This is an optimization exercise on Yosys and OpenROAD, whose aim is small area, a short achievable clock period and few clock cycles per item, not a production implementation.
RTL that was checked went through simulation tests only; none was proved equivalent to the original.
Some runs may be left out. An edit can pass the tests and still lose a function that they never use.
For runs 5 and 10, only the layout was checked, not whether the RTL still works.

[design.v]
module perceptron_sigmoid (
    input  [7:0] idx,
    output [7:0] val
);
    reg [7:0] sigmoid_lookup_table [255:0];
    initial $readmemh("perceptron_sigmoid.mem", sigmoid_lookup_table);
    assign val = sigmoid_lookup_table[idx];
endmodule
module mlp_s1 (
    input  [31:0] xn,      
    input  [31:0] wn,      
    input  [8:0]  bias,    
    output [63:0] r
);
    wire p0_0_0 = ~(xn[0] | wn[0]);
    wire p0_0_1 = ~(xn[0] | wn[1]);
    wire p0_0_2 = ~(xn[0] | wn[2]);
    wire p0_0_3 = ~(xn[0] | wn[3]);
    wire p0_0_4 = ~(xn[0] | wn[4]);
    wire p0_0_5 = ~(xn[0] | wn[5]);
    wire p0_0_6 = ~(xn[0] | wn[6]);
    wire p0_0_7 = ~(xn[0] | wn[7]);
    wire p0_1_0 = ~(xn[1] | wn[0]);
    wire p0_1_1 = ~(xn[1] | wn[1]);
    wire p0_1_2 = ~(xn[1] | wn[2]);
    wire p0_1_3 = ~(xn[1] | wn[3]);
    wire p0_1_4 = ~(xn[1] | wn[4]);
    wire p0_1_5 = ~(xn[1] | wn[5]);
    wire p0_1_6 = ~(xn[1] | wn[6]);
    wire p0_1_7 = ~(xn[1] | wn[7]);
    wire p0_2_0 = ~(xn[2] | wn[0]);
    wire p0_2_1 = ~(xn[2] | wn[1]);
    wire p0_2_2 = ~(xn[2] | wn[2]);
    wire p0_2_3 = ~(xn[2] | wn[3]);
    wire p0_2_4 = ~(xn[2] | wn[4]);
    wire p0_2_5 = ~(xn[2] | wn[5]);
    wire p0_2_6 = ~(xn[2] | wn[6]);
    wire p0_2_7 = ~(xn[2] | wn[7]);
    wire p0_3_0 = ~(xn[3] | wn[0]);
    wire p0_3_1 = ~(xn[3] | wn[1]);
    wire p0_3_2 = ~(xn[3] | wn[2]);
    wire p0_3_3 = ~(xn[3] | wn[3]);
    wire p0_3_4 = ~(xn[3] | wn[4]);
    wire p0_3_5 = ~(xn[3] | wn[5]);
    wire p0_3_6 = ~(xn[3] | wn[6]);
    wire p0_3_7 = ~(xn[3] | wn[7]);
    wire p0_4_0 = ~(xn[4] | wn[0]);
    wire p0_4_1 = ~(xn[4] | wn[1]);
    wire p0_4_2 = ~(xn[4] | wn[2]);
    wire p0_4_3 = ~(xn[4] | wn[3]);
    wire p0_4_4 = ~(xn[4] | wn[4]);
    wire p0_4_5 = ~(xn[4] | wn[5]);
    wire p0_4_6 = ~(xn[4] | wn[6]);
    wire p0_4_7 = ~(xn[4] | wn[7]);
    wire p0_5_0 = ~(xn[5] | wn[0]);
    wire p0_5_1 = ~(xn[5] | wn[1]);
    wire p0_5_2 = ~(xn[5] | wn[2]);
    wire p0_5_3 = ~(xn[5] | wn[3]);
    wire p0_5_4 = ~(xn[5] | wn[4]);
    wire p0_5_5 = ~(xn[5] | wn[5]);
    wire p0_5_6 = ~(xn[5] | wn[6]);
    wire p0_5_7 = ~(xn[5] | wn[7]);
    wire p0_6_0 = ~(xn[6] | wn[0]);
    wire p0_6_1 = ~(xn[6] | wn[1]);
    wire p0_6_2 = ~(xn[6] | wn[2]);
    wire p0_6_3 = ~(xn[6] | wn[3]);
    wire p0_6_4 = ~(xn[6] | wn[4]);
    wire p0_6_5 = ~(xn[6] | wn[5]);
    wire p0_6_6 = ~(xn[6] | wn[6]);
    wire p0_6_7 = ~(xn[6] | wn[7]);
    wire p0_7_0 = ~(xn[7] | wn[0]);
    wire p0_7_1 = ~(xn[7] | wn[1]);
    wire p0_7_2 = ~(xn[7] | wn[2]);
    wire p0_7_3 = ~(xn[7] | wn[3]);
    wire p0_7_4 = ~(xn[7] | wn[4]);
    wire p0_7_5 = ~(xn[7] | wn[5]);
    wire p0_7_6 = ~(xn[7] | wn[6]);
    wire p0_7_7 = ~(xn[7] | wn[7]);
    wire p1_0_0 = ~(xn[8] | wn[8]);
    wire p1_0_1 = ~(xn[8] | wn[9]);
    wire p1_0_2 = ~(xn[8] | wn[10]);
    wire p1_0_3 = ~(xn[8] | wn[11]);
    wire p1_0_4 = ~(xn[8] | wn[12]);
    wire p1_0_5 = ~(xn[8] | wn[13]);
    wire p1_0_6 = ~(xn[8] | wn[14]);
    wire p1_0_7 = ~(xn[8] | wn[15]);
    wire p1_1_0 = ~(xn[9] | wn[8]);
    wire p1_1_1 = ~(xn[9] | wn[9]);
    wire p1_1_2 = ~(xn[9] | wn[10]);
    wire p1_1_3 = ~(xn[9] | wn[11]);
    wire p1_1_4 = ~(xn[9] | wn[12]);
    wire p1_1_5 = ~(xn[9] | wn[13]);
    wire p1_1_6 = ~(xn[9] | wn[14]);
    wire p1_1_7 = ~(xn[9] | wn[15]);
    wire p1_2_0 = ~(xn[10] | wn[8]);
    wire p1_2_1 = ~(xn[10] | wn[9]);
    wire p1_2_2 = ~(xn[10] | wn[10]);
    wire p1_2_3 = ~(xn[10] | wn[11]);
    wire p1_2_4 = ~(xn[10] | wn[12]);
    wire p1_2_5 = ~(xn[10] | wn[13]);
    wire p1_2_6 = ~(xn[10] | wn[14]);
    wire p1_2_7 = ~(xn[10] | wn[15]);
    wire p1_3_0 = ~(xn[11] | wn[8]);
    wire p1_3_1 = ~(xn[11] | wn[9]);
    wire p1_3_2 = ~(xn[11] | wn[10]);
    wire p1_3_3 = ~(xn[11] | wn[11]);
    wire p1_3_4 = ~(xn[11] | wn[12]);
    wire p1_3_5 = ~(xn[11] | wn[13]);
    wire p1_3_6 = ~(xn[11] | wn[14]);
    wire p1_3_7 = ~(xn[11] | wn[15]);
    wire p1_4_0 = ~(xn[12] | wn[8]);
    wire p1_4_1 = ~(xn[12] | wn[9]);
    wire p1_4_2 = ~(xn[12] | wn[10]);
    wire p1_4_3 = ~(xn[12] | wn[11]);
    wire p1_4_4 = ~(xn[12] | wn[12]);
    wire p1_4_5 = ~(xn[12] | wn[13]);
    wire p1_4_6 = ~(xn[12] | wn[14]);
    wire p1_4_7 = ~(xn[12] | wn[15]);
    wire p1_5_0 = ~(xn[13] | wn[8]);
    wire p1_5_1 = ~(xn[13] | wn[9]);
    wire p1_5_2 = ~(xn[13] | wn[10]);
    wire p1_5_3 = ~(xn[13] | wn[11]);
    wire p1_5_4 = ~(xn[13] | wn[12]);
    wire p1_5_5 = ~(xn[13] | wn[13]);
    wire p1_5_6 = ~(xn[13] | wn[14]);
    wire p1_5_7 = ~(xn[13] | wn[15]);
    wire p1_6_0 = ~(xn[14] | wn[8]);
    wire p1_6_1 = ~(xn[14] | wn[9]);
    wire p1_6_2 = ~(xn[14] | wn[10]);
    wire p1_6_3 = ~(xn[14] | wn[11]);
    wire p1_6_4 = ~(xn[14] | wn[12]);
    wire p1_6_5 = ~(xn[14] | wn[13]);
    wire p1_6_6 = ~(xn[14] | wn[14]);
    wire p1_6_7 = ~(xn[14] | wn[15]);
    wire p1_7_0 = ~(xn[15] | wn[8]);
    wire p1_7_1 = ~(xn[15] | wn[9]);
    wire p1_7_2 = ~(xn[15] | wn[10]);
    wire p1_7_3 = ~(xn[15] | wn[11]);
    wire p1_7_4 = ~(xn[15] | wn[12]);
    wire p1_7_5 = ~(xn[15] | wn[13]);
    wire p1_7_6 = ~(xn[15] | wn[14]);
    wire p1_7_7 = ~(xn[15] | wn[15]);
    wire p2_0_0 = ~(xn[16] | wn[16]);
    wire p2_0_1 = ~(xn[16] | wn[17]);
    wire p2_0_2 = ~(xn[16] | wn[18]);
    wire p2_0_3 = ~(xn[16] | wn[19]);
    wire p2_0_4 = ~(xn[16] | wn[20]);
    wire p2_0_5 = ~(xn[16] | wn[21]);
    wire p2_0_6 = ~(xn[16] | wn[22]);
    wire p2_0_7 = ~(xn[16] | wn[23]);
    wire p2_1_0 = ~(xn[17] | wn[16]);
    wire p2_1_1 = ~(xn[17] | wn[17]);
    wire p2_1_2 = ~(xn[17] | wn[18]);
    wire p2_1_3 = ~(xn[17] | wn[19]);
    wire p2_1_4 = ~(xn[17] | wn[20]);
    wire p2_1_5 = ~(xn[17] | wn[21]);
    wire p2_1_6 = ~(xn[17] | wn[22]);
    wire p2_1_7 = ~(xn[17] | wn[23]);
    wire p2_2_0 = ~(xn[18] | wn[16]);
    wire p2_2_1 = ~(xn[18] | wn[17]);
    wire p2_2_2 = ~(xn[18] | wn[18]);
    wire p2_2_3 = ~(xn[18] | wn[19]);
    wire p2_2_4 = ~(xn[18] | wn[20]);
    wire p2_2_5 = ~(xn[18] | wn[21]);
    wire p2_2_6 = ~(xn[18] | wn[22]);
    wire p2_2_7 = ~(xn[18] | wn[23]);
    wire p2_3_0 = ~(xn[19] | wn[16]);
    wire p2_3_1 = ~(xn[19] | wn[17]);
    wire p2_3_2 = ~(xn[19] | wn[18]);
    wire p2_3_3 = ~(xn[19] | wn[19]);
    wire p2_3_4 = ~(xn[19] | wn[20]);
    wire p2_3_5 = ~(xn[19] | wn[21]);
    wire p2_3_6 = ~(xn[19] | wn[22]);
    wire p2_3_7 = ~(xn[19] | wn[23]);
    wire p2_4_0 = ~(xn[20] | wn[16]);
    wire p2_4_1 = ~(xn[20] | wn[17]);
    wire p2_4_2 = ~(xn[20] | wn[18]);
    wire p2_4_3 = ~(xn[20] | wn[19]);
    wire p2_4_4 = ~(xn[20] | wn[20]);
    wire p2_4_5 = ~(xn[20] | wn[21]);
    wire p2_4_6 = ~(xn[20] | wn[22]);
    wire p2_4_7 = ~(xn[20] | wn[23]);
    wire p2_5_0 = ~(xn[21] | wn[16]);
    wire p2_5_1 = ~(xn[21] | wn[17]);
    wire p2_5_2 = ~(xn[21] | wn[18]);
    wire p2_5_3 = ~(xn[21] | wn[19]);
    wire p2_5_4 = ~(xn[21] | wn[20]);
    wire p2_5_5 = ~(xn[21] | wn[21]);
    wire p2_5_6 = ~(xn[21] | wn[22]);
    wire p2_5_7 = ~(xn[21] | wn[23]);
    wire p2_6_0 = ~(xn[22] | wn[16]);
    wire p2_6_1 = ~(xn[22] | wn[17]);
    wire p2_6_2 = ~(xn[22] | wn[18]);
    wire p2_6_3 = ~(xn[22] | wn[19]);
    wire p2_6_4 = ~(xn[22] | wn[20]);
    wire p2_6_5 = ~(xn[22] | wn[21]);
    wire p2_6_6 = ~(xn[22] | wn[22]);
    wire p2_6_7 = ~(xn[22] | wn[23]);
    wire p2_7_0 = ~(xn[23] | wn[16]);
    wire p2_7_1 = ~(xn[23] | wn[17]);
    wire p2_7_2 = ~(xn[23] | wn[18]);
    wire p2_7_3 = ~(xn[23] | wn[19]);
    wire p2_7_4 = ~(xn[23] | wn[20]);
    wire p2_7_5 = ~(xn[23] | wn[21]);
    wire p2_7_6 = ~(xn[23] | wn[22]);
    wire p2_7_7 = ~(xn[23] | wn[23]);
    wire p3_0_0 = ~(xn[24] | wn[24]);
    wire p3_0_1 = ~(xn[24] | wn[25]);
    wire p3_0_2 = ~(xn[24] | wn[26]);
    wire p3_0_3 = ~(xn[24] | wn[27]);
    wire p3_0_4 = ~(xn[24] | wn[28]);
    wire p3_0_5 = ~(xn[24] | wn[29]);
    wire p3_0_6 = ~(xn[24] | wn[30]);
    wire p3_0_7 = ~(xn[24] | wn[31]);
    wire p3_1_0 = ~(xn[25] | wn[24]);
    wire p3_1_1 = ~(xn[25] | wn[25]);
    wire p3_1_2 = ~(xn[25] | wn[26]);
    wire p3_1_3 = ~(xn[25] | wn[27]);
    wire p3_1_4 = ~(xn[25] | wn[28]);
    wire p3_1_5 = ~(xn[25] | wn[29]);
    wire p3_1_6 = ~(xn[25] | wn[30]);
    wire p3_1_7 = ~(xn[25] | wn[31]);
    wire p3_2_0 = ~(xn[26] | wn[24]);
    wire p3_2_1 = ~(xn[26] | wn[25]);
    wire p3_2_2 = ~(xn[26] | wn[26]);
    wire p3_2_3 = ~(xn[26] | wn[27]);
    wire p3_2_4 = ~(xn[26] | wn[28]);
    wire p3_2_5 = ~(xn[26] | wn[29]);
    wire p3_2_6 = ~(xn[26] | wn[30]);
    wire p3_2_7 = ~(xn[26] | wn[31]);
    wire p3_3_0 = ~(xn[27] | wn[24]);
    wire p3_3_1 = ~(xn[27] | wn[25]);
    wire p3_3_2 = ~(xn[27] | wn[26]);
    wire p3_3_3 = ~(xn[27] | wn[27]);
    wire p3_3_4 = ~(xn[27] | wn[28]);
    wire p3_3_5 = ~(xn[27] | wn[29]);
    wire p3_3_6 = ~(xn[27] | wn[30]);
    wire p3_3_7 = ~(xn[27] | wn[31]);
    wire p3_4_0 = ~(xn[28] | wn[24]);
    wire p3_4_1 = ~(xn[28] | wn[25]);
    wire p3_4_2 = ~(xn[28] | wn[26]);
    wire p3_4_3 = ~(xn[28] | wn[27]);
    wire p3_4_4 = ~(xn[28] | wn[28]);
    wire p3_4_5 = ~(xn[28] | wn[29]);
    wire p3_4_6 = ~(xn[28] | wn[30]);
    wire p3_4_7 = ~(xn[28] | wn[31]);
    wire p3_5_0 = ~(xn[29] | wn[24]);
    wire p3_5_1 = ~(xn[29] | wn[25]);
    wire p3_5_2 = ~(xn[29] | wn[26]);
    wire p3_5_3 = ~(xn[29] | wn[27]);
    wire p3_5_4 = ~(xn[29] | wn[28]);
    wire p3_5_5 = ~(xn[29] | wn[29]);
    wire p3_5_6 = ~(xn[29] | wn[30]);
    wire p3_5_7 = ~(xn[29] | wn[31]);
    wire p3_6_0 = ~(xn[30] | wn[24]);
    wire p3_6_1 = ~(xn[30] | wn[25]);
    wire p3_6_2 = ~(xn[30] | wn[26]);
    wire p3_6_3 = ~(xn[30] | wn[27]);
    wire p3_6_4 = ~(xn[30] | wn[28]);
    wire p3_6_5 = ~(xn[30] | wn[29]);
    wire p3_6_6 = ~(xn[30] | wn[30]);
    wire p3_6_7 = ~(xn[30] | wn[31]);
    wire p3_7_0 = ~(xn[31] | wn[24]);
    wire p3_7_1 = ~(xn[31] | wn[25]);
    wire p3_7_2 = ~(xn[31] | wn[26]);
    wire p3_7_3 = ~(xn[31] | wn[27]);
    wire p3_7_4 = ~(xn[31] | wn[28]);
    wire p3_7_5 = ~(xn[31] | wn[29]);
    wire p3_7_6 = ~(xn[31] | wn[30]);
    wire p3_7_7 = ~(xn[31] | wn[31]);
    wire s1_1, s1_2;
    mlp_fa s1_1_u (.a(p0_0_0), .b(p1_0_0), .c(p2_0_0), .s(s1_1), .co(s1_2));
    wire s1_3, s1_4;
    mlp_fa s1_3_u (.a(p3_0_0), .b(bias[0]), .c(s1_1), .s(s1_3), .co(s1_4));
    wire s1_5, s1_6;
    mlp_fa s1_5_u (.a(p0_0_1), .b(p0_1_0), .c(p1_0_1), .s(s1_5), .co(s1_6));
    wire s1_7, s1_8;
    mlp_fa s1_7_u (.a(p1_1_0), .b(p2_0_1), .c(p2_1_0), .s(s1_7), .co(s1_8));
    wire s1_9, s1_10;
    mlp_fa s1_9_u (.a(p3_0_1), .b(p3_1_0), .c(bias[1]), .s(s1_9), .co(s1_10));
    wire s1_11, s1_12;
    mlp_fa s1_11_u (.a(s1_2), .b(s1_5), .c(s1_7), .s(s1_11), .co(s1_12));
    wire s1_13, s1_14;
    mlp_fa s1_13_u (.a(s1_9), .b(s1_4), .c(s1_11), .s(s1_13), .co(s1_14));
    wire s1_15, s1_16;
    mlp_fa s1_15_u (.a(p0_0_2), .b(p0_1_1), .c(p0_2_0), .s(s1_15), .co(s1_16));
    wire s1_17, s1_18;
    mlp_fa s1_17_u (.a(p1_0_2), .b(p1_1_1), .c(p1_2_0), .s(s1_17), .co(s1_18));
    wire s1_19, s1_20;
    mlp_fa s1_19_u (.a(p2_0_2), .b(p2_1_1), .c(p2_2_0), .s(s1_19), .co(s1_20));
    wire s1_21, s1_22;
    mlp_fa s1_21_u (.a(p3_0_2), .b(p3_1_1), .c(p3_2_0), .s(s1_21), .co(s1_22));
    wire s1_23, s1_24;
    mlp_fa s1_23_u (.a(bias[2]), .b(s1_6), .c(s1_8), .s(s1_23), .co(s1_24));
    wire s1_25, s1_26;
    mlp_fa s1_25_u (.a(s1_10), .b(s1_15), .c(s1_17), .s(s1_25), .co(s1_26));
    wire s1_27, s1_28;
    mlp_fa s1_27_u (.a(s1_19), .b(s1_21), .c(s1_12), .s(s1_27), .co(s1_28));
    wire s1_29, s1_30;
    mlp_fa s1_29_u (.a(s1_23), .b(s1_25), .c(s1_14), .s(s1_29), .co(s1_30));
    wire s1_31, s1_32;
    mlp_fa s1_31_u (.a(p0_0_3), .b(p0_1_2), .c(p0_2_1), .s(s1_31), .co(s1_32));
    wire s1_33, s1_34;
    mlp_fa s1_33_u (.a(p0_3_0), .b(p1_0_3), .c(p1_1_2), .s(s1_33), .co(s1_34));
    wire s1_35, s1_36;
    mlp_fa s1_35_u (.a(p1_2_1), .b(p1_3_0), .c(p2_0_3), .s(s1_35), .co(s1_36));
    wire s1_37, s1_38;
    mlp_fa s1_37_u (.a(p2_1_2), .b(p2_2_1), .c(p2_3_0), .s(s1_37), .co(s1_38));
    wire s1_39, s1_40;
    mlp_fa s1_39_u (.a(p3_0_3), .b(p3_1_2), .c(p3_2_1), .s(s1_39), .co(s1_40));
    wire s1_41, s1_42;
    mlp_fa s1_41_u (.a(p3_3_0), .b(bias[3]), .c(s1_16), .s(s1_41), .co(s1_42));
    wire s1_43, s1_44;
    mlp_fa s1_43_u (.a(s1_18), .b(s1_20), .c(s1_22), .s(s1_43), .co(s1_44));
    wire s1_45, s1_46;
    mlp_fa s1_45_u (.a(s1_31), .b(s1_33), .c(s1_35), .s(s1_45), .co(s1_46));
    wire s1_47, s1_48;
    mlp_fa s1_47_u (.a(s1_37), .b(s1_39), .c(s1_24), .s(s1_47), .co(s1_48));
    wire s1_49, s1_50;
    mlp_fa s1_49_u (.a(s1_26), .b(s1_41), .c(s1_43), .s(s1_49), .co(s1_50));
    wire s1_51, s1_52;
    mlp_fa s1_51_u (.a(s1_45), .b(s1_28), .c(s1_47), .s(s1_51), .co(s1_52));
    wire s1_53, s1_54;
    mlp_fa s1_53_u (.a(p0_0_4), .b(p0_1_3), .c(p0_2_2), .s(s1_53), .co(s1_54));
    wire s1_55, s1_56;
    mlp_fa s1_55_u (.a(p0_3_1), .b(p0_4_0), .c(p1_0_4), .s(s1_55), .co(s1_56));
    wire s1_57, s1_58;
    mlp_fa s1_57_u (.a(p1_1_3), .b(p1_2_2), .c(p1_3_1), .s(s1_57), .co(s1_58));
    wire s1_59, s1_60;
    mlp_fa s1_59_u (.a(p1_4_0), .b(p2_0_4), .c(p2_1_3), .s(s1_59), .co(s1_60));
    wire s1_61, s1_62;
    mlp_fa s1_61_u (.a(p2_2_2), .b(p2_3_1), .c(p2_4_0), .s(s1_61), .co(s1_62));
    wire s1_63, s1_64;
    mlp_fa s1_63_u (.a(p3_0_4), .b(p3_1_3), .c(p3_2_2), .s(s1_63), .co(s1_64));
    wire s1_65, s1_66;
    mlp_fa s1_65_u (.a(p3_3_1), .b(p3_4_0), .c(bias[4]), .s(s1_65), .co(s1_66));
    wire s1_67, s1_68;
    mlp_fa s1_67_u (.a(s1_32), .b(s1_34), .c(s1_36), .s(s1_67), .co(s1_68));
    wire s1_69, s1_70;
    mlp_fa s1_69_u (.a(s1_38), .b(s1_40), .c(s1_53), .s(s1_69), .co(s1_70));
    wire s1_71, s1_72;
    mlp_fa s1_71_u (.a(s1_55), .b(s1_57), .c(s1_59), .s(s1_71), .co(s1_72));
    wire s1_73, s1_74;
    mlp_fa s1_73_u (.a(s1_61), .b(s1_63), .c(s1_65), .s(s1_73), .co(s1_74));
    wire s1_75, s1_76;
    mlp_fa s1_75_u (.a(s1_42), .b(s1_44), .c(s1_46), .s(s1_75), .co(s1_76));
    wire s1_77, s1_78;
    mlp_fa s1_77_u (.a(s1_67), .b(s1_69), .c(s1_71), .s(s1_77), .co(s1_78));
    wire s1_79, s1_80;
    mlp_fa s1_79_u (.a(s1_73), .b(s1_48), .c(s1_50), .s(s1_79), .co(s1_80));
    wire s1_81, s1_82;
    mlp_fa s1_81_u (.a(p0_0_5), .b(p0_1_4), .c(p0_2_3), .s(s1_81), .co(s1_82));
    wire s1_83, s1_84;
    mlp_fa s1_83_u (.a(p0_3_2), .b(p0_4_1), .c(p0_5_0), .s(s1_83), .co(s1_84));
    wire s1_85, s1_86;
    mlp_fa s1_85_u (.a(p1_0_5), .b(p1_1_4), .c(p1_2_3), .s(s1_85), .co(s1_86));
    wire s1_87, s1_88;
    mlp_fa s1_87_u (.a(p1_3_2), .b(p1_4_1), .c(p1_5_0), .s(s1_87), .co(s1_88));
    wire s1_89, s1_90;
    mlp_fa s1_89_u (.a(p2_0_5), .b(p2_1_4), .c(p2_2_3), .s(s1_89), .co(s1_90));
    wire s1_91, s1_92;
    mlp_fa s1_91_u (.a(p2_3_2), .b(p2_4_1), .c(p2_5_0), .s(s1_91), .co(s1_92));
    wire s1_93, s1_94;
    mlp_fa s1_93_u (.a(p3_0_5), .b(p3_1_4), .c(p3_2_3), .s(s1_93), .co(s1_94));
    wire s1_95, s1_96;
    mlp_fa s1_95_u (.a(p3_3_2), .b(p3_4_1), .c(p3_5_0), .s(s1_95), .co(s1_96));
    wire s1_97, s1_98;
    mlp_fa s1_97_u (.a(bias[5]), .b(s1_54), .c(s1_56), .s(s1_97), .co(s1_98));
    wire s1_99, s1_100;
    mlp_fa s1_99_u (.a(s1_58), .b(s1_60), .c(s1_62), .s(s1_99), .co(s1_100));
    wire s1_101, s1_102;
    mlp_fa s1_101_u (.a(s1_64), .b(s1_66), .c(s1_81), .s(s1_101), .co(s1_102));
    wire s1_103, s1_104;
    mlp_fa s1_103_u (.a(s1_83), .b(s1_85), .c(s1_87), .s(s1_103), .co(s1_104));
    wire s1_105, s1_106;
    mlp_fa s1_105_u (.a(s1_89), .b(s1_91), .c(s1_93), .s(s1_105), .co(s1_106));
    wire s1_107, s1_108;
    mlp_fa s1_107_u (.a(s1_95), .b(s1_68), .c(s1_70), .s(s1_107), .co(s1_108));
    wire s1_109, s1_110;
    mlp_fa s1_109_u (.a(s1_72), .b(s1_74), .c(s1_97), .s(s1_109), .co(s1_110));
    wire s1_111, s1_112;
    mlp_fa s1_111_u (.a(s1_99), .b(s1_101), .c(s1_103), .s(s1_111), .co(s1_112));
    wire s1_113, s1_114;
    mlp_fa s1_113_u (.a(s1_105), .b(s1_76), .c(s1_78), .s(s1_113), .co(s1_114));
    wire s1_115, s1_116;
    mlp_fa s1_115_u (.a(s1_107), .b(s1_109), .c(s1_111), .s(s1_115), .co(s1_116));
    wire s1_117, s1_118;
    mlp_fa s1_117_u (.a(p0_0_6), .b(p0_1_5), .c(p0_2_4), .s(s1_117), .co(s1_118));
    wire s1_119, s1_120;
    mlp_fa s1_119_u (.a(p0_3_3), .b(p0_4_2), .c(p0_5_1), .s(s1_119), .co(s1_120));
    wire s1_121, s1_122;
    mlp_fa s1_121_u (.a(p0_6_0), .b(p1_0_6), .c(p1_1_5), .s(s1_121), .co(s1_122));
    wire s1_123, s1_124;
    mlp_fa s1_123_u (.a(p1_2_4), .b(p1_3_3), .c(p1_4_2), .s(s1_123), .co(s1_124));
    wire s1_125, s1_126;
    mlp_fa s1_125_u (.a(p1_5_1), .b(p1_6_0), .c(p2_0_6), .s(s1_125), .co(s1_126));
    wire s1_127, s1_128;
    mlp_fa s1_127_u (.a(p2_1_5), .b(p2_2_4), .c(p2_3_3), .s(s1_127), .co(s1_128));
    wire s1_129, s1_130;
    mlp_fa s1_129_u (.a(p2_4_2), .b(p2_5_1), .c(p2_6_0), .s(s1_129), .co(s1_130));
    wire s1_131, s1_132;
    mlp_fa s1_131_u (.a(p3_0_6), .b(p3_1_5), .c(p3_2_4), .s(s1_131), .co(s1_132));
    wire s1_133, s1_134;
    mlp_fa s1_133_u (.a(p3_3_3), .b(p3_4_2), .c(p3_5_1), .s(s1_133), .co(s1_134));
    wire s1_135, s1_136;
    mlp_fa s1_135_u (.a(p3_6_0), .b(bias[6]), .c(s1_82), .s(s1_135), .co(s1_136));
    wire s1_137, s1_138;
    mlp_fa s1_137_u (.a(s1_84), .b(s1_86), .c(s1_88), .s(s1_137), .co(s1_138));
    wire s1_139, s1_140;
    mlp_fa s1_139_u (.a(s1_90), .b(s1_92), .c(s1_94), .s(s1_139), .co(s1_140));
    wire s1_141, s1_142;
    mlp_fa s1_141_u (.a(s1_96), .b(s1_117), .c(s1_119), .s(s1_141), .co(s1_142));
    wire s1_143, s1_144;
    mlp_fa s1_143_u (.a(s1_121), .b(s1_123), .c(s1_125), .s(s1_143), .co(s1_144));
    wire s1_145, s1_146;
    mlp_fa s1_145_u (.a(s1_127), .b(s1_129), .c(s1_131), .s(s1_145), .co(s1_146));
    wire s1_147, s1_148;
    mlp_fa s1_147_u (.a(s1_133), .b(s1_98), .c(s1_100), .s(s1_147), .co(s1_148));
    wire s1_149, s1_150;
    mlp_fa s1_149_u (.a(s1_102), .b(s1_104), .c(s1_106), .s(s1_149), .co(s1_150));
    wire s1_151, s1_152;
    mlp_fa s1_151_u (.a(s1_135), .b(s1_137), .c(s1_139), .s(s1_151), .co(s1_152));
    wire s1_153, s1_154;
    mlp_fa s1_153_u (.a(s1_141), .b(s1_143), .c(s1_145), .s(s1_153), .co(s1_154));
    wire s1_155, s1_156;
    mlp_fa s1_155_u (.a(s1_108), .b(s1_110), .c(s1_147), .s(s1_155), .co(s1_156));
    wire s1_157, s1_158;
    mlp_fa s1_157_u (.a(s1_112), .b(s1_149), .c(s1_151), .s(s1_157), .co(s1_158));
    wire s1_159, s1_160;
    mlp_fa s1_159_u (.a(p0_0_7), .b(p0_1_6), .c(p0_2_5), .s(s1_159), .co(s1_160));
    wire s1_161, s1_162;
    mlp_fa s1_161_u (.a(p0_3_4), .b(p0_4_3), .c(p0_5_2), .s(s1_161), .co(s1_162));
    wire s1_163, s1_164;
    mlp_fa s1_163_u (.a(p0_6_1), .b(p0_7_0), .c(p1_0_7), .s(s1_163), .co(s1_164));
    wire s1_165, s1_166;
    mlp_fa s1_165_u (.a(p1_1_6), .b(p1_2_5), .c(p1_3_4), .s(s1_165), .co(s1_166));
    wire s1_167, s1_168;
    mlp_fa s1_167_u (.a(p1_4_3), .b(p1_5_2), .c(p1_6_1), .s(s1_167), .co(s1_168));
    wire s1_169, s1_170;
    mlp_fa s1_169_u (.a(p1_7_0), .b(p2_0_7), .c(p2_1_6), .s(s1_169), .co(s1_170));
    wire s1_171, s1_172;
    mlp_fa s1_171_u (.a(p2_2_5), .b(p2_3_4), .c(p2_4_3), .s(s1_171), .co(s1_172));
    wire s1_173, s1_174;
    mlp_fa s1_173_u (.a(p2_5_2), .b(p2_6_1), .c(p2_7_0), .s(s1_173), .co(s1_174));
    wire s1_175, s1_176;
    mlp_fa s1_175_u (.a(p3_0_7), .b(p3_1_6), .c(p3_2_5), .s(s1_175), .co(s1_176));
    wire s1_177, s1_178;
    mlp_fa s1_177_u (.a(p3_3_4), .b(p3_4_3), .c(p3_5_2), .s(s1_177), .co(s1_178));
    wire s1_179, s1_180;
    mlp_fa s1_179_u (.a(p3_6_1), .b(p3_7_0), .c(bias[7]), .s(s1_179), .co(s1_180));
    wire s1_181, s1_182;
    mlp_fa s1_181_u (.a(s1_118), .b(s1_120), .c(s1_122), .s(s1_181), .co(s1_182));
    wire s1_183, s1_184;
    mlp_fa s1_183_u (.a(s1_124), .b(s1_126), .c(s1_128), .s(s1_183), .co(s1_184));
    wire s1_185, s1_186;
    mlp_fa s1_185_u (.a(s1_130), .b(s1_132), .c(s1_134), .s(s1_185), .co(s1_186));
    wire s1_187, s1_188;
    mlp_fa s1_187_u (.a(s1_159), .b(s1_161), .c(s1_163), .s(s1_187), .co(s1_188));
    wire s1_189, s1_190;
    mlp_fa s1_189_u (.a(s1_165), .b(s1_167), .c(s1_169), .s(s1_189), .co(s1_190));
    wire s1_191, s1_192;
    mlp_fa s1_191_u (.a(s1_171), .b(s1_173), .c(s1_175), .s(s1_191), .co(s1_192));
    wire s1_193, s1_194;
    mlp_fa s1_193_u (.a(s1_177), .b(s1_179), .c(s1_136), .s(s1_193), .co(s1_194));
    wire s1_195, s1_196;
    mlp_fa s1_195_u (.a(s1_138), .b(s1_140), .c(s1_142), .s(s1_195), .co(s1_196));
    wire s1_197, s1_198;
    mlp_fa s1_197_u (.a(s1_144), .b(s1_146), .c(s1_181), .s(s1_197), .co(s1_198));
    wire s1_199, s1_200;
    mlp_fa s1_199_u (.a(s1_183), .b(s1_185), .c(s1_187), .s(s1_199), .co(s1_200));
    wire s1_201, s1_202;
    mlp_fa s1_201_u (.a(s1_189), .b(s1_191), .c(s1_148), .s(s1_201), .co(s1_202));
    wire s1_203, s1_204;
    mlp_fa s1_203_u (.a(s1_150), .b(s1_152), .c(s1_193), .s(s1_203), .co(s1_204));
    wire s1_205, s1_206;
    mlp_fa s1_205_u (.a(s1_154), .b(s1_195), .c(s1_197), .s(s1_205), .co(s1_206));
    wire s1_207, s1_208;
    mlp_fa s1_207_u (.a(p0_1_7), .b(p0_2_6), .c(p0_3_5), .s(s1_207), .co(s1_208));
    wire s1_209, s1_210;
    mlp_fa s1_209_u (.a(p0_4_4), .b(p0_5_3), .c(p0_6_2), .s(s1_209), .co(s1_210));
    wire s1_211, s1_212;
    mlp_fa s1_211_u (.a(p0_7_1), .b(p1_1_7), .c(p1_2_6), .s(s1_211), .co(s1_212));
    wire s1_213, s1_214;
    mlp_fa s1_213_u (.a(p1_3_5), .b(p1_4_4), .c(p1_5_3), .s(s1_213), .co(s1_214));
    wire s1_215, s1_216;
    mlp_fa s1_215_u (.a(p1_6_2), .b(p1_7_1), .c(p2_1_7), .s(s1_215), .co(s1_216));
    wire s1_217, s1_218;
    mlp_fa s1_217_u (.a(p2_2_6), .b(p2_3_5), .c(p2_4_4), .s(s1_217), .co(s1_218));
    wire s1_219, s1_220;
    mlp_fa s1_219_u (.a(p2_5_3), .b(p2_6_2), .c(p2_7_1), .s(s1_219), .co(s1_220));
    wire s1_221, s1_222;
    mlp_fa s1_221_u (.a(p3_1_7), .b(p3_2_6), .c(p3_3_5), .s(s1_221), .co(s1_222));
    wire s1_223, s1_224;
    mlp_fa s1_223_u (.a(p3_4_4), .b(p3_5_3), .c(p3_6_2), .s(s1_223), .co(s1_224));
    wire s1_225, s1_226;
    mlp_fa s1_225_u (.a(p3_7_1), .b(bias[8]), .c(s1_160), .s(s1_225), .co(s1_226));
    wire s1_227, s1_228;
    mlp_fa s1_227_u (.a(s1_162), .b(s1_164), .c(s1_166), .s(s1_227), .co(s1_228));
    wire s1_229, s1_230;
    mlp_fa s1_229_u (.a(s1_168), .b(s1_170), .c(s1_172), .s(s1_229), .co(s1_230));
    wire s1_231, s1_232;
    mlp_fa s1_231_u (.a(s1_174), .b(s1_176), .c(s1_178), .s(s1_231), .co(s1_232));
    wire s1_233, s1_234;
    mlp_fa s1_233_u (.a(s1_180), .b(s1_207), .c(s1_209), .s(s1_233), .co(s1_234));
    wire s1_235, s1_236;
    mlp_fa s1_235_u (.a(s1_211), .b(s1_213), .c(s1_215), .s(s1_235), .co(s1_236));
    wire s1_237, s1_238;
    mlp_fa s1_237_u (.a(s1_217), .b(s1_219), .c(s1_221), .s(s1_237), .co(s1_238));
    wire s1_239, s1_240;
    mlp_fa s1_239_u (.a(s1_223), .b(s1_182), .c(s1_184), .s(s1_239), .co(s1_240));
    wire s1_241, s1_242;
    mlp_fa s1_241_u (.a(s1_186), .b(s1_188), .c(s1_190), .s(s1_241), .co(s1_242));
    wire s1_243, s1_244;
    mlp_fa s1_243_u (.a(s1_192), .b(s1_225), .c(s1_227), .s(s1_243), .co(s1_244));
    wire s1_245, s1_246;
    mlp_fa s1_245_u (.a(s1_229), .b(s1_231), .c(s1_233), .s(s1_245), .co(s1_246));
    wire s1_247, s1_248;
    mlp_fa s1_247_u (.a(s1_235), .b(s1_237), .c(s1_194), .s(s1_247), .co(s1_248));
    wire s1_249, s1_250;
    mlp_fa s1_249_u (.a(s1_196), .b(s1_198), .c(s1_239), .s(s1_249), .co(s1_250));
    wire s1_251, s1_252;
    mlp_fa s1_251_u (.a(s1_200), .b(s1_241), .c(s1_243), .s(s1_251), .co(s1_252));
    wire s1_253, s1_254;
    mlp_fa s1_253_u (.a(p0_2_7), .b(p0_3_6), .c(p0_4_5), .s(s1_253), .co(s1_254));
    wire s1_255, s1_256;
    mlp_fa s1_255_u (.a(p0_5_4), .b(p0_6_3), .c(p0_7_2), .s(s1_255), .co(s1_256));
    wire s1_257, s1_258;
    mlp_fa s1_257_u (.a(p1_2_7), .b(p1_3_6), .c(p1_4_5), .s(s1_257), .co(s1_258));
    wire s1_259, s1_260;
    mlp_fa s1_259_u (.a(p1_5_4), .b(p1_6_3), .c(p1_7_2), .s(s1_259), .co(s1_260));
    wire s1_261, s1_262;
    mlp_fa s1_261_u (.a(p2_2_7), .b(p2_3_6), .c(p2_4_5), .s(s1_261), .co(s1_262));
    wire s1_263, s1_264;
    mlp_fa s1_263_u (.a(p2_5_4), .b(p2_6_3), .c(p2_7_2), .s(s1_263), .co(s1_264));
    wire s1_265, s1_266;
    mlp_fa s1_265_u (.a(p3_2_7), .b(p3_3_6), .c(p3_4_5), .s(s1_265), .co(s1_266));
    wire s1_267, s1_268;
    mlp_fa s1_267_u (.a(p3_5_4), .b(p3_6_3), .c(p3_7_2), .s(s1_267), .co(s1_268));
    wire s1_269, s1_270;
    mlp_fa s1_269_u (.a(s1_208), .b(s1_210), .c(s1_212), .s(s1_269), .co(s1_270));
    wire s1_271, s1_272;
    mlp_fa s1_271_u (.a(s1_214), .b(s1_216), .c(s1_218), .s(s1_271), .co(s1_272));
    wire s1_273, s1_274;
    mlp_fa s1_273_u (.a(s1_220), .b(s1_222), .c(s1_224), .s(s1_273), .co(s1_274));
    wire s1_275, s1_276;
    mlp_fa s1_275_u (.a(s1_253), .b(s1_255), .c(s1_257), .s(s1_275), .co(s1_276));
    wire s1_277, s1_278;
    mlp_fa s1_277_u (.a(s1_259), .b(s1_261), .c(s1_263), .s(s1_277), .co(s1_278));
    wire s1_279, s1_280;
    mlp_fa s1_279_u (.a(s1_265), .b(s1_267), .c(s1_226), .s(s1_279), .co(s1_280));
    wire s1_281, s1_282;
    mlp_fa s1_281_u (.a(s1_228), .b(s1_230), .c(s1_232), .s(s1_281), .co(s1_282));
    wire s1_283, s1_284;
    mlp_fa s1_283_u (.a(s1_234), .b(s1_236), .c(s1_238), .s(s1_283), .co(s1_284));
    wire s1_285, s1_286;
    mlp_fa s1_285_u (.a(s1_269), .b(s1_271), .c(s1_273), .s(s1_285), .co(s1_286));
    wire s1_287, s1_288;
    mlp_fa s1_287_u (.a(s1_275), .b(s1_277), .c(s1_240), .s(s1_287), .co(s1_288));
    wire s1_289, s1_290;
    mlp_fa s1_289_u (.a(s1_242), .b(s1_244), .c(s1_279), .s(s1_289), .co(s1_290));
    wire s1_291, s1_292;
    mlp_fa s1_291_u (.a(s1_281), .b(s1_246), .c(s1_283), .s(s1_291), .co(s1_292));
    wire s1_293, s1_294;
    mlp_fa s1_293_u (.a(p0_3_7), .b(p0_4_6), .c(p0_5_5), .s(s1_293), .co(s1_294));
    wire s1_295, s1_296;
    mlp_fa s1_295_u (.a(p0_6_4), .b(p0_7_3), .c(p1_3_7), .s(s1_295), .co(s1_296));
    wire s1_297, s1_298;
    mlp_fa s1_297_u (.a(p1_4_6), .b(p1_5_5), .c(p1_6_4), .s(s1_297), .co(s1_298));
    wire s1_299, s1_300;
    mlp_fa s1_299_u (.a(p1_7_3), .b(p2_3_7), .c(p2_4_6), .s(s1_299), .co(s1_300));
    wire s1_301, s1_302;
    mlp_fa s1_301_u (.a(p2_5_5), .b(p2_6_4), .c(p2_7_3), .s(s1_301), .co(s1_302));
    wire s1_303, s1_304;
    mlp_fa s1_303_u (.a(p3_3_7), .b(p3_4_6), .c(p3_5_5), .s(s1_303), .co(s1_304));
    wire s1_305, s1_306;
    mlp_fa s1_305_u (.a(p3_6_4), .b(p3_7_3), .c(s1_254), .s(s1_305), .co(s1_306));
    wire s1_307, s1_308;
    mlp_fa s1_307_u (.a(s1_256), .b(s1_258), .c(s1_260), .s(s1_307), .co(s1_308));
    wire s1_309, s1_310;
    mlp_fa s1_309_u (.a(s1_262), .b(s1_264), .c(s1_266), .s(s1_309), .co(s1_310));
    wire s1_311, s1_312;
    mlp_fa s1_311_u (.a(s1_268), .b(s1_293), .c(s1_295), .s(s1_311), .co(s1_312));
    wire s1_313, s1_314;
    mlp_fa s1_313_u (.a(s1_297), .b(s1_299), .c(s1_301), .s(s1_313), .co(s1_314));
    wire s1_315, s1_316;
    mlp_fa s1_315_u (.a(s1_303), .b(s1_270), .c(s1_272), .s(s1_315), .co(s1_316));
    wire s1_317, s1_318;
    mlp_fa s1_317_u (.a(s1_274), .b(s1_276), .c(s1_278), .s(s1_317), .co(s1_318));
    wire s1_319, s1_320;
    mlp_fa s1_319_u (.a(s1_305), .b(s1_307), .c(s1_309), .s(s1_319), .co(s1_320));
    wire s1_321, s1_322;
    mlp_fa s1_321_u (.a(s1_311), .b(s1_313), .c(s1_280), .s(s1_321), .co(s1_322));
    wire s1_323, s1_324;
    mlp_fa s1_323_u (.a(s1_282), .b(s1_284), .c(s1_286), .s(s1_323), .co(s1_324));
    wire s1_325, s1_326;
    mlp_fa s1_325_u (.a(s1_315), .b(s1_317), .c(s1_319), .s(s1_325), .co(s1_326));
    wire s1_327, s1_328;
    mlp_fa s1_327_u (.a(p0_4_7), .b(p0_5_6), .c(p0_6_5), .s(s1_327), .co(s1_328));
    wire s1_329, s1_330;
    mlp_fa s1_329_u (.a(p0_7_4), .b(p1_4_7), .c(p1_5_6), .s(s1_329), .co(s1_330));
    wire s1_331, s1_332;
    mlp_fa s1_331_u (.a(p1_6_5), .b(p1_7_4), .c(p2_4_7), .s(s1_331), .co(s1_332));
    wire s1_333, s1_334;
    mlp_fa s1_333_u (.a(p2_5_6), .b(p2_6_5), .c(p2_7_4), .s(s1_333), .co(s1_334));
    wire s1_335, s1_336;
    mlp_fa s1_335_u (.a(p3_4_7), .b(p3_5_6), .c(p3_6_5), .s(s1_335), .co(s1_336));
    wire s1_337, s1_338;
    mlp_fa s1_337_u (.a(p3_7_4), .b(s1_294), .c(s1_296), .s(s1_337), .co(s1_338));
    wire s1_339, s1_340;
    mlp_fa s1_339_u (.a(s1_298), .b(s1_300), .c(s1_302), .s(s1_339), .co(s1_340));
    wire s1_341, s1_342;
    mlp_fa s1_341_u (.a(s1_304), .b(s1_327), .c(s1_329), .s(s1_341), .co(s1_342));
    wire s1_343, s1_344;
    mlp_fa s1_343_u (.a(s1_331), .b(s1_333), .c(s1_335), .s(s1_343), .co(s1_344));
    wire s1_345, s1_346;
    mlp_fa s1_345_u (.a(s1_306), .b(s1_308), .c(s1_310), .s(s1_345), .co(s1_346));
    wire s1_347, s1_348;
    mlp_fa s1_347_u (.a(s1_312), .b(s1_314), .c(s1_337), .s(s1_347), .co(s1_348));
    wire s1_349, s1_350;
    mlp_fa s1_349_u (.a(s1_339), .b(s1_341), .c(s1_343), .s(s1_349), .co(s1_350));
    wire s1_351, s1_352;
    mlp_fa s1_351_u (.a(s1_316), .b(s1_318), .c(s1_320), .s(s1_351), .co(s1_352));
    wire s1_353, s1_354;
    mlp_fa s1_353_u (.a(s1_345), .b(s1_347), .c(s1_349), .s(s1_353), .co(s1_354));
    wire s1_355, s1_356;
    mlp_fa s1_355_u (.a(p0_5_7), .b(p0_6_6), .c(p0_7_5), .s(s1_355), .co(s1_356));
    wire s1_357, s1_358;
    mlp_fa s1_357_u (.a(p1_5_7), .b(p1_6_6), .c(p1_7_5), .s(s1_357), .co(s1_358));
    wire s1_359, s1_360;
    mlp_fa s1_359_u (.a(p2_5_7), .b(p2_6_6), .c(p2_7_5), .s(s1_359), .co(s1_360));
    wire s1_361, s1_362;
    mlp_fa s1_361_u (.a(p3_5_7), .b(p3_6_6), .c(p3_7_5), .s(s1_361), .co(s1_362));
    wire s1_363, s1_364;
    mlp_fa s1_363_u (.a(s1_328), .b(s1_330), .c(s1_332), .s(s1_363), .co(s1_364));
    wire s1_365, s1_366;
    mlp_fa s1_365_u (.a(s1_334), .b(s1_336), .c(s1_355), .s(s1_365), .co(s1_366));
    wire s1_367, s1_368;
    mlp_fa s1_367_u (.a(s1_357), .b(s1_359), .c(s1_361), .s(s1_367), .co(s1_368));
    wire s1_369, s1_370;
    mlp_fa s1_369_u (.a(s1_338), .b(s1_340), .c(s1_342), .s(s1_369), .co(s1_370));
    wire s1_371, s1_372;
    mlp_fa s1_371_u (.a(s1_344), .b(s1_363), .c(s1_365), .s(s1_371), .co(s1_372));
    wire s1_373, s1_374;
    mlp_fa s1_373_u (.a(s1_367), .b(s1_346), .c(s1_348), .s(s1_373), .co(s1_374));
    wire s1_375, s1_376;
    mlp_fa s1_375_u (.a(s1_350), .b(s1_369), .c(s1_371), .s(s1_375), .co(s1_376));
    wire s1_377, s1_378;
    mlp_fa s1_377_u (.a(p0_6_7), .b(p0_7_6), .c(p1_6_7), .s(s1_377), .co(s1_378));
    wire s1_379, s1_380;
    mlp_fa s1_379_u (.a(p1_7_6), .b(p2_6_7), .c(p2_7_6), .s(s1_379), .co(s1_380));
    wire s1_381, s1_382;
    mlp_fa s1_381_u (.a(p3_6_7), .b(p3_7_6), .c(s1_356), .s(s1_381), .co(s1_382));
    wire s1_383, s1_384;
    mlp_fa s1_383_u (.a(s1_358), .b(s1_360), .c(s1_362), .s(s1_383), .co(s1_384));
    wire s1_385, s1_386;
    mlp_fa s1_385_u (.a(s1_377), .b(s1_379), .c(s1_364), .s(s1_385), .co(s1_386));
    wire s1_387, s1_388;
    mlp_fa s1_387_u (.a(s1_366), .b(s1_368), .c(s1_381), .s(s1_387), .co(s1_388));
    wire s1_389, s1_390;
    mlp_fa s1_389_u (.a(s1_383), .b(s1_370), .c(s1_385), .s(s1_389), .co(s1_390));
    wire s1_391, s1_392;
    mlp_fa s1_391_u (.a(p0_7_7), .b(p1_7_7), .c(p2_7_7), .s(s1_391), .co(s1_392));
    wire s1_393, s1_394;
    mlp_fa s1_393_u (.a(p3_7_7), .b(s1_378), .c(s1_380), .s(s1_393), .co(s1_394));
    wire s1_395, s1_396;
    mlp_fa s1_395_u (.a(s1_391), .b(s1_382), .c(s1_384), .s(s1_395), .co(s1_396));
    wire s1_397, s1_398;
    mlp_fa s1_397_u (.a(s1_393), .b(s1_386), .c(s1_388), .s(s1_397), .co(s1_398));
    wire s1_399 = s1_392 ^ s1_394 ^ s1_396;
    assign r = {s1_399, s1_398, s1_397, s1_390, s1_395, s1_376, s1_389, s1_374, s1_387, s1_372, s1_375, s1_354, s1_373, s1_352, s1_353, s1_351, s1_326, s1_324, s1_322, s1_325, s1_323, s1_292, s1_321, s1_290, s1_288, s1_291, s1_289, s1_252, s1_287, s1_250, s1_248, s1_285, s1_251, s1_249, s1_206, s1_247, s1_204, s1_202, s1_245, s1_205, s1_203, s1_158, s1_201, s1_156, s1_199, s1_157, s1_116, s1_155, s1_114, s1_153, s1_115, s1_113, s1_80, s1_79, s1_52, s1_77, s1_75, s1_51, s1_30, s1_49, s1_29, s1_27, s1_13, s1_3};
endmodule
module mlp_s2 (
    input  [63:0] r,
    input  [15:0] as,
    input  [15:0] ac,
    output [15:0] ys,
    output [15:0] yc
);
    wire s2_1 = r[14] ^ r[15];
    wire s2_2 = r[14] & r[15];
    wire s2_3, s2_4;
    mlp_fa s2_3_u (.a(r[19]), .b(r[20]), .c(r[21]), .s(s2_3), .co(s2_4));
    wire s2_5 = r[22] ^ r[23];
    wire s2_6 = r[22] & r[23];
    wire s2_7, s2_8;
    mlp_fa s2_7_u (.a(r[25]), .b(r[26]), .c(r[27]), .s(s2_7), .co(s2_8));
    wire s2_9, s2_10;
    mlp_fa s2_9_u (.a(r[28]), .b(r[29]), .c(r[30]), .s(s2_9), .co(s2_10));
    wire s2_11 = r[31] ^ as[8];
    wire s2_12 = r[31] & as[8];
    wire s2_13, s2_14;
    mlp_fa s2_13_u (.a(r[32]), .b(r[33]), .c(r[34]), .s(s2_13), .co(s2_14));
    wire s2_15, s2_16;
    mlp_fa s2_15_u (.a(r[35]), .b(r[36]), .c(r[37]), .s(s2_15), .co(s2_16));
    wire s2_17, s2_18;
    mlp_fa s2_17_u (.a(r[38]), .b(as[9]), .c(ac[9]), .s(s2_17), .co(s2_18));
    wire s2_19, s2_20;
    mlp_fa s2_19_u (.a(r[39]), .b(r[40]), .c(r[41]), .s(s2_19), .co(s2_20));
    wire s2_21, s2_22;
    mlp_fa s2_21_u (.a(r[42]), .b(r[43]), .c(r[44]), .s(s2_21), .co(s2_22));
    wire s2_23 = as[10] ^ ac[10];
    wire s2_24 = as[10] & ac[10];
    wire s2_25, s2_26;
    mlp_fa s2_25_u (.a(r[45]), .b(r[46]), .c(r[47]), .s(s2_25), .co(s2_26));
    wire s2_27, s2_28;
    mlp_fa s2_27_u (.a(r[48]), .b(r[49]), .c(as[11]), .s(s2_27), .co(s2_28));
    wire s2_29, s2_30;
    mlp_fa s2_29_u (.a(r[50]), .b(r[51]), .c(r[52]), .s(s2_29), .co(s2_30));
    wire s2_31, s2_32;
    mlp_fa s2_31_u (.a(r[54]), .b(r[55]), .c(r[56]), .s(s2_31), .co(s2_32));
    wire s2_33 = r[4] ^ r[5];
    wire s2_34 = r[4] & r[5];
    wire s2_35, s2_36;
    mlp_fa s2_35_u (.a(r[7]), .b(r[8]), .c(r[9]), .s(s2_35), .co(s2_36));
    wire s2_37 = r[10] ^ as[4];
    wire s2_38 = r[10] & as[4];
    wire s2_39, s2_40;
    mlp_fa s2_39_u (.a(r[11]), .b(r[12]), .c(r[13]), .s(s2_39), .co(s2_40));
    wire s2_41 = as[5] ^ ac[5];
    wire s2_42 = as[5] & ac[5];
    wire s2_43, s2_44;
    mlp_fa s2_43_u (.a(r[16]), .b(r[17]), .c(r[18]), .s(s2_43), .co(s2_44));
    wire s2_45, s2_46;
    mlp_fa s2_45_u (.a(s2_1), .b(as[6]), .c(ac[6]), .s(s2_45), .co(s2_46));
    wire s2_47, s2_48;
    mlp_fa s2_47_u (.a(r[24]), .b(s2_2), .c(s2_5), .s(s2_47), .co(s2_48));
    wire s2_49, s2_50;
    mlp_fa s2_49_u (.a(as[7]), .b(ac[7]), .c(s2_3), .s(s2_49), .co(s2_50));
    wire s2_51, s2_52;
    mlp_fa s2_51_u (.a(s2_6), .b(ac[8]), .c(s2_4), .s(s2_51), .co(s2_52));
    wire s2_53, s2_54;
    mlp_fa s2_53_u (.a(s2_7), .b(s2_9), .c(s2_11), .s(s2_53), .co(s2_54));
    wire s2_55, s2_56;
    mlp_fa s2_55_u (.a(s2_8), .b(s2_10), .c(s2_13), .s(s2_55), .co(s2_56));
    wire s2_57, s2_58;
    mlp_fa s2_57_u (.a(s2_15), .b(s2_12), .c(s2_17), .s(s2_57), .co(s2_58));
    wire s2_59, s2_60;
    mlp_fa s2_59_u (.a(s2_14), .b(s2_16), .c(s2_19), .s(s2_59), .co(s2_60));
    wire s2_61, s2_62;
    mlp_fa s2_61_u (.a(s2_21), .b(s2_23), .c(s2_18), .s(s2_61), .co(s2_62));
    wire s2_63, s2_64;
    mlp_fa s2_63_u (.a(ac[11]), .b(s2_20), .c(s2_22), .s(s2_63), .co(s2_64));
    wire s2_65, s2_66;
    mlp_fa s2_65_u (.a(s2_25), .b(s2_24), .c(s2_27), .s(s2_65), .co(s2_66));
    wire s2_67, s2_68;
    mlp_fa s2_67_u (.a(r[53]), .b(as[12]), .c(ac[12]), .s(s2_67), .co(s2_68));
    wire s2_69, s2_70;
    mlp_fa s2_69_u (.a(s2_26), .b(s2_29), .c(s2_28), .s(s2_69), .co(s2_70));
    wire s2_71, s2_72;
    mlp_fa s2_71_u (.a(r[57]), .b(r[58]), .c(as[13]), .s(s2_71), .co(s2_72));
    wire s2_73, s2_74;
    mlp_fa s2_73_u (.a(ac[13]), .b(s2_30), .c(s2_31), .s(s2_73), .co(s2_74));
    wire s2_75, s2_76;
    mlp_fa s2_75_u (.a(r[59]), .b(r[60]), .c(r[61]), .s(s2_75), .co(s2_76));
    wire s2_77, s2_78;
    mlp_fa s2_77_u (.a(as[14]), .b(ac[14]), .c(s2_32), .s(s2_77), .co(s2_78));
    wire s2_79 = r[62] ^ r[63] ^ as[15];
    wire s2_80 = r[2] ^ r[3];
    wire s2_81 = r[2] & r[3];
    wire s2_82, s2_83;
    mlp_fa s2_82_u (.a(r[6]), .b(s2_33), .c(as[3]), .s(s2_82), .co(s2_83));
    wire s2_84, s2_85;
    mlp_fa s2_84_u (.a(s2_34), .b(ac[4]), .c(s2_35), .s(s2_84), .co(s2_85));
    wire s2_86, s2_87;
    mlp_fa s2_86_u (.a(s2_36), .b(s2_39), .c(s2_38), .s(s2_86), .co(s2_87));
    wire s2_88, s2_89;
    mlp_fa s2_88_u (.a(s2_40), .b(s2_43), .c(s2_42), .s(s2_88), .co(s2_89));
    wire s2_90, s2_91;
    mlp_fa s2_90_u (.a(s2_44), .b(s2_47), .c(s2_46), .s(s2_90), .co(s2_91));
    wire s2_92, s2_93;
    mlp_fa s2_92_u (.a(s2_48), .b(s2_50), .c(s2_51), .s(s2_92), .co(s2_93));
    wire s2_94, s2_95;
    mlp_fa s2_94_u (.a(s2_52), .b(s2_55), .c(s2_54), .s(s2_94), .co(s2_95));
    wire s2_96, s2_97;
    mlp_fa s2_96_u (.a(s2_56), .b(s2_59), .c(s2_58), .s(s2_96), .co(s2_97));
    wire s2_98, s2_99;
    mlp_fa s2_98_u (.a(s2_60), .b(s2_63), .c(s2_62), .s(s2_98), .co(s2_99));
    wire s2_100, s2_101;
    mlp_fa s2_100_u (.a(s2_67), .b(s2_64), .c(s2_66), .s(s2_100), .co(s2_101));
    wire s2_102, s2_103;
    mlp_fa s2_102_u (.a(s2_68), .b(s2_71), .c(s2_73), .s(s2_102), .co(s2_103));
    wire s2_104, s2_105;
    mlp_fa s2_104_u (.a(s2_75), .b(s2_72), .c(s2_74), .s(s2_104), .co(s2_105));
    wire s2_106 = ac[15] ^ s2_76 ^ s2_79;
    wire s2_107 = r[0] ^ as[0];
    wire s2_108 = r[0] & as[0];
    wire s2_109, s2_110;
    mlp_fa s2_109_u (.a(r[1]), .b(as[1]), .c(ac[1]), .s(s2_109), .co(s2_110));
    wire s2_111, s2_112;
    mlp_fa s2_111_u (.a(s2_80), .b(as[2]), .c(ac[2]), .s(s2_111), .co(s2_112));
    wire s2_113, s2_114;
    mlp_fa s2_113_u (.a(s2_81), .b(ac[3]), .c(s2_82), .s(s2_113), .co(s2_114));
    wire s2_115, s2_116;
    mlp_fa s2_115_u (.a(s2_37), .b(s2_83), .c(s2_84), .s(s2_115), .co(s2_116));
    wire s2_117, s2_118;
    mlp_fa s2_117_u (.a(s2_41), .b(s2_85), .c(s2_86), .s(s2_117), .co(s2_118));
    wire s2_119, s2_120;
    mlp_fa s2_119_u (.a(s2_45), .b(s2_87), .c(s2_88), .s(s2_119), .co(s2_120));
    wire s2_121, s2_122;
    mlp_fa s2_121_u (.a(s2_49), .b(s2_89), .c(s2_90), .s(s2_121), .co(s2_122));
    wire s2_123, s2_124;
    mlp_fa s2_123_u (.a(s2_53), .b(s2_91), .c(s2_92), .s(s2_123), .co(s2_124));
    wire s2_125, s2_126;
    mlp_fa s2_125_u (.a(s2_57), .b(s2_93), .c(s2_94), .s(s2_125), .co(s2_126));
    wire s2_127, s2_128;
    mlp_fa s2_127_u (.a(s2_61), .b(s2_95), .c(s2_96), .s(s2_127), .co(s2_128));
    wire s2_129, s2_130;
    mlp_fa s2_129_u (.a(s2_65), .b(s2_97), .c(s2_98), .s(s2_129), .co(s2_130));
    wire s2_131, s2_132;
    mlp_fa s2_131_u (.a(s2_69), .b(s2_99), .c(s2_100), .s(s2_131), .co(s2_132));
    wire s2_133, s2_134;
    mlp_fa s2_133_u (.a(s2_70), .b(s2_102), .c(s2_101), .s(s2_133), .co(s2_134));
    wire s2_135, s2_136;
    mlp_fa s2_135_u (.a(s2_77), .b(s2_103), .c(s2_104), .s(s2_135), .co(s2_136));
    wire s2_137 = s2_78 ^ s2_106 ^ s2_105;
    assign ys = {s2_136, s2_134, s2_132, s2_130, s2_128, s2_126, s2_124, s2_122, s2_120, s2_118, s2_116, s2_114, s2_112, s2_110, s2_108, s2_107};
    assign yc = {s2_137, s2_135, s2_133, s2_131, s2_129, s2_127, s2_125, s2_123, s2_121, s2_119, s2_117, s2_115, s2_113, s2_111, s2_109, ac[0]};
endmodule
module mlp_l2 (
    input  [7:0]  h,
    input  [7:0]  c,
    input  [15:0] base,
    output [15:0] ys,
    output [15:0] yc
);
    wire q_0_0 = h[0] & c[0];
    wire q_0_1 = h[0] & c[1];
    wire q_0_2 = h[0] & c[2];
    wire q_0_3 = h[0] & c[3];
    wire q_0_4 = h[0] & c[4];
    wire q_0_5 = h[0] & c[5];
    wire q_0_6 = h[0] & c[6];
    wire q_0_7 = h[0] & c[7];
    wire q_1_0 = h[1] & c[0];
    wire q_1_1 = h[1] & c[1];
    wire q_1_2 = h[1] & c[2];
    wire q_1_3 = h[1] & c[3];
    wire q_1_4 = h[1] & c[4];
    wire q_1_5 = h[1] & c[5];
    wire q_1_6 = h[1] & c[6];
    wire q_1_7 = h[1] & c[7];
    wire q_2_0 = h[2] & c[0];
    wire q_2_1 = h[2] & c[1];
    wire q_2_2 = h[2] & c[2];
    wire q_2_3 = h[2] & c[3];
    wire q_2_4 = h[2] & c[4];
    wire q_2_5 = h[2] & c[5];
    wire q_2_6 = h[2] & c[6];
    wire q_2_7 = h[2] & c[7];
    wire q_3_0 = h[3] & c[0];
    wire q_3_1 = h[3] & c[1];
    wire q_3_2 = h[3] & c[2];
    wire q_3_3 = h[3] & c[3];
    wire q_3_4 = h[3] & c[4];
    wire q_3_5 = h[3] & c[5];
    wire q_3_6 = h[3] & c[6];
    wire q_3_7 = h[3] & c[7];
    wire q_4_0 = h[4] & c[0];
    wire q_4_1 = h[4] & c[1];
    wire q_4_2 = h[4] & c[2];
    wire q_4_3 = h[4] & c[3];
    wire q_4_4 = h[4] & c[4];
    wire q_4_5 = h[4] & c[5];
    wire q_4_6 = h[4] & c[6];
    wire q_4_7 = h[4] & c[7];
    wire q_5_0 = h[5] & c[0];
    wire q_5_1 = h[5] & c[1];
    wire q_5_2 = h[5] & c[2];
    wire q_5_3 = h[5] & c[3];
    wire q_5_4 = h[5] & c[4];
    wire q_5_5 = h[5] & c[5];
    wire q_5_6 = h[5] & c[6];
    wire q_5_7 = h[5] & c[7];
    wire q_6_0 = h[6] & c[0];
    wire q_6_1 = h[6] & c[1];
    wire q_6_2 = h[6] & c[2];
    wire q_6_3 = h[6] & c[3];
    wire q_6_4 = h[6] & c[4];
    wire q_6_5 = h[6] & c[5];
    wire q_6_6 = h[6] & c[6];
    wire q_6_7 = h[6] & c[7];
    wire q_7_0 = h[7] & c[0];
    wire q_7_1 = h[7] & c[1];
    wire q_7_2 = h[7] & c[2];
    wire q_7_3 = h[7] & c[3];
    wire q_7_4 = h[7] & c[4];
    wire q_7_5 = h[7] & c[5];
    wire q_7_6 = h[7] & c[6];
    wire q_7_7 = h[7] & c[7];
    wire l2_1 = q_0_5 ^ q_1_4;
    wire l2_2 = q_0_5 & q_1_4;
    wire l2_3, l2_4;
    mlp_fa l2_3_u (.a(q_0_6), .b(q_1_5), .c(q_2_4), .s(l2_3), .co(l2_4));
    wire l2_5 = q_3_3 ^ q_4_2;
    wire l2_6 = q_3_3 & q_4_2;
    wire l2_7, l2_8;
    mlp_fa l2_7_u (.a(q_0_7), .b(q_1_6), .c(q_2_5), .s(l2_7), .co(l2_8));
    wire l2_9, l2_10;
    mlp_fa l2_9_u (.a(q_3_4), .b(q_4_3), .c(q_5_2), .s(l2_9), .co(l2_10));
    wire l2_11 = q_6_1 ^ q_7_0;
    wire l2_12 = q_6_1 & q_7_0;
    wire l2_13, l2_14;
    mlp_fa l2_13_u (.a(q_1_7), .b(q_2_6), .c(q_3_5), .s(l2_13), .co(l2_14));
    wire l2_15, l2_16;
    mlp_fa l2_15_u (.a(q_4_4), .b(q_5_3), .c(q_6_2), .s(l2_15), .co(l2_16));
    wire l2_17 = q_7_1 ^ base[8];
    wire l2_18 = q_7_1 & base[8];
    wire l2_19, l2_20;
    mlp_fa l2_19_u (.a(q_2_7), .b(q_3_6), .c(q_4_5), .s(l2_19), .co(l2_20));
    wire l2_21, l2_22;
    mlp_fa l2_21_u (.a(q_5_4), .b(q_6_3), .c(q_7_2), .s(l2_21), .co(l2_22));
    wire l2_23, l2_24;
    mlp_fa l2_23_u (.a(q_3_7), .b(q_4_6), .c(q_5_5), .s(l2_23), .co(l2_24));
    wire l2_25 = q_0_3 ^ q_1_2;
    wire l2_26 = q_0_3 & q_1_2;
    wire l2_27, l2_28;
    mlp_fa l2_27_u (.a(q_0_4), .b(q_1_3), .c(q_2_2), .s(l2_27), .co(l2_28));
    wire l2_29 = q_3_1 ^ q_4_0;
    wire l2_30 = q_3_1 & q_4_0;
    wire l2_31, l2_32;
    mlp_fa l2_31_u (.a(q_2_3), .b(q_3_2), .c(q_4_1), .s(l2_31), .co(l2_32));
    wire l2_33, l2_34;
    mlp_fa l2_33_u (.a(q_5_0), .b(base[5]), .c(l2_1), .s(l2_33), .co(l2_34));
    wire l2_35, l2_36;
    mlp_fa l2_35_u (.a(q_5_1), .b(q_6_0), .c(base[6]), .s(l2_35), .co(l2_36));
    wire l2_37, l2_38;
    mlp_fa l2_37_u (.a(l2_2), .b(l2_5), .c(l2_3), .s(l2_37), .co(l2_38));
    wire l2_39, l2_40;
    mlp_fa l2_39_u (.a(base[7]), .b(l2_6), .c(l2_11), .s(l2_39), .co(l2_40));
    wire l2_41, l2_42;
    mlp_fa l2_41_u (.a(l2_4), .b(l2_7), .c(l2_9), .s(l2_41), .co(l2_42));
    wire l2_43, l2_44;
    mlp_fa l2_43_u (.a(l2_12), .b(l2_17), .c(l2_8), .s(l2_43), .co(l2_44));
    wire l2_45, l2_46;
    mlp_fa l2_45_u (.a(l2_10), .b(l2_13), .c(l2_15), .s(l2_45), .co(l2_46));
    wire l2_47, l2_48;
    mlp_fa l2_47_u (.a(base[9]), .b(l2_18), .c(l2_14), .s(l2_47), .co(l2_48));
    wire l2_49, l2_50;
    mlp_fa l2_49_u (.a(l2_16), .b(l2_19), .c(l2_21), .s(l2_49), .co(l2_50));
    wire l2_51, l2_52;
    mlp_fa l2_51_u (.a(q_6_4), .b(q_7_3), .c(base[10]), .s(l2_51), .co(l2_52));
    wire l2_53, l2_54;
    mlp_fa l2_53_u (.a(l2_20), .b(l2_22), .c(l2_23), .s(l2_53), .co(l2_54));
    wire l2_55, l2_56;
    mlp_fa l2_55_u (.a(q_4_7), .b(q_5_6), .c(q_6_5), .s(l2_55), .co(l2_56));
    wire l2_57, l2_58;
    mlp_fa l2_57_u (.a(q_7_4), .b(base[11]), .c(l2_24), .s(l2_57), .co(l2_58));
    wire l2_59, l2_60;
    mlp_fa l2_59_u (.a(q_5_7), .b(q_6_6), .c(q_7_5), .s(l2_59), .co(l2_60));
    wire l2_61 = q_0_2 ^ q_1_1;
    wire l2_62 = q_0_2 & q_1_1;
    wire l2_63, l2_64;
    mlp_fa l2_63_u (.a(q_2_1), .b(q_3_0), .c(base[3]), .s(l2_63), .co(l2_64));
    wire l2_65, l2_66;
    mlp_fa l2_65_u (.a(base[4]), .b(l2_26), .c(l2_29), .s(l2_65), .co(l2_66));
    wire l2_67, l2_68;
    mlp_fa l2_67_u (.a(l2_30), .b(l2_28), .c(l2_31), .s(l2_67), .co(l2_68));
    wire l2_69, l2_70;
    mlp_fa l2_69_u (.a(l2_32), .b(l2_35), .c(l2_34), .s(l2_69), .co(l2_70));
    wire l2_71, l2_72;
    mlp_fa l2_71_u (.a(l2_36), .b(l2_39), .c(l2_38), .s(l2_71), .co(l2_72));
    wire l2_73, l2_74;
    mlp_fa l2_73_u (.a(l2_40), .b(l2_42), .c(l2_43), .s(l2_73), .co(l2_74));
    wire l2_75, l2_76;
    mlp_fa l2_75_u (.a(l2_44), .b(l2_46), .c(l2_47), .s(l2_75), .co(l2_76));
    wire l2_77, l2_78;
    mlp_fa l2_77_u (.a(l2_51), .b(l2_48), .c(l2_50), .s(l2_77), .co(l2_78));
    wire l2_79, l2_80;
    mlp_fa l2_79_u (.a(l2_55), .b(l2_52), .c(l2_54), .s(l2_79), .co(l2_80));
    wire l2_81, l2_82;
    mlp_fa l2_81_u (.a(base[12]), .b(l2_56), .c(l2_59), .s(l2_81), .co(l2_82));
    wire l2_83, l2_84;
    mlp_fa l2_83_u (.a(q_6_7), .b(q_7_6), .c(base[13]), .s(l2_83), .co(l2_84));
    wire l2_85 = q_0_1 ^ q_1_0;
    wire l2_86 = q_0_1 & q_1_0;
    wire l2_87, l2_88;
    mlp_fa l2_87_u (.a(q_2_0), .b(base[2]), .c(l2_61), .s(l2_87), .co(l2_88));
    wire l2_89, l2_90;
    mlp_fa l2_89_u (.a(l2_62), .b(l2_25), .c(l2_63), .s(l2_89), .co(l2_90));
    wire l2_91, l2_92;
    mlp_fa l2_91_u (.a(l2_27), .b(l2_64), .c(l2_65), .s(l2_91), .co(l2_92));
    wire l2_93, l2_94;
    mlp_fa l2_93_u (.a(l2_66), .b(l2_33), .c(l2_67), .s(l2_93), .co(l2_94));
    wire l2_95, l2_96;
    mlp_fa l2_95_u (.a(l2_68), .b(l2_37), .c(l2_69), .s(l2_95), .co(l2_96));
    wire l2_97, l2_98;
    mlp_fa l2_97_u (.a(l2_41), .b(l2_70), .c(l2_71), .s(l2_97), .co(l2_98));
    wire l2_99, l2_100;
    mlp_fa l2_99_u (.a(l2_45), .b(l2_72), .c(l2_73), .s(l2_99), .co(l2_100));
    wire l2_101, l2_102;
    mlp_fa l2_101_u (.a(l2_49), .b(l2_74), .c(l2_75), .s(l2_101), .co(l2_102));
    wire l2_103, l2_104;
    mlp_fa l2_103_u (.a(l2_53), .b(l2_76), .c(l2_77), .s(l2_103), .co(l2_104));
    wire l2_105, l2_106;
    mlp_fa l2_105_u (.a(l2_57), .b(l2_78), .c(l2_79), .s(l2_105), .co(l2_106));
    wire l2_107, l2_108;
    mlp_fa l2_107_u (.a(l2_58), .b(l2_81), .c(l2_80), .s(l2_107), .co(l2_108));
    wire l2_109, l2_110;
    mlp_fa l2_109_u (.a(l2_60), .b(l2_83), .c(l2_82), .s(l2_109), .co(l2_110));
    wire l2_111, l2_112;
    mlp_fa l2_111_u (.a(q_7_7), .b(base[14]), .c(l2_84), .s(l2_111), .co(l2_112));
    assign ys = {l2_112, l2_110, l2_108, l2_106, l2_104, l2_102, l2_100, l2_98, l2_96, l2_94, l2_92, l2_90, l2_88, l2_86, l2_85, q_0_0};
    assign yc = {base[15], l2_111, l2_109, l2_107, l2_105, l2_103, l2_101, l2_99, l2_97, l2_95, l2_93, l2_91, l2_89, l2_87, base[1], base[0]};
endmodule
module mlp_neuron (
    input         clk,
    input  [31:0] xn,      
    input  [31:0] wn,      
    input  [7:0]  bias,
    input         ph0,     
    input         keep,    
    output reg [15:0] as,
    output reg [15:0] ac
);
    reg  [63:0] r1;
    wire [63:0] r1_d;
    wire [15:0] ys, yc;
    wire [8:0]  brow = {bias[7], ~bias[7], bias[6:0]} & {9{ph0}};
    mlp_s1 s1 (.xn(xn), .wn(wn), .bias(brow), .r(r1_d));
    mlp_s2 s2 (.r(r1), .as(as & {16{keep}}), .ac(ac & {16{keep}}), .ys(ys), .yc(yc));
    always @(posedge clk) begin
        r1 <= r1_d;
        as <= ys;
        ac <= yc;
    end
endmodule
module mlp_fa (
    input  a,
    input  b,
    input  c,
    output s,
    output co
);
    assign s  = a ^ b ^ c;
    assign co = (a & b) | (a & c) | (b & c);
endmodule
module MLP_RTL_IP_v1_0 (
    ACLK,
    ARESETN,
    S_AXIS_TREADY,
    S_AXIS_TDATA,
    S_AXIS_TLAST,
    S_AXIS_TVALID,
    M_AXIS_TVALID,
    M_AXIS_TDATA,
    M_AXIS_TLAST,
    M_AXIS_TREADY
);
    input         ACLK;
    input         ARESETN;
    output        S_AXIS_TREADY;
    input  [31:0] S_AXIS_TDATA;
    input         S_AXIS_TLAST;
    input         S_AXIS_TVALID;
    output        M_AXIS_TVALID;
    output [31:0] M_AXIS_TDATA;
    output        M_AXIS_TLAST;
    input         M_AXIS_TREADY;
    reg       par;       
    reg       run;       
    reg [2:0] wcnt;      
    reg       word1;     
    reg [2:0] cnt;       
    reg       ov;        
    wire take = ov & M_AXIS_TREADY;
    reg  rdy;            
    assign S_AXIS_TREADY = rdy;
    wire acc_in = S_AXIS_TVALID & rdy;
    wire [31:0] dn = ~S_AXIS_TDATA;
    wire       par_n   = ~par;
    wire       run_n   = run | (acc_in & ~run & wcnt == 3'd4);
    wire [2:0] wcnt_n  = wcnt + {2'd0, acc_in & ~run};
    wire       word1_n = word1 ^ (acc_in & run);
    wire [2:0] cnt_n   = cnt + {2'd0, acc_in & run & word1} - {2'd0, take};
    function rdy_of;
        input       run_x;
        input [2:0] wcnt_x;
        input       word1_x;
        input [2:0] cnt_x;
        begin
            if (!run_x)
                rdy_of = (wcnt_x == 3'd1 || wcnt_x == 3'd3) ? par_n : ~par_n;
            else if (word1_x)
                rdy_of = ~par_n & (cnt_x < 3'd5);
            else
                rdy_of = par_n;
        end
    endfunction
    wire       run_a   = run | (wcnt == 3'd4);
    wire [2:0] wcnt_a  = wcnt + {2'd0, ~run};
    wire       word1_a = word1 ^ run;
    wire [2:0] cnt_a   = cnt + {2'd0, run & word1};
    wire r00 = rdy_of(run,   wcnt,   word1,   cnt);
    wire r01 = rdy_of(run,   wcnt,   word1,   cnt - 3'd1);
    wire r10 = rdy_of(run_a, wcnt_a, word1_a, cnt_a);
    wire r11 = rdy_of(run_a, wcnt_a, word1_a, cnt_a - 3'd1);
    wire rdy_n = acc_in ? (take ? r11 : r10) : (take ? r01 : r00);
    wire ldw = ~run & rdy;
    reg [23:0] ra1, rb1, ra2, rb2;    
    reg [7:0]  a13, a23;              
    reg [7:0]  b1, b2, b3;
    reg [7:0]  rac, rbc;              
    always @(posedge ACLK) begin
        ra1 <= rb1;
        rb1 <= (ldw & (wcnt == 3'd0 | wcnt == 3'd1)) ? dn[31:8] : ra1;
        ra2 <= rb2;
        rb2 <= (ldw & (wcnt == 3'd2 | wcnt == 3'd3)) ? dn[31:8] : ra2;
        if (ldw & wcnt == 3'd4) begin
            rac <= S_AXIS_TDATA[15:8];
            rbc <= S_AXIS_TDATA[23:16];
        end else begin
            rac <= rbc;
            rbc <= rac;
        end
        if (ldw & wcnt == 3'd0) b1  <= S_AXIS_TDATA[7:0];
        if (ldw & wcnt == 3'd1) a13 <= dn[7:0];
        if (ldw & wcnt == 3'd2) b2  <= S_AXIS_TDATA[7:0];
        if (ldw & wcnt == 3'd3) a23 <= dn[7:0];
        if (ldw & wcnt == 3'd4) b3  <= S_AXIS_TDATA[7:0];
    end
    reg [31:0] xr;
    reg        xv, xp;
    always @(posedge ACLK) begin
        xr[23:0]  <= dn[23:0]  | {24{~(acc_in & run)}};
        xr[31:24] <= dn[31:24] | {8{~(acc_in & run & par)}};
    end
    reg v1, p1, k1, vs, vc;
    wire [15:0] as1, ac1, as2, ac2;
    mlp_neuron n1 (.clk(ACLK), .xn(xr), .wn({a13, ra1}), .bias(b1), .ph0(xv & ~xp),
                   .keep(k1), .as(as1), .ac(ac1));
    mlp_neuron n2 (.clk(ACLK), .xn(xr), .wn({a23, ra2}), .bias(b2), .ph0(xv & ~xp),
                   .keep(k1), .as(as2), .ac(ac2));
    wire [15:0] s1 = as1 + ac1;
    wire [15:0] s2 = as2 + ac2;
    reg  [7:0] sa, sb;   
    reg  [7:0] h;
    reg        vh1, vh2, vq;
    wire [7:0] g;
    always @(posedge ACLK) begin
        sa <= vs ? s1[15:8] : sb;
        sb <= s2[15:8];
    end
    perceptron_sigmoid sig (.idx(sa), .val(g));
    always @(posedge ACLK) h <= g;
    reg  [15:0] ls, lc, pc;
    wire [15:0] ls_d, lc_d;
    wire [15:0] b3row = {7'd0, b3[7], ~b3[7], b3[6:0]};
    mlp_l2 l2u (.h(h), .c(rac), .base(vh2 ? ls : b3row), .ys(ls_d), .yc(lc_d));
    always @(posedge ACLK) begin
        ls <= ls_d;
        lc <= lc_d;
        pc <= lc;
    end
    wire [15:0] l2sum = ls + lc + pc;
    reg  [7:0] yo;
    reg  [7:0] q0, q1, q2, q3;
    reg  [3:0] wp, rp;   
    reg  [2:0] fc;       
    wire [7:0] y    = l2sum[15:8];
    wire       push = vq;
    wire       adv  = take | ~ov;               
    wire       pop  = adv & (fc != 3'd0);
    wire       qwr  = push & ~(adv & fc == 3'd0);
    wire [7:0] qh   = ({8{rp[0]}} & q0) | ({8{rp[1]}} & q1) |
                      ({8{rp[2]}} & q2) | ({8{rp[3]}} & q3);
    always @(posedge ACLK) begin
        if (qwr & wp[0]) q0 <= y;
        if (qwr & wp[1]) q1 <= y;
        if (qwr & wp[2]) q2 <= y;
        if (qwr & wp[3]) q3 <= y;
        if (adv) yo <= (fc != 3'd0) ? qh : y;
    end
    assign M_AXIS_TVALID = ov;
    assign M_AXIS_TLAST  = ov;
    assign M_AXIS_TDATA  = {24'd0, yo};
    always @(posedge ACLK) begin
        if (!ARESETN) begin
            par   <= 1'b0;
            run   <= 1'b0;
            wcnt  <= 3'd0;
            word1 <= 1'b0;
            cnt   <= 3'd0;
            rdy   <= 1'b1;
            ov    <= 1'b0;
            xv    <= 1'b0;
            xp    <= 1'b0;
            v1    <= 1'b0;
            p1    <= 1'b0;
            k1    <= 1'b0;
            vs    <= 1'b0;
            vc    <= 1'b0;
            vh1   <= 1'b0;
            vh2   <= 1'b0;
            vq    <= 1'b0;
            wp    <= 4'b0001;
            rp    <= 4'b0001;
            fc    <= 3'd0;
        end else begin
            par   <= par_n;
            run   <= run_n;
            wcnt  <= wcnt_n;
            word1 <= word1_n;
            cnt   <= cnt_n;
            rdy   <= rdy_n;
            xv  <= acc_in & run;
            xp  <= word1;
            v1  <= xv;
            p1  <= xp;
            k1  <= xp | ~xv;
            vs  <= v1 & p1;
            vc  <= vs;
            vh1 <= vc;
            vh2 <= vh1;
            vq  <= vh2;
            if (qwr) wp <= {wp[2:0], wp[3]};
            if (pop) rp <= {rp[2:0], rp[3]};
            fc <= fc + {2'd0, qwr} - {2'd0, pop};
            if (adv) ov <= push | (fc != 3'd0);
        end
    end
endmodule
[perceptron_sigmoid.mem]
0c
0c
0c
0c
0d
0d
0d
0e
0e
0e
0f
0f
0f
10
10
10
11
11
12
12
12
13
13
14
14
15
15
15
16
16
17
17
18
18
19
1a
1a
1b
1b
1c
1c
1d
1e
1e
1f
20
20
21
22
22
23
24
24
25
26
27
27
28
29
2a
2b
2c
2c
2d
2e
2f
30
31
32
33
34
35
36
37
38
39
3a
3b
3c
3d
3e
3f
40
42
43
44
45
46
48
49
4a
4b
4c
4e
4f
50
52
53
54
56
57
58
5a
5b
5c
5e
5f
61
62
63
65
66
68
69
6b
6c
6e
6f
71
72
74
75
77
78
7a
7b
7d
7e
80
81
82
84
85
87
88
8a
8b
8d
8e
90
91
93
94
96
97
99
9a
9c
9d
9e
a0
a1
a3
a4
a5
a7
a8
a9
ab
ac
ad
af
b0
b1
b3
b4
b5
b6
b7
b9
ba
bb
bc
bd
bf
c0
c1
c2
c3
c4
c5
c6
c7
c8
c9
ca
cb
cc
cd
ce
cf
d0
d1
d2
d3
d3
d4
d5
d6
d7
d8
d8
d9
da
db
db
dc
dd
dd
de
df
df
e0
e1
e1
e2
e3
e3
e4
e4
e5
e5
e6
e7
e7
e8
e8
e9
e9
ea
ea
ea
eb
eb
ec
ec
ed
ed
ed
ee
ee
ef
ef
ef
f0
f0
f0
f1
f1
f1
f2
f2
f2
f3
f3
f3
[run.sh]
#!/bin/bash
# synth_recipe.tcl (not shown) runs the flow's synth.tcl, then flattens the netlist and writes it again
# the make line also repeats each setting of config.mk as NAME=value (left out here)
make -C /OpenROAD-flow-scripts/flow DESIGN_CONFIG=/design/flow/config.mk WORK_HOME=/design/flow/orfs CLKGATE_MAP_FILE= SYNTH_SCRIPT=/design/flow/synth_recipe.tcl finish
[config.mk]
export PLATFORM = sky130hd
export DESIGN_NAME = MLP_RTL_IP_v1_0
export DESIGN_NICKNAME = MLP_RTL_IP_v1_0
export VERILOG_FILES = /design/flow/design.v
export SDC_FILE = /design/flow/constraint.sdc
export NUM_CORES = 4
export LEC_CHECK = 0
export CAP_MARGIN = 20
export CORE_MARGIN = 2
export CORE_UTILIZATION = 40
export CTS_BUF_LIST = sky130_fd_sc_hd__clkbuf_16
export CTS_CLUSTER_DIAMETER = 80
export CTS_CLUSTER_SIZE = 30
export SETUP_SLACK_MARGIN = 2.8
export SLEW_MARGIN = 20
export SYNTH_HIERARCHICAL = 1
export SYNTH_MINIMUM_KEEP_SIZE = 0
[constraint.sdc]
create_clock -name core_clock -period 6.0 [get_ports {ACLK}]
set_input_delay 1.2000 -clock core_clock [delete_from_list [all_inputs] [get_ports {ACLK}]]
set_output_delay 1.2000 -clock core_clock [all_outputs]
set_load 0.01 [all_outputs]
run_1/closeup.png
Window x 212 to 232, y 64 to 84 microns. Cells in grey, sequential cells in the stronger grey; small squares are vias.
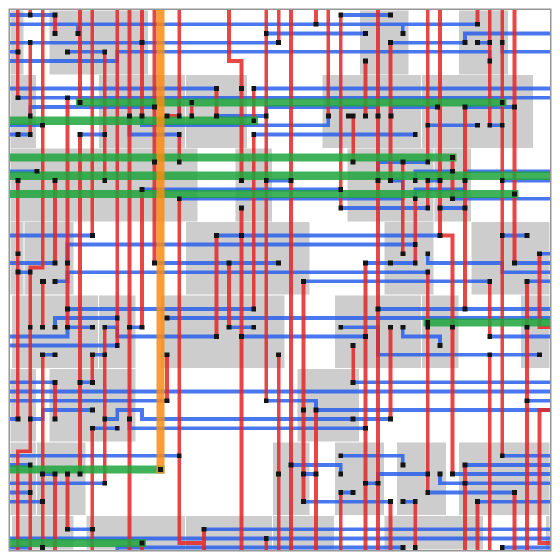
- M4: orange
- M2: red
- M1: blue
- M3: green
- cells with their middle in the window: 29
- most frequent: a21oi_1 (5), nor2_1 (4), ha_1 (4)
- sequential cells in the window: 0

run_1/sizing.png
Drawn at 1.5 px/micron.
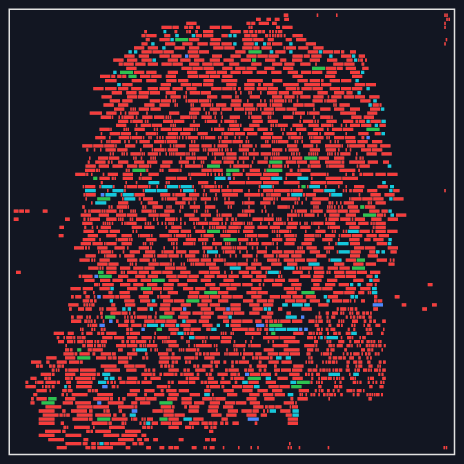
- x2: cyan (cells 136; share 5.0%; most used and2_2)
- x3 and x4: blue (cells 21; share 0.77%; most used buf_4)
- x1 and smaller: red (cells 2515; share 93%; most used fa_1)
- x6 and larger: green (cells 45; share 1.7%; most used clkbuf_16)
Area Overhead vs Synth: 0.936%
post-route cell area: 34400 sq um

==> impl_metrics.toml, run 1 <==
[clock_network]
cts_resized = 12
htree_levels = 1
cts_tree = "done"
cts.sinks = 520
postCtsSetupBuffers = 0

[synth]
yosysMostFrequentCell = "fa_1"
synth_top_area_cell = "fa_1"
synth.distinct_cells = 78
synth_flop_cell = "dfxtp_1"
synth_compound_gate_area_share_pct = 5.08
synthAdderAreaFrac_pct = 37.5
avgSynthCellArea_sq_um = 11.2
synth_top_cell_area_share_pct = 34.0
synth_edf_count = 80
synth-xor-area-share_pct = 1.46
synthMuxAreaShare_pct = 0.859

[setup_path]
crit_chain = "nor2_1 -> fa_1 -> fa_1 -> fa_1 -> fa_1"
critical_path.top_delay_family = "adder cells"
slowest_delay_ns = 0.89
crit_fanout = 16
critPathSlowestCell = "dfxtp_1"
cp_common_cell = "fa_1"
rrSetupSlack_ns = 2.89
worstSetupEndpointType = "register"
r2r-end = "n1.r1[31]"
cp.arrival_ns = 3.60
r2r_cells = 5
r2r_start = "xr[23]"
endpoint = "n1.r1[31]"

[sta]
setup_violations = 0
fin_crit_ns = 3.11
max_freq_mhz = 321
hold_viol = 0
worst_pin_slew_ns = 1.09
finalCritPeriodShare_pct = 51.9

[status]
outcome = "timing/DRC/antenna clean"

[cells_and_area]
buffers = 59
multi_input_gates = 2048
final-clk-cell-share_pct = 2.72
post-route-util_pct = 40.6
final_layout_size_suffix_gt1_share_pct = 7.43
post_layout_nonfiller_instances = 3861
multi_input_area_share_pct = 58.2

[global_routing]
antenna_found_initial = 1
grtUsageTotal_pct = 18.3
met1_usage_pct = 26.3
grt_max_degree = 70

[die]
std_cell_rows = 107
dieArea_sq_um = 87600
die_w_microns = 296

[detailed_routing]
wl_met1_microns = 33500
viasPerCell = 5.02
dr_wl_met3_microns = 6030
wl_per_cell_microns = 20.1
vias = 19400

[placed_design]
place_ws_ns = 2.14
gp_congestion = 0.881
post-dp-hpwl_microns = 59800

[worst_hold_path]
hold-path-endpoint = "ra1[12]"
Testbench counts for the RTL of run 1, summed over its fixed seeds: cycles 2,152, items 1,024.
run_1/m1.png
Drawn at 1 px/micron. Supply wires on this layer in grey.
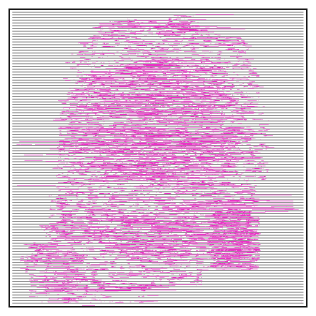
- share of all routed wire: 43%
- wire length on this layer: 33.5 mm
- nets with wire on the layer: 2994
- main direction: horizontal

run_1/route_heat.png
Drawn at 1 px/micron. 30 x 30 tiles, from dark purple (low) to yellow (high), scaled to the fullest tile. Values are wire area over tile area, all layers added.
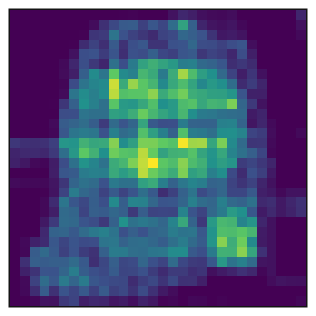
- densest ninth of the die: centre
- nearly empty tiles: 26%
- fullest tile: 0.60
- mean over tiles: 0.14
- emptiest ninth of the die: north-west
- tiles over half the peak: 15%

==> run 2, diff against run 1 <==
--- a/config.mk
+++ b/config.mk
@@ -13,3 +13,3 @@
 export CTS_CLUSTER_SIZE = 30
-export SETUP_SLACK_MARGIN = 2.8
+export SETUP_SLACK_MARGIN = 3.3
 export SLEW_MARGIN = 20
run_2/closeup.png
Window x 212 to 232, y 64 to 84 microns. Cells in grey, sequential cells in the stronger grey; small squares are vias.
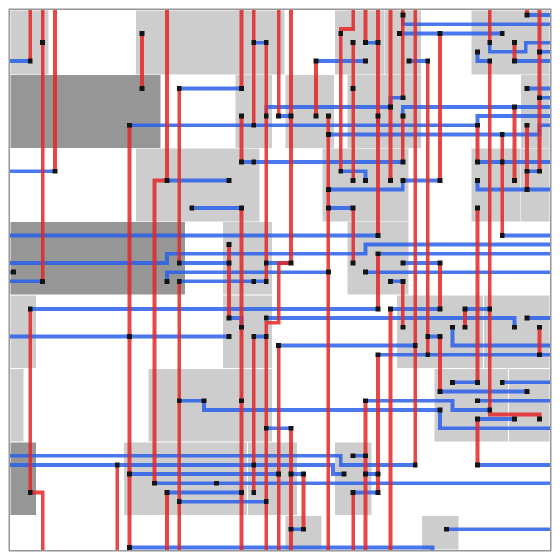
- M1: blue
- M2: red
- cells with their middle in the window: 24
- netlist names of flops here include: sa (2)
- sequential cells in the window: 2
- most frequent: a21oi_1 (4), ha_1 (3)

run_2/m1.png
Drawn at 1 px/micron. Supply wires on this layer in grey.
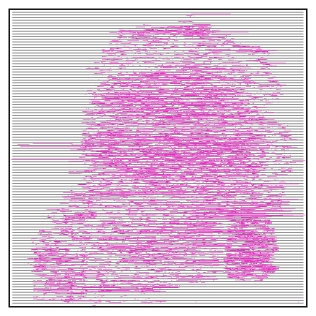
- main direction: horizontal
- longest straight run: 85.6 microns

==> impl_metrics.toml, run 2 <==
[setup_path]
r2r_cells = 9
r2r-end = "yo[6]"
crit_chain = "fa_1 -> ha_1 -> nand4_1 -> a211oi_4 -> o31ai_4 -> a21oi_2 -> or3_4 -> xor2_4 -> o21a_1"
slowest_delay_ns = 0.47
crit_type = "register to register"
crit_fanout = 4
cp.arrival_ns = 3.28
critPathSlowestCell = "fa_1"
worstSetupEndpointType = "register"
r2r_start = "ls[6]"
rrSetupSlack_ns = 3.09
critical_path.top_delay_family = "adder cells"
endpoint = "yo[6]"

[status]
outcome = "timing/DRC/antenna clean"

[placed_design]
post-dp-hpwl_microns = 59800
gp_congestion = 0.881
place_ws_ns = 2.01
dp.cells = 3806

[sta]
fin_ws_ns = 3.09
fin_crit_ns = 2.91
tns_ns = 0
max_freq_mhz = 344
finalCritPeriodShare_pct = 48.5

[die]
std_cell_rows = 107
dieArea_sq_um = 87600
die_w_microns = 296

[synth]
synth-xor-area-share_pct = 1.46
synthAdderAreaFrac_pct = 37.5
synth_top_area_cell = "fa_1"
avgSynthCellArea_sq_um = 11.2
yosysMostFrequentCell = "fa_1"
synth_flop_cell = "dfxtp_1"
synth_edf_count = 80
synth_compound_gate_area_share_pct = 5.08
synthMuxAreaShare_pct = 0.859
synth_top_cell_area_share_pct = 34.0
synth.distinct_cells = 78

[cells_and_area]
post-route-util_pct = 44.2
final-clk-cell-share_pct = 2.73
stdcell_area_sq_um = 37500
nNonClkInverters = 41
buffers = 212
final_layout_size_suffix_gt1_share_pct = 23.7
sh_seq_area_pct = 30.7
multi_input_area_share_pct = 55.9
multi_input_gates = 2050
area_growth_pct = 9.98
reg_top3 = "n1.r1 (64), n2.r1 (64), xr (32)"
post_layout_nonfiller_instances = 4019

[clock_network]
cts_buffers = 28
postCtsSetupBuffers = 115
htree_levels = 1
cts_tree = "done"
cts_resized = 241

[global_routing]
antenna_found_initial = 7
met1_usage_pct = 27.0
grt_max_degree = 70

[worst_hold_path]
hold-path-endpoint = "ra2[8]"

[detailed_routing]
dr_wl_met3_microns = 7380
route.detailed.drc = 0
run_2/route_heat.png
Drawn at 1 px/micron. 30 x 30 tiles, from dark purple (low) to yellow (high), scaled to the fullest tile. Values are wire area over tile area, all layers added.
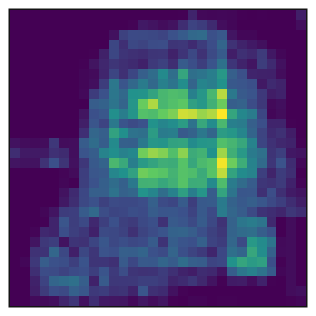
- fullest tile: 0.79
- tiles over half the peak: 11%
- emptiest ninth of the die: north-west
- nearly empty tiles: 28%
- densest ninth of the die: centre
- mean over tiles: 0.16
Total GRT Usage: 19.5%
drt total wl: 84800 microns
wire per inst: 21.1 microns
Via Count: 20500

==> run 3, diff against run 2 <==
--- a/config.mk
+++ b/config.mk
@@ -13,3 +13,3 @@
 export CTS_CLUSTER_SIZE = 30
-export SETUP_SLACK_MARGIN = 3.3
+export SETUP_SLACK_MARGIN = 3.1
 export SLEW_MARGIN = 20
run_3/closeup.png
Window x 212 to 232, y 64 to 84 microns. Cells in grey, sequential cells in the stronger grey; small squares are vias.
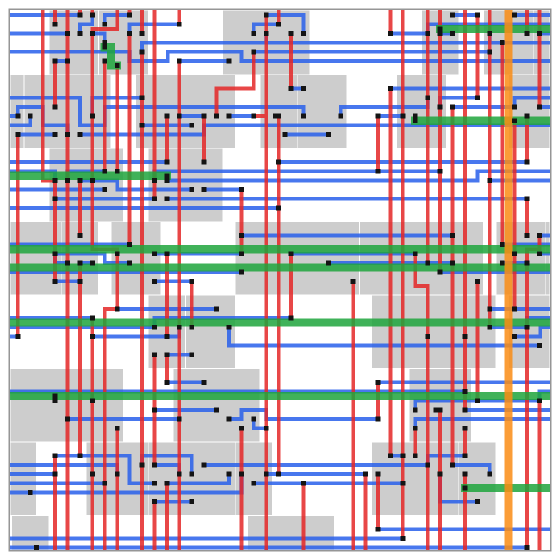
- M2: red
- M1: blue
- M4: orange
- M3: green
- sequential cells in the window: 0
- cells with their middle in the window: 31
- most frequent: o21ai_0 (5), a21oi_1 (4), ha_1 (4)

run_3/sizing.png
Drawn at 1.5 px/micron.
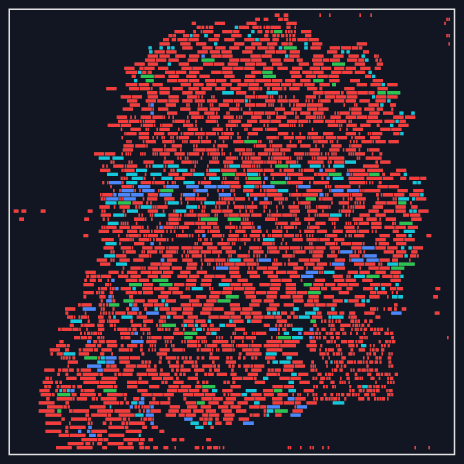
- x6 and larger: green (cells 51; share 1.9%; most used clkbuf_16)
- x2: cyan (cells 167; share 6.1%; most used and2_2)
- x3 and x4: blue (cells 84; share 3.1%; most used dfxtp_4)
- x1 and smaller: red (cells 2442; share 89%; most used fa_1)
bufs w/o clock: 84
post-route cell area: 35100 sq um
Area Overhead vs Synth: 2.88%
final worst slack: 3.03 ns

==> impl_metrics.toml, run 3 <==
[global_routing]
grt_max_degree = 70
busiest_layer = "met2"
grt_pass1_vias = 20500
antenna_found_initial = 5
grtUsageTotal_pct = 18.5
met2_usage_pct = 28.7

[worst_hold_path]
hold-path-endpoint = "ra1[11]"

[setup_path]
critical_path.top_delay_family = "adder cells"
crit_chain = "fa_1 -> ha_1 -> nand4_1 -> a211oi_4 -> o31ai_4 -> buf_4 -> a21oi_4 -> or3_4 -> xor2_4 -> o21a_1"
rrSetupSlack_ns = 3.03
critPathSlowestCell = "fa_1"
worstSetupEndpointType = "register"
endpoint = "yo[6]"
crit_type = "register to register"
crit_fanout = 5
r2r_start = "ls[6]"
r2r-end = "yo[6]"
slowest_delay_ns = 0.48
cp.arrival_ns = 3.33

[synth]
yosysMostFrequentCell = "fa_1"
synth_flop_cell = "dfxtp_1"
netlist_instances = 3032
synthAdderAreaFrac_pct = 37.5
synth_top_cell_area_share_pct = 34.0
synth.distinct_cells = 78
avgSynthCellArea_sq_um = 11.2
synth_top_area_cell = "fa_1"
synth-xor-area-share_pct = 1.46
synth_top_family_by_area = "adder cells"
synth_compound_gate_area_share_pct = 5.08
synthMuxAreaShare_pct = 0.859

[cells_and_area]
nNonClkInverters = 41
sh_seq_area_pct = 32.5
multi_input_gates = 2048
post_layout_nonfiller_instances = 3888
post-route-util_pct = 41.4
multi_input_area_share_pct = 57.6
reg_top3 = "n1.r1 (64), n2.r1 (64), xr (32)"
final-clk-cell-share_pct = 2.92
most-common-layout-cells = "fa_1, nor2_1, dfxtp_1, nand2_1, and2_1"
final_layout_size_suffix_gt1_share_pct = 11.0

[die]
dieArea_sq_um = 87600
std_cell_rows = 107

[detailed_routing]
dr_wl_met3_microns = 6730
top_layer = "met5"
route.detailed.drc = 0
wl_per_cell_microns = 20.3

[placed_design]
dp.cells = 3809
post-dp-hpwl_microns = 59900
place_ws_ns = 2.21
gp_congestion = 0.882

[clock_network]
cts_resized = 66
cts_tree = "done"
cts_hold_buf = 0
htree_levels = 1
cts_buffers = 28
postCtsSetupBuffers = 5

[sta]
finalCritPeriodShare_pct = 49.5
tns_ns = 0
fin_crit_ns = 2.97
max_freq_mhz = 337
rsz0062_at_grt = "yes"

[status]
outcome = "timing/DRC/antenna clean"
run_3/m1.png
Drawn at 1 px/micron. Supply wires on this layer in grey.
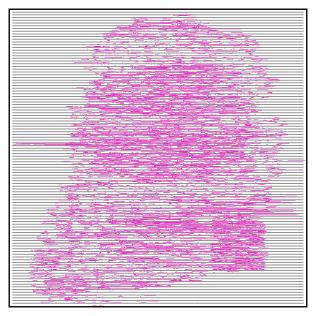
- wire length on this layer: 33.3 mm
- share of all routed wire: 42%
met1 Usage GRT: 25.6%
Via Count: 19600
drt total wl: 78800 microns

==> run 4, diff against run 3 <==
--- a/config.mk
+++ b/config.mk
@@ -13,3 +13,3 @@
 export CTS_CLUSTER_SIZE = 30
-export SETUP_SLACK_MARGIN = 3.1
+export SETUP_SLACK_MARGIN = 3.2
 export SLEW_MARGIN = 20
run_4/m1.png
Drawn at 1 px/micron. Supply wires on this layer in grey.
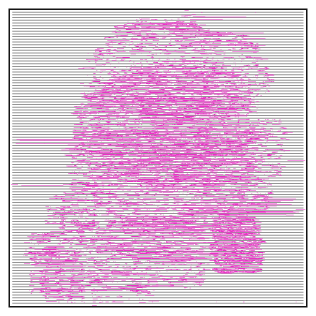
- main direction: horizontal
- share of all routed wire: 42%
- wire length on this layer: 34.9 mm
- longest straight run: 93.8 microns
- nets with wire on the layer: 3084
Via Count: 20000
met1 Usage GRT: 26.5%
drt total wl: 82400 microns

run_4/route_heat.png
Drawn at 1 px/micron. 30 x 30 tiles, from dark purple (low) to yellow (high), scaled to the fullest tile. Values are wire area over tile area, all layers added.
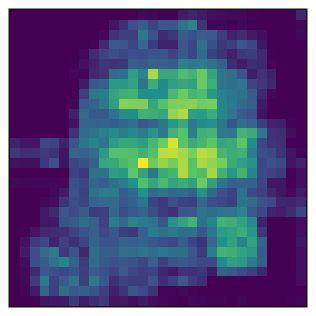
- mean over tiles: 0.16
- emptiest ninth of the die: north-west
- tiles over half the peak: 16%
- densest ninth of the die: centre
- nearly empty tiles: 27%

==> impl_metrics.toml, run 4 <==
[cells_and_area]
multi_input_area_sq_um = 20400
final-clk-cell-share_pct = 2.61
nNonClkInverters = 41
buffers = 161
area_growth_pct = 6.21
nClkBuffers = 28
post-route-util_pct = 42.7
multi_input_area_share_pct = 56.5
final_layout_size_suffix_gt1_share_pct = 15.4
multi_input_gates = 2048
final_common_cell = "fa_1"
regArea_sq_um = 11400
nNetsFinal = 3511
seq_cells = 520
buffer_area_share_pct = 4.96
most-common-layout-cells = "fa_1, nor2_1, dfxtp_1, nand2_1, and2_1"
area_dominant_class = "multi-input gates"
stdcell_area_sq_um = 36200
sh_seq_area_pct = 31.5
post_layout_nonfiller_instances = 3964
n_antenna_cell = 1
reg_top3 = "n1.r1 (64), n2.r1 (64), xr (32)"

[clock_network]
cts_buffers = 27
cts_resized = 146
cts_tree = "done"
cts_hold_buf = 0
postCtsSetupBuffers = 23
clockRootBuffer = "clkbuf_16"
path_clk_slew_ns = 0.11
htree_levels = 1
clk-insertion-delay-late_ns = 0.61

[sta]
fin_crit_ns = 2.88
worst_pin_slew_ns = 1.16
timing.slew.headroom_pct = 22.2
tns_ns = 0
finalCritPeriodShare_pct = 48.1
rsz0062_at_grt = "yes"
max_freq_mhz = 347
clock_skew_ns = 0.0306
fin_ws_ns = 3.12
hold_viol = 0

[die]
die_h_microns = 296
std_cell_rows = 107
dieArea_sq_um = 87600
taps = 1144

[setup_path]
r2r_start = "ls[2]"
crit_fanout = 4
rrSetupSlack_ns = 3.12
worstSetupEndpointType = "register"
cp.arrival_ns = 3.25
crit_type = "register to register"
critPathSlowestCell = "fa_1"
critical_path.top_delay_family = "compound AO/OA/AOI/OAI gates"
crit_chain = "fa_1 -> ha_2 -> a211oi_2 -> a211oi_4 -> o31ai_4 -> a21oi_2 -> or3_4 -> xor2_4 -> o21a_1"
slowest_delay_ns = 0.47
endpoint = "yo[6]"
r2r-end = "yo[6]"

[synth]
netlist_top_cells_count = "fa_1, nor2_1, dfxtp_1"
synth_top_area_cell = "fa_1"
synth_edf_count = 80
netlist_area_sq_um = 34100
netlist_instances = 3032
synth_compound_gate_area_share_pct = 5.08
yosysMostFrequentCell = "fa_1"
synthMuxAreaShare_pct = 0.859
synth.distinct_cells = 78
synth-xor-area-share_pct = 1.46
avgSynthCellArea_sq_um = 11.2
synth_top_cell_area_share_pct = 34.0
synth_flop_cell = "dfxtp_1"
synthAdderAreaFrac_pct = 37.5
synth_top_family_by_area = "adder cells"

[detailed_routing]
wl_per_cell_microns = 20.8
wl_met1_microns = 34900
top_layer = "met5"
route.detailed.drc = 0
dr_wl_met3_microns = 6850
wl_met2_microns = 36800

[worst_hold_path]
holdPathStages = 0
hold-path-endpoint = "ra1[18]"

[global_routing]
grt_pass1_vias = 21000
grt_max_degree = 70
met2_usage_pct = 29.4
busiest_layer = "met2"
grt_overflow = 0
grtUsageTotal_pct = 18.9
antenna_found_initial = 5
use_met3_pct = 3.34

[placed_design]
gp_congestion = 0.899
place_ws_ns = 2.20
post-dp-hpwl_microns = 59700
dp.cells = 3808

[status]
outcome = "timing/DRC/antenna clean"
run_4/closeup.png
Window x 212 to 232, y 64 to 84 microns. Cells in grey, sequential cells in the stronger grey; small squares are vias.
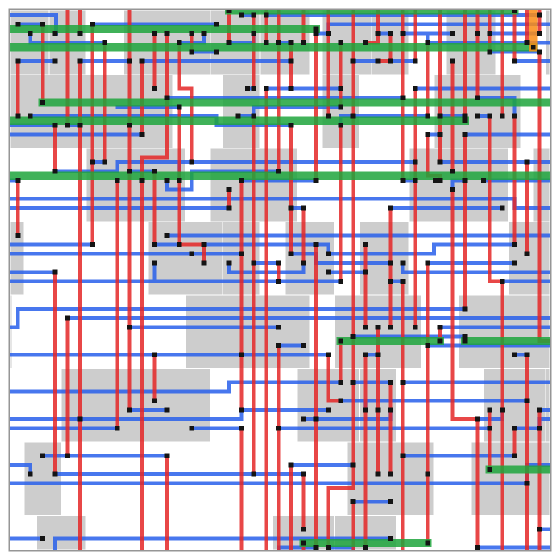
- M1: blue
- M3: green
- M4: orange
- M2: red
- sequential cells in the window: 0
- most frequent: o21ai_0 (4)
- cells with their middle in the window: 29

==> run 5: a larger rewrite; changed files in full <==
==> design.v <==
module perceptron_sigmoid (
    input  [7:0] idx,
    output [7:0] val
);
    reg [7:0] sigmoid_lookup_table [255:0];
    initial $readmemh("perceptron_sigmoid.mem", sigmoid_lookup_table);
    assign val = sigmoid_lookup_table[idx];
endmodule
module mlp_s1 (
    input  [31:0] xn,      
    input  [31:0] wn,      
    input  [8:0]  bias,    
    output [47:0] r
);
    wire p0_0_0 = ~(xn[0] | wn[0]);
    wire p0_0_1 = ~(xn[0] | wn[1]);
    wire p0_0_2 = ~(xn[0] | wn[2]);
    wire p0_0_3 = ~(xn[0] | wn[3]);
    wire p0_0_4 = ~(xn[0] | wn[4]);
    wire p0_0_5 = ~(xn[0] | wn[5]);
    wire p0_0_6 = ~(xn[0] | wn[6]);
    wire p0_0_7 = ~(xn[0] | wn[7]);
    wire p0_1_0 = ~(xn[1] | wn[0]);
    wire p0_1_1 = ~(xn[1] | wn[1]);
    wire p0_1_2 = ~(xn[1] | wn[2]);
    wire p0_1_3 = ~(xn[1] | wn[3]);
    wire p0_1_4 = ~(xn[1] | wn[4]);
    wire p0_1_5 = ~(xn[1] | wn[5]);
    wire p0_1_6 = ~(xn[1] | wn[6]);
    wire p0_1_7 = ~(xn[1] | wn[7]);
    wire p0_2_0 = ~(xn[2] | wn[0]);
    wire p0_2_1 = ~(xn[2] | wn[1]);
    wire p0_2_2 = ~(xn[2] | wn[2]);
    wire p0_2_3 = ~(xn[2] | wn[3]);
    wire p0_2_4 = ~(xn[2] | wn[4]);
    wire p0_2_5 = ~(xn[2] | wn[5]);
    wire p0_2_6 = ~(xn[2] | wn[6]);
    wire p0_2_7 = ~(xn[2] | wn[7]);
    wire p0_3_0 = ~(xn[3] | wn[0]);
    wire p0_3_1 = ~(xn[3] | wn[1]);
    wire p0_3_2 = ~(xn[3] | wn[2]);
    wire p0_3_3 = ~(xn[3] | wn[3]);
    wire p0_3_4 = ~(xn[3] | wn[4]);
    wire p0_3_5 = ~(xn[3] | wn[5]);
    wire p0_3_6 = ~(xn[3] | wn[6]);
    wire p0_3_7 = ~(xn[3] | wn[7]);
    wire p0_4_0 = ~(xn[4] | wn[0]);
    wire p0_4_1 = ~(xn[4] | wn[1]);
    wire p0_4_2 = ~(xn[4] | wn[2]);
    wire p0_4_3 = ~(xn[4] | wn[3]);
    wire p0_4_4 = ~(xn[4] | wn[4]);
    wire p0_4_5 = ~(xn[4] | wn[5]);
    wire p0_4_6 = ~(xn[4] | wn[6]);
    wire p0_4_7 = ~(xn[4] | wn[7]);
    wire p0_5_0 = ~(xn[5] | wn[0]);
    wire p0_5_1 = ~(xn[5] | wn[1]);
    wire p0_5_2 = ~(xn[5] | wn[2]);
    wire p0_5_3 = ~(xn[5] | wn[3]);
    wire p0_5_4 = ~(xn[5] | wn[4]);
    wire p0_5_5 = ~(xn[5] | wn[5]);
    wire p0_5_6 = ~(xn[5] | wn[6]);
    wire p0_5_7 = ~(xn[5] | wn[7]);
    wire p0_6_0 = ~(xn[6] | wn[0]);
    wire p0_6_1 = ~(xn[6] | wn[1]);
    wire p0_6_2 = ~(xn[6] | wn[2]);
    wire p0_6_3 = ~(xn[6] | wn[3]);
    wire p0_6_4 = ~(xn[6] | wn[4]);
    wire p0_6_5 = ~(xn[6] | wn[5]);
    wire p0_6_6 = ~(xn[6] | wn[6]);
    wire p0_6_7 = ~(xn[6] | wn[7]);
    wire p0_7_0 = ~(xn[7] | wn[0]);
    wire p0_7_1 = ~(xn[7] | wn[1]);
    wire p0_7_2 = ~(xn[7] | wn[2]);
    wire p0_7_3 = ~(xn[7] | wn[3]);
    wire p0_7_4 = ~(xn[7] | wn[4]);
    wire p0_7_5 = ~(xn[7] | wn[5]);
    wire p0_7_6 = ~(xn[7] | wn[6]);
    wire p0_7_7 = ~(xn[7] | wn[7]);
    wire p1_0_0 = ~(xn[8] | wn[8]);
    wire p1_0_1 = ~(xn[8] | wn[9]);
    wire p1_0_2 = ~(xn[8] | wn[10]);
    wire p1_0_3 = ~(xn[8] | wn[11]);
    wire p1_0_4 = ~(xn[8] | wn[12]);
    wire p1_0_5 = ~(xn[8] | wn[13]);
    wire p1_0_6 = ~(xn[8] | wn[14]);
    wire p1_0_7 = ~(xn[8] | wn[15]);
    wire p1_1_0 = ~(xn[9] | wn[8]);
    wire p1_1_1 = ~(xn[9] | wn[9]);
    wire p1_1_2 = ~(xn[9] | wn[10]);
    wire p1_1_3 = ~(xn[9] | wn[11]);
    wire p1_1_4 = ~(xn[9] | wn[12]);
    wire p1_1_5 = ~(xn[9] | wn[13]);
    wire p1_1_6 = ~(xn[9] | wn[14]);
    wire p1_1_7 = ~(xn[9] | wn[15]);
    wire p1_2_0 = ~(xn[10] | wn[8]);
    wire p1_2_1 = ~(xn[10] | wn[9]);
    wire p1_2_2 = ~(xn[10] | wn[10]);
    wire p1_2_3 = ~(xn[10] | wn[11]);
    wire p1_2_4 = ~(xn[10] | wn[12]);
    wire p1_2_5 = ~(xn[10] | wn[13]);
    wire p1_2_6 = ~(xn[10] | wn[14]);
    wire p1_2_7 = ~(xn[10] | wn[15]);
    wire p1_3_0 = ~(xn[11] | wn[8]);
    wire p1_3_1 = ~(xn[11] | wn[9]);
    wire p1_3_2 = ~(xn[11] | wn[10]);
    wire p1_3_3 = ~(xn[11] | wn[11]);
    wire p1_3_4 = ~(xn[11] | wn[12]);
    wire p1_3_5 = ~(xn[11] | wn[13]);
    wire p1_3_6 = ~(xn[11] | wn[14]);
    wire p1_3_7 = ~(xn[11] | wn[15]);
    wire p1_4_0 = ~(xn[12] | wn[8]);
    wire p1_4_1 = ~(xn[12] | wn[9]);
    wire p1_4_2 = ~(xn[12] | wn[10]);
    wire p1_4_3 = ~(xn[12] | wn[11]);
    wire p1_4_4 = ~(xn[12] | wn[12]);
    wire p1_4_5 = ~(xn[12] | wn[13]);
    wire p1_4_6 = ~(xn[12] | wn[14]);
    wire p1_4_7 = ~(xn[12] | wn[15]);
    wire p1_5_0 = ~(xn[13] | wn[8]);
    wire p1_5_1 = ~(xn[13] | wn[9]);
    wire p1_5_2 = ~(xn[13] | wn[10]);
    wire p1_5_3 = ~(xn[13] | wn[11]);
    wire p1_5_4 = ~(xn[13] | wn[12]);
    wire p1_5_5 = ~(xn[13] | wn[13]);
    wire p1_5_6 = ~(xn[13] | wn[14]);
    wire p1_5_7 = ~(xn[13] | wn[15]);
    wire p1_6_0 = ~(xn[14] | wn[8]);
    wire p1_6_1 = ~(xn[14] | wn[9]);
    wire p1_6_2 = ~(xn[14] | wn[10]);
    wire p1_6_3 = ~(xn[14] | wn[11]);
    wire p1_6_4 = ~(xn[14] | wn[12]);
    wire p1_6_5 = ~(xn[14] | wn[13]);
    wire p1_6_6 = ~(xn[14] | wn[14]);
    wire p1_6_7 = ~(xn[14] | wn[15]);
    wire p1_7_0 = ~(xn[15] | wn[8]);
    wire p1_7_1 = ~(xn[15] | wn[9]);
    wire p1_7_2 = ~(xn[15] | wn[10]);
    wire p1_7_3 = ~(xn[15] | wn[11]);
    wire p1_7_4 = ~(xn[15] | wn[12]);
    wire p1_7_5 = ~(xn[15] | wn[13]);
    wire p1_7_6 = ~(xn[15] | wn[14]);
    wire p1_7_7 = ~(xn[15] | wn[15]);
    wire p2_0_0 = ~(xn[16] | wn[16]);
    wire p2_0_1 = ~(xn[16] | wn[17]);
    wire p2_0_2 = ~(xn[16] | wn[18]);
    wire p2_0_3 = ~(xn[16] | wn[19]);
    wire p2_0_4 = ~(xn[16] | wn[20]);
    wire p2_0_5 = ~(xn[16] | wn[21]);
    wire p2_0_6 = ~(xn[16] | wn[22]);
    wire p2_0_7 = ~(xn[16] | wn[23]);
    wire p2_1_0 = ~(xn[17] | wn[16]);
    wire p2_1_1 = ~(xn[17] | wn[17]);
    wire p2_1_2 = ~(xn[17] | wn[18]);
    wire p2_1_3 = ~(xn[17] | wn[19]);
    wire p2_1_4 = ~(xn[17] | wn[20]);
    wire p2_1_5 = ~(xn[17] | wn[21]);
    wire p2_1_6 = ~(xn[17] | wn[22]);
    wire p2_1_7 = ~(xn[17] | wn[23]);
    wire p2_2_0 = ~(xn[18] | wn[16]);
    wire p2_2_1 = ~(xn[18] | wn[17]);
    wire p2_2_2 = ~(xn[18] | wn[18]);
    wire p2_2_3 = ~(xn[18] | wn[19]);
    wire p2_2_4 = ~(xn[18] | wn[20]);
    wire p2_2_5 = ~(xn[18] | wn[21]);
    wire p2_2_6 = ~(xn[18] | wn[22]);
    wire p2_2_7 = ~(xn[18] | wn[23]);
    wire p2_3_0 = ~(xn[19] | wn[16]);
    wire p2_3_1 = ~(xn[19] | wn[17]);
    wire p2_3_2 = ~(xn[19] | wn[18]);
    wire p2_3_3 = ~(xn[19] | wn[19]);
    wire p2_3_4 = ~(xn[19] | wn[20]);
    wire p2_3_5 = ~(xn[19] | wn[21]);
    wire p2_3_6 = ~(xn[19] | wn[22]);
    wire p2_3_7 = ~(xn[19] | wn[23]);
    wire p2_4_0 = ~(xn[20] | wn[16]);
    wire p2_4_1 = ~(xn[20] | wn[17]);
    wire p2_4_2 = ~(xn[20] | wn[18]);
    wire p2_4_3 = ~(xn[20] | wn[19]);
    wire p2_4_4 = ~(xn[20] | wn[20]);
    wire p2_4_5 = ~(xn[20] | wn[21]);
    wire p2_4_6 = ~(xn[20] | wn[22]);
    wire p2_4_7 = ~(xn[20] | wn[23]);
    wire p2_5_0 = ~(xn[21] | wn[16]);
    wire p2_5_1 = ~(xn[21] | wn[17]);
    wire p2_5_2 = ~(xn[21] | wn[18]);
    wire p2_5_3 = ~(xn[21] | wn[19]);
    wire p2_5_4 = ~(xn[21] | wn[20]);
    wire p2_5_5 = ~(xn[21] | wn[21]);
    wire p2_5_6 = ~(xn[21] | wn[22]);
    wire p2_5_7 = ~(xn[21] | wn[23]);
    wire p2_6_0 = ~(xn[22] | wn[16]);
    wire p2_6_1 = ~(xn[22] | wn[17]);
    wire p2_6_2 = ~(xn[22] | wn[18]);
    wire p2_6_3 = ~(xn[22] | wn[19]);
    wire p2_6_4 = ~(xn[22] | wn[20]);
    wire p2_6_5 = ~(xn[22] | wn[21]);
    wire p2_6_6 = ~(xn[22] | wn[22]);
    wire p2_6_7 = ~(xn[22] | wn[23]);
    wire p2_7_0 = ~(xn[23] | wn[16]);
    wire p2_7_1 = ~(xn[23] | wn[17]);
    wire p2_7_2 = ~(xn[23] | wn[18]);
    wire p2_7_3 = ~(xn[23] | wn[19]);
    wire p2_7_4 = ~(xn[23] | wn[20]);
    wire p2_7_5 = ~(xn[23] | wn[21]);
    wire p2_7_6 = ~(xn[23] | wn[22]);
    wire p2_7_7 = ~(xn[23] | wn[23]);
    wire p3_0_0 = ~(xn[24] | wn[24]);
    wire p3_0_1 = ~(xn[24] | wn[25]);
    wire p3_0_2 = ~(xn[24] | wn[26]);
    wire p3_0_3 = ~(xn[24] | wn[27]);
    wire p3_0_4 = ~(xn[24] | wn[28]);
    wire p3_0_5 = ~(xn[24] | wn[29]);
    wire p3_0_6 = ~(xn[24] | wn[30]);
    wire p3_0_7 = ~(xn[24] | wn[31]);
    wire p3_1_0 = ~(xn[25] | wn[24]);
    wire p3_1_1 = ~(xn[25] | wn[25]);
    wire p3_1_2 = ~(xn[25] | wn[26]);
    wire p3_1_3 = ~(xn[25] | wn[27]);
    wire p3_1_4 = ~(xn[25] | wn[28]);
    wire p3_1_5 = ~(xn[25] | wn[29]);
    wire p3_1_6 = ~(xn[25] | wn[30]);
    wire p3_1_7 = ~(xn[25] | wn[31]);
    wire p3_2_0 = ~(xn[26] | wn[24]);
    wire p3_2_1 = ~(xn[26] | wn[25]);
    wire p3_2_2 = ~(xn[26] | wn[26]);
    wire p3_2_3 = ~(xn[26] | wn[27]);
    wire p3_2_4 = ~(xn[26] | wn[28]);
    wire p3_2_5 = ~(xn[26] | wn[29]);
    wire p3_2_6 = ~(xn[26] | wn[30]);
    wire p3_2_7 = ~(xn[26] | wn[31]);
    wire p3_3_0 = ~(xn[27] | wn[24]);
    wire p3_3_1 = ~(xn[27] | wn[25]);
    wire p3_3_2 = ~(xn[27] | wn[26]);
    wire p3_3_3 = ~(xn[27] | wn[27]);
    wire p3_3_4 = ~(xn[27] | wn[28]);
    wire p3_3_5 = ~(xn[27] | wn[29]);
    wire p3_3_6 = ~(xn[27] | wn[30]);
    wire p3_3_7 = ~(xn[27] | wn[31]);
    wire p3_4_0 = ~(xn[28] | wn[24]);
    wire p3_4_1 = ~(xn[28] | wn[25]);
    wire p3_4_2 = ~(xn[28] | wn[26]);
    wire p3_4_3 = ~(xn[28] | wn[27]);
    wire p3_4_4 = ~(xn[28] | wn[28]);
    wire p3_4_5 = ~(xn[28] | wn[29]);
    wire p3_4_6 = ~(xn[28] | wn[30]);
    wire p3_4_7 = ~(xn[28] | wn[31]);
    wire p3_5_0 = ~(xn[29] | wn[24]);
    wire p3_5_1 = ~(xn[29] | wn[25]);
    wire p3_5_2 = ~(xn[29] | wn[26]);
    wire p3_5_3 = ~(xn[29] | wn[27]);
    wire p3_5_4 = ~(xn[29] | wn[28]);
    wire p3_5_5 = ~(xn[29] | wn[29]);
    wire p3_5_6 = ~(xn[29] | wn[30]);
    wire p3_5_7 = ~(xn[29] | wn[31]);
    wire p3_6_0 = ~(xn[30] | wn[24]);
    wire p3_6_1 = ~(xn[30] | wn[25]);
    wire p3_6_2 = ~(xn[30] | wn[26]);
    wire p3_6_3 = ~(xn[30] | wn[27]);
    wire p3_6_4 = ~(xn[30] | wn[28]);
    wire p3_6_5 = ~(xn[30] | wn[29]);
    wire p3_6_6 = ~(xn[30] | wn[30]);
    wire p3_6_7 = ~(xn[30] | wn[31]);
    wire p3_7_0 = ~(xn[31] | wn[24]);
    wire p3_7_1 = ~(xn[31] | wn[25]);
    wire p3_7_2 = ~(xn[31] | wn[26]);
    wire p3_7_3 = ~(xn[31] | wn[27]);
    wire p3_7_4 = ~(xn[31] | wn[28]);
    wire p3_7_5 = ~(xn[31] | wn[29]);
    wire p3_7_6 = ~(xn[31] | wn[30]);
    wire p3_7_7 = ~(xn[31] | wn[31]);
    wire s1_1, s1_2;
    mlp_fa s1_1_u (.a(p0_0_0), .b(p1_0_0), .c(p2_0_0), .s(s1_1), .co(s1_2));
    wire s1_3, s1_4;
    mlp_fa s1_3_u (.a(p3_0_0), .b(bias[0]), .c(s1_1), .s(s1_3), .co(s1_4));
    wire s1_5, s1_6;
    mlp_fa s1_5_u (.a(p0_0_1), .b(p0_1_0), .c(p1_0_1), .s(s1_5), .co(s1_6));
    wire s1_7, s1_8;
    mlp_fa s1_7_u (.a(p1_1_0), .b(p2_0_1), .c(p2_1_0), .s(s1_7), .co(s1_8));
    wire s1_9, s1_10;
    mlp_fa s1_9_u (.a(p3_0_1), .b(p3_1_0), .c(bias[1]), .s(s1_9), .co(s1_10));
    wire s1_11, s1_12;
    mlp_fa s1_11_u (.a(s1_2), .b(s1_5), .c(s1_7), .s(s1_11), .co(s1_12));
    wire s1_13, s1_14;
    mlp_fa s1_13_u (.a(s1_9), .b(s1_4), .c(s1_11), .s(s1_13), .co(s1_14));
    wire s1_15, s1_16;
    mlp_fa s1_15_u (.a(p0_0_2), .b(p0_1_1), .c(p0_2_0), .s(s1_15), .co(s1_16));
    wire s1_17, s1_18;
    mlp_fa s1_17_u (.a(p1_0_2), .b(p1_1_1), .c(p1_2_0), .s(s1_17), .co(s1_18));
    wire s1_19, s1_20;
    mlp_fa s1_19_u (.a(p2_0_2), .b(p2_1_1), .c(p2_2_0), .s(s1_19), .co(s1_20));
    wire s1_21, s1_22;
    mlp_fa s1_21_u (.a(p3_0_2), .b(p3_1_1), .c(p3_2_0), .s(s1_21), .co(s1_22));
    wire s1_23, s1_24;
    mlp_fa s1_23_u (.a(bias[2]), .b(s1_6), .c(s1_8), .s(s1_23), .co(s1_24));
    wire s1_25, s1_26;
    mlp_fa s1_25_u (.a(s1_10), .b(s1_15), .c(s1_17), .s(s1_25), .co(s1_26));
    wire s1_27, s1_28;
    mlp_fa s1_27_u (.a(s1_19), .b(s1_21), .c(s1_12), .s(s1_27), .co(s1_28));
    wire s1_29, s1_30;
    mlp_fa s1_29_u (.a(s1_23), .b(s1_25), .c(s1_14), .s(s1_29), .co(s1_30));
    wire s1_31, s1_32;
    mlp_fa s1_31_u (.a(p0_0_3), .b(p0_1_2), .c(p0_2_1), .s(s1_31), .co(s1_32));
    wire s1_33, s1_34;
    mlp_fa s1_33_u (.a(p0_3_0), .b(p1_0_3), .c(p1_1_2), .s(s1_33), .co(s1_34));
    wire s1_35, s1_36;
    mlp_fa s1_35_u (.a(p1_2_1), .b(p1_3_0), .c(p2_0_3), .s(s1_35), .co(s1_36));
    wire s1_37, s1_38;
    mlp_fa s1_37_u (.a(p2_1_2), .b(p2_2_1), .c(p2_3_0), .s(s1_37), .co(s1_38));
    wire s1_39, s1_40;
    mlp_fa s1_39_u (.a(p3_0_3), .b(p3_1_2), .c(p3_2_1), .s(s1_39), .co(s1_40));
    wire s1_41, s1_42;
    mlp_fa s1_41_u (.a(p3_3_0), .b(bias[3]), .c(s1_16), .s(s1_41), .co(s1_42));
    wire s1_43, s1_44;
    mlp_fa s1_43_u (.a(s1_18), .b(s1_20), .c(s1_22), .s(s1_43), .co(s1_44));
    wire s1_45, s1_46;
    mlp_fa s1_45_u (.a(s1_31), .b(s1_33), .c(s1_35), .s(s1_45), .co(s1_46));
    wire s1_47, s1_48;
    mlp_fa s1_47_u (.a(s1_37), .b(s1_39), .c(s1_24), .s(s1_47), .co(s1_48));
    wire s1_49, s1_50;
    mlp_fa s1_49_u (.a(s1_26), .b(s1_41), .c(s1_43), .s(s1_49), .co(s1_50));
    wire s1_51, s1_52;
    mlp_fa s1_51_u (.a(s1_45), .b(s1_28), .c(s1_47), .s(s1_51), .co(s1_52));
    wire s1_53, s1_54;
    mlp_fa s1_53_u (.a(s1_49), .b(s1_30), .c(s1_51), .s(s1_53), .co(s1_54));
    wire s1_55, s1_56;
    mlp_fa s1_55_u (.a(p0_0_4), .b(p0_1_3), .c(p0_2_2), .s(s1_55), .co(s1_56));
    wire s1_57, s1_58;
    mlp_fa s1_57_u (.a(p0_3_1), .b(p0_4_0), .c(p1_0_4), .s(s1_57), .co(s1_58));
    wire s1_59, s1_60;
    mlp_fa s1_59_u (.a(p1_1_3), .b(p1_2_2), .c(p1_3_1), .s(s1_59), .co(s1_60));
    wire s1_61, s1_62;
    mlp_fa s1_61_u (.a(p1_4_0), .b(p2_0_4), .c(p2_1_3), .s(s1_61), .co(s1_62));
    wire s1_63, s1_64;
    mlp_fa s1_63_u (.a(p2_2_2), .b(p2_3_1), .c(p2_4_0), .s(s1_63), .co(s1_64));
    wire s1_65, s1_66;
    mlp_fa s1_65_u (.a(p3_0_4), .b(p3_1_3), .c(p3_2_2), .s(s1_65), .co(s1_66));
    wire s1_67, s1_68;
    mlp_fa s1_67_u (.a(p3_3_1), .b(p3_4_0), .c(bias[4]), .s(s1_67), .co(s1_68));
    wire s1_69, s1_70;
    mlp_fa s1_69_u (.a(s1_32), .b(s1_34), .c(s1_36), .s(s1_69), .co(s1_70));
    wire s1_71, s1_72;
    mlp_fa s1_71_u (.a(s1_38), .b(s1_40), .c(s1_55), .s(s1_71), .co(s1_72));
    wire s1_73, s1_74;
    mlp_fa s1_73_u (.a(s1_57), .b(s1_59), .c(s1_61), .s(s1_73), .co(s1_74));
    wire s1_75, s1_76;
    mlp_fa s1_75_u (.a(s1_63), .b(s1_65), .c(s1_67), .s(s1_75), .co(s1_76));
    wire s1_77, s1_78;
    mlp_fa s1_77_u (.a(s1_42), .b(s1_44), .c(s1_46), .s(s1_77), .co(s1_78));
    wire s1_79, s1_80;
    mlp_fa s1_79_u (.a(s1_69), .b(s1_71), .c(s1_73), .s(s1_79), .co(s1_80));
    wire s1_81, s1_82;
    mlp_fa s1_81_u (.a(s1_75), .b(s1_48), .c(s1_50), .s(s1_81), .co(s1_82));
    wire s1_83, s1_84;
    mlp_fa s1_83_u (.a(s1_77), .b(s1_79), .c(s1_52), .s(s1_83), .co(s1_84));
    wire s1_85, s1_86;
    mlp_fa s1_85_u (.a(p0_0_5), .b(p0_1_4), .c(p0_2_3), .s(s1_85), .co(s1_86));
    wire s1_87, s1_88;
    mlp_fa s1_87_u (.a(p0_3_2), .b(p0_4_1), .c(p0_5_0), .s(s1_87), .co(s1_88));
    wire s1_89, s1_90;
    mlp_fa s1_89_u (.a(p1_0_5), .b(p1_1_4), .c(p1_2_3), .s(s1_89), .co(s1_90));
    wire s1_91, s1_92;
    mlp_fa s1_91_u (.a(p1_3_2), .b(p1_4_1), .c(p1_5_0), .s(s1_91), .co(s1_92));
    wire s1_93, s1_94;
    mlp_fa s1_93_u (.a(p2_0_5), .b(p2_1_4), .c(p2_2_3), .s(s1_93), .co(s1_94));
    wire s1_95, s1_96;
    mlp_fa s1_95_u (.a(p2_3_2), .b(p2_4_1), .c(p2_5_0), .s(s1_95), .co(s1_96));
    wire s1_97, s1_98;
    mlp_fa s1_97_u (.a(p3_0_5), .b(p3_1_4), .c(p3_2_3), .s(s1_97), .co(s1_98));
    wire s1_99, s1_100;
    mlp_fa s1_99_u (.a(p3_3_2), .b(p3_4_1), .c(p3_5_0), .s(s1_99), .co(s1_100));
    wire s1_101, s1_102;
    mlp_fa s1_101_u (.a(bias[5]), .b(s1_56), .c(s1_58), .s(s1_101), .co(s1_102));
    wire s1_103, s1_104;
    mlp_fa s1_103_u (.a(s1_60), .b(s1_62), .c(s1_64), .s(s1_103), .co(s1_104));
    wire s1_105, s1_106;
    mlp_fa s1_105_u (.a(s1_66), .b(s1_68), .c(s1_85), .s(s1_105), .co(s1_106));
    wire s1_107, s1_108;
    mlp_fa s1_107_u (.a(s1_87), .b(s1_89), .c(s1_91), .s(s1_107), .co(s1_108));
    wire s1_109, s1_110;
    mlp_fa s1_109_u (.a(s1_93), .b(s1_95), .c(s1_97), .s(s1_109), .co(s1_110));
    wire s1_111, s1_112;
    mlp_fa s1_111_u (.a(s1_99), .b(s1_70), .c(s1_72), .s(s1_111), .co(s1_112));
    wire s1_113, s1_114;
    mlp_fa s1_113_u (.a(s1_74), .b(s1_76), .c(s1_101), .s(s1_113), .co(s1_114));
    wire s1_115, s1_116;
    mlp_fa s1_115_u (.a(s1_103), .b(s1_105), .c(s1_107), .s(s1_115), .co(s1_116));
    wire s1_117, s1_118;
    mlp_fa s1_117_u (.a(s1_109), .b(s1_78), .c(s1_80), .s(s1_117), .co(s1_118));
    wire s1_119, s1_120;
    mlp_fa s1_119_u (.a(s1_111), .b(s1_113), .c(s1_115), .s(s1_119), .co(s1_120));
    wire s1_121, s1_122;
    mlp_fa s1_121_u (.a(s1_82), .b(s1_117), .c(s1_119), .s(s1_121), .co(s1_122));
    wire s1_123, s1_124;
    mlp_fa s1_123_u (.a(p0_0_6), .b(p0_1_5), .c(p0_2_4), .s(s1_123), .co(s1_124));
    wire s1_125, s1_126;
    mlp_fa s1_125_u (.a(p0_3_3), .b(p0_4_2), .c(p0_5_1), .s(s1_125), .co(s1_126));
    wire s1_127, s1_128;
    mlp_fa s1_127_u (.a(p0_6_0), .b(p1_0_6), .c(p1_1_5), .s(s1_127), .co(s1_128));
    wire s1_129, s1_130;
    mlp_fa s1_129_u (.a(p1_2_4), .b(p1_3_3), .c(p1_4_2), .s(s1_129), .co(s1_130));
    wire s1_131, s1_132;
    mlp_fa s1_131_u (.a(p1_5_1), .b(p1_6_0), .c(p2_0_6), .s(s1_131), .co(s1_132));
    wire s1_133, s1_134;
    mlp_fa s1_133_u (.a(p2_1_5), .b(p2_2_4), .c(p2_3_3), .s(s1_133), .co(s1_134));
    wire s1_135, s1_136;
    mlp_fa s1_135_u (.a(p2_4_2), .b(p2_5_1), .c(p2_6_0), .s(s1_135), .co(s1_136));
    wire s1_137, s1_138;
    mlp_fa s1_137_u (.a(p3_0_6), .b(p3_1_5), .c(p3_2_4), .s(s1_137), .co(s1_138));
    wire s1_139, s1_140;
    mlp_fa s1_139_u (.a(p3_3_3), .b(p3_4_2), .c(p3_5_1), .s(s1_139), .co(s1_140));
    wire s1_141, s1_142;
    mlp_fa s1_141_u (.a(p3_6_0), .b(bias[6]), .c(s1_86), .s(s1_141), .co(s1_142));
    wire s1_143, s1_144;
    mlp_fa s1_143_u (.a(s1_88), .b(s1_90), .c(s1_92), .s(s1_143), .co(s1_144));
    wire s1_145, s1_146;
    mlp_fa s1_145_u (.a(s1_94), .b(s1_96), .c(s1_98), .s(s1_145), .co(s1_146));
    wire s1_147, s1_148;
    mlp_fa s1_147_u (.a(s1_100), .b(s1_123), .c(s1_125), .s(s1_147), .co(s1_148));
    wire s1_149, s1_150;
    mlp_fa s1_149_u (.a(s1_127), .b(s1_129), .c(s1_131), .s(s1_149), .co(s1_150));
    wire s1_151, s1_152;
    mlp_fa s1_151_u (.a(s1_133), .b(s1_135), .c(s1_137), .s(s1_151), .co(s1_152));
    wire s1_153, s1_154;
    mlp_fa s1_153_u (.a(s1_139), .b(s1_102), .c(s1_104), .s(s1_153), .co(s1_154));
    wire s1_155, s1_156;
    mlp_fa s1_155_u (.a(s1_106), .b(s1_108), .c(s1_110), .s(s1_155), .co(s1_156));
    wire s1_157, s1_158;
    mlp_fa s1_157_u (.a(s1_141), .b(s1_143), .c(s1_145), .s(s1_157), .co(s1_158));
    wire s1_159, s1_160;
    mlp_fa s1_159_u (.a(s1_147), .b(s1_149), .c(s1_151), .s(s1_159), .co(s1_160));
    wire s1_161, s1_162;
    mlp_fa s1_161_u (.a(s1_112), .b(s1_114), .c(s1_153), .s(s1_161), .co(s1_162));
    wire s1_163, s1_164;
    mlp_fa s1_163_u (.a(s1_116), .b(s1_155), .c(s1_157), .s(s1_163), .co(s1_164));
    wire s1_165, s1_166;
    mlp_fa s1_165_u (.a(s1_159), .b(s1_118), .c(s1_161), .s(s1_165), .co(s1_166));
    wire s1_167, s1_168;
    mlp_fa s1_167_u (.a(p0_0_7), .b(p0_1_6), .c(p0_2_5), .s(s1_167), .co(s1_168));
    wire s1_169, s1_170;
    mlp_fa s1_169_u (.a(p0_3_4), .b(p0_4_3), .c(p0_5_2), .s(s1_169), .co(s1_170));
    wire s1_171, s1_172;
    mlp_fa s1_171_u (.a(p0_6_1), .b(p0_7_0), .c(p1_0_7), .s(s1_171), .co(s1_172));
    wire s1_173, s1_174;
    mlp_fa s1_173_u (.a(p1_1_6), .b(p1_2_5), .c(p1_3_4), .s(s1_173), .co(s1_174));
    wire s1_175, s1_176;
    mlp_fa s1_175_u (.a(p1_4_3), .b(p1_5_2), .c(p1_6_1), .s(s1_175), .co(s1_176));
    wire s1_177, s1_178;
    mlp_fa s1_177_u (.a(p1_7_0), .b(p2_0_7), .c(p2_1_6), .s(s1_177), .co(s1_178));
    wire s1_179, s1_180;
    mlp_fa s1_179_u (.a(p2_2_5), .b(p2_3_4), .c(p2_4_3), .s(s1_179), .co(s1_180));
    wire s1_181, s1_182;
    mlp_fa s1_181_u (.a(p2_5_2), .b(p2_6_1), .c(p2_7_0), .s(s1_181), .co(s1_182));
    wire s1_183, s1_184;
    mlp_fa s1_183_u (.a(p3_0_7), .b(p3_1_6), .c(p3_2_5), .s(s1_183), .co(s1_184));
    wire s1_185, s1_186;
    mlp_fa s1_185_u (.a(p3_3_4), .b(p3_4_3), .c(p3_5_2), .s(s1_185), .co(s1_186));
    wire s1_187, s1_188;
    mlp_fa s1_187_u (.a(p3_6_1), .b(p3_7_0), .c(bias[7]), .s(s1_187), .co(s1_188));
    wire s1_189, s1_190;
    mlp_fa s1_189_u (.a(s1_124), .b(s1_126), .c(s1_128), .s(s1_189), .co(s1_190));
    wire s1_191, s1_192;
    mlp_fa s1_191_u (.a(s1_130), .b(s1_132), .c(s1_134), .s(s1_191), .co(s1_192));
    wire s1_193, s1_194;
    mlp_fa s1_193_u (.a(s1_136), .b(s1_138), .c(s1_140), .s(s1_193), .co(s1_194));
    wire s1_195, s1_196;
    mlp_fa s1_195_u (.a(s1_167), .b(s1_169), .c(s1_171), .s(s1_195), .co(s1_196));
    wire s1_197, s1_198;
    mlp_fa s1_197_u (.a(s1_173), .b(s1_175), .c(s1_177), .s(s1_197), .co(s1_198));
    wire s1_199, s1_200;
    mlp_fa s1_199_u (.a(s1_179), .b(s1_181), .c(s1_183), .s(s1_199), .co(s1_200));
    wire s1_201, s1_202;
    mlp_fa s1_201_u (.a(s1_185), .b(s1_187), .c(s1_142), .s(s1_201), .co(s1_202));
    wire s1_203, s1_204;
    mlp_fa s1_203_u (.a(s1_144), .b(s1_146), .c(s1_148), .s(s1_203), .co(s1_204));
    wire s1_205, s1_206;
    mlp_fa s1_205_u (.a(s1_150), .b(s1_152), .c(s1_189), .s(s1_205), .co(s1_206));
    wire s1_207, s1_208;
    mlp_fa s1_207_u (.a(s1_191), .b(s1_193), .c(s1_195), .s(s1_207), .co(s1_208));
    wire s1_209, s1_210;
    mlp_fa s1_209_u (.a(s1_197), .b(s1_199), .c(s1_154), .s(s1_209), .co(s1_210));
    wire s1_211, s1_212;
    mlp_fa s1_211_u (.a(s1_156), .b(s1_158), .c(s1_201), .s(s1_211), .co(s1_212));
    wire s1_213, s1_214;
    mlp_fa s1_213_u (.a(s1_160), .b(s1_203), .c(s1_205), .s(s1_213), .co(s1_214));
    wire s1_215, s1_216;
    mlp_fa s1_215_u (.a(s1_207), .b(s1_162), .c(s1_209), .s(s1_215), .co(s1_216));
    wire s1_217, s1_218;
    mlp_fa s1_217_u (.a(s1_164), .b(s1_211), .c(s1_213), .s(s1_217), .co(s1_218));
    wire s1_219, s1_220;
    mlp_fa s1_219_u (.a(p0_1_7), .b(p0_2_6), .c(p0_3_5), .s(s1_219), .co(s1_220));
    wire s1_221, s1_222;
    mlp_fa s1_221_u (.a(p0_4_4), .b(p0_5_3), .c(p0_6_2), .s(s1_221), .co(s1_222));
    wire s1_223, s1_224;
    mlp_fa s1_223_u (.a(p0_7_1), .b(p1_1_7), .c(p1_2_6), .s(s1_223), .co(s1_224));
    wire s1_225, s1_226;
    mlp_fa s1_225_u (.a(p1_3_5), .b(p1_4_4), .c(p1_5_3), .s(s1_225), .co(s1_226));
    wire s1_227, s1_228;
    mlp_fa s1_227_u (.a(p1_6_2), .b(p1_7_1), .c(p2_1_7), .s(s1_227), .co(s1_228));
    wire s1_229, s1_230;
    mlp_fa s1_229_u (.a(p2_2_6), .b(p2_3_5), .c(p2_4_4), .s(s1_229), .co(s1_230));
    wire s1_231, s1_232;
    mlp_fa s1_231_u (.a(p2_5_3), .b(p2_6_2), .c(p2_7_1), .s(s1_231), .co(s1_232));
    wire s1_233, s1_234;
    mlp_fa s1_233_u (.a(p3_1_7), .b(p3_2_6), .c(p3_3_5), .s(s1_233), .co(s1_234));
    wire s1_235, s1_236;
    mlp_fa s1_235_u (.a(p3_4_4), .b(p3_5_3), .c(p3_6_2), .s(s1_235), .co(s1_236));
    wire s1_237, s1_238;
    mlp_fa s1_237_u (.a(p3_7_1), .b(bias[8]), .c(s1_168), .s(s1_237), .co(s1_238));
    wire s1_239, s1_240;
    mlp_fa s1_239_u (.a(s1_170), .b(s1_172), .c(s1_174), .s(s1_239), .co(s1_240));
    wire s1_241, s1_242;
    mlp_fa s1_241_u (.a(s1_176), .b(s1_178), .c(s1_180), .s(s1_241), .co(s1_242));
    wire s1_243, s1_244;
    mlp_fa s1_243_u (.a(s1_182), .b(s1_184), .c(s1_186), .s(s1_243), .co(s1_244));
    wire s1_245, s1_246;
    mlp_fa s1_245_u (.a(s1_188), .b(s1_219), .c(s1_221), .s(s1_245), .co(s1_246));
    wire s1_247, s1_248;
    mlp_fa s1_247_u (.a(s1_223), .b(s1_225), .c(s1_227), .s(s1_247), .co(s1_248));
    wire s1_249, s1_250;
    mlp_fa s1_249_u (.a(s1_229), .b(s1_231), .c(s1_233), .s(s1_249), .co(s1_250));
    wire s1_251, s1_252;
    mlp_fa s1_251_u (.a(s1_235), .b(s1_190), .c(s1_192), .s(s1_251), .co(s1_252));
    wire s1_253, s1_254;
    mlp_fa s1_253_u (.a(s1_194), .b(s1_196), .c(s1_198), .s(s1_253), .co(s1_254));
    wire s1_255, s1_256;
    mlp_fa s1_255_u (.a(s1_200), .b(s1_237), .c(s1_239), .s(s1_255), .co(s1_256));
    wire s1_257, s1_258;
    mlp_fa s1_257_u (.a(s1_241), .b(s1_243), .c(s1_245), .s(s1_257), .co(s1_258));
    wire s1_259, s1_260;
    mlp_fa s1_259_u (.a(s1_247), .b(s1_249), .c(s1_202), .s(s1_259), .co(s1_260));
    wire s1_261, s1_262;
    mlp_fa s1_261_u (.a(s1_204), .b(s1_206), .c(s1_251), .s(s1_261), .co(s1_262));
    wire s1_263, s1_264;
    mlp_fa s1_263_u (.a(s1_208), .b(s1_253), .c(s1_255), .s(s1_263), .co(s1_264));
    wire s1_265, s1_266;
    mlp_fa s1_265_u (.a(s1_257), .b(s1_210), .c(s1_212), .s(s1_265), .co(s1_266));
    wire s1_267, s1_268;
    mlp_fa s1_267_u (.a(s1_259), .b(s1_214), .c(s1_261), .s(s1_267), .co(s1_268));
    wire s1_269, s1_270;
    mlp_fa s1_269_u (.a(p0_2_7), .b(p0_3_6), .c(p0_4_5), .s(s1_269), .co(s1_270));
    wire s1_271, s1_272;
    mlp_fa s1_271_u (.a(p0_5_4), .b(p0_6_3), .c(p0_7_2), .s(s1_271), .co(s1_272));
    wire s1_273, s1_274;
    mlp_fa s1_273_u (.a(p1_2_7), .b(p1_3_6), .c(p1_4_5), .s(s1_273), .co(s1_274));
    wire s1_275, s1_276;
    mlp_fa s1_275_u (.a(p1_5_4), .b(p1_6_3), .c(p1_7_2), .s(s1_275), .co(s1_276));
    wire s1_277, s1_278;
    mlp_fa s1_277_u (.a(p2_2_7), .b(p2_3_6), .c(p2_4_5), .s(s1_277), .co(s1_278));
    wire s1_279, s1_280;
    mlp_fa s1_279_u (.a(p2_5_4), .b(p2_6_3), .c(p2_7_2), .s(s1_279), .co(s1_280));
    wire s1_281, s1_282;
    mlp_fa s1_281_u (.a(p3_2_7), .b(p3_3_6), .c(p3_4_5), .s(s1_281), .co(s1_282));
    wire s1_283, s1_284;
    mlp_fa s1_283_u (.a(p3_5_4), .b(p3_6_3), .c(p3_7_2), .s(s1_283), .co(s1_284));
    wire s1_285, s1_286;
    mlp_fa s1_285_u (.a(s1_220), .b(s1_222), .c(s1_224), .s(s1_285), .co(s1_286));
    wire s1_287, s1_288;
    mlp_fa s1_287_u (.a(s1_226), .b(s1_228), .c(s1_230), .s(s1_287), .co(s1_288));
    wire s1_289, s1_290;
    mlp_fa s1_289_u (.a(s1_232), .b(s1_234), .c(s1_236), .s(s1_289), .co(s1_290));
    wire s1_291, s1_292;
    mlp_fa s1_291_u (.a(s1_269), .b(s1_271), .c(s1_273), .s(s1_291), .co(s1_292));
    wire s1_293, s1_294;
    mlp_fa s1_293_u (.a(s1_275), .b(s1_277), .c(s1_279), .s(s1_293), .co(s1_294));
    wire s1_295, s1_296;
    mlp_fa s1_295_u (.a(s1_281), .b(s1_283), .c(s1_238), .s(s1_295), .co(s1_296));
    wire s1_297, s1_298;
    mlp_fa s1_297_u (.a(s1_240), .b(s1_242), .c(s1_244), .s(s1_297), .co(s1_298));
    wire s1_299, s1_300;
    mlp_fa s1_299_u (.a(s1_246), .b(s1_248), .c(s1_250), .s(s1_299), .co(s1_300));
    wire s1_301, s1_302;
    mlp_fa s1_301_u (.a(s1_285), .b(s1_287), .c(s1_289), .s(s1_301), .co(s1_302));
    wire s1_303, s1_304;
    mlp_fa s1_303_u (.a(s1_291), .b(s1_293), .c(s1_252), .s(s1_303), .co(s1_304));
    wire s1_305, s1_306;
    mlp_fa s1_305_u (.a(s1_254), .b(s1_256), .c(s1_295), .s(s1_305), .co(s1_306));
    wire s1_307, s1_308;
    mlp_fa s1_307_u (.a(s1_297), .b(s1_258), .c(s1_299), .s(s1_307), .co(s1_308));
    wire s1_309, s1_310;
    mlp_fa s1_309_u (.a(s1_301), .b(s1_260), .c(s1_262), .s(s1_309), .co(s1_310));
    wire s1_311, s1_312;
    mlp_fa s1_311_u (.a(s1_303), .b(s1_264), .c(s1_305), .s(s1_311), .co(s1_312));
    wire s1_313, s1_314;
    mlp_fa s1_313_u (.a(p0_3_7), .b(p0_4_6), .c(p0_5_5), .s(s1_313), .co(s1_314));
    wire s1_315, s1_316;
    mlp_fa s1_315_u (.a(p0_6_4), .b(p0_7_3), .c(p1_3_7), .s(s1_315), .co(s1_316));
    wire s1_317, s1_318;
    mlp_fa s1_317_u (.a(p1_4_6), .b(p1_5_5), .c(p1_6_4), .s(s1_317), .co(s1_318));
    wire s1_319, s1_320;
    mlp_fa s1_319_u (.a(p1_7_3), .b(p2_3_7), .c(p2_4_6), .s(s1_319), .co(s1_320));
    wire s1_321, s1_322;
    mlp_fa s1_321_u (.a(p2_5_5), .b(p2_6_4), .c(p2_7_3), .s(s1_321), .co(s1_322));
    wire s1_323, s1_324;
    mlp_fa s1_323_u (.a(p3_3_7), .b(p3_4_6), .c(p3_5_5), .s(s1_323), .co(s1_324));
    wire s1_325, s1_326;
    mlp_fa s1_325_u (.a(p3_6_4), .b(p3_7_3), .c(s1_270), .s(s1_325), .co(s1_326));
    wire s1_327, s1_328;
    mlp_fa s1_327_u (.a(s1_272), .b(s1_274), .c(s1_276), .s(s1_327), .co(s1_328));
    wire s1_329, s1_330;
    mlp_fa s1_329_u (.a(s1_278), .b(s1_280), .c(s1_282), .s(s1_329), .co(s1_330));
    wire s1_331, s1_332;
    mlp_fa s1_331_u (.a(s1_284), .b(s1_313), .c(s1_315), .s(s1_331), .co(s1_332));
    wire s1_333, s1_334;
    mlp_fa s1_333_u (.a(s1_317), .b(s1_319), .c(s1_321), .s(s1_333), .co(s1_334));
    wire s1_335, s1_336;
    mlp_fa s1_335_u (.a(s1_323), .b(s1_286), .c(s1_288), .s(s1_335), .co(s1_336));
    wire s1_337, s1_338;
    mlp_fa s1_337_u (.a(s1_290), .b(s1_292), .c(s1_294), .s(s1_337), .co(s1_338));
    wire s1_339, s1_340;
    mlp_fa s1_339_u (.a(s1_325), .b(s1_327), .c(s1_329), .s(s1_339), .co(s1_340));
    wire s1_341, s1_342;
    mlp_fa s1_341_u (.a(s1_331), .b(s1_333), .c(s1_296), .s(s1_341), .co(s1_342));
    wire s1_343, s1_344;
    mlp_fa s1_343_u (.a(s1_298), .b(s1_300), .c(s1_302), .s(s1_343), .co(s1_344));
    wire s1_345, s1_346;
    mlp_fa s1_345_u (.a(s1_335), .b(s1_337), .c(s1_339), .s(s1_345), .co(s1_346));
    wire s1_347, s1_348;
    mlp_fa s1_347_u (.a(s1_304), .b(s1_306), .c(s1_341), .s(s1_347), .co(s1_348));
    wire s1_349, s1_350;
    mlp_fa s1_349_u (.a(s1_308), .b(s1_343), .c(s1_345), .s(s1_349), .co(s1_350));
    wire s1_351, s1_352;
    mlp_fa s1_351_u (.a(p0_4_7), .b(p0_5_6), .c(p0_6_5), .s(s1_351), .co(s1_352));
    wire s1_353, s1_354;
    mlp_fa s1_353_u (.a(p0_7_4), .b(p1_4_7), .c(p1_5_6), .s(s1_353), .co(s1_354));
    wire s1_355, s1_356;
    mlp_fa s1_355_u (.a(p1_6_5), .b(p1_7_4), .c(p2_4_7), .s(s1_355), .co(s1_356));
    wire s1_357, s1_358;
    mlp_fa s1_357_u (.a(p2_5_6), .b(p2_6_5), .c(p2_7_4), .s(s1_357), .co(s1_358));
    wire s1_359, s1_360;
    mlp_fa s1_359_u (.a(p3_4_7), .b(p3_5_6), .c(p3_6_5), .s(s1_359), .co(s1_360));
    wire s1_361, s1_362;
    mlp_fa s1_361_u (.a(p3_7_4), .b(s1_314), .c(s1_316), .s(s1_361), .co(s1_362));
    wire s1_363, s1_364;
    mlp_fa s1_363_u (.a(s1_318), .b(s1_320), .c(s1_322), .s(s1_363), .co(s1_364));
    wire s1_365, s1_366;
    mlp_fa s1_365_u (.a(s1_324), .b(s1_351), .c(s1_353), .s(s1_365), .co(s1_366));
    wire s1_367, s1_368;
    mlp_fa s1_367_u (.a(s1_355), .b(s1_357), .c(s1_359), .s(s1_367), .co(s1_368));
    wire s1_369, s1_370;
    mlp_fa s1_369_u (.a(s1_326), .b(s1_328), .c(s1_330), .s(s1_369), .co(s1_370));
    wire s1_371, s1_372;
    mlp_fa s1_371_u (.a(s1_332), .b(s1_334), .c(s1_361), .s(s1_371), .co(s1_372));
    wire s1_373, s1_374;
    mlp_fa s1_373_u (.a(s1_363), .b(s1_365), .c(s1_367), .s(s1_373), .co(s1_374));
    wire s1_375, s1_376;
    mlp_fa s1_375_u (.a(s1_336), .b(s1_338), .c(s1_340), .s(s1_375), .co(s1_376));
    wire s1_377, s1_378;
    mlp_fa s1_377_u (.a(s1_369), .b(s1_371), .c(s1_373), .s(s1_377), .co(s1_378));
    wire s1_379, s1_380;
    mlp_fa s1_379_u (.a(s1_342), .b(s1_344), .c(s1_346), .s(s1_379), .co(s1_380));
    wire s1_381, s1_382;
    mlp_fa s1_381_u (.a(p0_5_7), .b(p0_6_6), .c(p0_7_5), .s(s1_381), .co(s1_382));
    wire s1_383, s1_384;
    mlp_fa s1_383_u (.a(p1_5_7), .b(p1_6_6), .c(p1_7_5), .s(s1_383), .co(s1_384));
    wire s1_385, s1_386;
    mlp_fa s1_385_u (.a(p2_5_7), .b(p2_6_6), .c(p2_7_5), .s(s1_385), .co(s1_386));
    wire s1_387, s1_388;
    mlp_fa s1_387_u (.a(p3_5_7), .b(p3_6_6), .c(p3_7_5), .s(s1_387), .co(s1_388));
    wire s1_389, s1_390;
    mlp_fa s1_389_u (.a(s1_352), .b(s1_354), .c(s1_356), .s(s1_389), .co(s1_390));
    wire s1_391, s1_392;
    mlp_fa s1_391_u (.a(s1_358), .b(s1_360), .c(s1_381), .s(s1_391), .co(s1_392));
    wire s1_393, s1_394;
    mlp_fa s1_393_u (.a(s1_383), .b(s1_385), .c(s1_387), .s(s1_393), .co(s1_394));
    wire s1_395, s1_396;
    mlp_fa s1_395_u (.a(s1_362), .b(s1_364), .c(s1_366), .s(s1_395), .co(s1_396));
    wire s1_397, s1_398;
    mlp_fa s1_397_u (.a(s1_368), .b(s1_389), .c(s1_391), .s(s1_397), .co(s1_398));
    wire s1_399, s1_400;
    mlp_fa s1_399_u (.a(s1_393), .b(s1_370), .c(s1_372), .s(s1_399), .co(s1_400));
    wire s1_401, s1_402;
    mlp_fa s1_401_u (.a(s1_374), .b(s1_395), .c(s1_397), .s(s1_401), .co(s1_402));
    wire s1_403, s1_404;
    mlp_fa s1_403_u (.a(s1_376), .b(s1_399), .c(s1_378), .s(s1_403), .co(s1_404));
    wire s1_405, s1_406;
    mlp_fa s1_405_u (.a(p0_6_7), .b(p0_7_6), .c(p1_6_7), .s(s1_405), .co(s1_406));
    wire s1_407, s1_408;
    mlp_fa s1_407_u (.a(p1_7_6), .b(p2_6_7), .c(p2_7_6), .s(s1_407), .co(s1_408));
    wire s1_409, s1_410;
    mlp_fa s1_409_u (.a(p3_6_7), .b(p3_7_6), .c(s1_382), .s(s1_409), .co(s1_410));
    wire s1_411, s1_412;
    mlp_fa s1_411_u (.a(s1_384), .b(s1_386), .c(s1_388), .s(s1_411), .co(s1_412));
    wire s1_413, s1_414;
    mlp_fa s1_413_u (.a(s1_405), .b(s1_407), .c(s1_390), .s(s1_413), .co(s1_414));
    wire s1_415, s1_416;
    mlp_fa s1_415_u (.a(s1_392), .b(s1_394), .c(s1_409), .s(s1_415), .co(s1_416));
    wire s1_417, s1_418;
    mlp_fa s1_417_u (.a(s1_411), .b(s1_396), .c(s1_413), .s(s1_417), .co(s1_418));
    wire s1_419, s1_420;
    mlp_fa s1_419_u (.a(s1_398), .b(s1_415), .c(s1_400), .s(s1_419), .co(s1_420));
    wire s1_421, s1_422;
    mlp_fa s1_421_u (.a(p0_7_7), .b(p1_7_7), .c(p2_7_7), .s(s1_421), .co(s1_422));
    wire s1_423, s1_424;
    mlp_fa s1_423_u (.a(p3_7_7), .b(s1_406), .c(s1_408), .s(s1_423), .co(s1_424));
    wire s1_425, s1_426;
    mlp_fa s1_425_u (.a(s1_421), .b(s1_410), .c(s1_412), .s(s1_425), .co(s1_426));
    wire s1_427, s1_428;
    mlp_fa s1_427_u (.a(s1_423), .b(s1_414), .c(s1_416), .s(s1_427), .co(s1_428));
    wire s1_429, s1_430;
    mlp_fa s1_429_u (.a(s1_425), .b(s1_418), .c(s1_427), .s(s1_429), .co(s1_430));
    wire s1_431 = s1_422 ^ s1_424 ^ s1_426;
    assign r = {s1_430, s1_431, s1_428, s1_429, s1_420, s1_404, s1_419, s1_402, s1_417, s1_403, s1_380, s1_401, s1_379, s1_350, s1_348, s1_377, s1_375, s1_349, s1_347, s1_312, s1_310, s1_311, s1_309, s1_268, s1_266, s1_307, s1_267, s1_218, s1_265, s1_216, s1_263, s1_217, s1_215, s1_166, s1_122, s1_165, s1_163, s1_120, s1_121, s1_84, s1_83, s1_54, s1_81, s1_53, s1_29, s1_27, s1_13, s1_3};
endmodule
module mlp_s2 (
    input  [47:0] r,
    input  [15:0] as,
    input  [15:0] ac,
    output [15:0] ys,
    output [15:0] yc
);
    wire s2_1 = r[17] ^ r[18];
    wire s2_2 = r[17] & r[18];
    wire s2_3, s2_4;
    mlp_fa s2_3_u (.a(r[22]), .b(r[23]), .c(r[24]), .s(s2_3), .co(s2_4));
    wire s2_5 = r[27] ^ r[28];
    wire s2_6 = r[27] & r[28];
    wire s2_7, s2_8;
    mlp_fa s2_7_u (.a(r[31]), .b(r[32]), .c(r[33]), .s(s2_7), .co(s2_8));
    wire s2_9 = r[5] ^ r[6];
    wire s2_10 = r[5] & r[6];
    wire s2_11 = r[8] ^ r[9];
    wire s2_12 = r[8] & r[9];
    wire s2_13, s2_14;
    mlp_fa s2_13_u (.a(r[10]), .b(r[11]), .c(r[12]), .s(s2_13), .co(s2_14));
    wire s2_15 = r[13] ^ as[6];
    wire s2_16 = r[13] & as[6];
    wire s2_17, s2_18;
    mlp_fa s2_17_u (.a(r[14]), .b(r[15]), .c(r[16]), .s(s2_17), .co(s2_18));
    wire s2_19 = as[7] ^ ac[7];
    wire s2_20 = as[7] & ac[7];
    wire s2_21, s2_22;
    mlp_fa s2_21_u (.a(r[19]), .b(r[20]), .c(r[21]), .s(s2_21), .co(s2_22));
    wire s2_23, s2_24;
    mlp_fa s2_23_u (.a(s2_1), .b(as[8]), .c(ac[8]), .s(s2_23), .co(s2_24));
    wire s2_25, s2_26;
    mlp_fa s2_25_u (.a(r[25]), .b(r[26]), .c(s2_2), .s(s2_25), .co(s2_26));
    wire s2_27, s2_28;
    mlp_fa s2_27_u (.a(as[9]), .b(ac[9]), .c(s2_3), .s(s2_27), .co(s2_28));
    wire s2_29, s2_30;
    mlp_fa s2_29_u (.a(r[29]), .b(r[30]), .c(s2_5), .s(s2_29), .co(s2_30));
    wire s2_31, s2_32;
    mlp_fa s2_31_u (.a(as[10]), .b(ac[10]), .c(s2_4), .s(s2_31), .co(s2_32));
    wire s2_33, s2_34;
    mlp_fa s2_33_u (.a(r[34]), .b(r[35]), .c(s2_6), .s(s2_33), .co(s2_34));
    wire s2_35, s2_36;
    mlp_fa s2_35_u (.a(as[11]), .b(ac[11]), .c(s2_7), .s(s2_35), .co(s2_36));
    wire s2_37, s2_38;
    mlp_fa s2_37_u (.a(r[36]), .b(r[37]), .c(r[38]), .s(s2_37), .co(s2_38));
    wire s2_39, s2_40;
    mlp_fa s2_39_u (.a(as[12]), .b(ac[12]), .c(s2_8), .s(s2_39), .co(s2_40));
    wire s2_41, s2_42;
    mlp_fa s2_41_u (.a(r[39]), .b(r[40]), .c(r[41]), .s(s2_41), .co(s2_42));
    wire s2_43, s2_44;
    mlp_fa s2_43_u (.a(r[42]), .b(as[13]), .c(ac[13]), .s(s2_43), .co(s2_44));
    wire s2_45, s2_46;
    mlp_fa s2_45_u (.a(r[43]), .b(r[44]), .c(as[14]), .s(s2_45), .co(s2_46));
    wire s2_47 = r[45] ^ r[46] ^ r[47];
    wire s2_48 = r[2] ^ r[3];
    wire s2_49 = r[2] & r[3];
    wire s2_50 = r[4] ^ as[3];
    wire s2_51 = r[4] & as[3];
    wire s2_52, s2_53;
    mlp_fa s2_52_u (.a(r[7]), .b(s2_9), .c(as[4]), .s(s2_52), .co(s2_53));
    wire s2_54, s2_55;
    mlp_fa s2_54_u (.a(s2_10), .b(s2_11), .c(as[5]), .s(s2_54), .co(s2_55));
    wire s2_56, s2_57;
    mlp_fa s2_56_u (.a(s2_12), .b(ac[6]), .c(s2_13), .s(s2_56), .co(s2_57));
    wire s2_58, s2_59;
    mlp_fa s2_58_u (.a(s2_14), .b(s2_17), .c(s2_16), .s(s2_58), .co(s2_59));
    wire s2_60, s2_61;
    mlp_fa s2_60_u (.a(s2_18), .b(s2_21), .c(s2_20), .s(s2_60), .co(s2_61));
    wire s2_62, s2_63;
    mlp_fa s2_62_u (.a(s2_22), .b(s2_25), .c(s2_24), .s(s2_62), .co(s2_63));
    wire s2_64, s2_65;
    mlp_fa s2_64_u (.a(s2_26), .b(s2_29), .c(s2_28), .s(s2_64), .co(s2_65));
    wire s2_66, s2_67;
    mlp_fa s2_66_u (.a(s2_33), .b(s2_30), .c(s2_32), .s(s2_66), .co(s2_67));
    wire s2_68, s2_69;
    mlp_fa s2_68_u (.a(s2_37), .b(s2_34), .c(s2_36), .s(s2_68), .co(s2_69));
    wire s2_70, s2_71;
    mlp_fa s2_70_u (.a(s2_38), .b(s2_41), .c(s2_43), .s(s2_70), .co(s2_71));
    wire s2_72, s2_73;
    mlp_fa s2_72_u (.a(ac[14]), .b(s2_42), .c(s2_44), .s(s2_72), .co(s2_73));
    wire s2_74 = as[15] ^ ac[15] ^ s2_47;
    wire s2_75 = r[0] ^ as[0];
    wire s2_76 = r[0] & as[0];
    wire s2_77, s2_78;
    mlp_fa s2_77_u (.a(r[1]), .b(as[1]), .c(ac[1]), .s(s2_77), .co(s2_78));
    wire s2_79, s2_80;
    mlp_fa s2_79_u (.a(s2_48), .b(as[2]), .c(ac[2]), .s(s2_79), .co(s2_80));
    wire s2_81, s2_82;
    mlp_fa s2_81_u (.a(s2_49), .b(ac[3]), .c(s2_50), .s(s2_81), .co(s2_82));
    wire s2_83, s2_84;
    mlp_fa s2_83_u (.a(ac[4]), .b(s2_51), .c(s2_52), .s(s2_83), .co(s2_84));
    wire s2_85, s2_86;
    mlp_fa s2_85_u (.a(ac[5]), .b(s2_53), .c(s2_54), .s(s2_85), .co(s2_86));
    wire s2_87, s2_88;
    mlp_fa s2_87_u (.a(s2_15), .b(s2_55), .c(s2_56), .s(s2_87), .co(s2_88));
    wire s2_89, s2_90;
    mlp_fa s2_89_u (.a(s2_19), .b(s2_57), .c(s2_58), .s(s2_89), .co(s2_90));
    wire s2_91, s2_92;
    mlp_fa s2_91_u (.a(s2_23), .b(s2_59), .c(s2_60), .s(s2_91), .co(s2_92));
    wire s2_93, s2_94;
    mlp_fa s2_93_u (.a(s2_27), .b(s2_61), .c(s2_62), .s(s2_93), .co(s2_94));
    wire s2_95, s2_96;
    mlp_fa s2_95_u (.a(s2_31), .b(s2_63), .c(s2_64), .s(s2_95), .co(s2_96));
    wire s2_97, s2_98;
    mlp_fa s2_97_u (.a(s2_35), .b(s2_65), .c(s2_66), .s(s2_97), .co(s2_98));
    wire s2_99, s2_100;
    mlp_fa s2_99_u (.a(s2_39), .b(s2_67), .c(s2_68), .s(s2_99), .co(s2_100));
    wire s2_101, s2_102;
    mlp_fa s2_101_u (.a(s2_40), .b(s2_70), .c(s2_69), .s(s2_101), .co(s2_102));
    wire s2_103, s2_104;
    mlp_fa s2_103_u (.a(s2_45), .b(s2_71), .c(s2_72), .s(s2_103), .co(s2_104));
    wire s2_105 = s2_46 ^ s2_74 ^ s2_73;
    assign ys = {s2_104, s2_102, s2_100, s2_98, s2_96, s2_94, s2_92, s2_90, s2_88, s2_86, s2_84, s2_82, s2_80, s2_78, s2_76, s2_75};
    assign yc = {s2_105, s2_103, s2_101, s2_99, s2_97, s2_95, s2_93, s2_91, s2_89, s2_87, s2_85, s2_83, s2_81, s2_79, s2_77, ac[0]};
endmodule
module mlp_l2 (
    input  [7:0]  h,
    input  [7:0]  c,
    input  [15:0] base,
    output [15:0] ys,
    output [15:0] yc
);
    wire q_0_0 = h[0] & c[0];
    wire q_0_1 = h[0] & c[1];
    wire q_0_2 = h[0] & c[2];
    wire q_0_3 = h[0] & c[3];
    wire q_0_4 = h[0] & c[4];
    wire q_0_5 = h[0] & c[5];
    wire q_0_6 = h[0] & c[6];
    wire q_0_7 = h[0] & c[7];
    wire q_1_0 = h[1] & c[0];
    wire q_1_1 = h[1] & c[1];
    wire q_1_2 = h[1] & c[2];
    wire q_1_3 = h[1] & c[3];
    wire q_1_4 = h[1] & c[4];
    wire q_1_5 = h[1] & c[5];
    wire q_1_6 = h[1] & c[6];
    wire q_1_7 = h[1] & c[7];
    wire q_2_0 = h[2] & c[0];
    wire q_2_1 = h[2] & c[1];
    wire q_2_2 = h[2] & c[2];
    wire q_2_3 = h[2] & c[3];
    wire q_2_4 = h[2] & c[4];
    wire q_2_5 = h[2] & c[5];
    wire q_2_6 = h[2] & c[6];
    wire q_2_7 = h[2] & c[7];
    wire q_3_0 = h[3] & c[0];
    wire q_3_1 = h[3] & c[1];
    wire q_3_2 = h[3] & c[2];
    wire q_3_3 = h[3] & c[3];
    wire q_3_4 = h[3] & c[4];
    wire q_3_5 = h[3] & c[5];
    wire q_3_6 = h[3] & c[6];
    wire q_3_7 = h[3] & c[7];
    wire q_4_0 = h[4] & c[0];
    wire q_4_1 = h[4] & c[1];
    wire q_4_2 = h[4] & c[2];
    wire q_4_3 = h[4] & c[3];
    wire q_4_4 = h[4] & c[4];
    wire q_4_5 = h[4] & c[5];
    wire q_4_6 = h[4] & c[6];
    wire q_4_7 = h[4] & c[7];
    wire q_5_0 = h[5] & c[0];
    wire q_5_1 = h[5] & c[1];
    wire q_5_2 = h[5] & c[2];
    wire q_5_3 = h[5] & c[3];
    wire q_5_4 = h[5] & c[4];
    wire q_5_5 = h[5] & c[5];
    wire q_5_6 = h[5] & c[6];
    wire q_5_7 = h[5] & c[7];
    wire q_6_0 = h[6] & c[0];
    wire q_6_1 = h[6] & c[1];
    wire q_6_2 = h[6] & c[2];
    wire q_6_3 = h[6] & c[3];
    wire q_6_4 = h[6] & c[4];
    wire q_6_5 = h[6] & c[5];
    wire q_6_6 = h[6] & c[6];
    wire q_6_7 = h[6] & c[7];
    wire q_7_0 = h[7] & c[0];
    wire q_7_1 = h[7] & c[1];
    wire q_7_2 = h[7] & c[2];
    wire q_7_3 = h[7] & c[3];
    wire q_7_4 = h[7] & c[4];
    wire q_7_5 = h[7] & c[5];
    wire q_7_6 = h[7] & c[6];
    wire q_7_7 = h[7] & c[7];
    wire l2_1 = q_0_5 ^ q_1_4;
    wire l2_2 = q_0_5 & q_1_4;
    wire l2_3, l2_4;
    mlp_fa l2_3_u (.a(q_0_6), .b(q_1_5), .c(q_2_4), .s(l2_3), .co(l2_4));
    wire l2_5 = q_3_3 ^ q_4_2;
    wire l2_6 = q_3_3 & q_4_2;
    wire l2_7, l2_8;
    mlp_fa l2_7_u (.a(q_0_7), .b(q_1_6), .c(q_2_5), .s(l2_7), .co(l2_8));
    wire l2_9, l2_10;
    mlp_fa l2_9_u (.a(q_3_4), .b(q_4_3), .c(q_5_2), .s(l2_9), .co(l2_10));
    wire l2_11 = q_6_1 ^ q_7_0;
    wire l2_12 = q_6_1 & q_7_0;
    wire l2_13, l2_14;
    mlp_fa l2_13_u (.a(q_1_7), .b(q_2_6), .c(q_3_5), .s(l2_13), .co(l2_14));
    wire l2_15, l2_16;
    mlp_fa l2_15_u (.a(q_4_4), .b(q_5_3), .c(q_6_2), .s(l2_15), .co(l2_16));
    wire l2_17 = q_7_1 ^ base[8];
    wire l2_18 = q_7_1 & base[8];
    wire l2_19, l2_20;
    mlp_fa l2_19_u (.a(q_2_7), .b(q_3_6), .c(q_4_5), .s(l2_19), .co(l2_20));
    wire l2_21, l2_22;
    mlp_fa l2_21_u (.a(q_5_4), .b(q_6_3), .c(q_7_2), .s(l2_21), .co(l2_22));
    wire l2_23, l2_24;
    mlp_fa l2_23_u (.a(q_3_7), .b(q_4_6), .c(q_5_5), .s(l2_23), .co(l2_24));
    wire l2_25 = q_0_3 ^ q_1_2;
    wire l2_26 = q_0_3 & q_1_2;
    wire l2_27, l2_28;
    mlp_fa l2_27_u (.a(q_0_4), .b(q_1_3), .c(q_2_2), .s(l2_27), .co(l2_28));
    wire l2_29 = q_3_1 ^ q_4_0;
    wire l2_30 = q_3_1 & q_4_0;
    wire l2_31, l2_32;
    mlp_fa l2_31_u (.a(q_2_3), .b(q_3_2), .c(q_4_1), .s(l2_31), .co(l2_32));
    wire l2_33, l2_34;
    mlp_fa l2_33_u (.a(q_5_0), .b(base[5]), .c(l2_1), .s(l2_33), .co(l2_34));
    wire l2_35, l2_36;
    mlp_fa l2_35_u (.a(q_5_1), .b(q_6_0), .c(base[6]), .s(l2_35), .co(l2_36));
    wire l2_37, l2_38;
    mlp_fa l2_37_u (.a(l2_2), .b(l2_5), .c(l2_3), .s(l2_37), .co(l2_38));
    wire l2_39, l2_40;
    mlp_fa l2_39_u (.a(base[7]), .b(l2_6), .c(l2_11), .s(l2_39), .co(l2_40));
    wire l2_41, l2_42;
    mlp_fa l2_41_u (.a(l2_4), .b(l2_7), .c(l2_9), .s(l2_41), .co(l2_42));
    wire l2_43, l2_44;
    mlp_fa l2_43_u (.a(l2_12), .b(l2_17), .c(l2_8), .s(l2_43), .co(l2_44));
    wire l2_45, l2_46;
    mlp_fa l2_45_u (.a(l2_10), .b(l2_13), .c(l2_15), .s(l2_45), .co(l2_46));
    wire l2_47, l2_48;
    mlp_fa l2_47_u (.a(base[9]), .b(l2_18), .c(l2_14), .s(l2_47), .co(l2_48));
    wire l2_49, l2_50;
    mlp_fa l2_49_u (.a(l2_16), .b(l2_19), .c(l2_21), .s(l2_49), .co(l2_50));
    wire l2_51, l2_52;
    mlp_fa l2_51_u (.a(q_6_4), .b(q_7_3), .c(base[10]), .s(l2_51), .co(l2_52));
    wire l2_53, l2_54;
    mlp_fa l2_53_u (.a(l2_20), .b(l2_22), .c(l2_23), .s(l2_53), .co(l2_54));
    wire l2_55, l2_56;
    mlp_fa l2_55_u (.a(q_4_7), .b(q_5_6), .c(q_6_5), .s(l2_55), .co(l2_56));
    wire l2_57, l2_58;
    mlp_fa l2_57_u (.a(q_7_4), .b(base[11]), .c(l2_24), .s(l2_57), .co(l2_58));
    wire l2_59, l2_60;
    mlp_fa l2_59_u (.a(q_5_7), .b(q_6_6), .c(q_7_5), .s(l2_59), .co(l2_60));
    wire l2_61 = q_0_2 ^ q_1_1;
    wire l2_62 = q_0_2 & q_1_1;
    wire l2_63, l2_64;
    mlp_fa l2_63_u (.a(q_2_1), .b(q_3_0), .c(base[3]), .s(l2_63), .co(l2_64));
    wire l2_65, l2_66;
    mlp_fa l2_65_u (.a(base[4]), .b(l2_26), .c(l2_29), .s(l2_65), .co(l2_66));
    wire l2_67, l2_68;
    mlp_fa l2_67_u (.a(l2_30), .b(l2_28), .c(l2_31), .s(l2_67), .co(l2_68));
    wire l2_69, l2_70;
    mlp_fa l2_69_u (.a(l2_32), .b(l2_35), .c(l2_34), .s(l2_69), .co(l2_70));
    wire l2_71, l2_72;
    mlp_fa l2_71_u (.a(l2_36), .b(l2_39), .c(l2_38), .s(l2_71), .co(l2_72));
    wire l2_73, l2_74;
    mlp_fa l2_73_u (.a(l2_40), .b(l2_42), .c(l2_43), .s(l2_73), .co(l2_74));
    wire l2_75, l2_76;
    mlp_fa l2_75_u (.a(l2_44), .b(l2_46), .c(l2_47), .s(l2_75), .co(l2_76));
    wire l2_77, l2_78;
    mlp_fa l2_77_u (.a(l2_51), .b(l2_48), .c(l2_50), .s(l2_77), .co(l2_78));
    wire l2_79, l2_80;
    mlp_fa l2_79_u (.a(l2_55), .b(l2_52), .c(l2_54), .s(l2_79), .co(l2_80));
    wire l2_81, l2_82;
    mlp_fa l2_81_u (.a(base[12]), .b(l2_56), .c(l2_59), .s(l2_81), .co(l2_82));
    wire l2_83, l2_84;
    mlp_fa l2_83_u (.a(q_6_7), .b(q_7_6), .c(base[13]), .s(l2_83), .co(l2_84));
    wire l2_85 = q_0_1 ^ q_1_0;
    wire l2_86 = q_0_1 & q_1_0;
    wire l2_87, l2_88;
    mlp_fa l2_87_u (.a(q_2_0), .b(base[2]), .c(l2_61), .s(l2_87), .co(l2_88));
    wire l2_89, l2_90;
    mlp_fa l2_89_u (.a(l2_62), .b(l2_25), .c(l2_63), .s(l2_89), .co(l2_90));
    wire l2_91, l2_92;
    mlp_fa l2_91_u (.a(l2_27), .b(l2_64), .c(l2_65), .s(l2_91), .co(l2_92));
    wire l2_93, l2_94;
    mlp_fa l2_93_u (.a(l2_66), .b(l2_33), .c(l2_67), .s(l2_93), .co(l2_94));
    wire l2_95, l2_96;
    mlp_fa l2_95_u (.a(l2_68), .b(l2_37), .c(l2_69), .s(l2_95), .co(l2_96));
    wire l2_97, l2_98;
    mlp_fa l2_97_u (.a(l2_41), .b(l2_70), .c(l2_71), .s(l2_97), .co(l2_98));
    wire l2_99, l2_100;
    mlp_fa l2_99_u (.a(l2_45), .b(l2_72), .c(l2_73), .s(l2_99), .co(l2_100));
    wire l2_101, l2_102;
    mlp_fa l2_101_u (.a(l2_49), .b(l2_74), .c(l2_75), .s(l2_101), .co(l2_102));
    wire l2_103, l2_104;
    mlp_fa l2_103_u (.a(l2_53), .b(l2_76), .c(l2_77), .s(l2_103), .co(l2_104));
    wire l2_105, l2_106;
    mlp_fa l2_105_u (.a(l2_57), .b(l2_78), .c(l2_79), .s(l2_105), .co(l2_106));
    wire l2_107, l2_108;
    mlp_fa l2_107_u (.a(l2_58), .b(l2_81), .c(l2_80), .s(l2_107), .co(l2_108));
    wire l2_109, l2_110;
    mlp_fa l2_109_u (.a(l2_60), .b(l2_83), .c(l2_82), .s(l2_109), .co(l2_110));
    wire l2_111, l2_112;
    mlp_fa l2_111_u (.a(q_7_7), .b(base[14]), .c(l2_84), .s(l2_111), .co(l2_112));
    assign ys = {l2_112, l2_110, l2_108, l2_106, l2_104, l2_102, l2_100, l2_98, l2_96, l2_94, l2_92, l2_90, l2_88, l2_86, l2_85, q_0_0};
    assign yc = {base[15], l2_111, l2_109, l2_107, l2_105, l2_103, l2_101, l2_99, l2_97, l2_95, l2_93, l2_91, l2_89, l2_87, base[1], base[0]};
endmodule
module mlp_neuron (
    input         clk,
    input  [31:0] xn,      
    input  [31:0] wn,      
    input  [7:0]  bias,
    input         ph0,     
    input         keep,    
    output reg [15:0] as,
    output reg [15:0] ac
);
    reg  [47:0] r1;
    wire [47:0] r1_d;
    wire [15:0] ys, yc;
    wire [8:0]  brow = {bias[7], ~bias[7], bias[6:0]} & {9{ph0}};
    mlp_s1 s1 (.xn(xn), .wn(wn), .bias(brow), .r(r1_d));
    mlp_s2 s2 (.r(r1), .as(as & {16{keep}}), .ac(ac & {16{keep}}), .ys(ys), .yc(yc));
    always @(posedge clk) begin
        r1 <= r1_d;
        as <= ys;
        ac <= yc;
    end
endmodule
module mlp_fa (
    input  a,
    input  b,
    input  c,
    output s,
    output co
);
    assign s  = a ^ b ^ c;
    assign co = (a & b) | (a & c) | (b & c);
endmodule
module MLP_RTL_IP_v1_0 (
    ACLK,
    ARESETN,
    S_AXIS_TREADY,
    S_AXIS_TDATA,
    S_AXIS_TLAST,
    S_AXIS_TVALID,
    M_AXIS_TVALID,
    M_AXIS_TDATA,
    M_AXIS_TLAST,
    M_AXIS_TREADY
);
    input         ACLK;
    input         ARESETN;
    output        S_AXIS_TREADY;
    input  [31:0] S_AXIS_TDATA;
    input         S_AXIS_TLAST;
    input         S_AXIS_TVALID;
    output        M_AXIS_TVALID;
    output [31:0] M_AXIS_TDATA;
    output        M_AXIS_TLAST;
    input         M_AXIS_TREADY;
    reg       par;       
    reg       run;       
    reg [2:0] wcnt;      
    reg       word1;     
    reg [2:0] cnt;       
    reg       ov;        
    wire take = ov & M_AXIS_TREADY;
    reg  rdy;            
    assign S_AXIS_TREADY = rdy;
    wire acc_in = S_AXIS_TVALID & rdy;
    wire [31:0] dn = ~S_AXIS_TDATA;
    wire       par_n   = ~par;
    wire       run_n   = run | (acc_in & ~run & wcnt == 3'd4);
    wire [2:0] wcnt_n  = wcnt + {2'd0, acc_in & ~run};
    wire       word1_n = word1 ^ (acc_in & run);
    wire [2:0] cnt_n   = cnt + {2'd0, acc_in & run & word1} - {2'd0, take};
    function rdy_of;
        input       run_x;
        input [2:0] wcnt_x;
        input       word1_x;
        input [2:0] cnt_x;
        begin
            if (!run_x)
                rdy_of = (wcnt_x == 3'd1 || wcnt_x == 3'd3) ? par_n : ~par_n;
            else if (word1_x)
                rdy_of = ~par_n & (cnt_x < 3'd5);
            else
                rdy_of = par_n;
        end
    endfunction
    wire       run_a   = run | (wcnt == 3'd4);
    wire [2:0] wcnt_a  = wcnt + {2'd0, ~run};
    wire       word1_a = word1 ^ run;
    wire [2:0] cnt_a   = cnt + {2'd0, run & word1};
    wire r00 = rdy_of(run,   wcnt,   word1,   cnt);
    wire r01 = rdy_of(run,   wcnt,   word1,   cnt - 3'd1);
    wire r10 = rdy_of(run_a, wcnt_a, word1_a, cnt_a);
    wire r11 = rdy_of(run_a, wcnt_a, word1_a, cnt_a - 3'd1);
    wire rdy_n = acc_in ? (take ? r11 : r10) : (take ? r01 : r00);
    wire ldw = ~run & rdy;
    reg [23:0] ra1, rb1, ra2, rb2;    
    reg [7:0]  a13, a23;              
    reg [7:0]  b1, b2, b3;
    reg [7:0]  rac, rbc;              
    always @(posedge ACLK) begin
        ra1 <= rb1;
        rb1 <= (ldw & (wcnt == 3'd0 | wcnt == 3'd1)) ? dn[31:8] : ra1;
        ra2 <= rb2;
        rb2 <= (ldw & (wcnt == 3'd2 | wcnt == 3'd3)) ? dn[31:8] : ra2;
        if (ldw & wcnt == 3'd4) begin
            rac <= S_AXIS_TDATA[15:8];
            rbc <= S_AXIS_TDATA[23:16];
        end else begin
            rac <= rbc;
            rbc <= rac;
        end
        if (ldw & wcnt == 3'd0) b1  <= S_AXIS_TDATA[7:0];
        if (ldw & wcnt == 3'd1) a13 <= dn[7:0];
        if (ldw & wcnt == 3'd2) b2  <= S_AXIS_TDATA[7:0];
        if (ldw & wcnt == 3'd3) a23 <= dn[7:0];
        if (ldw & wcnt == 3'd4) b3  <= S_AXIS_TDATA[7:0];
    end
    reg [31:0] xr;
    reg        xv, xp;
    always @(posedge ACLK) begin
        xr[23:0]  <= dn[23:0]  | {24{~(acc_in & run)}};
        xr[31:24] <= dn[31:24] | {8{~(acc_in & run & par)}};
    end
    reg v1, p1, k1, vs, vc;
    wire [15:0] as1, ac1, as2, ac2;
    mlp_neuron n1 (.clk(ACLK), .xn(xr), .wn({a13, ra1}), .bias(b1), .ph0(xv & ~xp),
                   .keep(k1), .as(as1), .ac(ac1));
    mlp_neuron n2 (.clk(ACLK), .xn(xr), .wn({a23, ra2}), .bias(b2), .ph0(xv & ~xp),
                   .keep(k1), .as(as2), .ac(ac2));
    wire [15:0] s1 = as1 + ac1;
    wire [15:0] s2 = as2 + ac2;
    reg  [7:0] sa, sb;   
    reg  [7:0] h;
    reg        vh1, vh2, vq;
    wire [7:0] g;
    always @(posedge ACLK) begin
        sa <= vs ? s1[15:8] : sb;
        sb <= s2[15:8];
    end
    perceptron_sigmoid sig (.idx(sa), .val(g));
    always @(posedge ACLK) h <= g;
    reg  [15:0] ls, lc, pc;
    wire [15:0] ls_d, lc_d;
    wire [15:0] b3row = {7'd0, b3[7], ~b3[7], b3[6:0]};
    mlp_l2 l2u (.h(h), .c(rac), .base(vh2 ? ls : b3row), .ys(ls_d), .yc(lc_d));
    always @(posedge ACLK) begin
        ls <= ls_d;
        lc <= lc_d;
        pc <= lc;
    end
    wire [15:0] l2sum = ls + lc + pc;
    reg  [7:0] yo;
    reg  [7:0] q0, q1, q2, q3;
    reg  [3:0] wp, rp;   
    reg  [2:0] fc;       
    wire [7:0] y    = l2sum[15:8];
    wire       push = vq;
    wire       adv  = take | ~ov;               
    wire       pop  = adv & (fc != 3'd0);
    wire       qwr  = push & ~(adv & fc == 3'd0);
    wire [7:0] qh   = ({8{rp[0]}} & q0) | ({8{rp[1]}} & q1) |
                      ({8{rp[2]}} & q2) | ({8{rp[3]}} & q3);
    always @(posedge ACLK) begin
        if (qwr & wp[0]) q0 <= y;
        if (qwr & wp[1]) q1 <= y;
        if (qwr & wp[2]) q2 <= y;
        if (qwr & wp[3]) q3 <= y;
        if (adv) yo <= (fc != 3'd0) ? qh : y;
    end
    assign M_AXIS_TVALID = ov;
    assign M_AXIS_TLAST  = ov;
    assign M_AXIS_TDATA  = {24'd0, yo};
    always @(posedge ACLK) begin
        if (!ARESETN) begin
            par   <= 1'b0;
            run   <= 1'b0;
            wcnt  <= 3'd0;
            word1 <= 1'b0;
            cnt   <= 3'd0;
            rdy   <= 1'b1;
            ov    <= 1'b0;
            xv    <= 1'b0;
            xp    <= 1'b0;
            v1    <= 1'b0;
            p1    <= 1'b0;
            k1    <= 1'b0;
            vs    <= 1'b0;
            vc    <= 1'b0;
            vh1   <= 1'b0;
            vh2   <= 1'b0;
            vq    <= 1'b0;
            wp    <= 4'b0001;
            rp    <= 4'b0001;
            fc    <= 3'd0;
        end else begin
            par   <= par_n;
            run   <= run_n;
            wcnt  <= wcnt_n;
            word1 <= word1_n;
            cnt   <= cnt_n;
            rdy   <= rdy_n;
            xv  <= acc_in & run;
            xp  <= word1;
            v1  <= xv;
            p1  <= xp;
            k1  <= xp | ~xv;
            vs  <= v1 & p1;
            vc  <= vs;
            vh1 <= vc;
            vh2 <= vh1;
            vq  <= vh2;
            if (qwr) wp <= {wp[2:0], wp[3]};
            if (pop) rp <= {rp[2:0], rp[3]};
            fc <= fc + {2'd0, qwr} - {2'd0, pop};
            if (adv) ov <= push | (fc != 3'd0);
        end
    end
endmodule
run_5/m1.png
Drawn at 1 px/micron. Supply wires on this layer in grey.
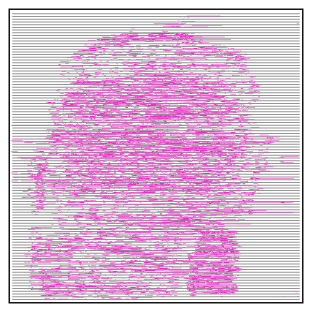
- share of all routed wire: 40%
- longest straight run: 79.1 microns
- main direction: horizontal
met1 Usage GRT: 27.3%
Via Count: 20900

run_5/sizing.png
Drawn at 1.5 px/micron.
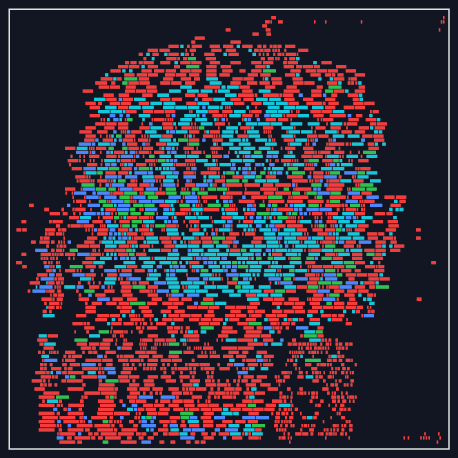
- x3 and x4: blue (cells 279; share 9.7%; most used buf_4)
- x6 and larger: green (cells 144; share 5.0%; most used buf_12)
- x2: cyan (cells 517; share 18%; most used fa_2)
- x1 and smaller: red (cells 1936; share 67%; most used nor2_1)

==> impl_metrics.toml, run 5 <==
[synth]
yosysMostFrequentCell = "fa_1"
netlist_area_sq_um = 33200
async_flop_share_pct = 0
synthAdderAreaFrac_pct = 38.5
synth_compound_gate_area_share_pct = 5.23
synth-xor-area-share_pct = 1.50
yosys.area_share.simple_pct = 13.8
synth_edf_count = 80
synth_flop_cell = "dfxtp_1"
synth.distinct_cells = 79
synth_top_family_by_area = "adder cells"
ys_warn_count = 9
synth_seq_cells = 488
netlist_top_cells_count = "fa_1, nor2_1, dfxtp_1"
yosys-top-cells-area = "fa_1, dfxtp_1, edfxtp_1, nor2_1, buf_4"
ys_seq_area_share_pct = 31.8
synth_top_area_cell = "fa_1"
netlist_instances = 2968
synth_top_cell_area_share_pct = 34.8
avgSynthCellArea_sq_um = 11.2
synthMuxAreaShare_pct = 0.882

[detailed_routing]
dr_wl_met3_microns = 7520
routed_wl_microns = 86800
route.detailed.drc = 0
viasPerCell = 5.30
wl_per_cell_microns = 22.0
drt_iter0_markers = 1608
drtPass1Iterations = 6
top_layer = "met4"
drtAntennaViolNets = 0
wl_met2_microns = 40000
wl_met1_microns = 34900

[worst_hold_path]
hold_start = "rb2[2]"
holdPathStages = 0
holdCritPathClass = "register to register"
hold-path-endpoint = "ra2[2]"

[cells_and_area]
final-clk-cell-share_pct = 2.53
multi_input_area_sq_um = 21900
post_layout_nonfiller_instances = 3946
most-common-layout-cells = "nor2_1, fa_1, dfxtp_1, fa_2, nand2_1"
regArea_sq_um = 10900
seq_cells = 488
buffer_area_share_pct = 7.54
reg_top3 = "n1.r1 (48), n2.r1 (48), xr (32)"
n_antenna_cell = 0
final_common_cell = "nor2_1"
area_dominant_class = "multi-input gates"
multi_input_area_share_pct = 57.5
post-route-util_pct = 46.3
fill_cells = 7086
nNetsFinal = 3568
buffers = 250
nClkBuffers = 27
multi_input_gates = 2049
final_layout_size_suffix_gt1_share_pct = 32.7
area_growth_pct = 14.6
stdcell_area_sq_um = 38100
sh_seq_area_pct = 28.5
nNonClkInverters = 41

[global_routing]
met2_usage_pct = 32.2
busiest_layer = "met2"
grt_overflow = 0
grt_pass1_vias = 22900
use_met3_pct = 4.51
grt_pass1_wl_microns = 135000
grt_max_degree = 70
grtUsageTotal_pct = 20.6
antenna_found_initial = 0

[die]
taps = 1070
start_util_pct = 40.4
dieArea_sq_um = 85300
std_cell_rows = 105
die_h_microns = 292
coreArea_sq_um = 82100
num_io_pins = 72
die_w_microns = 292

[sta]
finalCritPeriodShare_pct = 53.8
fin_ws_ns = 2.77
max_freq_mhz = 310
timing.slew.headroom_pct = 23.7
hold_viol = 0
worst_pin_slew_ns = 1.14
hold_slack_ns = 0.314
tns_ns = 0
setup_violations = 0
clock_skew_ns = 0.0324
fin_crit_ns = 3.23
drv_slew = 0
rsz0062_at_grt = "yes"

[clock_network]
cts_hold_buf = 0
clockRootBuffer = "clkbuf_16"
cts_tree = "done"
path_clk_slew_ns = 0.11
cts.sinks = 488
clk-insertion-delay-late_ns = 0.62
cts_resized = 493
postCtsSetupBuffers = 163
htree_levels = 1
clk_path_buf_depth = 3
cts_buffers = 26

[setup_path]
critPathSlowestCell = "fa_2"
cp-start-kind = "register"
r2r_start = "xr[17]"
cp_common_cell = "fa_2"
cp_num_cells = 7
slowest_delay_ns = 0.60
crit_fanout = 6
endpoint = "n1.r1[9]"
rrSetupSlack_ns = 2.77
critical_path.top_delay_family = "adder cells"
r2r-end = "n1.r1[9]"
crit_chain = "buf_4 -> nor2_1 -> fa_2 -> fa_2 -> fa_2 -> fa_1 -> fa_1"
critPathRequiredTime_ns = 6.50
r2r_cells = 7
crit_path_start = "xr[17]"
crit_type = "register to register"
cp.arrival_ns = 3.73
worstSetupEndpointType = "register"
cp_num_buf_inv = 1

[placed_design]
gp_congestion = 0.891
place_area_sq_um = 33000
place_ws_ns = 2.06
post-dp-hpwl_microns = 60800
dp.cells = 3703
io_buffers = 46

[flow_run]
cap_violations = 0

[status]
outcome = "timing/DRC/antenna clean"
run_5/closeup.png
Window x 209 to 229, y 63 to 83 microns. Cells in grey, sequential cells in the stronger grey; small squares are vias.
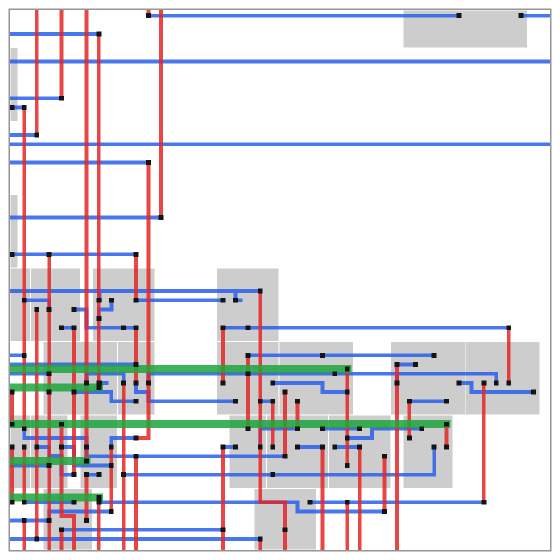
- M2: red
- M1: blue
- M3: green
- cells with their middle in the window: 18
- sequential cells in the window: 0

--- run 6: outline of the changes from run 5 ---
design.v: 1221 -> 1210 lines; modules unchanged: 3
  mlp_s1: edited, 695 -> 651 lines
  mlp_s2: edited, 115 -> 145 lines
  mlp_neuron: edited, 22 -> 20 lines
  MLP_RTL_IP_v1_0: edited, 185 -> 190 lines
==> module MLP_RTL_IP_v1_0 as of run 6 <==
module MLP_RTL_IP_v1_0 (
    ACLK,
    ARESETN,
    S_AXIS_TREADY,
    S_AXIS_TDATA,
    S_AXIS_TLAST,
    S_AXIS_TVALID,
    M_AXIS_TVALID,
    M_AXIS_TDATA,
    M_AXIS_TLAST,
    M_AXIS_TREADY
);
    input         ACLK;
    input         ARESETN;
    output        S_AXIS_TREADY;
    input  [31:0] S_AXIS_TDATA;
    input         S_AXIS_TLAST;
    input         S_AXIS_TVALID;
    output        M_AXIS_TVALID;
    output [31:0] M_AXIS_TDATA;
    output        M_AXIS_TLAST;
    input         M_AXIS_TREADY;
    reg       par;       
    reg       run;       
    reg [2:0] wcnt;      
    reg       word1;     
    reg [2:0] cnt;       
    reg       ov;        
    wire take = ov & M_AXIS_TREADY;
    reg  rdy;            
    assign S_AXIS_TREADY = rdy;
    wire acc_in = S_AXIS_TVALID & rdy;
    wire [31:0] dn = ~S_AXIS_TDATA;
    wire       par_n   = ~par;
    wire       run_n   = run | (acc_in & ~run & wcnt == 3'd4);
    wire [2:0] wcnt_n  = wcnt + {2'd0, acc_in & ~run};
    wire       word1_n = word1 ^ (acc_in & run);
    wire [2:0] cnt_n   = cnt + {2'd0, acc_in & run & word1} - {2'd0, take};
    function rdy_of;
        input       run_x;
        input [2:0] wcnt_x;
        input       word1_x;
        input [2:0] cnt_x;
        begin
            if (!run_x)
                rdy_of = (wcnt_x == 3'd1 || wcnt_x == 3'd3) ? par_n : ~par_n;
            else if (word1_x)
                rdy_of = ~par_n & (cnt_x < 3'd5);
            else
                rdy_of = par_n;
        end
    endfunction
    wire       run_a   = run | (wcnt == 3'd4);
    wire [2:0] wcnt_a  = wcnt + {2'd0, ~run};
    wire       word1_a = word1 ^ run;
    wire [2:0] cnt_a   = cnt + {2'd0, run & word1};
    wire r00 = rdy_of(run,   wcnt,   word1,   cnt);
    wire r01 = rdy_of(run,   wcnt,   word1,   cnt - 3'd1);
    wire r10 = rdy_of(run_a, wcnt_a, word1_a, cnt_a);
    wire r11 = rdy_of(run_a, wcnt_a, word1_a, cnt_a - 3'd1);
    wire rdy_n = acc_in ? (take ? r11 : r10) : (take ? r01 : r00);
    wire [7:0] blane = wcnt[0] ? dn[7:0] : {S_AXIS_TDATA[7], dn[6:0]};
    wire ldw = ~run & rdy;
    reg [23:0] ra1, rb1, ra2, rb2;    
    reg [7:0]  ra13, rb13, ra23, rb23;    
    reg        b17, b27;
    reg [7:0]  b3;
    reg [7:0]  rac, rbc;              
    always @(posedge ACLK) begin
        ra1 <= rb1;
        rb1 <= (ldw & (wcnt == 3'd0 | wcnt == 3'd1)) ? dn[31:8] : ra1;
        ra2 <= rb2;
        rb2 <= (ldw & (wcnt == 3'd2 | wcnt == 3'd3)) ? dn[31:8] : ra2;
        if (ldw & wcnt == 3'd4) begin
            rac <= S_AXIS_TDATA[15:8];
            rbc <= S_AXIS_TDATA[23:16];
        end else begin
            rac <= rbc;
            rbc <= rac;
        end
        ra13 <= (ldw & (wcnt == 3'd0 | wcnt == 3'd1)) ? blane : rb13;
        rb13 <= ra13;
        ra23 <= (ldw & (wcnt == 3'd2 | wcnt == 3'd3)) ? blane : rb23;
        rb23 <= ra23;
        if (ldw & wcnt == 3'd0) b17 <= S_AXIS_TDATA[7];
        if (ldw & wcnt == 3'd2) b27 <= S_AXIS_TDATA[7];
        if (ldw & wcnt == 3'd4) b3  <= S_AXIS_TDATA[7:0];
    end
    reg [31:0] xr;
    reg        xv, xp;
    always @(posedge ACLK) begin
        xr[23:0]  <= dn[23:0]  | {24{~(acc_in & run)}};
        xr[31:25] <= dn[31:25] | {7{~(acc_in & run & par)}};
        xr[24]    <= (acc_in & run) ? (par & dn[24]) : 1'b1;
    end
    reg v1, p1, k1, vs, vc;
    wire [15:0] as1, ac1, as2, ac2;
    mlp_neuron n1 (.clk(ACLK), .xn(xr), .wn({ra13, ra1}), .b8(b17 & xv & xp),
                   .keep(k1), .as(as1), .ac(ac1));
    mlp_neuron n2 (.clk(ACLK), .xn(xr), .wn({ra23, ra2}), .b8(b27 & xv & xp),
                   .keep(k1), .as(as2), .ac(ac2));
    wire [15:0] s1 = as1 + ac1;
    wire [15:0] s2 = as2 + ac2;
    reg  [7:0] sa, sb;   
    reg  [7:0] h;
    reg        vh1, vh2, vq;
    wire [7:0] g;
    always @(posedge ACLK) begin
        sa <= vs ? s1[15:8] : sb;
        sb <= s2[15:8];
    end
    perceptron_sigmoid sig (.idx(sa), .val(g));
    always @(posedge ACLK) h <= g;
    reg  [15:0] ls, lc, pc;
    wire [15:0] ls_d, lc_d;
    wire [15:0] b3row = {7'd0, b3[7], ~b3[7], b3[6:0]};
    mlp_l2 l2u (.h(h), .c(rac), .base(vh2 ? ls : b3row), .ys(ls_d), .yc(lc_d));
    always @(posedge ACLK) begin
        ls <= ls_d;
        lc <= lc_d;
        pc <= lc;
    end
    wire [15:0] l2sum = ls + lc + pc;
    reg  [7:0] yo;
    reg  [7:0] q0, q1, q2, q3;
    reg  [3:0] wp, rp;   
    reg  [2:0] fc;       
    wire [7:0] y    = l2sum[15:8];
    wire       push = vq;
    wire       adv  = take | ~ov;               
    wire       pop  = adv & (fc != 3'd0);
    wire       qwr  = push & ~(adv & fc == 3'd0);
    wire [7:0] qh   = ({8{rp[0]}} & q0) | ({8{rp[1]}} & q1) |
                      ({8{rp[2]}} & q2) | ({8{rp[3]}} & q3);
    always @(posedge ACLK) begin
        if (qwr & wp[0]) q0 <= y;
        if (qwr & wp[1]) q1 <= y;
        if (qwr & wp[2]) q2 <= y;
        if (qwr & wp[3]) q3 <= y;
        if (adv) yo <= (fc != 3'd0) ? qh : y;
    end
    assign M_AXIS_TVALID = ov;
    assign M_AXIS_TLAST  = ov;
    assign M_AXIS_TDATA  = {24'd0, yo};
    always @(posedge ACLK) begin
        if (!ARESETN) begin
            par   <= 1'b0;
            run   <= 1'b0;
            wcnt  <= 3'd0;
            word1 <= 1'b0;
            cnt   <= 3'd0;
            rdy   <= 1'b1;
            ov    <= 1'b0;
            xv    <= 1'b0;
            xp    <= 1'b0;
            v1    <= 1'b0;
            p1    <= 1'b0;
            k1    <= 1'b0;
            vs    <= 1'b0;
            vc    <= 1'b0;
            vh1   <= 1'b0;
            vh2   <= 1'b0;
            vq    <= 1'b0;
            wp    <= 4'b0001;
            rp    <= 4'b0001;
            fc    <= 3'd0;
        end else begin
            par   <= par_n;
            run   <= run_n;
            wcnt  <= wcnt_n;
            word1 <= word1_n;
            cnt   <= cnt_n;
            rdy   <= rdy_n;
            xv  <= acc_in & run;
            xp  <= word1;
            v1  <= xv;
            p1  <= xp;
            k1  <= xp | ~xv;
            vs  <= v1 & p1;
            vc  <= vs;
            vh1 <= vc;
            vh2 <= vh1;
            vq  <= vh2;
            if (qwr) wp <= {wp[2:0], wp[3]};
            if (pop) rp <= {rp[2:0], rp[3]};
            fc <= fc + {2'd0, qwr} - {2'd0, pop};
            if (adv) ov <= push | (fc != 3'd0);
        end
    end
endmodule
==> module mlp_s2 as of run 6 <==
module mlp_s2 (
    input  [61:0] r,
    input  [15:0] as,
    input  [15:0] ac,
    output [15:0] ys,
    output [15:0] yc
);
    wire s2_1 = r[13] ^ r[14];
    wire s2_2 = r[13] & r[14];
    wire s2_3, s2_4;
    mlp_fa s2_3_u (.a(r[18]), .b(r[19]), .c(r[20]), .s(s2_3), .co(s2_4));
    wire s2_5 = r[21] ^ r[22];
    wire s2_6 = r[21] & r[22];
    wire s2_7, s2_8;
    mlp_fa s2_7_u (.a(r[24]), .b(r[25]), .c(r[26]), .s(s2_7), .co(s2_8));
    wire s2_9, s2_10;
    mlp_fa s2_9_u (.a(r[27]), .b(r[28]), .c(r[29]), .s(s2_9), .co(s2_10));
    wire s2_11, s2_12;
    mlp_fa s2_11_u (.a(r[30]), .b(r[31]), .c(r[32]), .s(s2_11), .co(s2_12));
    wire s2_13, s2_14;
    mlp_fa s2_13_u (.a(r[33]), .b(r[34]), .c(r[35]), .s(s2_13), .co(s2_14));
    wire s2_15 = r[36] ^ as[9];
    wire s2_16 = r[36] & as[9];
    wire s2_17, s2_18;
    mlp_fa s2_17_u (.a(r[37]), .b(r[38]), .c(r[39]), .s(s2_17), .co(s2_18));
    wire s2_19, s2_20;
    mlp_fa s2_19_u (.a(r[40]), .b(r[41]), .c(r[42]), .s(s2_19), .co(s2_20));
    wire s2_21 = as[10] ^ ac[10];
    wire s2_22 = as[10] & ac[10];
    wire s2_23, s2_24;
    mlp_fa s2_23_u (.a(r[43]), .b(r[44]), .c(r[45]), .s(s2_23), .co(s2_24));
    wire s2_25, s2_26;
    mlp_fa s2_25_u (.a(r[46]), .b(r[47]), .c(as[11]), .s(s2_25), .co(s2_26));
    wire s2_27, s2_28;
    mlp_fa s2_27_u (.a(r[48]), .b(r[49]), .c(r[50]), .s(s2_27), .co(s2_28));
    wire s2_29, s2_30;
    mlp_fa s2_29_u (.a(r[52]), .b(r[53]), .c(r[54]), .s(s2_29), .co(s2_30));
    wire s2_31 = r[6] ^ r[7];
    wire s2_32 = r[6] & r[7];
    wire s2_33, s2_34;
    mlp_fa s2_33_u (.a(r[9]), .b(r[10]), .c(r[11]), .s(s2_33), .co(s2_34));
    wire s2_35 = r[12] ^ as[5];
    wire s2_36 = r[12] & as[5];
    wire s2_37, s2_38;
    mlp_fa s2_37_u (.a(r[15]), .b(r[16]), .c(r[17]), .s(s2_37), .co(s2_38));
    wire s2_39, s2_40;
    mlp_fa s2_39_u (.a(s2_1), .b(as[6]), .c(ac[6]), .s(s2_39), .co(s2_40));
    wire s2_41, s2_42;
    mlp_fa s2_41_u (.a(r[23]), .b(s2_2), .c(s2_5), .s(s2_41), .co(s2_42));
    wire s2_43, s2_44;
    mlp_fa s2_43_u (.a(as[7]), .b(ac[7]), .c(s2_3), .s(s2_43), .co(s2_44));
    wire s2_45, s2_46;
    mlp_fa s2_45_u (.a(s2_6), .b(as[8]), .c(ac[8]), .s(s2_45), .co(s2_46));
    wire s2_47, s2_48;
    mlp_fa s2_47_u (.a(s2_4), .b(s2_7), .c(s2_9), .s(s2_47), .co(s2_48));
    wire s2_49, s2_50;
    mlp_fa s2_49_u (.a(ac[9]), .b(s2_8), .c(s2_10), .s(s2_49), .co(s2_50));
    wire s2_51, s2_52;
    mlp_fa s2_51_u (.a(s2_11), .b(s2_13), .c(s2_15), .s(s2_51), .co(s2_52));
    wire s2_53, s2_54;
    mlp_fa s2_53_u (.a(s2_12), .b(s2_14), .c(s2_17), .s(s2_53), .co(s2_54));
    wire s2_55, s2_56;
    mlp_fa s2_55_u (.a(s2_19), .b(s2_16), .c(s2_21), .s(s2_55), .co(s2_56));
    wire s2_57, s2_58;
    mlp_fa s2_57_u (.a(ac[11]), .b(s2_18), .c(s2_20), .s(s2_57), .co(s2_58));
    wire s2_59, s2_60;
    mlp_fa s2_59_u (.a(s2_23), .b(s2_22), .c(s2_25), .s(s2_59), .co(s2_60));
    wire s2_61, s2_62;
    mlp_fa s2_61_u (.a(r[51]), .b(as[12]), .c(ac[12]), .s(s2_61), .co(s2_62));
    wire s2_63, s2_64;
    mlp_fa s2_63_u (.a(s2_24), .b(s2_27), .c(s2_26), .s(s2_63), .co(s2_64));
    wire s2_65, s2_66;
    mlp_fa s2_65_u (.a(r[55]), .b(r[56]), .c(as[13]), .s(s2_65), .co(s2_66));
    wire s2_67, s2_68;
    mlp_fa s2_67_u (.a(ac[13]), .b(s2_28), .c(s2_29), .s(s2_67), .co(s2_68));
    wire s2_69, s2_70;
    mlp_fa s2_69_u (.a(r[57]), .b(r[58]), .c(r[59]), .s(s2_69), .co(s2_70));
    wire s2_71, s2_72;
    mlp_fa s2_71_u (.a(as[14]), .b(ac[14]), .c(s2_30), .s(s2_71), .co(s2_72));
    wire s2_73 = r[60] ^ r[61] ^ as[15];
    wire s2_74 = r[0] ^ r[1];
    wire s2_75 = r[0] & r[1];
    wire s2_76 = r[2] ^ as[1];
    wire s2_77 = r[2] & as[1];
    wire s2_78, s2_79;
    mlp_fa s2_78_u (.a(r[3]), .b(r[4]), .c(as[2]), .s(s2_78), .co(s2_79));
    wire s2_80 = r[5] ^ as[3];
    wire s2_81 = r[5] & as[3];
    wire s2_82, s2_83;
    mlp_fa s2_82_u (.a(r[8]), .b(s2_31), .c(as[4]), .s(s2_82), .co(s2_83));
    wire s2_84, s2_85;
    mlp_fa s2_84_u (.a(s2_32), .b(ac[5]), .c(s2_33), .s(s2_84), .co(s2_85));
    wire s2_86, s2_87;
    mlp_fa s2_86_u (.a(s2_34), .b(s2_37), .c(s2_36), .s(s2_86), .co(s2_87));
    wire s2_88, s2_89;
    mlp_fa s2_88_u (.a(s2_38), .b(s2_41), .c(s2_40), .s(s2_88), .co(s2_89));
    wire s2_90, s2_91;
    mlp_fa s2_90_u (.a(s2_42), .b(s2_45), .c(s2_44), .s(s2_90), .co(s2_91));
    wire s2_92, s2_93;
    mlp_fa s2_92_u (.a(s2_46), .b(s2_48), .c(s2_49), .s(s2_92), .co(s2_93));
    wire s2_94, s2_95;
    mlp_fa s2_94_u (.a(s2_50), .b(s2_53), .c(s2_52), .s(s2_94), .co(s2_95));
    wire s2_96, s2_97;
    mlp_fa s2_96_u (.a(s2_54), .b(s2_57), .c(s2_56), .s(s2_96), .co(s2_97));
    wire s2_98, s2_99;
    mlp_fa s2_98_u (.a(s2_61), .b(s2_58), .c(s2_60), .s(s2_98), .co(s2_99));
    wire s2_100, s2_101;
    mlp_fa s2_100_u (.a(s2_62), .b(s2_65), .c(s2_67), .s(s2_100), .co(s2_101));
    wire s2_102, s2_103;
    mlp_fa s2_102_u (.a(s2_69), .b(s2_66), .c(s2_68), .s(s2_102), .co(s2_103));
    wire s2_104 = ac[15] ^ s2_70 ^ s2_73;
    wire s2_105 = s2_74 ^ as[0];
    wire s2_106 = s2_74 & as[0];
    wire s2_107, s2_108;
    mlp_fa s2_107_u (.a(s2_75), .b(ac[1]), .c(s2_76), .s(s2_107), .co(s2_108));
    wire s2_109, s2_110;
    mlp_fa s2_109_u (.a(ac[2]), .b(s2_77), .c(s2_78), .s(s2_109), .co(s2_110));
    wire s2_111, s2_112;
    mlp_fa s2_111_u (.a(ac[3]), .b(s2_80), .c(s2_79), .s(s2_111), .co(s2_112));
    wire s2_113, s2_114;
    mlp_fa s2_113_u (.a(ac[4]), .b(s2_81), .c(s2_82), .s(s2_113), .co(s2_114));
    wire s2_115, s2_116;
    mlp_fa s2_115_u (.a(s2_35), .b(s2_83), .c(s2_84), .s(s2_115), .co(s2_116));
    wire s2_117, s2_118;
    mlp_fa s2_117_u (.a(s2_39), .b(s2_85), .c(s2_86), .s(s2_117), .co(s2_118));
    wire s2_119, s2_120;
    mlp_fa s2_119_u (.a(s2_43), .b(s2_87), .c(s2_88), .s(s2_119), .co(s2_120));
    wire s2_121, s2_122;
    mlp_fa s2_121_u (.a(s2_47), .b(s2_89), .c(s2_90), .s(s2_121), .co(s2_122));
    wire s2_123, s2_124;
    mlp_fa s2_123_u (.a(s2_51), .b(s2_91), .c(s2_92), .s(s2_123), .co(s2_124));
    wire s2_125, s2_126;
    mlp_fa s2_125_u (.a(s2_55), .b(s2_93), .c(s2_94), .s(s2_125), .co(s2_126));
    wire s2_127, s2_128;
    mlp_fa s2_127_u (.a(s2_59), .b(s2_95), .c(s2_96), .s(s2_127), .co(s2_128));
    wire s2_129, s2_130;
    mlp_fa s2_129_u (.a(s2_63), .b(s2_97), .c(s2_98), .s(s2_129), .co(s2_130));
    wire s2_131, s2_132;
    mlp_fa s2_131_u (.a(s2_64), .b(s2_100), .c(s2_99), .s(s2_131), .co(s2_132));
    wire s2_133, s2_134;
    mlp_fa s2_133_u (.a(s2_71), .b(s2_101), .c(s2_102), .s(s2_133), .co(s2_134));
    wire s2_135 = s2_72 ^ s2_104 ^ s2_103;
    assign ys = {s2_134, s2_132, s2_130, s2_128, s2_126, s2_124, s2_122, s2_120, s2_118, s2_116, s2_114, s2_112, s2_110, s2_108, s2_106, s2_105};
    assign yc = {s2_135, s2_133, s2_131, s2_129, s2_127, s2_125, s2_123, s2_121, s2_119, s2_117, s2_115, s2_113, s2_111, s2_109, s2_107, ac[0]};
endmodule
==> module mlp_neuron as of run 6 <==
module mlp_neuron (
    input         clk,
    input  [31:0] xn,      
    input  [31:0] wn,      
    input         b8,      
    input         keep,    
    output reg [15:0] as,
    output reg [15:0] ac
);
    reg  [61:0] r1;
    wire [61:0] r1_d;
    wire [15:0] ys, yc;
    mlp_s1 s1 (.xn(xn), .wn(wn), .b8(b8), .r(r1_d));
    mlp_s2 s2 (.r(r1), .as(as & {16{keep}}), .ac(ac & {16{keep}}), .ys(ys), .yc(yc));
    always @(posedge clk) begin
        r1 <= r1_d;
        as <= ys;
        ac <= yc;
    end
endmodule
run_6/route_heat.png
Drawn at 1 px/micron. 29 x 29 tiles, from dark purple (low) to yellow (high), scaled to the fullest tile. Values are wire area over tile area, all layers added.
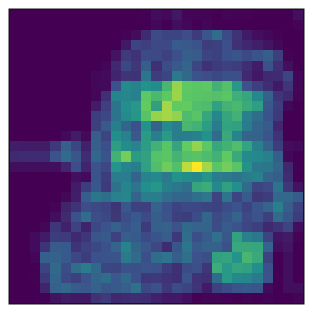
- tiles over half the peak: 13%
- emptiest ninth of the die: north-west
- fullest tile: 0.68
- mean over tiles: 0.15
- densest ninth of the die: centre
- nearly empty tiles: 28%

run_6/m1.png
Drawn at 1 px/micron. Supply wires on this layer in grey.
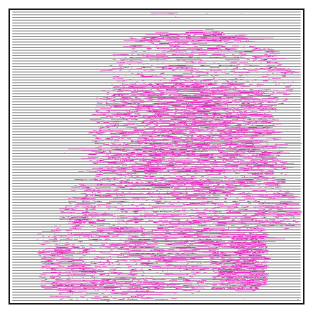
- longest straight run: 123 microns
- nets with wire on the layer: 3021
- main direction: horizontal
Via Count: 19700
drt total wl: 78900 microns
met1 Usage GRT: 25.5%

==> impl_metrics.toml, run 6 <==
[global_routing]
grt_overflow = 0
busiest_layer = "met2"
grt_pass1_vias = 20400
grtUsageTotal_pct = 18.3
antenna_found_initial = 7
grt_max_degree = 70
grt_pass1_wl_microns = 121000

[worst_hold_path]
hold_start = "rb1[0]"
hold-path-endpoint = "ra1[0]"
holdPathStages = 0
holdCritPathClass = "register to register"

[setup_path]
endpoint = "yo[6]"
critPathSlowestCell = "fa_1"
slowest_delay_ns = 0.57
crit_type = "register to register"
cp_num_buf_inv = 1
crit_chain = "fa_1 -> ha_4 -> a211oi_2 -> nor2_2 -> o31ai_4 -> buf_4 -> a21oi_2 -> or3_4 -> xor2_2 -> o21a_1"
r2r-end = "yo[6]"
r2r_cells = 10
rrSetupSlack_ns = 2.96
critPathRequiredTime_ns = 6.35
crit_fanout = 5
crit_path_start = "ls[4]"
critical_path.top_delay_family = "compound AO/OA/AOI/OAI gates"

[cells_and_area]
post_layout_nonfiller_instances = 3870
seq_cells = 518
reg_top3 = "n1.r1 (62), n2.r1 (62), xr (32)"
regArea_sq_um = 11100
multi_input_area_share_pct = 56.8
post-route-util_pct = 42.3
final_common_cell = "fa_1"
sh_seq_area_pct = 31.6
multi_input_area_sq_um = 20000
most-common-layout-cells = "fa_1, nor2_1, dfxtp_1, nand2_1, o21ai_0"
area_dominant_class = "multi-input gates"
n_antenna_cell = 2
nNonClkInverters = 34
buffer_area_share_pct = 4.38
multi_input_gates = 2049

[synth]
synth.distinct_cells = 78
synthAdderAreaFrac_pct = 37.4
synth_flop_cell = "dfxtp_1"
synthMuxAreaShare_pct = 0.876
netlist_instances = 3021
ys_seq_area_share_pct = 32.5
synth_seq_cells = 518
synth_top_family_by_area = "adder cells"
avgSynthCellArea_sq_um = 11.1
netlist_top_cells_count = "fa_1, nor2_1, dfxtp_1"
synth_top_cell_area_share_pct = 33.6
yosys-top-cells-area = "fa_1, dfxtp_1, nor2_1, buf_4, edfxtp_1"
synth_top_area_cell = "fa_1"
yosysMostFrequentCell = "fa_1"
synth_edf_count = 50

[clock_network]
clk-insertion-delay-late_ns = 0.63
cts.sinks = 518
cts_resized = 133
clk_path_buf_depth = 3
cts_buffers = 29
cts_hold_buf = 0

[detailed_routing]
wl_met2_microns = 35900
wl_met1_microns = 32800
viasPerCell = 5.09
dr_wl_met3_microns = 6720
drtPass1Iterations = 6
drt_iter0_markers = 1910
top_layer = "met5"
drtAntennaViolNets = 0
route.detailed.drc = 0

[placed_design]
gp_congestion = 0.890
post-dp-hpwl_microns = 56800
place_area_sq_um = 32700
io_buffers = 46
dp.cells = 3734

[die]
start_util_pct = 40.2
die_h_microns = 293
coreArea_sq_um = 83200
std_cell_rows = 106
die_w_microns = 293
taps = 1080

[sta]
worst_pin_slew_ns = 0.989
hold_slack_ns = 0.305
timing.slew.headroom_pct = 33.9
fin_crit_ns = 3.04
clock_skew_ns = 0.0355
max_freq_mhz = 329
finalCritPeriodShare_pct = 50.7
rsz0062_at_grt = "yes"
hold_viol = 0
tns_ns = 0
setup_violations = 0
drv_slew = 0

[status]
outcome = "timing/DRC/antenna clean"
Testbench counts for the RTL of run 6, summed over its fixed seeds: cycles 2,152, items 1,024.
run_6/sizing.png
Drawn at 1.5 px/micron.
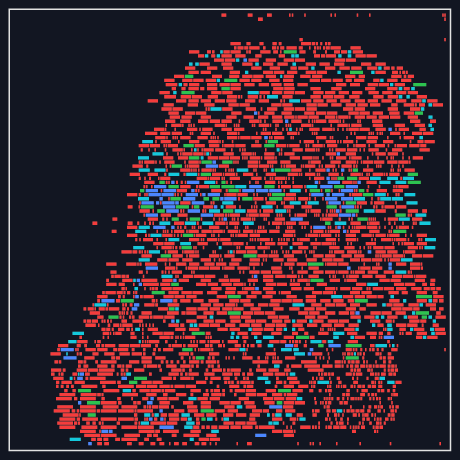
- x6 and larger: green (cells 88; share 3.2%; most used clkbuf_16)
- x3 and x4: blue (cells 103; share 3.7%; most used buf_4)
- x2: cyan (cells 195; share 7.0%; most used and2_2)
- x1 and smaller: red (cells 2402; share 86%; most used fa_1)
Area Overhead vs Synth: 5.17%
final worst slack: 2.96 ns
bufs w/o clock: 135
post-route cell area: 35200 sq um

==> run 7, diff against run 6 <==
--- a/config.mk
+++ b/config.mk
@@ -13,3 +13,3 @@
 export CTS_CLUSTER_SIZE = 30
-export SETUP_SLACK_MARGIN = 3.2
+export SETUP_SLACK_MARGIN = 3.0
 export SLEW_MARGIN = 20
run_7/m1.png
Drawn at 1 px/micron. Supply wires on this layer in grey.
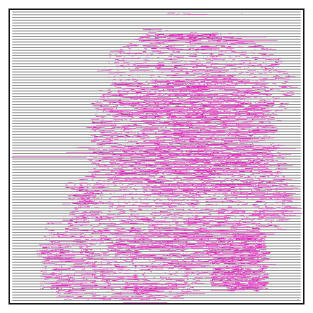
- nets with wire on the layer: 2961
- longest straight run: 75.4 microns
- share of all routed wire: 43%
- wire length on this layer: 32.6 mm
- main direction: horizontal
drt total wl: 75700 microns
Via Count: 19200

run_7/closeup.png
Window x 210 to 230, y 63 to 83 microns. Cells in grey, sequential cells in the stronger grey; small squares are vias.
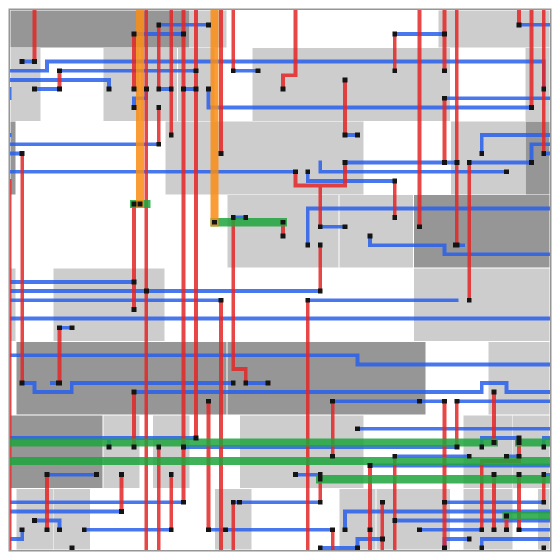
- M2: red
- M1: blue
- M3: green
- M4: orange
- sequential cells in the window: 4
- cells with their middle in the window: 26
- netlist names of flops here include: sa (2)
- most frequent: nand2_1 (9), fa_1 (3), dfxtp_1 (3)

==> impl_metrics.toml, run 7 <==
[sta]
setup_violations = 0
fin_crit_ns = 2.97
hold_slack_ns = 0.301
clock_skew_ns = 0.0373
worst_pin_slew_ns = 0.886
hold_viol = 0
drv_slew = 0
tns_ns = 0
max_freq_mhz = 337

[detailed_routing]
top_layer = "met5"
wl_met1_microns = 32600
drtPass1Iterations = 5
route.detailed.drc = 0
viasPerCell = 5.08
drtAntennaViolNets = 0
drt_iter0_markers = 1480
dr_wl_met3_microns = 5680

[cells_and_area]
multi_input_gates = 2049
post_layout_nonfiller_instances = 3790
most-common-layout-cells = "fa_1, nor2_1, dfxtp_1, nand2_1, o21ai_0"
buffers = 57
n_antenna_cell = 1
sh_seq_area_pct = 32.2
area_growth_pct = 1.55
multi_input_area_share_pct = 58.5
multi_input_area_sq_um = 19900
seq_cells = 518
nNonClkInverters = 35
post-route-util_pct = 40.8
area_dominant_class = "multi-input gates"
stdcell_area_sq_um = 34000

[die]
die_h_microns = 293
start_util_pct = 40.2
taps = 1080
die_w_microns = 293
std_cell_rows = 106

[setup_path]
slowest_delay_ns = 0.57
r2r-end = "yo[6]"
critical_path.top_delay_family = "compound AO/OA/AOI/OAI gates"
rrSetupSlack_ns = 3.03
endpoint = "yo[6]"
crit_chain = "fa_1 -> ha_4 -> a211oi_2 -> nor2_2 -> o31ai_4 -> a21oi_2 -> or3_4 -> xor2_4 -> o21a_1"
r2r_cells = 9
cp_num_buf_inv = 0
critPathRequiredTime_ns = 6.38
crit_fanout = 5
crit_path_start = "pc[4]"

[synth]
yosys-top-cells-area = "fa_1, dfxtp_1, nor2_1, buf_4, edfxtp_1"
synth_top_area_cell = "fa_1"
netlist_instances = 3021
synth.distinct_cells = 78
netlist_top_cells_count = "fa_1, nor2_1, dfxtp_1"
synthAdderAreaFrac_pct = 37.4
synth_top_cell_area_share_pct = 33.6
yosysMostFrequentCell = "fa_1"
synth_flop_cell = "dfxtp_1"
ys_seq_area_share_pct = 32.5

[global_routing]
grt_pass1_vias = 20400
grtUsageTotal_pct = 18.3
antenna_found_initial = 5
grt_max_degree = 70
grt_pass1_wl_microns = 121000

[placed_design]
dp.cells = 3734
io_buffers = 46
post-dp-hpwl_microns = 56700
gp_congestion = 0.880
place_area_sq_um = 32600

[clock_network]
clk-insertion-delay-late_ns = 0.62
cts_resized = 37
cts_buffers = 28
clk_path_buf_depth = 3
cts.sinks = 518

[status]
outcome = "timing/DRC/antenna clean"

[worst_hold_path]
holdCritPathClass = "register to register"
hold-path-endpoint = "ra1[20]"
hold_start = "rb1[20]"
holdPathStages = 0
run_7/sizing.png
Drawn at 1.5 px/micron.
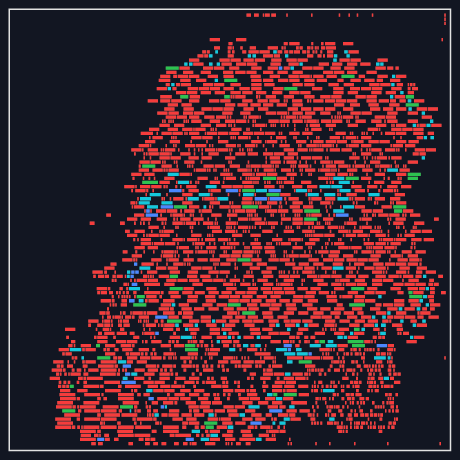
- x1 and smaller: red (cells 2483; share 92%; most used fa_1)
- x3 and x4: blue (cells 31; share 1.1%; most used dfxtp_4)
- x2: cyan (cells 145; share 5.4%; most used and2_2)
- x6 and larger: green (cells 50; share 1.8%; most used clkbuf_16)

--- run 8: outline of the changes from run 7 ---
design.v: 1210 -> 1707 lines; modules unchanged: 3
  mlp_s1: edited, 651 -> 1162 lines
  mlp_s2: edited, 145 -> 126 lines
  mlp_s3: new, 34 lines
  mlp_neuron: edited, 20 -> 19 lines
  MLP_RTL_IP_v1_0: edited, 190 -> 162 lines
==> module mlp_neuron as of run 8 <==
module mlp_neuron (
    input         clk,
    input  [55:0] xn,      
    input  [55:0] wn,      
    input  [8:0]  bias,    
    output [7:0]  s        
);
    reg  [100:0] r1;
    reg  [44:0] r2;
    wire [100:0] r1_d;
    wire [44:0] r2_d;
    mlp_s1 s1 (.xn(xn), .wn(wn), .bias(bias), .r(r1_d));
    mlp_s2 s2 (.r(r1), .y(r2_d));
    mlp_s3 s3 (.r(r2), .y(s));
    always @(posedge clk) begin
        r1 <= r1_d;
        r2 <= r2_d;
    end
endmodule
==> module mlp_s3 as of run 8 <==
module mlp_s3 (
    input  [44:0] r,
    output [7:0]  y
);
    wire s3_1 = r[6] ^ r[7];
    wire s3_2 = r[6] & r[7];
    wire s3_3, s3_4;
    mlp_fa s3_3_u (.a(r[9]), .b(r[10]), .c(r[11]), .s(s3_3), .co(s3_4));
    wire s3_5, s3_6;
    mlp_fa s3_5_u (.a(r[12]), .b(r[13]), .c(r[14]), .s(s3_5), .co(s3_6));
    wire s3_7, s3_8;
    mlp_fa s3_7_u (.a(r[15]), .b(r[16]), .c(r[17]), .s(s3_7), .co(s3_8));
    wire s3_9, s3_10;
    mlp_fa s3_9_u (.a(r[18]), .b(r[19]), .c(r[20]), .s(s3_9), .co(s3_10));
    wire s3_11, s3_12;
    mlp_fa s3_11_u (.a(r[21]), .b(r[22]), .c(r[23]), .s(s3_11), .co(s3_12));
    wire s3_13, s3_14;
    mlp_fa s3_13_u (.a(r[24]), .b(r[25]), .c(r[26]), .s(s3_13), .co(s3_14));
    wire s3_15, s3_16;
    mlp_fa s3_15_u (.a(r[27]), .b(r[28]), .c(r[29]), .s(s3_15), .co(s3_16));
    wire s3_17, s3_18;
    mlp_fa s3_17_u (.a(r[30]), .b(r[31]), .c(r[32]), .s(s3_17), .co(s3_18));
    wire s3_19, s3_20;
    mlp_fa s3_19_u (.a(r[33]), .b(r[34]), .c(r[35]), .s(s3_19), .co(s3_20));
    wire s3_21, s3_22;
    mlp_fa s3_21_u (.a(r[36]), .b(r[37]), .c(r[38]), .s(s3_21), .co(s3_22));
    wire s3_23, s3_24;
    mlp_fa s3_23_u (.a(r[39]), .b(r[40]), .c(r[41]), .s(s3_23), .co(s3_24));
    wire s3_25 = r[42] ^ r[43] ^ r[44];
    wire [15:0] ra = {s3_24, s3_22, s3_20, s3_18, s3_16, s3_14, s3_12, s3_10, s3_8, s3_6, s3_4, s3_2, s3_1, r[4], r[2], r[0]};
    wire [15:0] rb = {s3_25, s3_23, s3_21, s3_19, s3_17, s3_15, s3_13, s3_11, s3_9, s3_7, s3_5, s3_3, r[8], r[5], r[3], r[1]};
    wire [15:0] sum = ra + rb;
    assign y = sum[15:8];
endmodule
==> module mlp_s2 as of run 8 <==
module mlp_s2 (
    input  [100:0] r,
    output [44:0] y
);
    wire s2_1 = r[28] ^ r[29];
    wire s2_2 = r[28] & r[29];
    wire s2_3, s2_4;
    mlp_fa s2_3_u (.a(r[38]), .b(r[39]), .c(r[40]), .s(s2_3), .co(s2_4));
    wire s2_5, s2_6;
    mlp_fa s2_5_u (.a(r[48]), .b(r[49]), .c(r[50]), .s(s2_5), .co(s2_6));
    wire s2_7 = r[51] ^ r[52];
    wire s2_8 = r[51] & r[52];
    wire s2_9, s2_10;
    mlp_fa s2_9_u (.a(r[59]), .b(r[60]), .c(r[61]), .s(s2_9), .co(s2_10));
    wire s2_11, s2_12;
    mlp_fa s2_11_u (.a(r[62]), .b(r[63]), .c(r[64]), .s(s2_11), .co(s2_12));
    wire s2_13 = r[70] ^ r[71];
    wire s2_14 = r[70] & r[71];
    wire s2_15 = r[21] ^ r[22];
    wire s2_16 = r[21] & r[22];
    wire s2_17, s2_18;
    mlp_fa s2_17_u (.a(r[30]), .b(r[31]), .c(r[32]), .s(s2_17), .co(s2_18));
    wire s2_19, s2_20;
    mlp_fa s2_19_u (.a(r[33]), .b(r[34]), .c(r[35]), .s(s2_19), .co(s2_20));
    wire s2_21, s2_22;
    mlp_fa s2_21_u (.a(r[41]), .b(r[42]), .c(r[43]), .s(s2_21), .co(s2_22));
    wire s2_23, s2_24;
    mlp_fa s2_23_u (.a(r[44]), .b(r[45]), .c(r[46]), .s(s2_23), .co(s2_24));
    wire s2_25 = r[47] ^ s2_2;
    wire s2_26 = r[47] & s2_2;
    wire s2_27, s2_28;
    mlp_fa s2_27_u (.a(r[53]), .b(r[54]), .c(r[55]), .s(s2_27), .co(s2_28));
    wire s2_29, s2_30;
    mlp_fa s2_29_u (.a(r[56]), .b(r[57]), .c(r[58]), .s(s2_29), .co(s2_30));
    wire s2_31, s2_32;
    mlp_fa s2_31_u (.a(s2_7), .b(s2_4), .c(s2_5), .s(s2_31), .co(s2_32));
    wire s2_33, s2_34;
    mlp_fa s2_33_u (.a(r[65]), .b(r[66]), .c(r[67]), .s(s2_33), .co(s2_34));
    wire s2_35, s2_36;
    mlp_fa s2_35_u (.a(r[68]), .b(r[69]), .c(s2_8), .s(s2_35), .co(s2_36));
    wire s2_37, s2_38;
    mlp_fa s2_37_u (.a(s2_6), .b(s2_9), .c(s2_11), .s(s2_37), .co(s2_38));
    wire s2_39, s2_40;
    mlp_fa s2_39_u (.a(r[72]), .b(r[73]), .c(r[74]), .s(s2_39), .co(s2_40));
    wire s2_41, s2_42;
    mlp_fa s2_41_u (.a(r[75]), .b(r[76]), .c(r[77]), .s(s2_41), .co(s2_42));
    wire s2_43, s2_44;
    mlp_fa s2_43_u (.a(s2_13), .b(s2_10), .c(s2_12), .s(s2_43), .co(s2_44));
    wire s2_45, s2_46;
    mlp_fa s2_45_u (.a(r[78]), .b(r[79]), .c(r[80]), .s(s2_45), .co(s2_46));
    wire s2_47, s2_48;
    mlp_fa s2_47_u (.a(r[81]), .b(r[82]), .c(r[83]), .s(s2_47), .co(s2_48));
    wire s2_49, s2_50;
    mlp_fa s2_49_u (.a(r[84]), .b(r[85]), .c(s2_14), .s(s2_49), .co(s2_50));
    wire s2_51, s2_52;
    mlp_fa s2_51_u (.a(r[86]), .b(r[87]), .c(r[88]), .s(s2_51), .co(s2_52));
    wire s2_53, s2_54;
    mlp_fa s2_53_u (.a(r[89]), .b(r[90]), .c(r[91]), .s(s2_53), .co(s2_54));
    wire s2_55, s2_56;
    mlp_fa s2_55_u (.a(r[9]), .b(r[10]), .c(r[11]), .s(s2_55), .co(s2_56));
    wire s2_57, s2_58;
    mlp_fa s2_57_u (.a(r[15]), .b(r[16]), .c(r[17]), .s(s2_57), .co(s2_58));
    wire s2_59 = r[18] ^ r[19];
    wire s2_60 = r[18] & r[19];
    wire s2_61, s2_62;
    mlp_fa s2_61_u (.a(r[23]), .b(r[24]), .c(r[25]), .s(s2_61), .co(s2_62));
    wire s2_63, s2_64;
    mlp_fa s2_63_u (.a(r[26]), .b(r[27]), .c(s2_15), .s(s2_63), .co(s2_64));
    wire s2_65, s2_66;
    mlp_fa s2_65_u (.a(r[36]), .b(r[37]), .c(s2_16), .s(s2_65), .co(s2_66));
    wire s2_67, s2_68;
    mlp_fa s2_67_u (.a(s2_1), .b(s2_17), .c(s2_19), .s(s2_67), .co(s2_68));
    wire s2_69, s2_70;
    mlp_fa s2_69_u (.a(s2_18), .b(s2_20), .c(s2_21), .s(s2_69), .co(s2_70));
    wire s2_71, s2_72;
    mlp_fa s2_71_u (.a(s2_23), .b(s2_3), .c(s2_25), .s(s2_71), .co(s2_72));
    wire s2_73, s2_74;
    mlp_fa s2_73_u (.a(s2_22), .b(s2_24), .c(s2_26), .s(s2_73), .co(s2_74));
    wire s2_75, s2_76;
    mlp_fa s2_75_u (.a(s2_27), .b(s2_29), .c(s2_31), .s(s2_75), .co(s2_76));
    wire s2_77, s2_78;
    mlp_fa s2_77_u (.a(s2_28), .b(s2_30), .c(s2_33), .s(s2_77), .co(s2_78));
    wire s2_79, s2_80;
    mlp_fa s2_79_u (.a(s2_35), .b(s2_32), .c(s2_37), .s(s2_79), .co(s2_80));
    wire s2_81, s2_82;
    mlp_fa s2_81_u (.a(s2_34), .b(s2_39), .c(s2_41), .s(s2_81), .co(s2_82));
    wire s2_83, s2_84;
    mlp_fa s2_83_u (.a(s2_36), .b(s2_38), .c(s2_43), .s(s2_83), .co(s2_84));
    wire s2_85, s2_86;
    mlp_fa s2_85_u (.a(s2_40), .b(s2_42), .c(s2_45), .s(s2_85), .co(s2_86));
    wire s2_87, s2_88;
    mlp_fa s2_87_u (.a(s2_47), .b(s2_49), .c(s2_44), .s(s2_87), .co(s2_88));
    wire s2_89, s2_90;
    mlp_fa s2_89_u (.a(r[92]), .b(s2_46), .c(s2_48), .s(s2_89), .co(s2_90));
    wire s2_91, s2_92;
    mlp_fa s2_91_u (.a(s2_51), .b(s2_53), .c(s2_50), .s(s2_91), .co(s2_92));
    wire s2_93, s2_94;
    mlp_fa s2_93_u (.a(r[93]), .b(r[94]), .c(r[95]), .s(s2_93), .co(s2_94));
    wire s2_95, s2_96;
    mlp_fa s2_95_u (.a(r[96]), .b(s2_52), .c(s2_54), .s(s2_95), .co(s2_96));
    wire s2_97 = r[97] ^ r[98] ^ r[99];
    wire s2_98 = r[12] ^ r[13];
    wire s2_99 = r[12] & r[13];
    wire s2_100, s2_101;
    mlp_fa s2_100_u (.a(r[20]), .b(s2_59), .c(s2_56), .s(s2_100), .co(s2_101));
    wire s2_102, s2_103;
    mlp_fa s2_102_u (.a(s2_60), .b(s2_58), .c(s2_61), .s(s2_102), .co(s2_103));
    wire s2_104, s2_105;
    mlp_fa s2_104_u (.a(s2_62), .b(s2_65), .c(s2_64), .s(s2_104), .co(s2_105));
    wire s2_106, s2_107;
    mlp_fa s2_106_u (.a(s2_66), .b(s2_68), .c(s2_69), .s(s2_106), .co(s2_107));
    wire s2_108, s2_109;
    mlp_fa s2_108_u (.a(s2_70), .b(s2_73), .c(s2_72), .s(s2_108), .co(s2_109));
    wire s2_110, s2_111;
    mlp_fa s2_110_u (.a(s2_74), .b(s2_77), .c(s2_76), .s(s2_110), .co(s2_111));
    wire s2_112, s2_113;
    mlp_fa s2_112_u (.a(s2_78), .b(s2_81), .c(s2_80), .s(s2_112), .co(s2_113));
    wire s2_114, s2_115;
    mlp_fa s2_114_u (.a(s2_82), .b(s2_85), .c(s2_84), .s(s2_114), .co(s2_115));
    wire s2_116, s2_117;
    mlp_fa s2_116_u (.a(s2_86), .b(s2_89), .c(s2_91), .s(s2_116), .co(s2_117));
    wire s2_118, s2_119;
    mlp_fa s2_118_u (.a(s2_93), .b(s2_90), .c(s2_95), .s(s2_118), .co(s2_119));
    wire s2_120 = r[100] ^ s2_94 ^ s2_97;
    assign y = {s2_96, s2_120, s2_119, s2_92, s2_118, s2_117, s2_88, s2_116, s2_115, s2_87, s2_114, s2_113, s2_83, s2_112, s2_111, s2_79, s2_110, s2_109, s2_75, s2_108, s2_107, s2_71, s2_106, s2_105, s2_67, s2_104, s2_103, s2_63, s2_102, s2_101, s2_57, s2_100, s2_99, s2_55, r[14], s2_98, r[8], r[7], r[6], r[5], r[4], r[3], r[2], r[1], r[0]};
endmodule
--- a/config.mk
+++ b/config.mk
@@ -12,5 +12,5 @@
 export CTS_CLUSTER_DIAMETER = 80
 export CTS_CLUSTER_SIZE = 30
-export SETUP_SLACK_MARGIN = 3.0
+export SETUP_SLACK_MARGIN = 3.3
 export SLEW_MARGIN = 20
 export SYNTH_HIERARCHICAL = 1
run_8/sizing.png
Drawn at 1.5 px/micron.
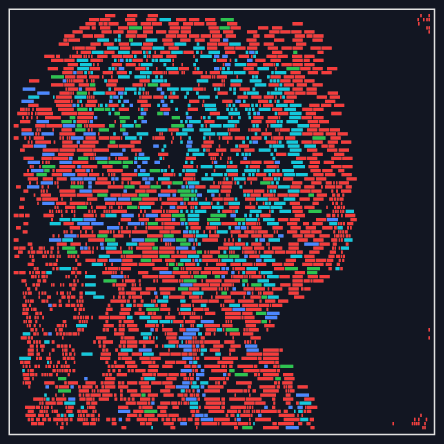
- x2: cyan (cells 420; share 16%; most used nor2_2)
- x3 and x4: blue (cells 184; share 7.1%; most used buf_4)
- x6 and larger: green (cells 103; share 4.0%; most used buf_12)
- x1 and smaller: red (cells 1887; share 73%; most used fa_1)
final worst slack: 3.12 ns
Area Overhead vs Synth: 11.8%
post-route cell area: 34700 sq um

run_8/m1.png
Drawn at 1.5 px/micron. Supply wires on this layer in grey.
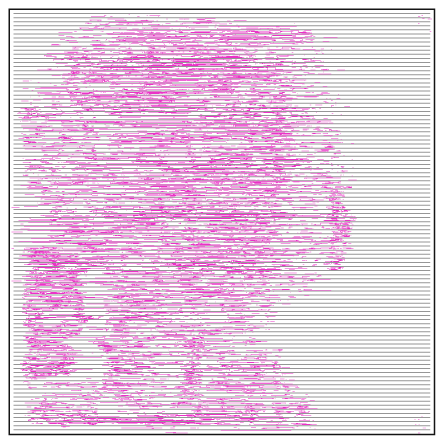
- nets with wire on the layer: 2904
- longest straight run: 130 microns
- main direction: horizontal
- share of all routed wire: 42%
drt total wl: 84400 microns
Via Count: 19000
met1 Usage GRT: 29.0%

==> impl_metrics.toml, run 8 <==
[setup_path]
crit_path_start = "xq[15]"
crit_fanout = 4
crit_chain = "buf_6 -> nor2_4 -> fa_1 -> fa_2 -> fa_2 -> fa_2"
endpoint = "nu.r1[77]"
r2r-end = "nu.r1[77]"
critPathRequiredTime_ns = 6.56
cp_common_cell = "fa_2"
critical_path.top_delay_family = "adder cells"
cp_num_buf_inv = 1
r2r_start = "xq[15]"
slowest_delay_ns = 0.59
r2r_cells = 6
rrSetupSlack_ns = 3.12

[sta]
max_freq_mhz = 347
rsz0062_at_grt = "yes"
timing.slew.headroom_pct = 43.9
worst_pin_slew_ns = 0.840
hold_viol = 0
setup_violations = 0
drv_slew = 0
clock_skew_ns = 0.0284
hold_slack_ns = 0.331
fin_crit_ns = 2.88
tns_ns = 0

[worst_hold_path]
hold-path-endpoint = "ra0[18]"
holdPathStages = 0
holdCritPathClass = "register to register"
hold_start = "rb0[18]"

[global_routing]
grt_pass1_wl_microns = 126000
grtUsageTotal_pct = 21.3
grt_max_degree = 70
grt_pass1_vias = 20200
use_met3_pct = 3.89
antenna_found_initial = 5

[synth]
synth_flop_cell = "dfxtp_1"
synth_top_area_cell = "fa_1"
ys_warn_count = 9
netlist_instances = 2724
synth.distinct_cells = 72
yosys-top-cells-area = "fa_1, dfxtp_1, edfxtp_1, nor2_1, buf_4"
synth-xor-area-share_pct = 1.19
synthAdderAreaFrac_pct = 33.9
yosys.area_share.simple_pct = 10.9
netlist_top_cells_count = "nor2_1, fa_1, dfxtp_1"
synth_edf_count = 136
synth_top_cell_area_share_pct = 30.9
ys_seq_area_share_pct = 38.0
yosysMostFrequentCell = "nor2_1"

[die]
num_io_pins = 72
taps = 1040
die_h_microns = 283
std_cell_rows = 102
die_w_microns = 283
start_util_pct = 40.3

[clock_network]
cts_hold_buf = 0
cts_resized = 311
cts_buffers = 26
clk_path_buf_depth = 3
clk-insertion-delay-late_ns = 0.63
path_clk_slew_ns = 0.11
cts.sinks = 521
htree_levels = 1

[cells_and_area]
nNonClkInverters = 88
n_antenna_cell = 1
nClkBuffers = 26
final_common_cell = "fa_1"
reg_top3 = "nu.r1 (101), nu.r2 (45)"
multi_input_area_sq_um = 18100
nNetsFinal = 3164
largest_reg_flops = 101
seq_cells = 521
post-route-util_pct = 45.0
most-common-layout-cells = "fa_1, dfxtp_1, nor2_1, nor2_2, edfxtp_1"
multi_input_gates = 1757
sh_seq_area_pct = 34.6
area_dominant_class = "multi-input gates"
final_layout_size_suffix_gt1_share_pct = 27.3
buffers = 180
multi_input_area_share_pct = 52.2
post_layout_nonfiller_instances = 3635

[detailed_routing]
dr_wl_met3_microns = 6910
viasPerCell = 5.21
drt_iter0_markers = 1491
drtAntennaViolNets = 0
route.detailed.drc = 0
top_layer = "met5"
drtPass1Iterations = 5
wl_met1_microns = 35100
wl_per_cell_microns = 23.2

[placed_design]
gp_congestion = 0.972
post-dp-hpwl_microns = 63300
io_buffers = 46
dp.cells = 3463
place_area_sq_um = 30900

[status]
outcome = "timing/DRC/antenna clean"

[flow_run]
cap_violations = 0
Testbench counts for the RTL of run 8, summed over its fixed seeds: cycles 2,160, items 1,024.
run_8/route_heat.png
Drawn at 1.5 px/micron. 28 x 28 tiles, from dark purple (low) to yellow (high), scaled to the fullest tile. Values are wire area over tile area, all layers added.
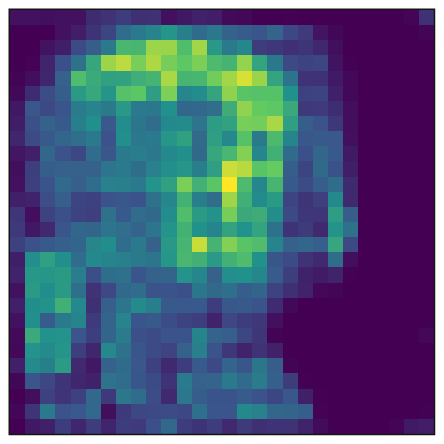
- tiles over half the peak: 16%
- mean over tiles: 0.17
- emptiest ninth of the die: south-east
- fullest tile: 0.67
- nearly empty tiles: 25%

==> run 9, diff against run 8 <==
--- a/config.mk
+++ b/config.mk
@@ -13,3 +13,3 @@
 export CTS_CLUSTER_SIZE = 30
-export SETUP_SLACK_MARGIN = 3.3
+export SETUP_SLACK_MARGIN = 3.0
 export SLEW_MARGIN = 20
run_9/closeup.png
Window x 202 to 222, y 61 to 81 microns. Cells in grey, sequential cells in the stronger grey; small squares are vias.
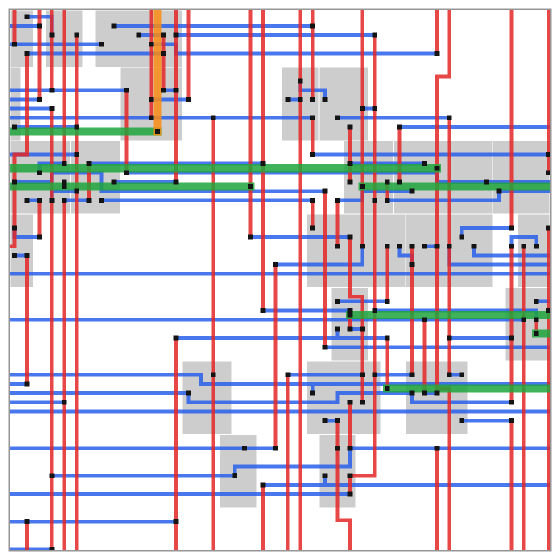
- M1: blue
- M3: green
- M4: orange
- M2: red
- most frequent: nor2_1 (3), a21oi_1 (2)
- sequential cells in the window: 0
- cells with their middle in the window: 19

run_9/m1.png
Drawn at 1.5 px/micron. Supply wires on this layer in grey.
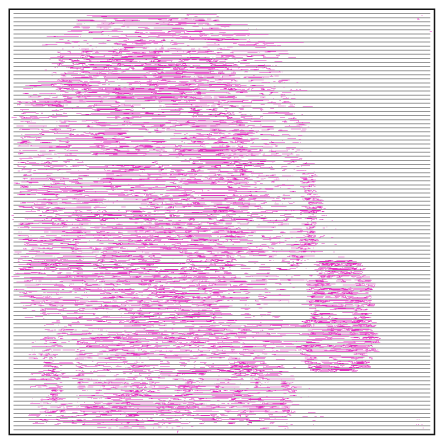
- longest straight run: 96.6 microns
- share of all routed wire: 42%
- wire length on this layer: 34.2 mm
- nets with wire on the layer: 2819
- main direction: horizontal

==> impl_metrics.toml, run 9 <==
[setup_path]
slowest_delay_ns = 0.70
crit_fanout = 8
r2r-end = "nu.r1[8]"
r2r_start = "xr1[2]"
crit_path_start = "xr1[2]"
critical_path.top_delay_family = "adder cells"
worstSetupEndpointType = "register"
critPathRequiredTime_ns = 6.48
crit_type = "register to register"
endpoint = "nu.r1[8]"
rrSetupSlack_ns = 3.04
cp_common_cell = "fa_1"
r2r_cells = 5
cp_num_buf_inv = 0
crit_chain = "nor2_1 -> fa_1 -> fa_1 -> fa_1 -> fa_1"

[global_routing]
antenna_found_initial = 1
grt_pass1_wl_microns = 123000
use_met3_pct = 3.72
grt_pass1_vias = 19800
met1_usage_pct = 28.7
grt_max_degree = 70
grtUsageTotal_pct = 20.7

[cells_and_area]
nClkBuffers = 24
nNetsFinal = 3099
area_dominant_class = "multi-input gates"
post-route-util_pct = 42.0
multi_input_area_share_pct = 51.7
sh_seq_area_pct = 36.7
final_common_cell = "nor2_1"
seq_cells = 521
multi_input_gates = 1757
n_antenna_cell = 1
largest_reg_flops = 101
multi_input_area_sq_um = 16700
buffers = 117
final_layout_size_suffix_gt1_share_pct = 8.19
regArea_sq_um = 11900
reg_top3 = "nu.r1 (101), nu.r2 (45)"
stdcell_area_sq_um = 32400
nNonClkInverters = 88
post_layout_nonfiller_instances = 3568
area_growth_pct = 4.32
most-common-layout-cells = "nor2_1, fa_1, dfxtp_1, edfxtp_1, nand2_1"

[detailed_routing]
wl_met1_microns = 34200
drtAntennaViolNets = 0
routed_wl_microns = 81300
top_layer = "met5"
drtPass1Iterations = 6
wl_per_cell_microns = 22.8
dr_wl_met3_microns = 6810
drt_iter0_markers = 1547
route.detailed.drc = 0
viasPerCell = 5.25

[sta]
drv_slew = 0
worst_pin_slew_ns = 1.02
tns_ns = 0
clock_skew_ns = 0.0292
setup_violations = 0
finalCritPeriodShare_pct = 49.4
hold_viol = 0
fin_crit_ns = 2.96
timing.slew.headroom_pct = 31.9
max_freq_mhz = 337
fin_ws_ns = 3.04
hold_slack_ns = 0.328
rsz0062_at_grt = "no"

[clock_network]
cts.sinks = 521
cts_buffers = 24
cts_hold_buf = 0
clockRootBuffer = "clkbuf_16"
clk_path_buf_depth = 3
htree_levels = 1
path_clk_slew_ns = 0.11
clk-insertion-delay-late_ns = 0.61
cts_resized = 37

[die]
num_io_pins = 72
std_cell_rows = 102
start_util_pct = 40.3
die_h_microns = 283
taps = 1040
die_w_microns = 283

[synth]
synth_top_cell_area_share_pct = 30.9
synthAdderAreaFrac_pct = 33.9
ys_seq_area_share_pct = 38.0
ys_warn_count = 9
netlist_top_cells_count = "nor2_1, fa_1, dfxtp_1"
yosysMostFrequentCell = "nor2_1"
synth_flop_cell = "dfxtp_1"
synth_edf_count = 136
synth.distinct_cells = 72
synth-xor-area-share_pct = 1.19
synth_top_area_cell = "fa_1"
yosys-top-cells-area = "fa_1, dfxtp_1, edfxtp_1, nor2_1, buf_4"
yosys.area_share.simple_pct = 10.9
avgSynthCellArea_sq_um = 11.4
netlist_instances = 2724

[placed_design]
io_buffers = 46
dp.cells = 3458
place_area_sq_um = 30600
post-dp-hpwl_microns = 63100
gp_congestion = 0.967

[worst_hold_path]
hold-path-endpoint = "ra0[12]"
hold_start = "rb0[12]"
holdCritPathClass = "register to register"
holdPathStages = 0

[flow_run]
cap_violations = 0

[status]
outcome = "timing/DRC/antenna clean"
run_9/sizing.png
Drawn at 1.5 px/micron.
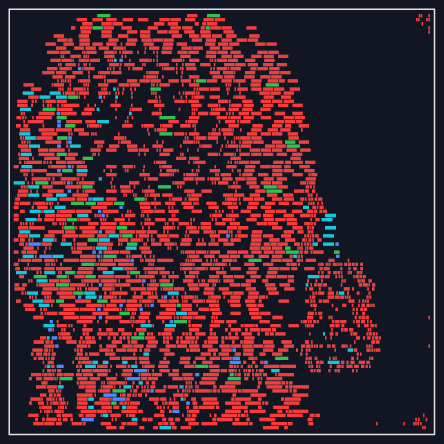
- x2: cyan (cells 87; share 3.4%; most used dfxtp_2)
- x3 and x4: blue (cells 58; share 2.3%; most used buf_4)
- x6 and larger: green (cells 62; share 2.5%; most used buf_12)
- x1 and smaller: red (cells 2320; share 92%; most used nor2_1)

==> run 10, diff against run 9 <==
--- a/design.v
+++ b/design.v
@@ -1172,3 +1172,3 @@
     input  [100:0] r,
-    output [44:0] y
+    output [31:0] y
 );
@@ -1294,35 +1294,35 @@
     wire s2_120 = r[100] ^ s2_94 ^ s2_97;
-    assign y = {s2_96, s2_120, s2_119, s2_92, s2_118, s2_117, s2_88, s2_116, s2_115, s2_87, s2_114, s2_113, s2_83, s2_112, s2_111, s2_79, s2_110, s2_109, s2_75, s2_108, s2_107, s2_71, s2_106, s2_105, s2_67, s2_104, s2_103, s2_63, s2_102, s2_101, s2_57, s2_100, s2_99, s2_55, r[14], s2_98, r[8], r[7], r[6], r[5], r[4], r[3], r[2], r[1], r[0]};
+    wire s2_121 = r[6] ^ r[7];
+    wire s2_122 = r[6] & r[7];
+    wire s2_123, s2_124;
+    mlp_fa s2_123_u (.a(r[14]), .b(s2_98), .c(s2_55), .s(s2_123), .co(s2_124));
+    wire s2_125, s2_126;
+    mlp_fa s2_125_u (.a(s2_99), .b(s2_57), .c(s2_100), .s(s2_125), .co(s2_126));
+    wire s2_127, s2_128;
+    mlp_fa s2_127_u (.a(s2_63), .b(s2_101), .c(s2_102), .s(s2_127), .co(s2_128));
+    wire s2_129, s2_130;
+    mlp_fa s2_129_u (.a(s2_103), .b(s2_67), .c(s2_104), .s(s2_129), .co(s2_130));
+    wire s2_131, s2_132;
+    mlp_fa s2_131_u (.a(s2_71), .b(s2_105), .c(s2_106), .s(s2_131), .co(s2_132));
+    wire s2_133, s2_134;
+    mlp_fa s2_133_u (.a(s2_107), .b(s2_75), .c(s2_108), .s(s2_133), .co(s2_134));
+    wire s2_135, s2_136;
+    mlp_fa s2_135_u (.a(s2_79), .b(s2_109), .c(s2_110), .s(s2_135), .co(s2_136));
+    wire s2_137, s2_138;
+    mlp_fa s2_137_u (.a(s2_83), .b(s2_111), .c(s2_112), .s(s2_137), .co(s2_138));
+    wire s2_139, s2_140;
+    mlp_fa s2_139_u (.a(s2_87), .b(s2_113), .c(s2_114), .s(s2_139), .co(s2_140));
+    wire s2_141, s2_142;
+    mlp_fa s2_141_u (.a(s2_88), .b(s2_116), .c(s2_115), .s(s2_141), .co(s2_142));
+    wire s2_143, s2_144;
+    mlp_fa s2_143_u (.a(s2_92), .b(s2_118), .c(s2_117), .s(s2_143), .co(s2_144));
+    wire s2_145 = s2_96 ^ s2_120 ^ s2_119;
+    assign y = {s2_145, s2_144, s2_143, s2_142, s2_141, s2_140, s2_139, s2_138, s2_137, s2_136, s2_135, s2_134, s2_133, s2_132, s2_131, s2_130, s2_129, s2_128, s2_127, s2_126, s2_125, s2_124, s2_123, s2_122, r[8], s2_121, r[5], r[4], r[3], r[2], r[1], r[0]};
 endmodule
 module mlp_s3 (
-    input  [44:0] r,
+    input  [31:0] r,
     output [7:0]  y
 );
-    wire s3_1 = r[6] ^ r[7];
-    wire s3_2 = r[6] & r[7];
-    wire s3_3, s3_4;
-    mlp_fa s3_3_u (.a(r[9]), .b(r[10]), .c(r[11]), .s(s3_3), .co(s3_4));
-    wire s3_5, s3_6;
-    mlp_fa s3_5_u (.a(r[12]), .b(r[13]), .c(r[14]), .s(s3_5), .co(s3_6));
-    wire s3_7, s3_8;
-    mlp_fa s3_7_u (.a(r[15]), .b(r[16]), .c(r[17]), .s(s3_7), .co(s3_8));
-    wire s3_9, s3_10;
-    mlp_fa s3_9_u (.a(r[18]), .b(r[19]), .c(r[20]), .s(s3_9), .co(s3_10));
-    wire s3_11, s3_12;
-    mlp_fa s3_11_u (.a(r[21]), .b(r[22]), .c(r[23]), .s(s3_11), .co(s3_12));
-    wire s3_13, s3_14;
-    mlp_fa s3_13_u (.a(r[24]), .b(r[25]), .c(r[26]), .s(s3_13), .co(s3_14));
-    wire s3_15, s3_16;
-    mlp_fa s3_15_u (.a(r[27]), .b(r[28]), .c(r[29]), .s(s3_15), .co(s3_16));
-    wire s3_17, s3_18;
-    mlp_fa s3_17_u (.a(r[30]), .b(r[31]), .c(r[32]), .s(s3_17), .co(s3_18));
-    wire s3_19, s3_20;
-    mlp_fa s3_19_u (.a(r[33]), .b(r[34]), .c(r[35]), .s(s3_19), .co(s3_20));
-    wire s3_21, s3_22;
-    mlp_fa s3_21_u (.a(r[36]), .b(r[37]), .c(r[38]), .s(s3_21), .co(s3_22));
-    wire s3_23, s3_24;
-    mlp_fa s3_23_u (.a(r[39]), .b(r[40]), .c(r[41]), .s(s3_23), .co(s3_24));
-    wire s3_25 = r[42] ^ r[43] ^ r[44];
-    wire [15:0] ra = {s3_24, s3_22, s3_20, s3_18, s3_16, s3_14, s3_12, s3_10, s3_8, s3_6, s3_4, s3_2, s3_1, r[4], r[2], r[0]};
-    wire [15:0] rb = {s3_25, s3_23, s3_21, s3_19, s3_17, s3_15, s3_13, s3_11, s3_9, s3_7, s3_5, s3_3, r[8], r[5], r[3], r[1]};
+    wire [15:0] ra = {r[30], r[28], r[26], r[24], r[22], r[20], r[18], r[16], r[14], r[12], r[10], r[8], r[6], r[4], r[2], r[0]};
+    wire [15:0] rb = {r[31], r[29], r[27], r[25], r[23], r[21], r[19], r[17], r[15], r[13], r[11], r[9], r[7], r[5], r[3], r[1]};
     wire [15:0] sum = ra + rb;
@@ -1524,5 +1524,5 @@
     reg  [100:0] r1;
-    reg  [44:0] r2;
+    reg  [31:0] r2;
     wire [100:0] r1_d;
-    wire [44:0] r2_d;
+    wire [31:0] r2_d;
     mlp_s1 s1 (.xn(xn), .wn(wn), .bias(bias), .r(r1_d));
@@ -1630,6 +1630,4 @@
         if (run & ~word1 & ~par) xr0 <= dn;
-        if (run & word1 & par) begin
-            xq  <= xr0;
-            xr1 <= dn[23:0];
-        end
+        if (par) xr1 <= dn[23:0];
+        xq <= xr0;
     end
run_10/closeup.png
Window x 200 to 220, y 60 to 80 microns. Cells in grey, sequential cells in the stronger grey; small squares are vias.
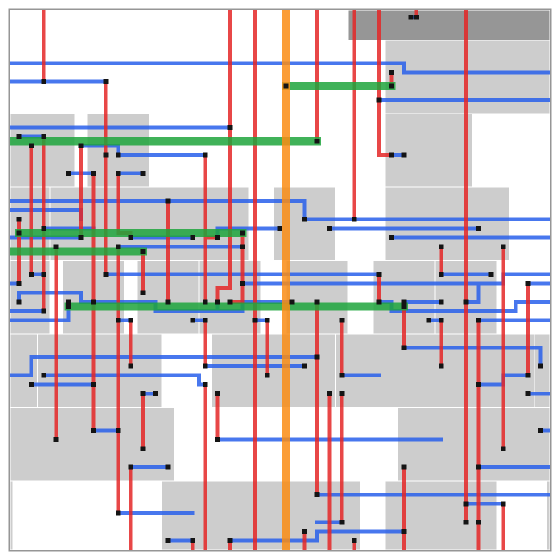
- M4: orange
- M1: blue
- M3: green
- M2: red
- sequential cells in the window: 0
- most frequent: and2_1 (10), fa_1 (5), ha_1 (3)
- cells with their middle in the window: 21

run_10/route_heat.png
Drawn at 1.5 px/micron. 28 x 28 tiles, from dark purple (low) to yellow (high), scaled to the fullest tile. Values are wire area over tile area, all layers added.
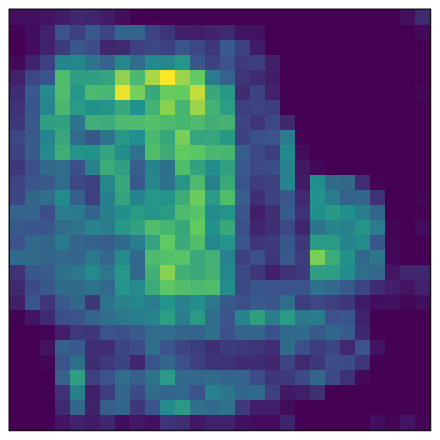
- emptiest ninth of the die: north-east
- mean over tiles: 0.17
- fullest tile: 0.65
- nearly empty tiles: 25%
- tiles over half the peak: 17%

==> impl_metrics.toml, run 10 <==
[status]
outcome = "timing/DRC/antenna clean"

[sta]
tns_ns = 0
worst_pin_slew_ns = 1.08
max_freq_mhz = 338
setup_violations = 0
hold_viol = 0
hold_slack_ns = 0.331
timing.slew.headroom_pct = 27.6
fin_ws_ns = 3.04
finalCritPeriodShare_pct = 49.3
rsz0062_at_grt = "yes"
fin_crit_ns = 2.96
clock_skew_ns = 0.0310

[setup_path]
r2r-end = "nu.r1[27]"
crit_chain = "nor2_1 -> fa_1 -> fa_1 -> fa_1 -> fa_1"
endpoint = "nu.r1[27]"
r2r_start = "xq[29]"
worstSetupEndpointType = "register"
cp_num_buf_inv = 0
critPathRequiredTime_ns = 6.49
rrSetupSlack_ns = 3.04

[clock_network]
clk-insertion-delay-late_ns = 0.61
cts_resized = 44
cts_buffers = 24
clk_path_buf_depth = 3
cts_hold_buf = 0
cts.sinks = 508
clockRootBuffer = "clkbuf_16"

[global_routing]
met1_usage_pct = 27.6
use_met3_pct = 3.05
grtUsageTotal_pct = 20.5
grt_pass1_wl_microns = 120000
antenna_found_initial = 1
grt_pass1_vias = 19400
grt_max_degree = 67

[cells_and_area]
multi_input_area_share_pct = 53.3
multi_input_gates = 1752
nNetsFinal = 3052
area_dominant_class = "multi-input gates"
reg_top3 = "nu.r1 (101), ra0 (33), rb0 (33)"
largest_reg_flops = 101
multi_input_area_sq_um = 16800
final_common_cell = "nor2_1"
sh_seq_area_pct = 35.9
nClkBuffers = 24
n_antenna_cell = 1
regArea_sq_um = 11300
most-common-layout-cells = "nor2_1, fa_1, dfxtp_1, nand2_1, o21ai_0"

[synth]
netlist_top_cells_count = "nor2_1, fa_1, dfxtp_1"
synthAdderAreaFrac_pct = 34.6
yosys.area_share.simple_pct = 11.7
yosys-top-cells-area = "fa_1, dfxtp_1, edfxtp_1, nor2_1, buf_4"
synth_edf_count = 104
ys_warn_count = 9
ys_seq_area_share_pct = 36.8
yosysMostFrequentCell = "nor2_1"
synth_flop_cell = "dfxtp_1"
synth.distinct_cells = 79

[detailed_routing]
route.detailed.drc = 0
top_layer = "met4"
wl_met1_microns = 33700
dr_wl_met3_microns = 5360
drtPass1Iterations = 5
drtAntennaViolNets = 0
viasPerCell = 5.29
wl_per_cell_microns = 23.1

[die]
die_w_microns = 280
start_util_pct = 40.3
std_cell_rows = 101
taps = 978

[placed_design]
io_buffers = 46
place_area_sq_um = 30100

[worst_hold_path]
holdPathStages = 0
hold_start = "rb0[30]"
holdCritPathClass = "register to register"
hold-path-endpoint = "ra0[30]"
run_10/sizing.png
Drawn at 1.5 px/micron.
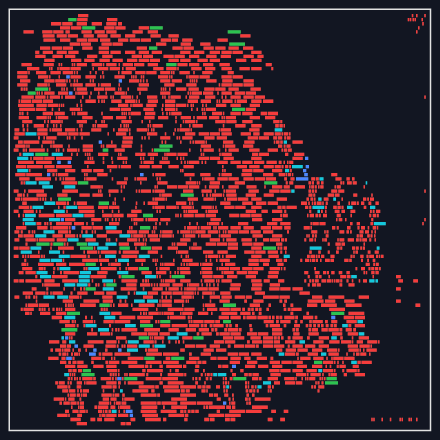
- x1 and smaller: red (cells 2294; share 93%; most used nor2_1)
- x3 and x4: blue (cells 27; share 1.1%; most used buf_4)
- x2: cyan (cells 106; share 4.3%; most used dfxtp_2)
- x6 and larger: green (cells 53; share 2.1%; most used clkbuf_16)
Area Overhead vs Synth: 3.47%
bufs w/o clock: 86
post-route cell area: 31500 sq um

==> run 11, diff against run 10 <==
--- a/design.v
+++ b/design.v
@@ -1172,3 +1172,3 @@
     input  [100:0] r,
-    output [31:0] y
+    output [16:0] y        
 );
@@ -1319,12 +1319,29 @@
     wire s2_145 = s2_96 ^ s2_120 ^ s2_119;
-    assign y = {s2_145, s2_144, s2_143, s2_142, s2_141, s2_140, s2_139, s2_138, s2_137, s2_136, s2_135, s2_134, s2_133, s2_132, s2_131, s2_130, s2_129, s2_128, s2_127, s2_126, s2_125, s2_124, s2_123, s2_122, r[8], s2_121, r[5], r[4], r[3], r[2], r[1], r[0]};
-endmodule
-module mlp_s3 (
-    input  [31:0] r,
-    output [7:0]  y
-);
-    wire [15:0] ra = {r[30], r[28], r[26], r[24], r[22], r[20], r[18], r[16], r[14], r[12], r[10], r[8], r[6], r[4], r[2], r[0]};
-    wire [15:0] rb = {r[31], r[29], r[27], r[25], r[23], r[21], r[19], r[17], r[15], r[13], r[11], r[9], r[7], r[5], r[3], r[1]};
-    wire [15:0] sum = ra + rb;
-    assign y = sum[15:8];
+    wire [7:0] lg = {s2_128, s2_126, s2_124, s2_122, s2_121, r[4], r[2], r[0]} & {s2_129, s2_127, s2_125, s2_123, r[8], r[5], r[3], r[1]};
+    wire [7:0] lp = {s2_128, s2_126, s2_124, s2_122, s2_121, r[4], r[2], r[0]} ^ {s2_129, s2_127, s2_125, s2_123, r[8], r[5], r[3], r[1]};
+    wire cg1 = lg[1] | (lp[1] & lg[0]);
+    wire cp1 = lp[1] & lp[0];
+    wire cg2 = lg[3] | (lp[3] & lg[2]);
+    wire cp2 = lp[3] & lp[2];
+    wire cg3 = lg[5] | (lp[5] & lg[4]);
+    wire cp3 = lp[5] & lp[4];
+    wire cg4 = lg[7] | (lp[7] & lg[6]);
+    wire cp4 = lp[7] & lp[6];
+    wire cg5 = lg[2] | (lp[2] & cg1);
+    wire cp5 = lp[2] & cp1;
+    wire cg6 = cg2 | (cp2 & cg1);
+    wire cp6 = cp2 & cp1;
+    wire cg7 = lg[6] | (lp[6] & cg3);
+    wire cp7 = lp[6] & cp3;
+    wire cg8 = cg4 | (cp4 & cg3);
+    wire cp8 = cp4 & cp3;
+    wire cg9 = lg[4] | (lp[4] & cg6);
+    wire cp9 = lp[4] & cp6;
+    wire cg10 = cg3 | (cp3 & cg6);
+    wire cp10 = cp3 & cp6;
+    wire cg11 = cg7 | (cp7 & cg6);
+    wire cp11 = cp7 & cp6;
+    wire cg12 = cg8 | (cp8 & cg6);
+    wire cp12 = cp8 & cp6;
+    assign y = {s2_144, s2_142, s2_140, s2_138, s2_136, s2_134, s2_132, s2_130, s2_145, s2_143, s2_141, s2_139, s2_137, s2_135, s2_133, s2_131, cg12};
 endmodule
@@ -1524,8 +1541,8 @@
     reg  [100:0] r1;
-    reg  [31:0] r2;
+    reg  [16:0] r2;
     wire [100:0] r1_d;
-    wire [31:0] r2_d;
+    wire [16:0] r2_d;
     mlp_s1 s1 (.xn(xn), .wn(wn), .bias(bias), .r(r1_d));
     mlp_s2 s2 (.r(r1), .y(r2_d));
-    mlp_s3 s3 (.r(r2), .y(s));
+    assign s = r2[16:9] + r2[8:1] + {7'd0, r2[0]};
     always @(posedge clk) begin
--- a/config.mk
+++ b/config.mk
@@ -11,4 +11,4 @@
 export CTS_BUF_LIST = sky130_fd_sc_hd__clkbuf_16
-export CTS_CLUSTER_DIAMETER = 80
-export CTS_CLUSTER_SIZE = 30
+export CTS_CLUSTER_DIAMETER = 90
+export CTS_CLUSTER_SIZE = 35
 export SETUP_SLACK_MARGIN = 3.0
run_11/closeup.png
Window x 198 to 218, y 59 to 79 microns. Cells in grey, sequential cells in the stronger grey; small squares are vias.
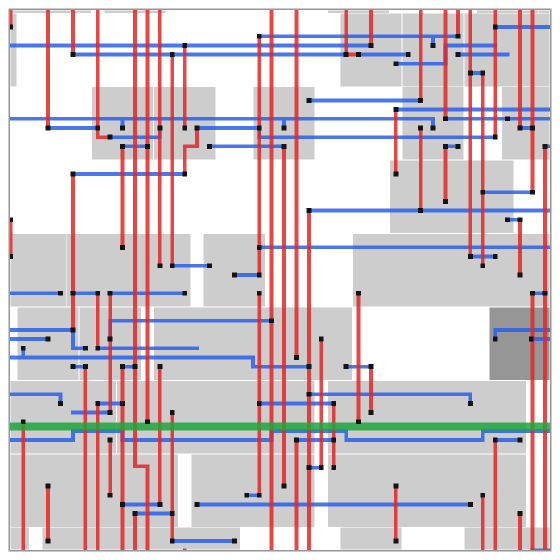
- M3: green
- M2: red
- M1: blue
- cells with their middle in the window: 20
- most frequent: and2_1 (10), fa_1 (7), ha_1 (3)
- sequential cells in the window: 0

run_11/m1.png
Drawn at 1.5 px/micron. Supply wires on this layer in grey.
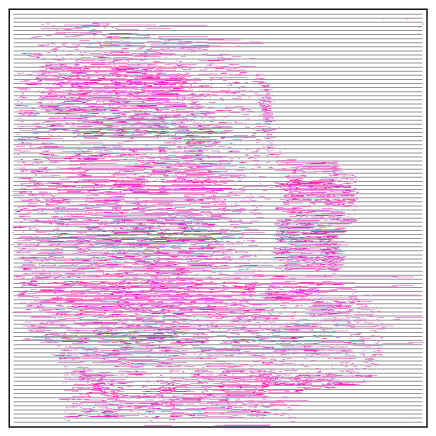
- share of all routed wire: 43%
- wire length on this layer: 33.1 mm
- longest straight run: 102 microns
Via Count: 17800
met1 Usage GRT: 27.7%
drt total wl: 77500 microns

==> impl_metrics.toml, run 11 <==
[clock_network]
path_clk_slew_ns = 0.12
clk_path_buf_depth = 3
cts_resized = 37
clockRootBuffer = "clkbuf_16"
postCtsSetupBuffers = 13
htree_levels = 1
cts_buffers = 22
cts_hold_buf = 0
cts_tree = "done"
clk-insertion-delay-late_ns = 0.62
cts.sinks = 493

[global_routing]
use_met3_pct = 3.07
grtUsageTotal_pct = 20.3
grt_pass1_wl_microns = 118000
grt_overflow = 0
antenna_found_initial = 0
busiest_layer = "met2"
grt_max_degree = 67
grt_pass1_vias = 19400
met2_usage_pct = 32.8

[cells_and_area]
sh_seq_area_pct = 35.6
nClkBuffers = 23
largest_reg_flops = 101
nNonClkInverters = 92
multi_input_area_share_pct = 53.8
area_growth_pct = 3.27
buffer_area_share_pct = 2.92
most-common-layout-cells = "nor2_1, fa_1, dfxtp_1, nand2_1, edfxtp_1"
seq_cells = 493
post_layout_nonfiller_instances = 3398
stdcell_area_sq_um = 30900
final-clk-cell-share_pct = 2.60
final_common_cell = "nor2_1"
multi_input_area_sq_um = 16600
area_dominant_class = "multi-input gates"
multi_input_gates = 1721
buffers = 83
n_antenna_cell = 0
reg_top3 = "nu.r1 (101), ra0 (33), rb0 (33)"
nNetsFinal = 3004
final_layout_size_suffix_gt1_share_pct = 7.58
post-route-util_pct = 41.6
regArea_sq_um = 11000

[sta]
hold_slack_ns = 0.328
finalCritPeriodShare_pct = 49.5
hold_viol = 0
fin_ws_ns = 3.03
rsz0062_at_grt = "yes"
clock_skew_ns = 0.0504
setup_violations = 0
worst_pin_slew_ns = 1.01
timing.slew.headroom_pct = 32.9
drv_slew = 0
tns_ns = 0
fin_crit_ns = 2.97
max_freq_mhz = 337

[synth]
avgSynthCellArea_sq_um = 11.4
ys_seq_area_share_pct = 36.5
synth_top_area_cell = "fa_1"
synthAdderAreaFrac_pct = 35.2
synth_top_family_by_area = "adder cells"
synth-xor-area-share_pct = 1.10
synthMuxAreaShare_pct = 1.01
netlist_instances = 2629
synth_compound_gate_area_share_pct = 6.31
async_flop_share_pct = 0
synth_flop_cell = "dfxtp_1"
netlist_top_cells_count = "nor2_1, fa_1, dfxtp_1"
netlist_area_sq_um = 29900
synth_edf_count = 104
yosysMostFrequentCell = "nor2_1"
yosys.area_share.simple_pct = 11.5
synth_top_cell_area_share_pct = 32.2
yosys-top-cells-area = "fa_1, dfxtp_1, edfxtp_1, nor2_1, buf_4"
ys_warn_count = 9
synth.distinct_cells = 87

[die]
coreArea_sq_um = 74200
die_w_microns = 277
num_io_pins = 72
std_cell_rows = 100
dieArea_sq_um = 77000
taps = 969
start_util_pct = 40.3
die_h_microns = 277

[detailed_routing]
dr_wl_met3_microns = 5340
top_layer = "met4"
viasPerCell = 5.23
drtPass1Iterations = 7
wl_met2_microns = 36000
drt_iter0_markers = 1384
wl_per_cell_microns = 22.8
drtAntennaViolNets = 0
route.detailed.drc = 0
wl_met1_microns = 33100

[setup_path]
worstSetupEndpointType = "register"
critPathRequiredTime_ns = 6.50
critPathSlowestCell = "dfxtp_1"
cp-start-kind = "register"
r2r_cells = 5
cp_num_cells = 5
cp_common_cell = "fa_1"
crit_chain = "nor2_1 -> fa_1 -> fa_1 -> fa_1 -> fa_1"
slowest_delay_ns = 0.61
cp_num_buf_inv = 0
r2r_start = "xq[3]"
crit_fanout = 8
endpoint = "nu.r1[47]"
crit_path_start = "xq[3]"
critical_path.top_delay_family = "adder cells"
rrSetupSlack_ns = 3.03
cp.arrival_ns = 3.47
crit_type = "register to register"
r2r-end = "nu.r1[47]"

[worst_hold_path]
holdCritPathClass = "register to register"
hold-path-endpoint = "ra0[19]"
holdPathStages = 0
hold_start = "rb0[19]"

[placed_design]
post-dp-hpwl_microns = 60900
place_ws_ns = 2.31
place_area_sq_um = 29600
io_buffers = 46
dp.cells = 3329

[status]
outcome = "timing/DRC/antenna clean"
Testbench counts for the RTL of run 11, summed over its fixed seeds: cycles 2,160, items 1,024.
run_11/sizing.png
Drawn at 1.5 px/micron.
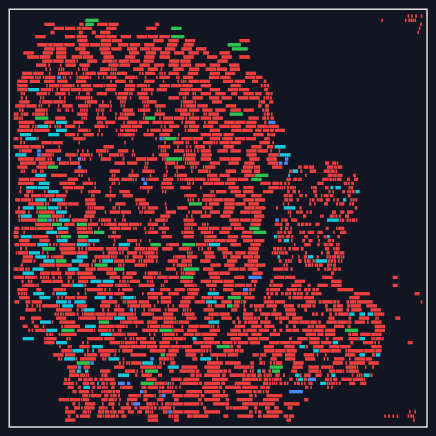
- x1 and smaller: red (cells 2245; share 92%; most used nor2_1)
- x6 and larger: green (cells 46; share 1.9%; most used clkbuf_16)
- x2: cyan (cells 106; share 4.4%; most used dfxtp_2)
- x3 and x4: blue (cells 32; share 1.3%; most used buf_4)


==> screenshots <==
Wiring heat map.
image #1
Drawn at 1 px/micron. 29 x 29 tiles, from dark purple (low) to yellow (high), scaled to the fullest tile. Values are wire area over tile area, all layers added.
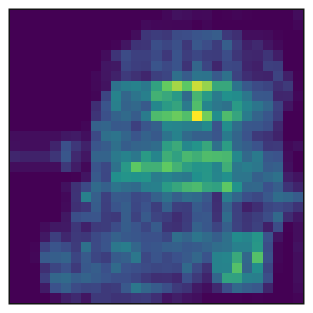
image #2
Drawn at 1 px/micron. 29 x 29 tiles, from dark purple (low) to yellow (high), scaled to the fullest tile. Values are wire area over tile area, all layers added.
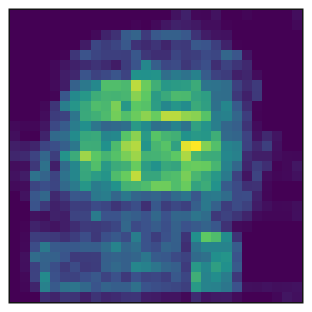
image #3
Drawn at 1.5 px/micron. 28 x 28 tiles, from dark purple (low) to yellow (high), scaled to the fullest tile. Values are wire area over tile area, all layers added.
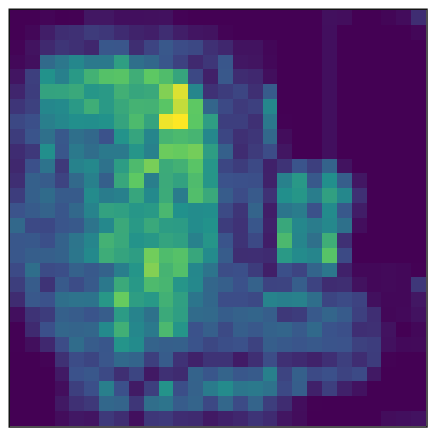
Image #3 comes from run 11.
Image #2 comes from run 5.
Image #1 comes from run 7.

Key to image #3:
- tiles over half the peak: 15%
- fullest tile: 0.68
- mean over tiles: 0.16

==> separate check: timing with driven ports <==
No port has a modelled driver above. Below, the same layouts with a new extraction and two added sets of constraints. Step 1: set_driving_cell puts a clkbuf_16 on ACLK and a buf_2 on each other input, an assumption about the parent block. Step 2 moves the port delays by t, midway between the first and last clock arrival at a register: inputs arrive t later, outputs are due t later. That takes back most of the time a late clock gives input paths. Three values: ideal ports, drivers, drivers and shift; two values: the first two.
| run | t (ns) | setup slack, ns | latest minus earliest clock arrival (ns) | worst register clock-pin slew, ns |
|---|---|---|---|---|
| run 1 | 0.656 | 2.889 / 2.889 / 2.317 | 0.037 / 0.038 | 0.11 / 0.11 |
| run 2 | 0.667 | 3.092 / 3.092 / 2.725 | 0.036 / 0.037 | 0.11 / 0.11 |
| run 3 | 0.663 | 3.029 / 3.029 / 2.606 | 0.039 / 0.038 | 0.11 / 0.11 |
| run 4 | 0.661 | 3.115 / 3.115 / 2.671 | 0.033 / 0.033 | 0.11 / 0.11 |
| run 5 | 0.671 | 2.771 / 2.771 / 2.631 | 0.033 / 0.033 | 0.11 / 0.11 |
| run 6 | 0.665 | 2.961 / 2.961 / 2.632 | 0.049 / 0.049 | 0.11 / 0.11 |
| run 7 | 0.657 | 3.033 / 3.033 / 2.523 | 0.037 / 0.037 | 0.11 / 0.11 |
| run 8 | 0.668 | 3.121 / 3.121 / 2.868 | 0.040 / 0.041 | 0.12 / 0.12 |
| run 9 | 0.651 | 3.037 / 2.995 / 2.583 | 0.036 / 0.036 | 0.11 / 0.11 |
| run 10 | 0.659 | 3.040 / 3.019 / 2.515 | 0.033 / 0.033 | 0.11 / 0.11 |
| run 11 | 0.656 | 3.029 / 3.029 / 2.676 | 0.052 / 0.052 | 0.12 / 0.12 |
After both steps setup and hold are still met in every run listed. The setup slack of run 1, which loses most, moves by 0.000 ns with the drivers and by -0.572 ns with both steps.
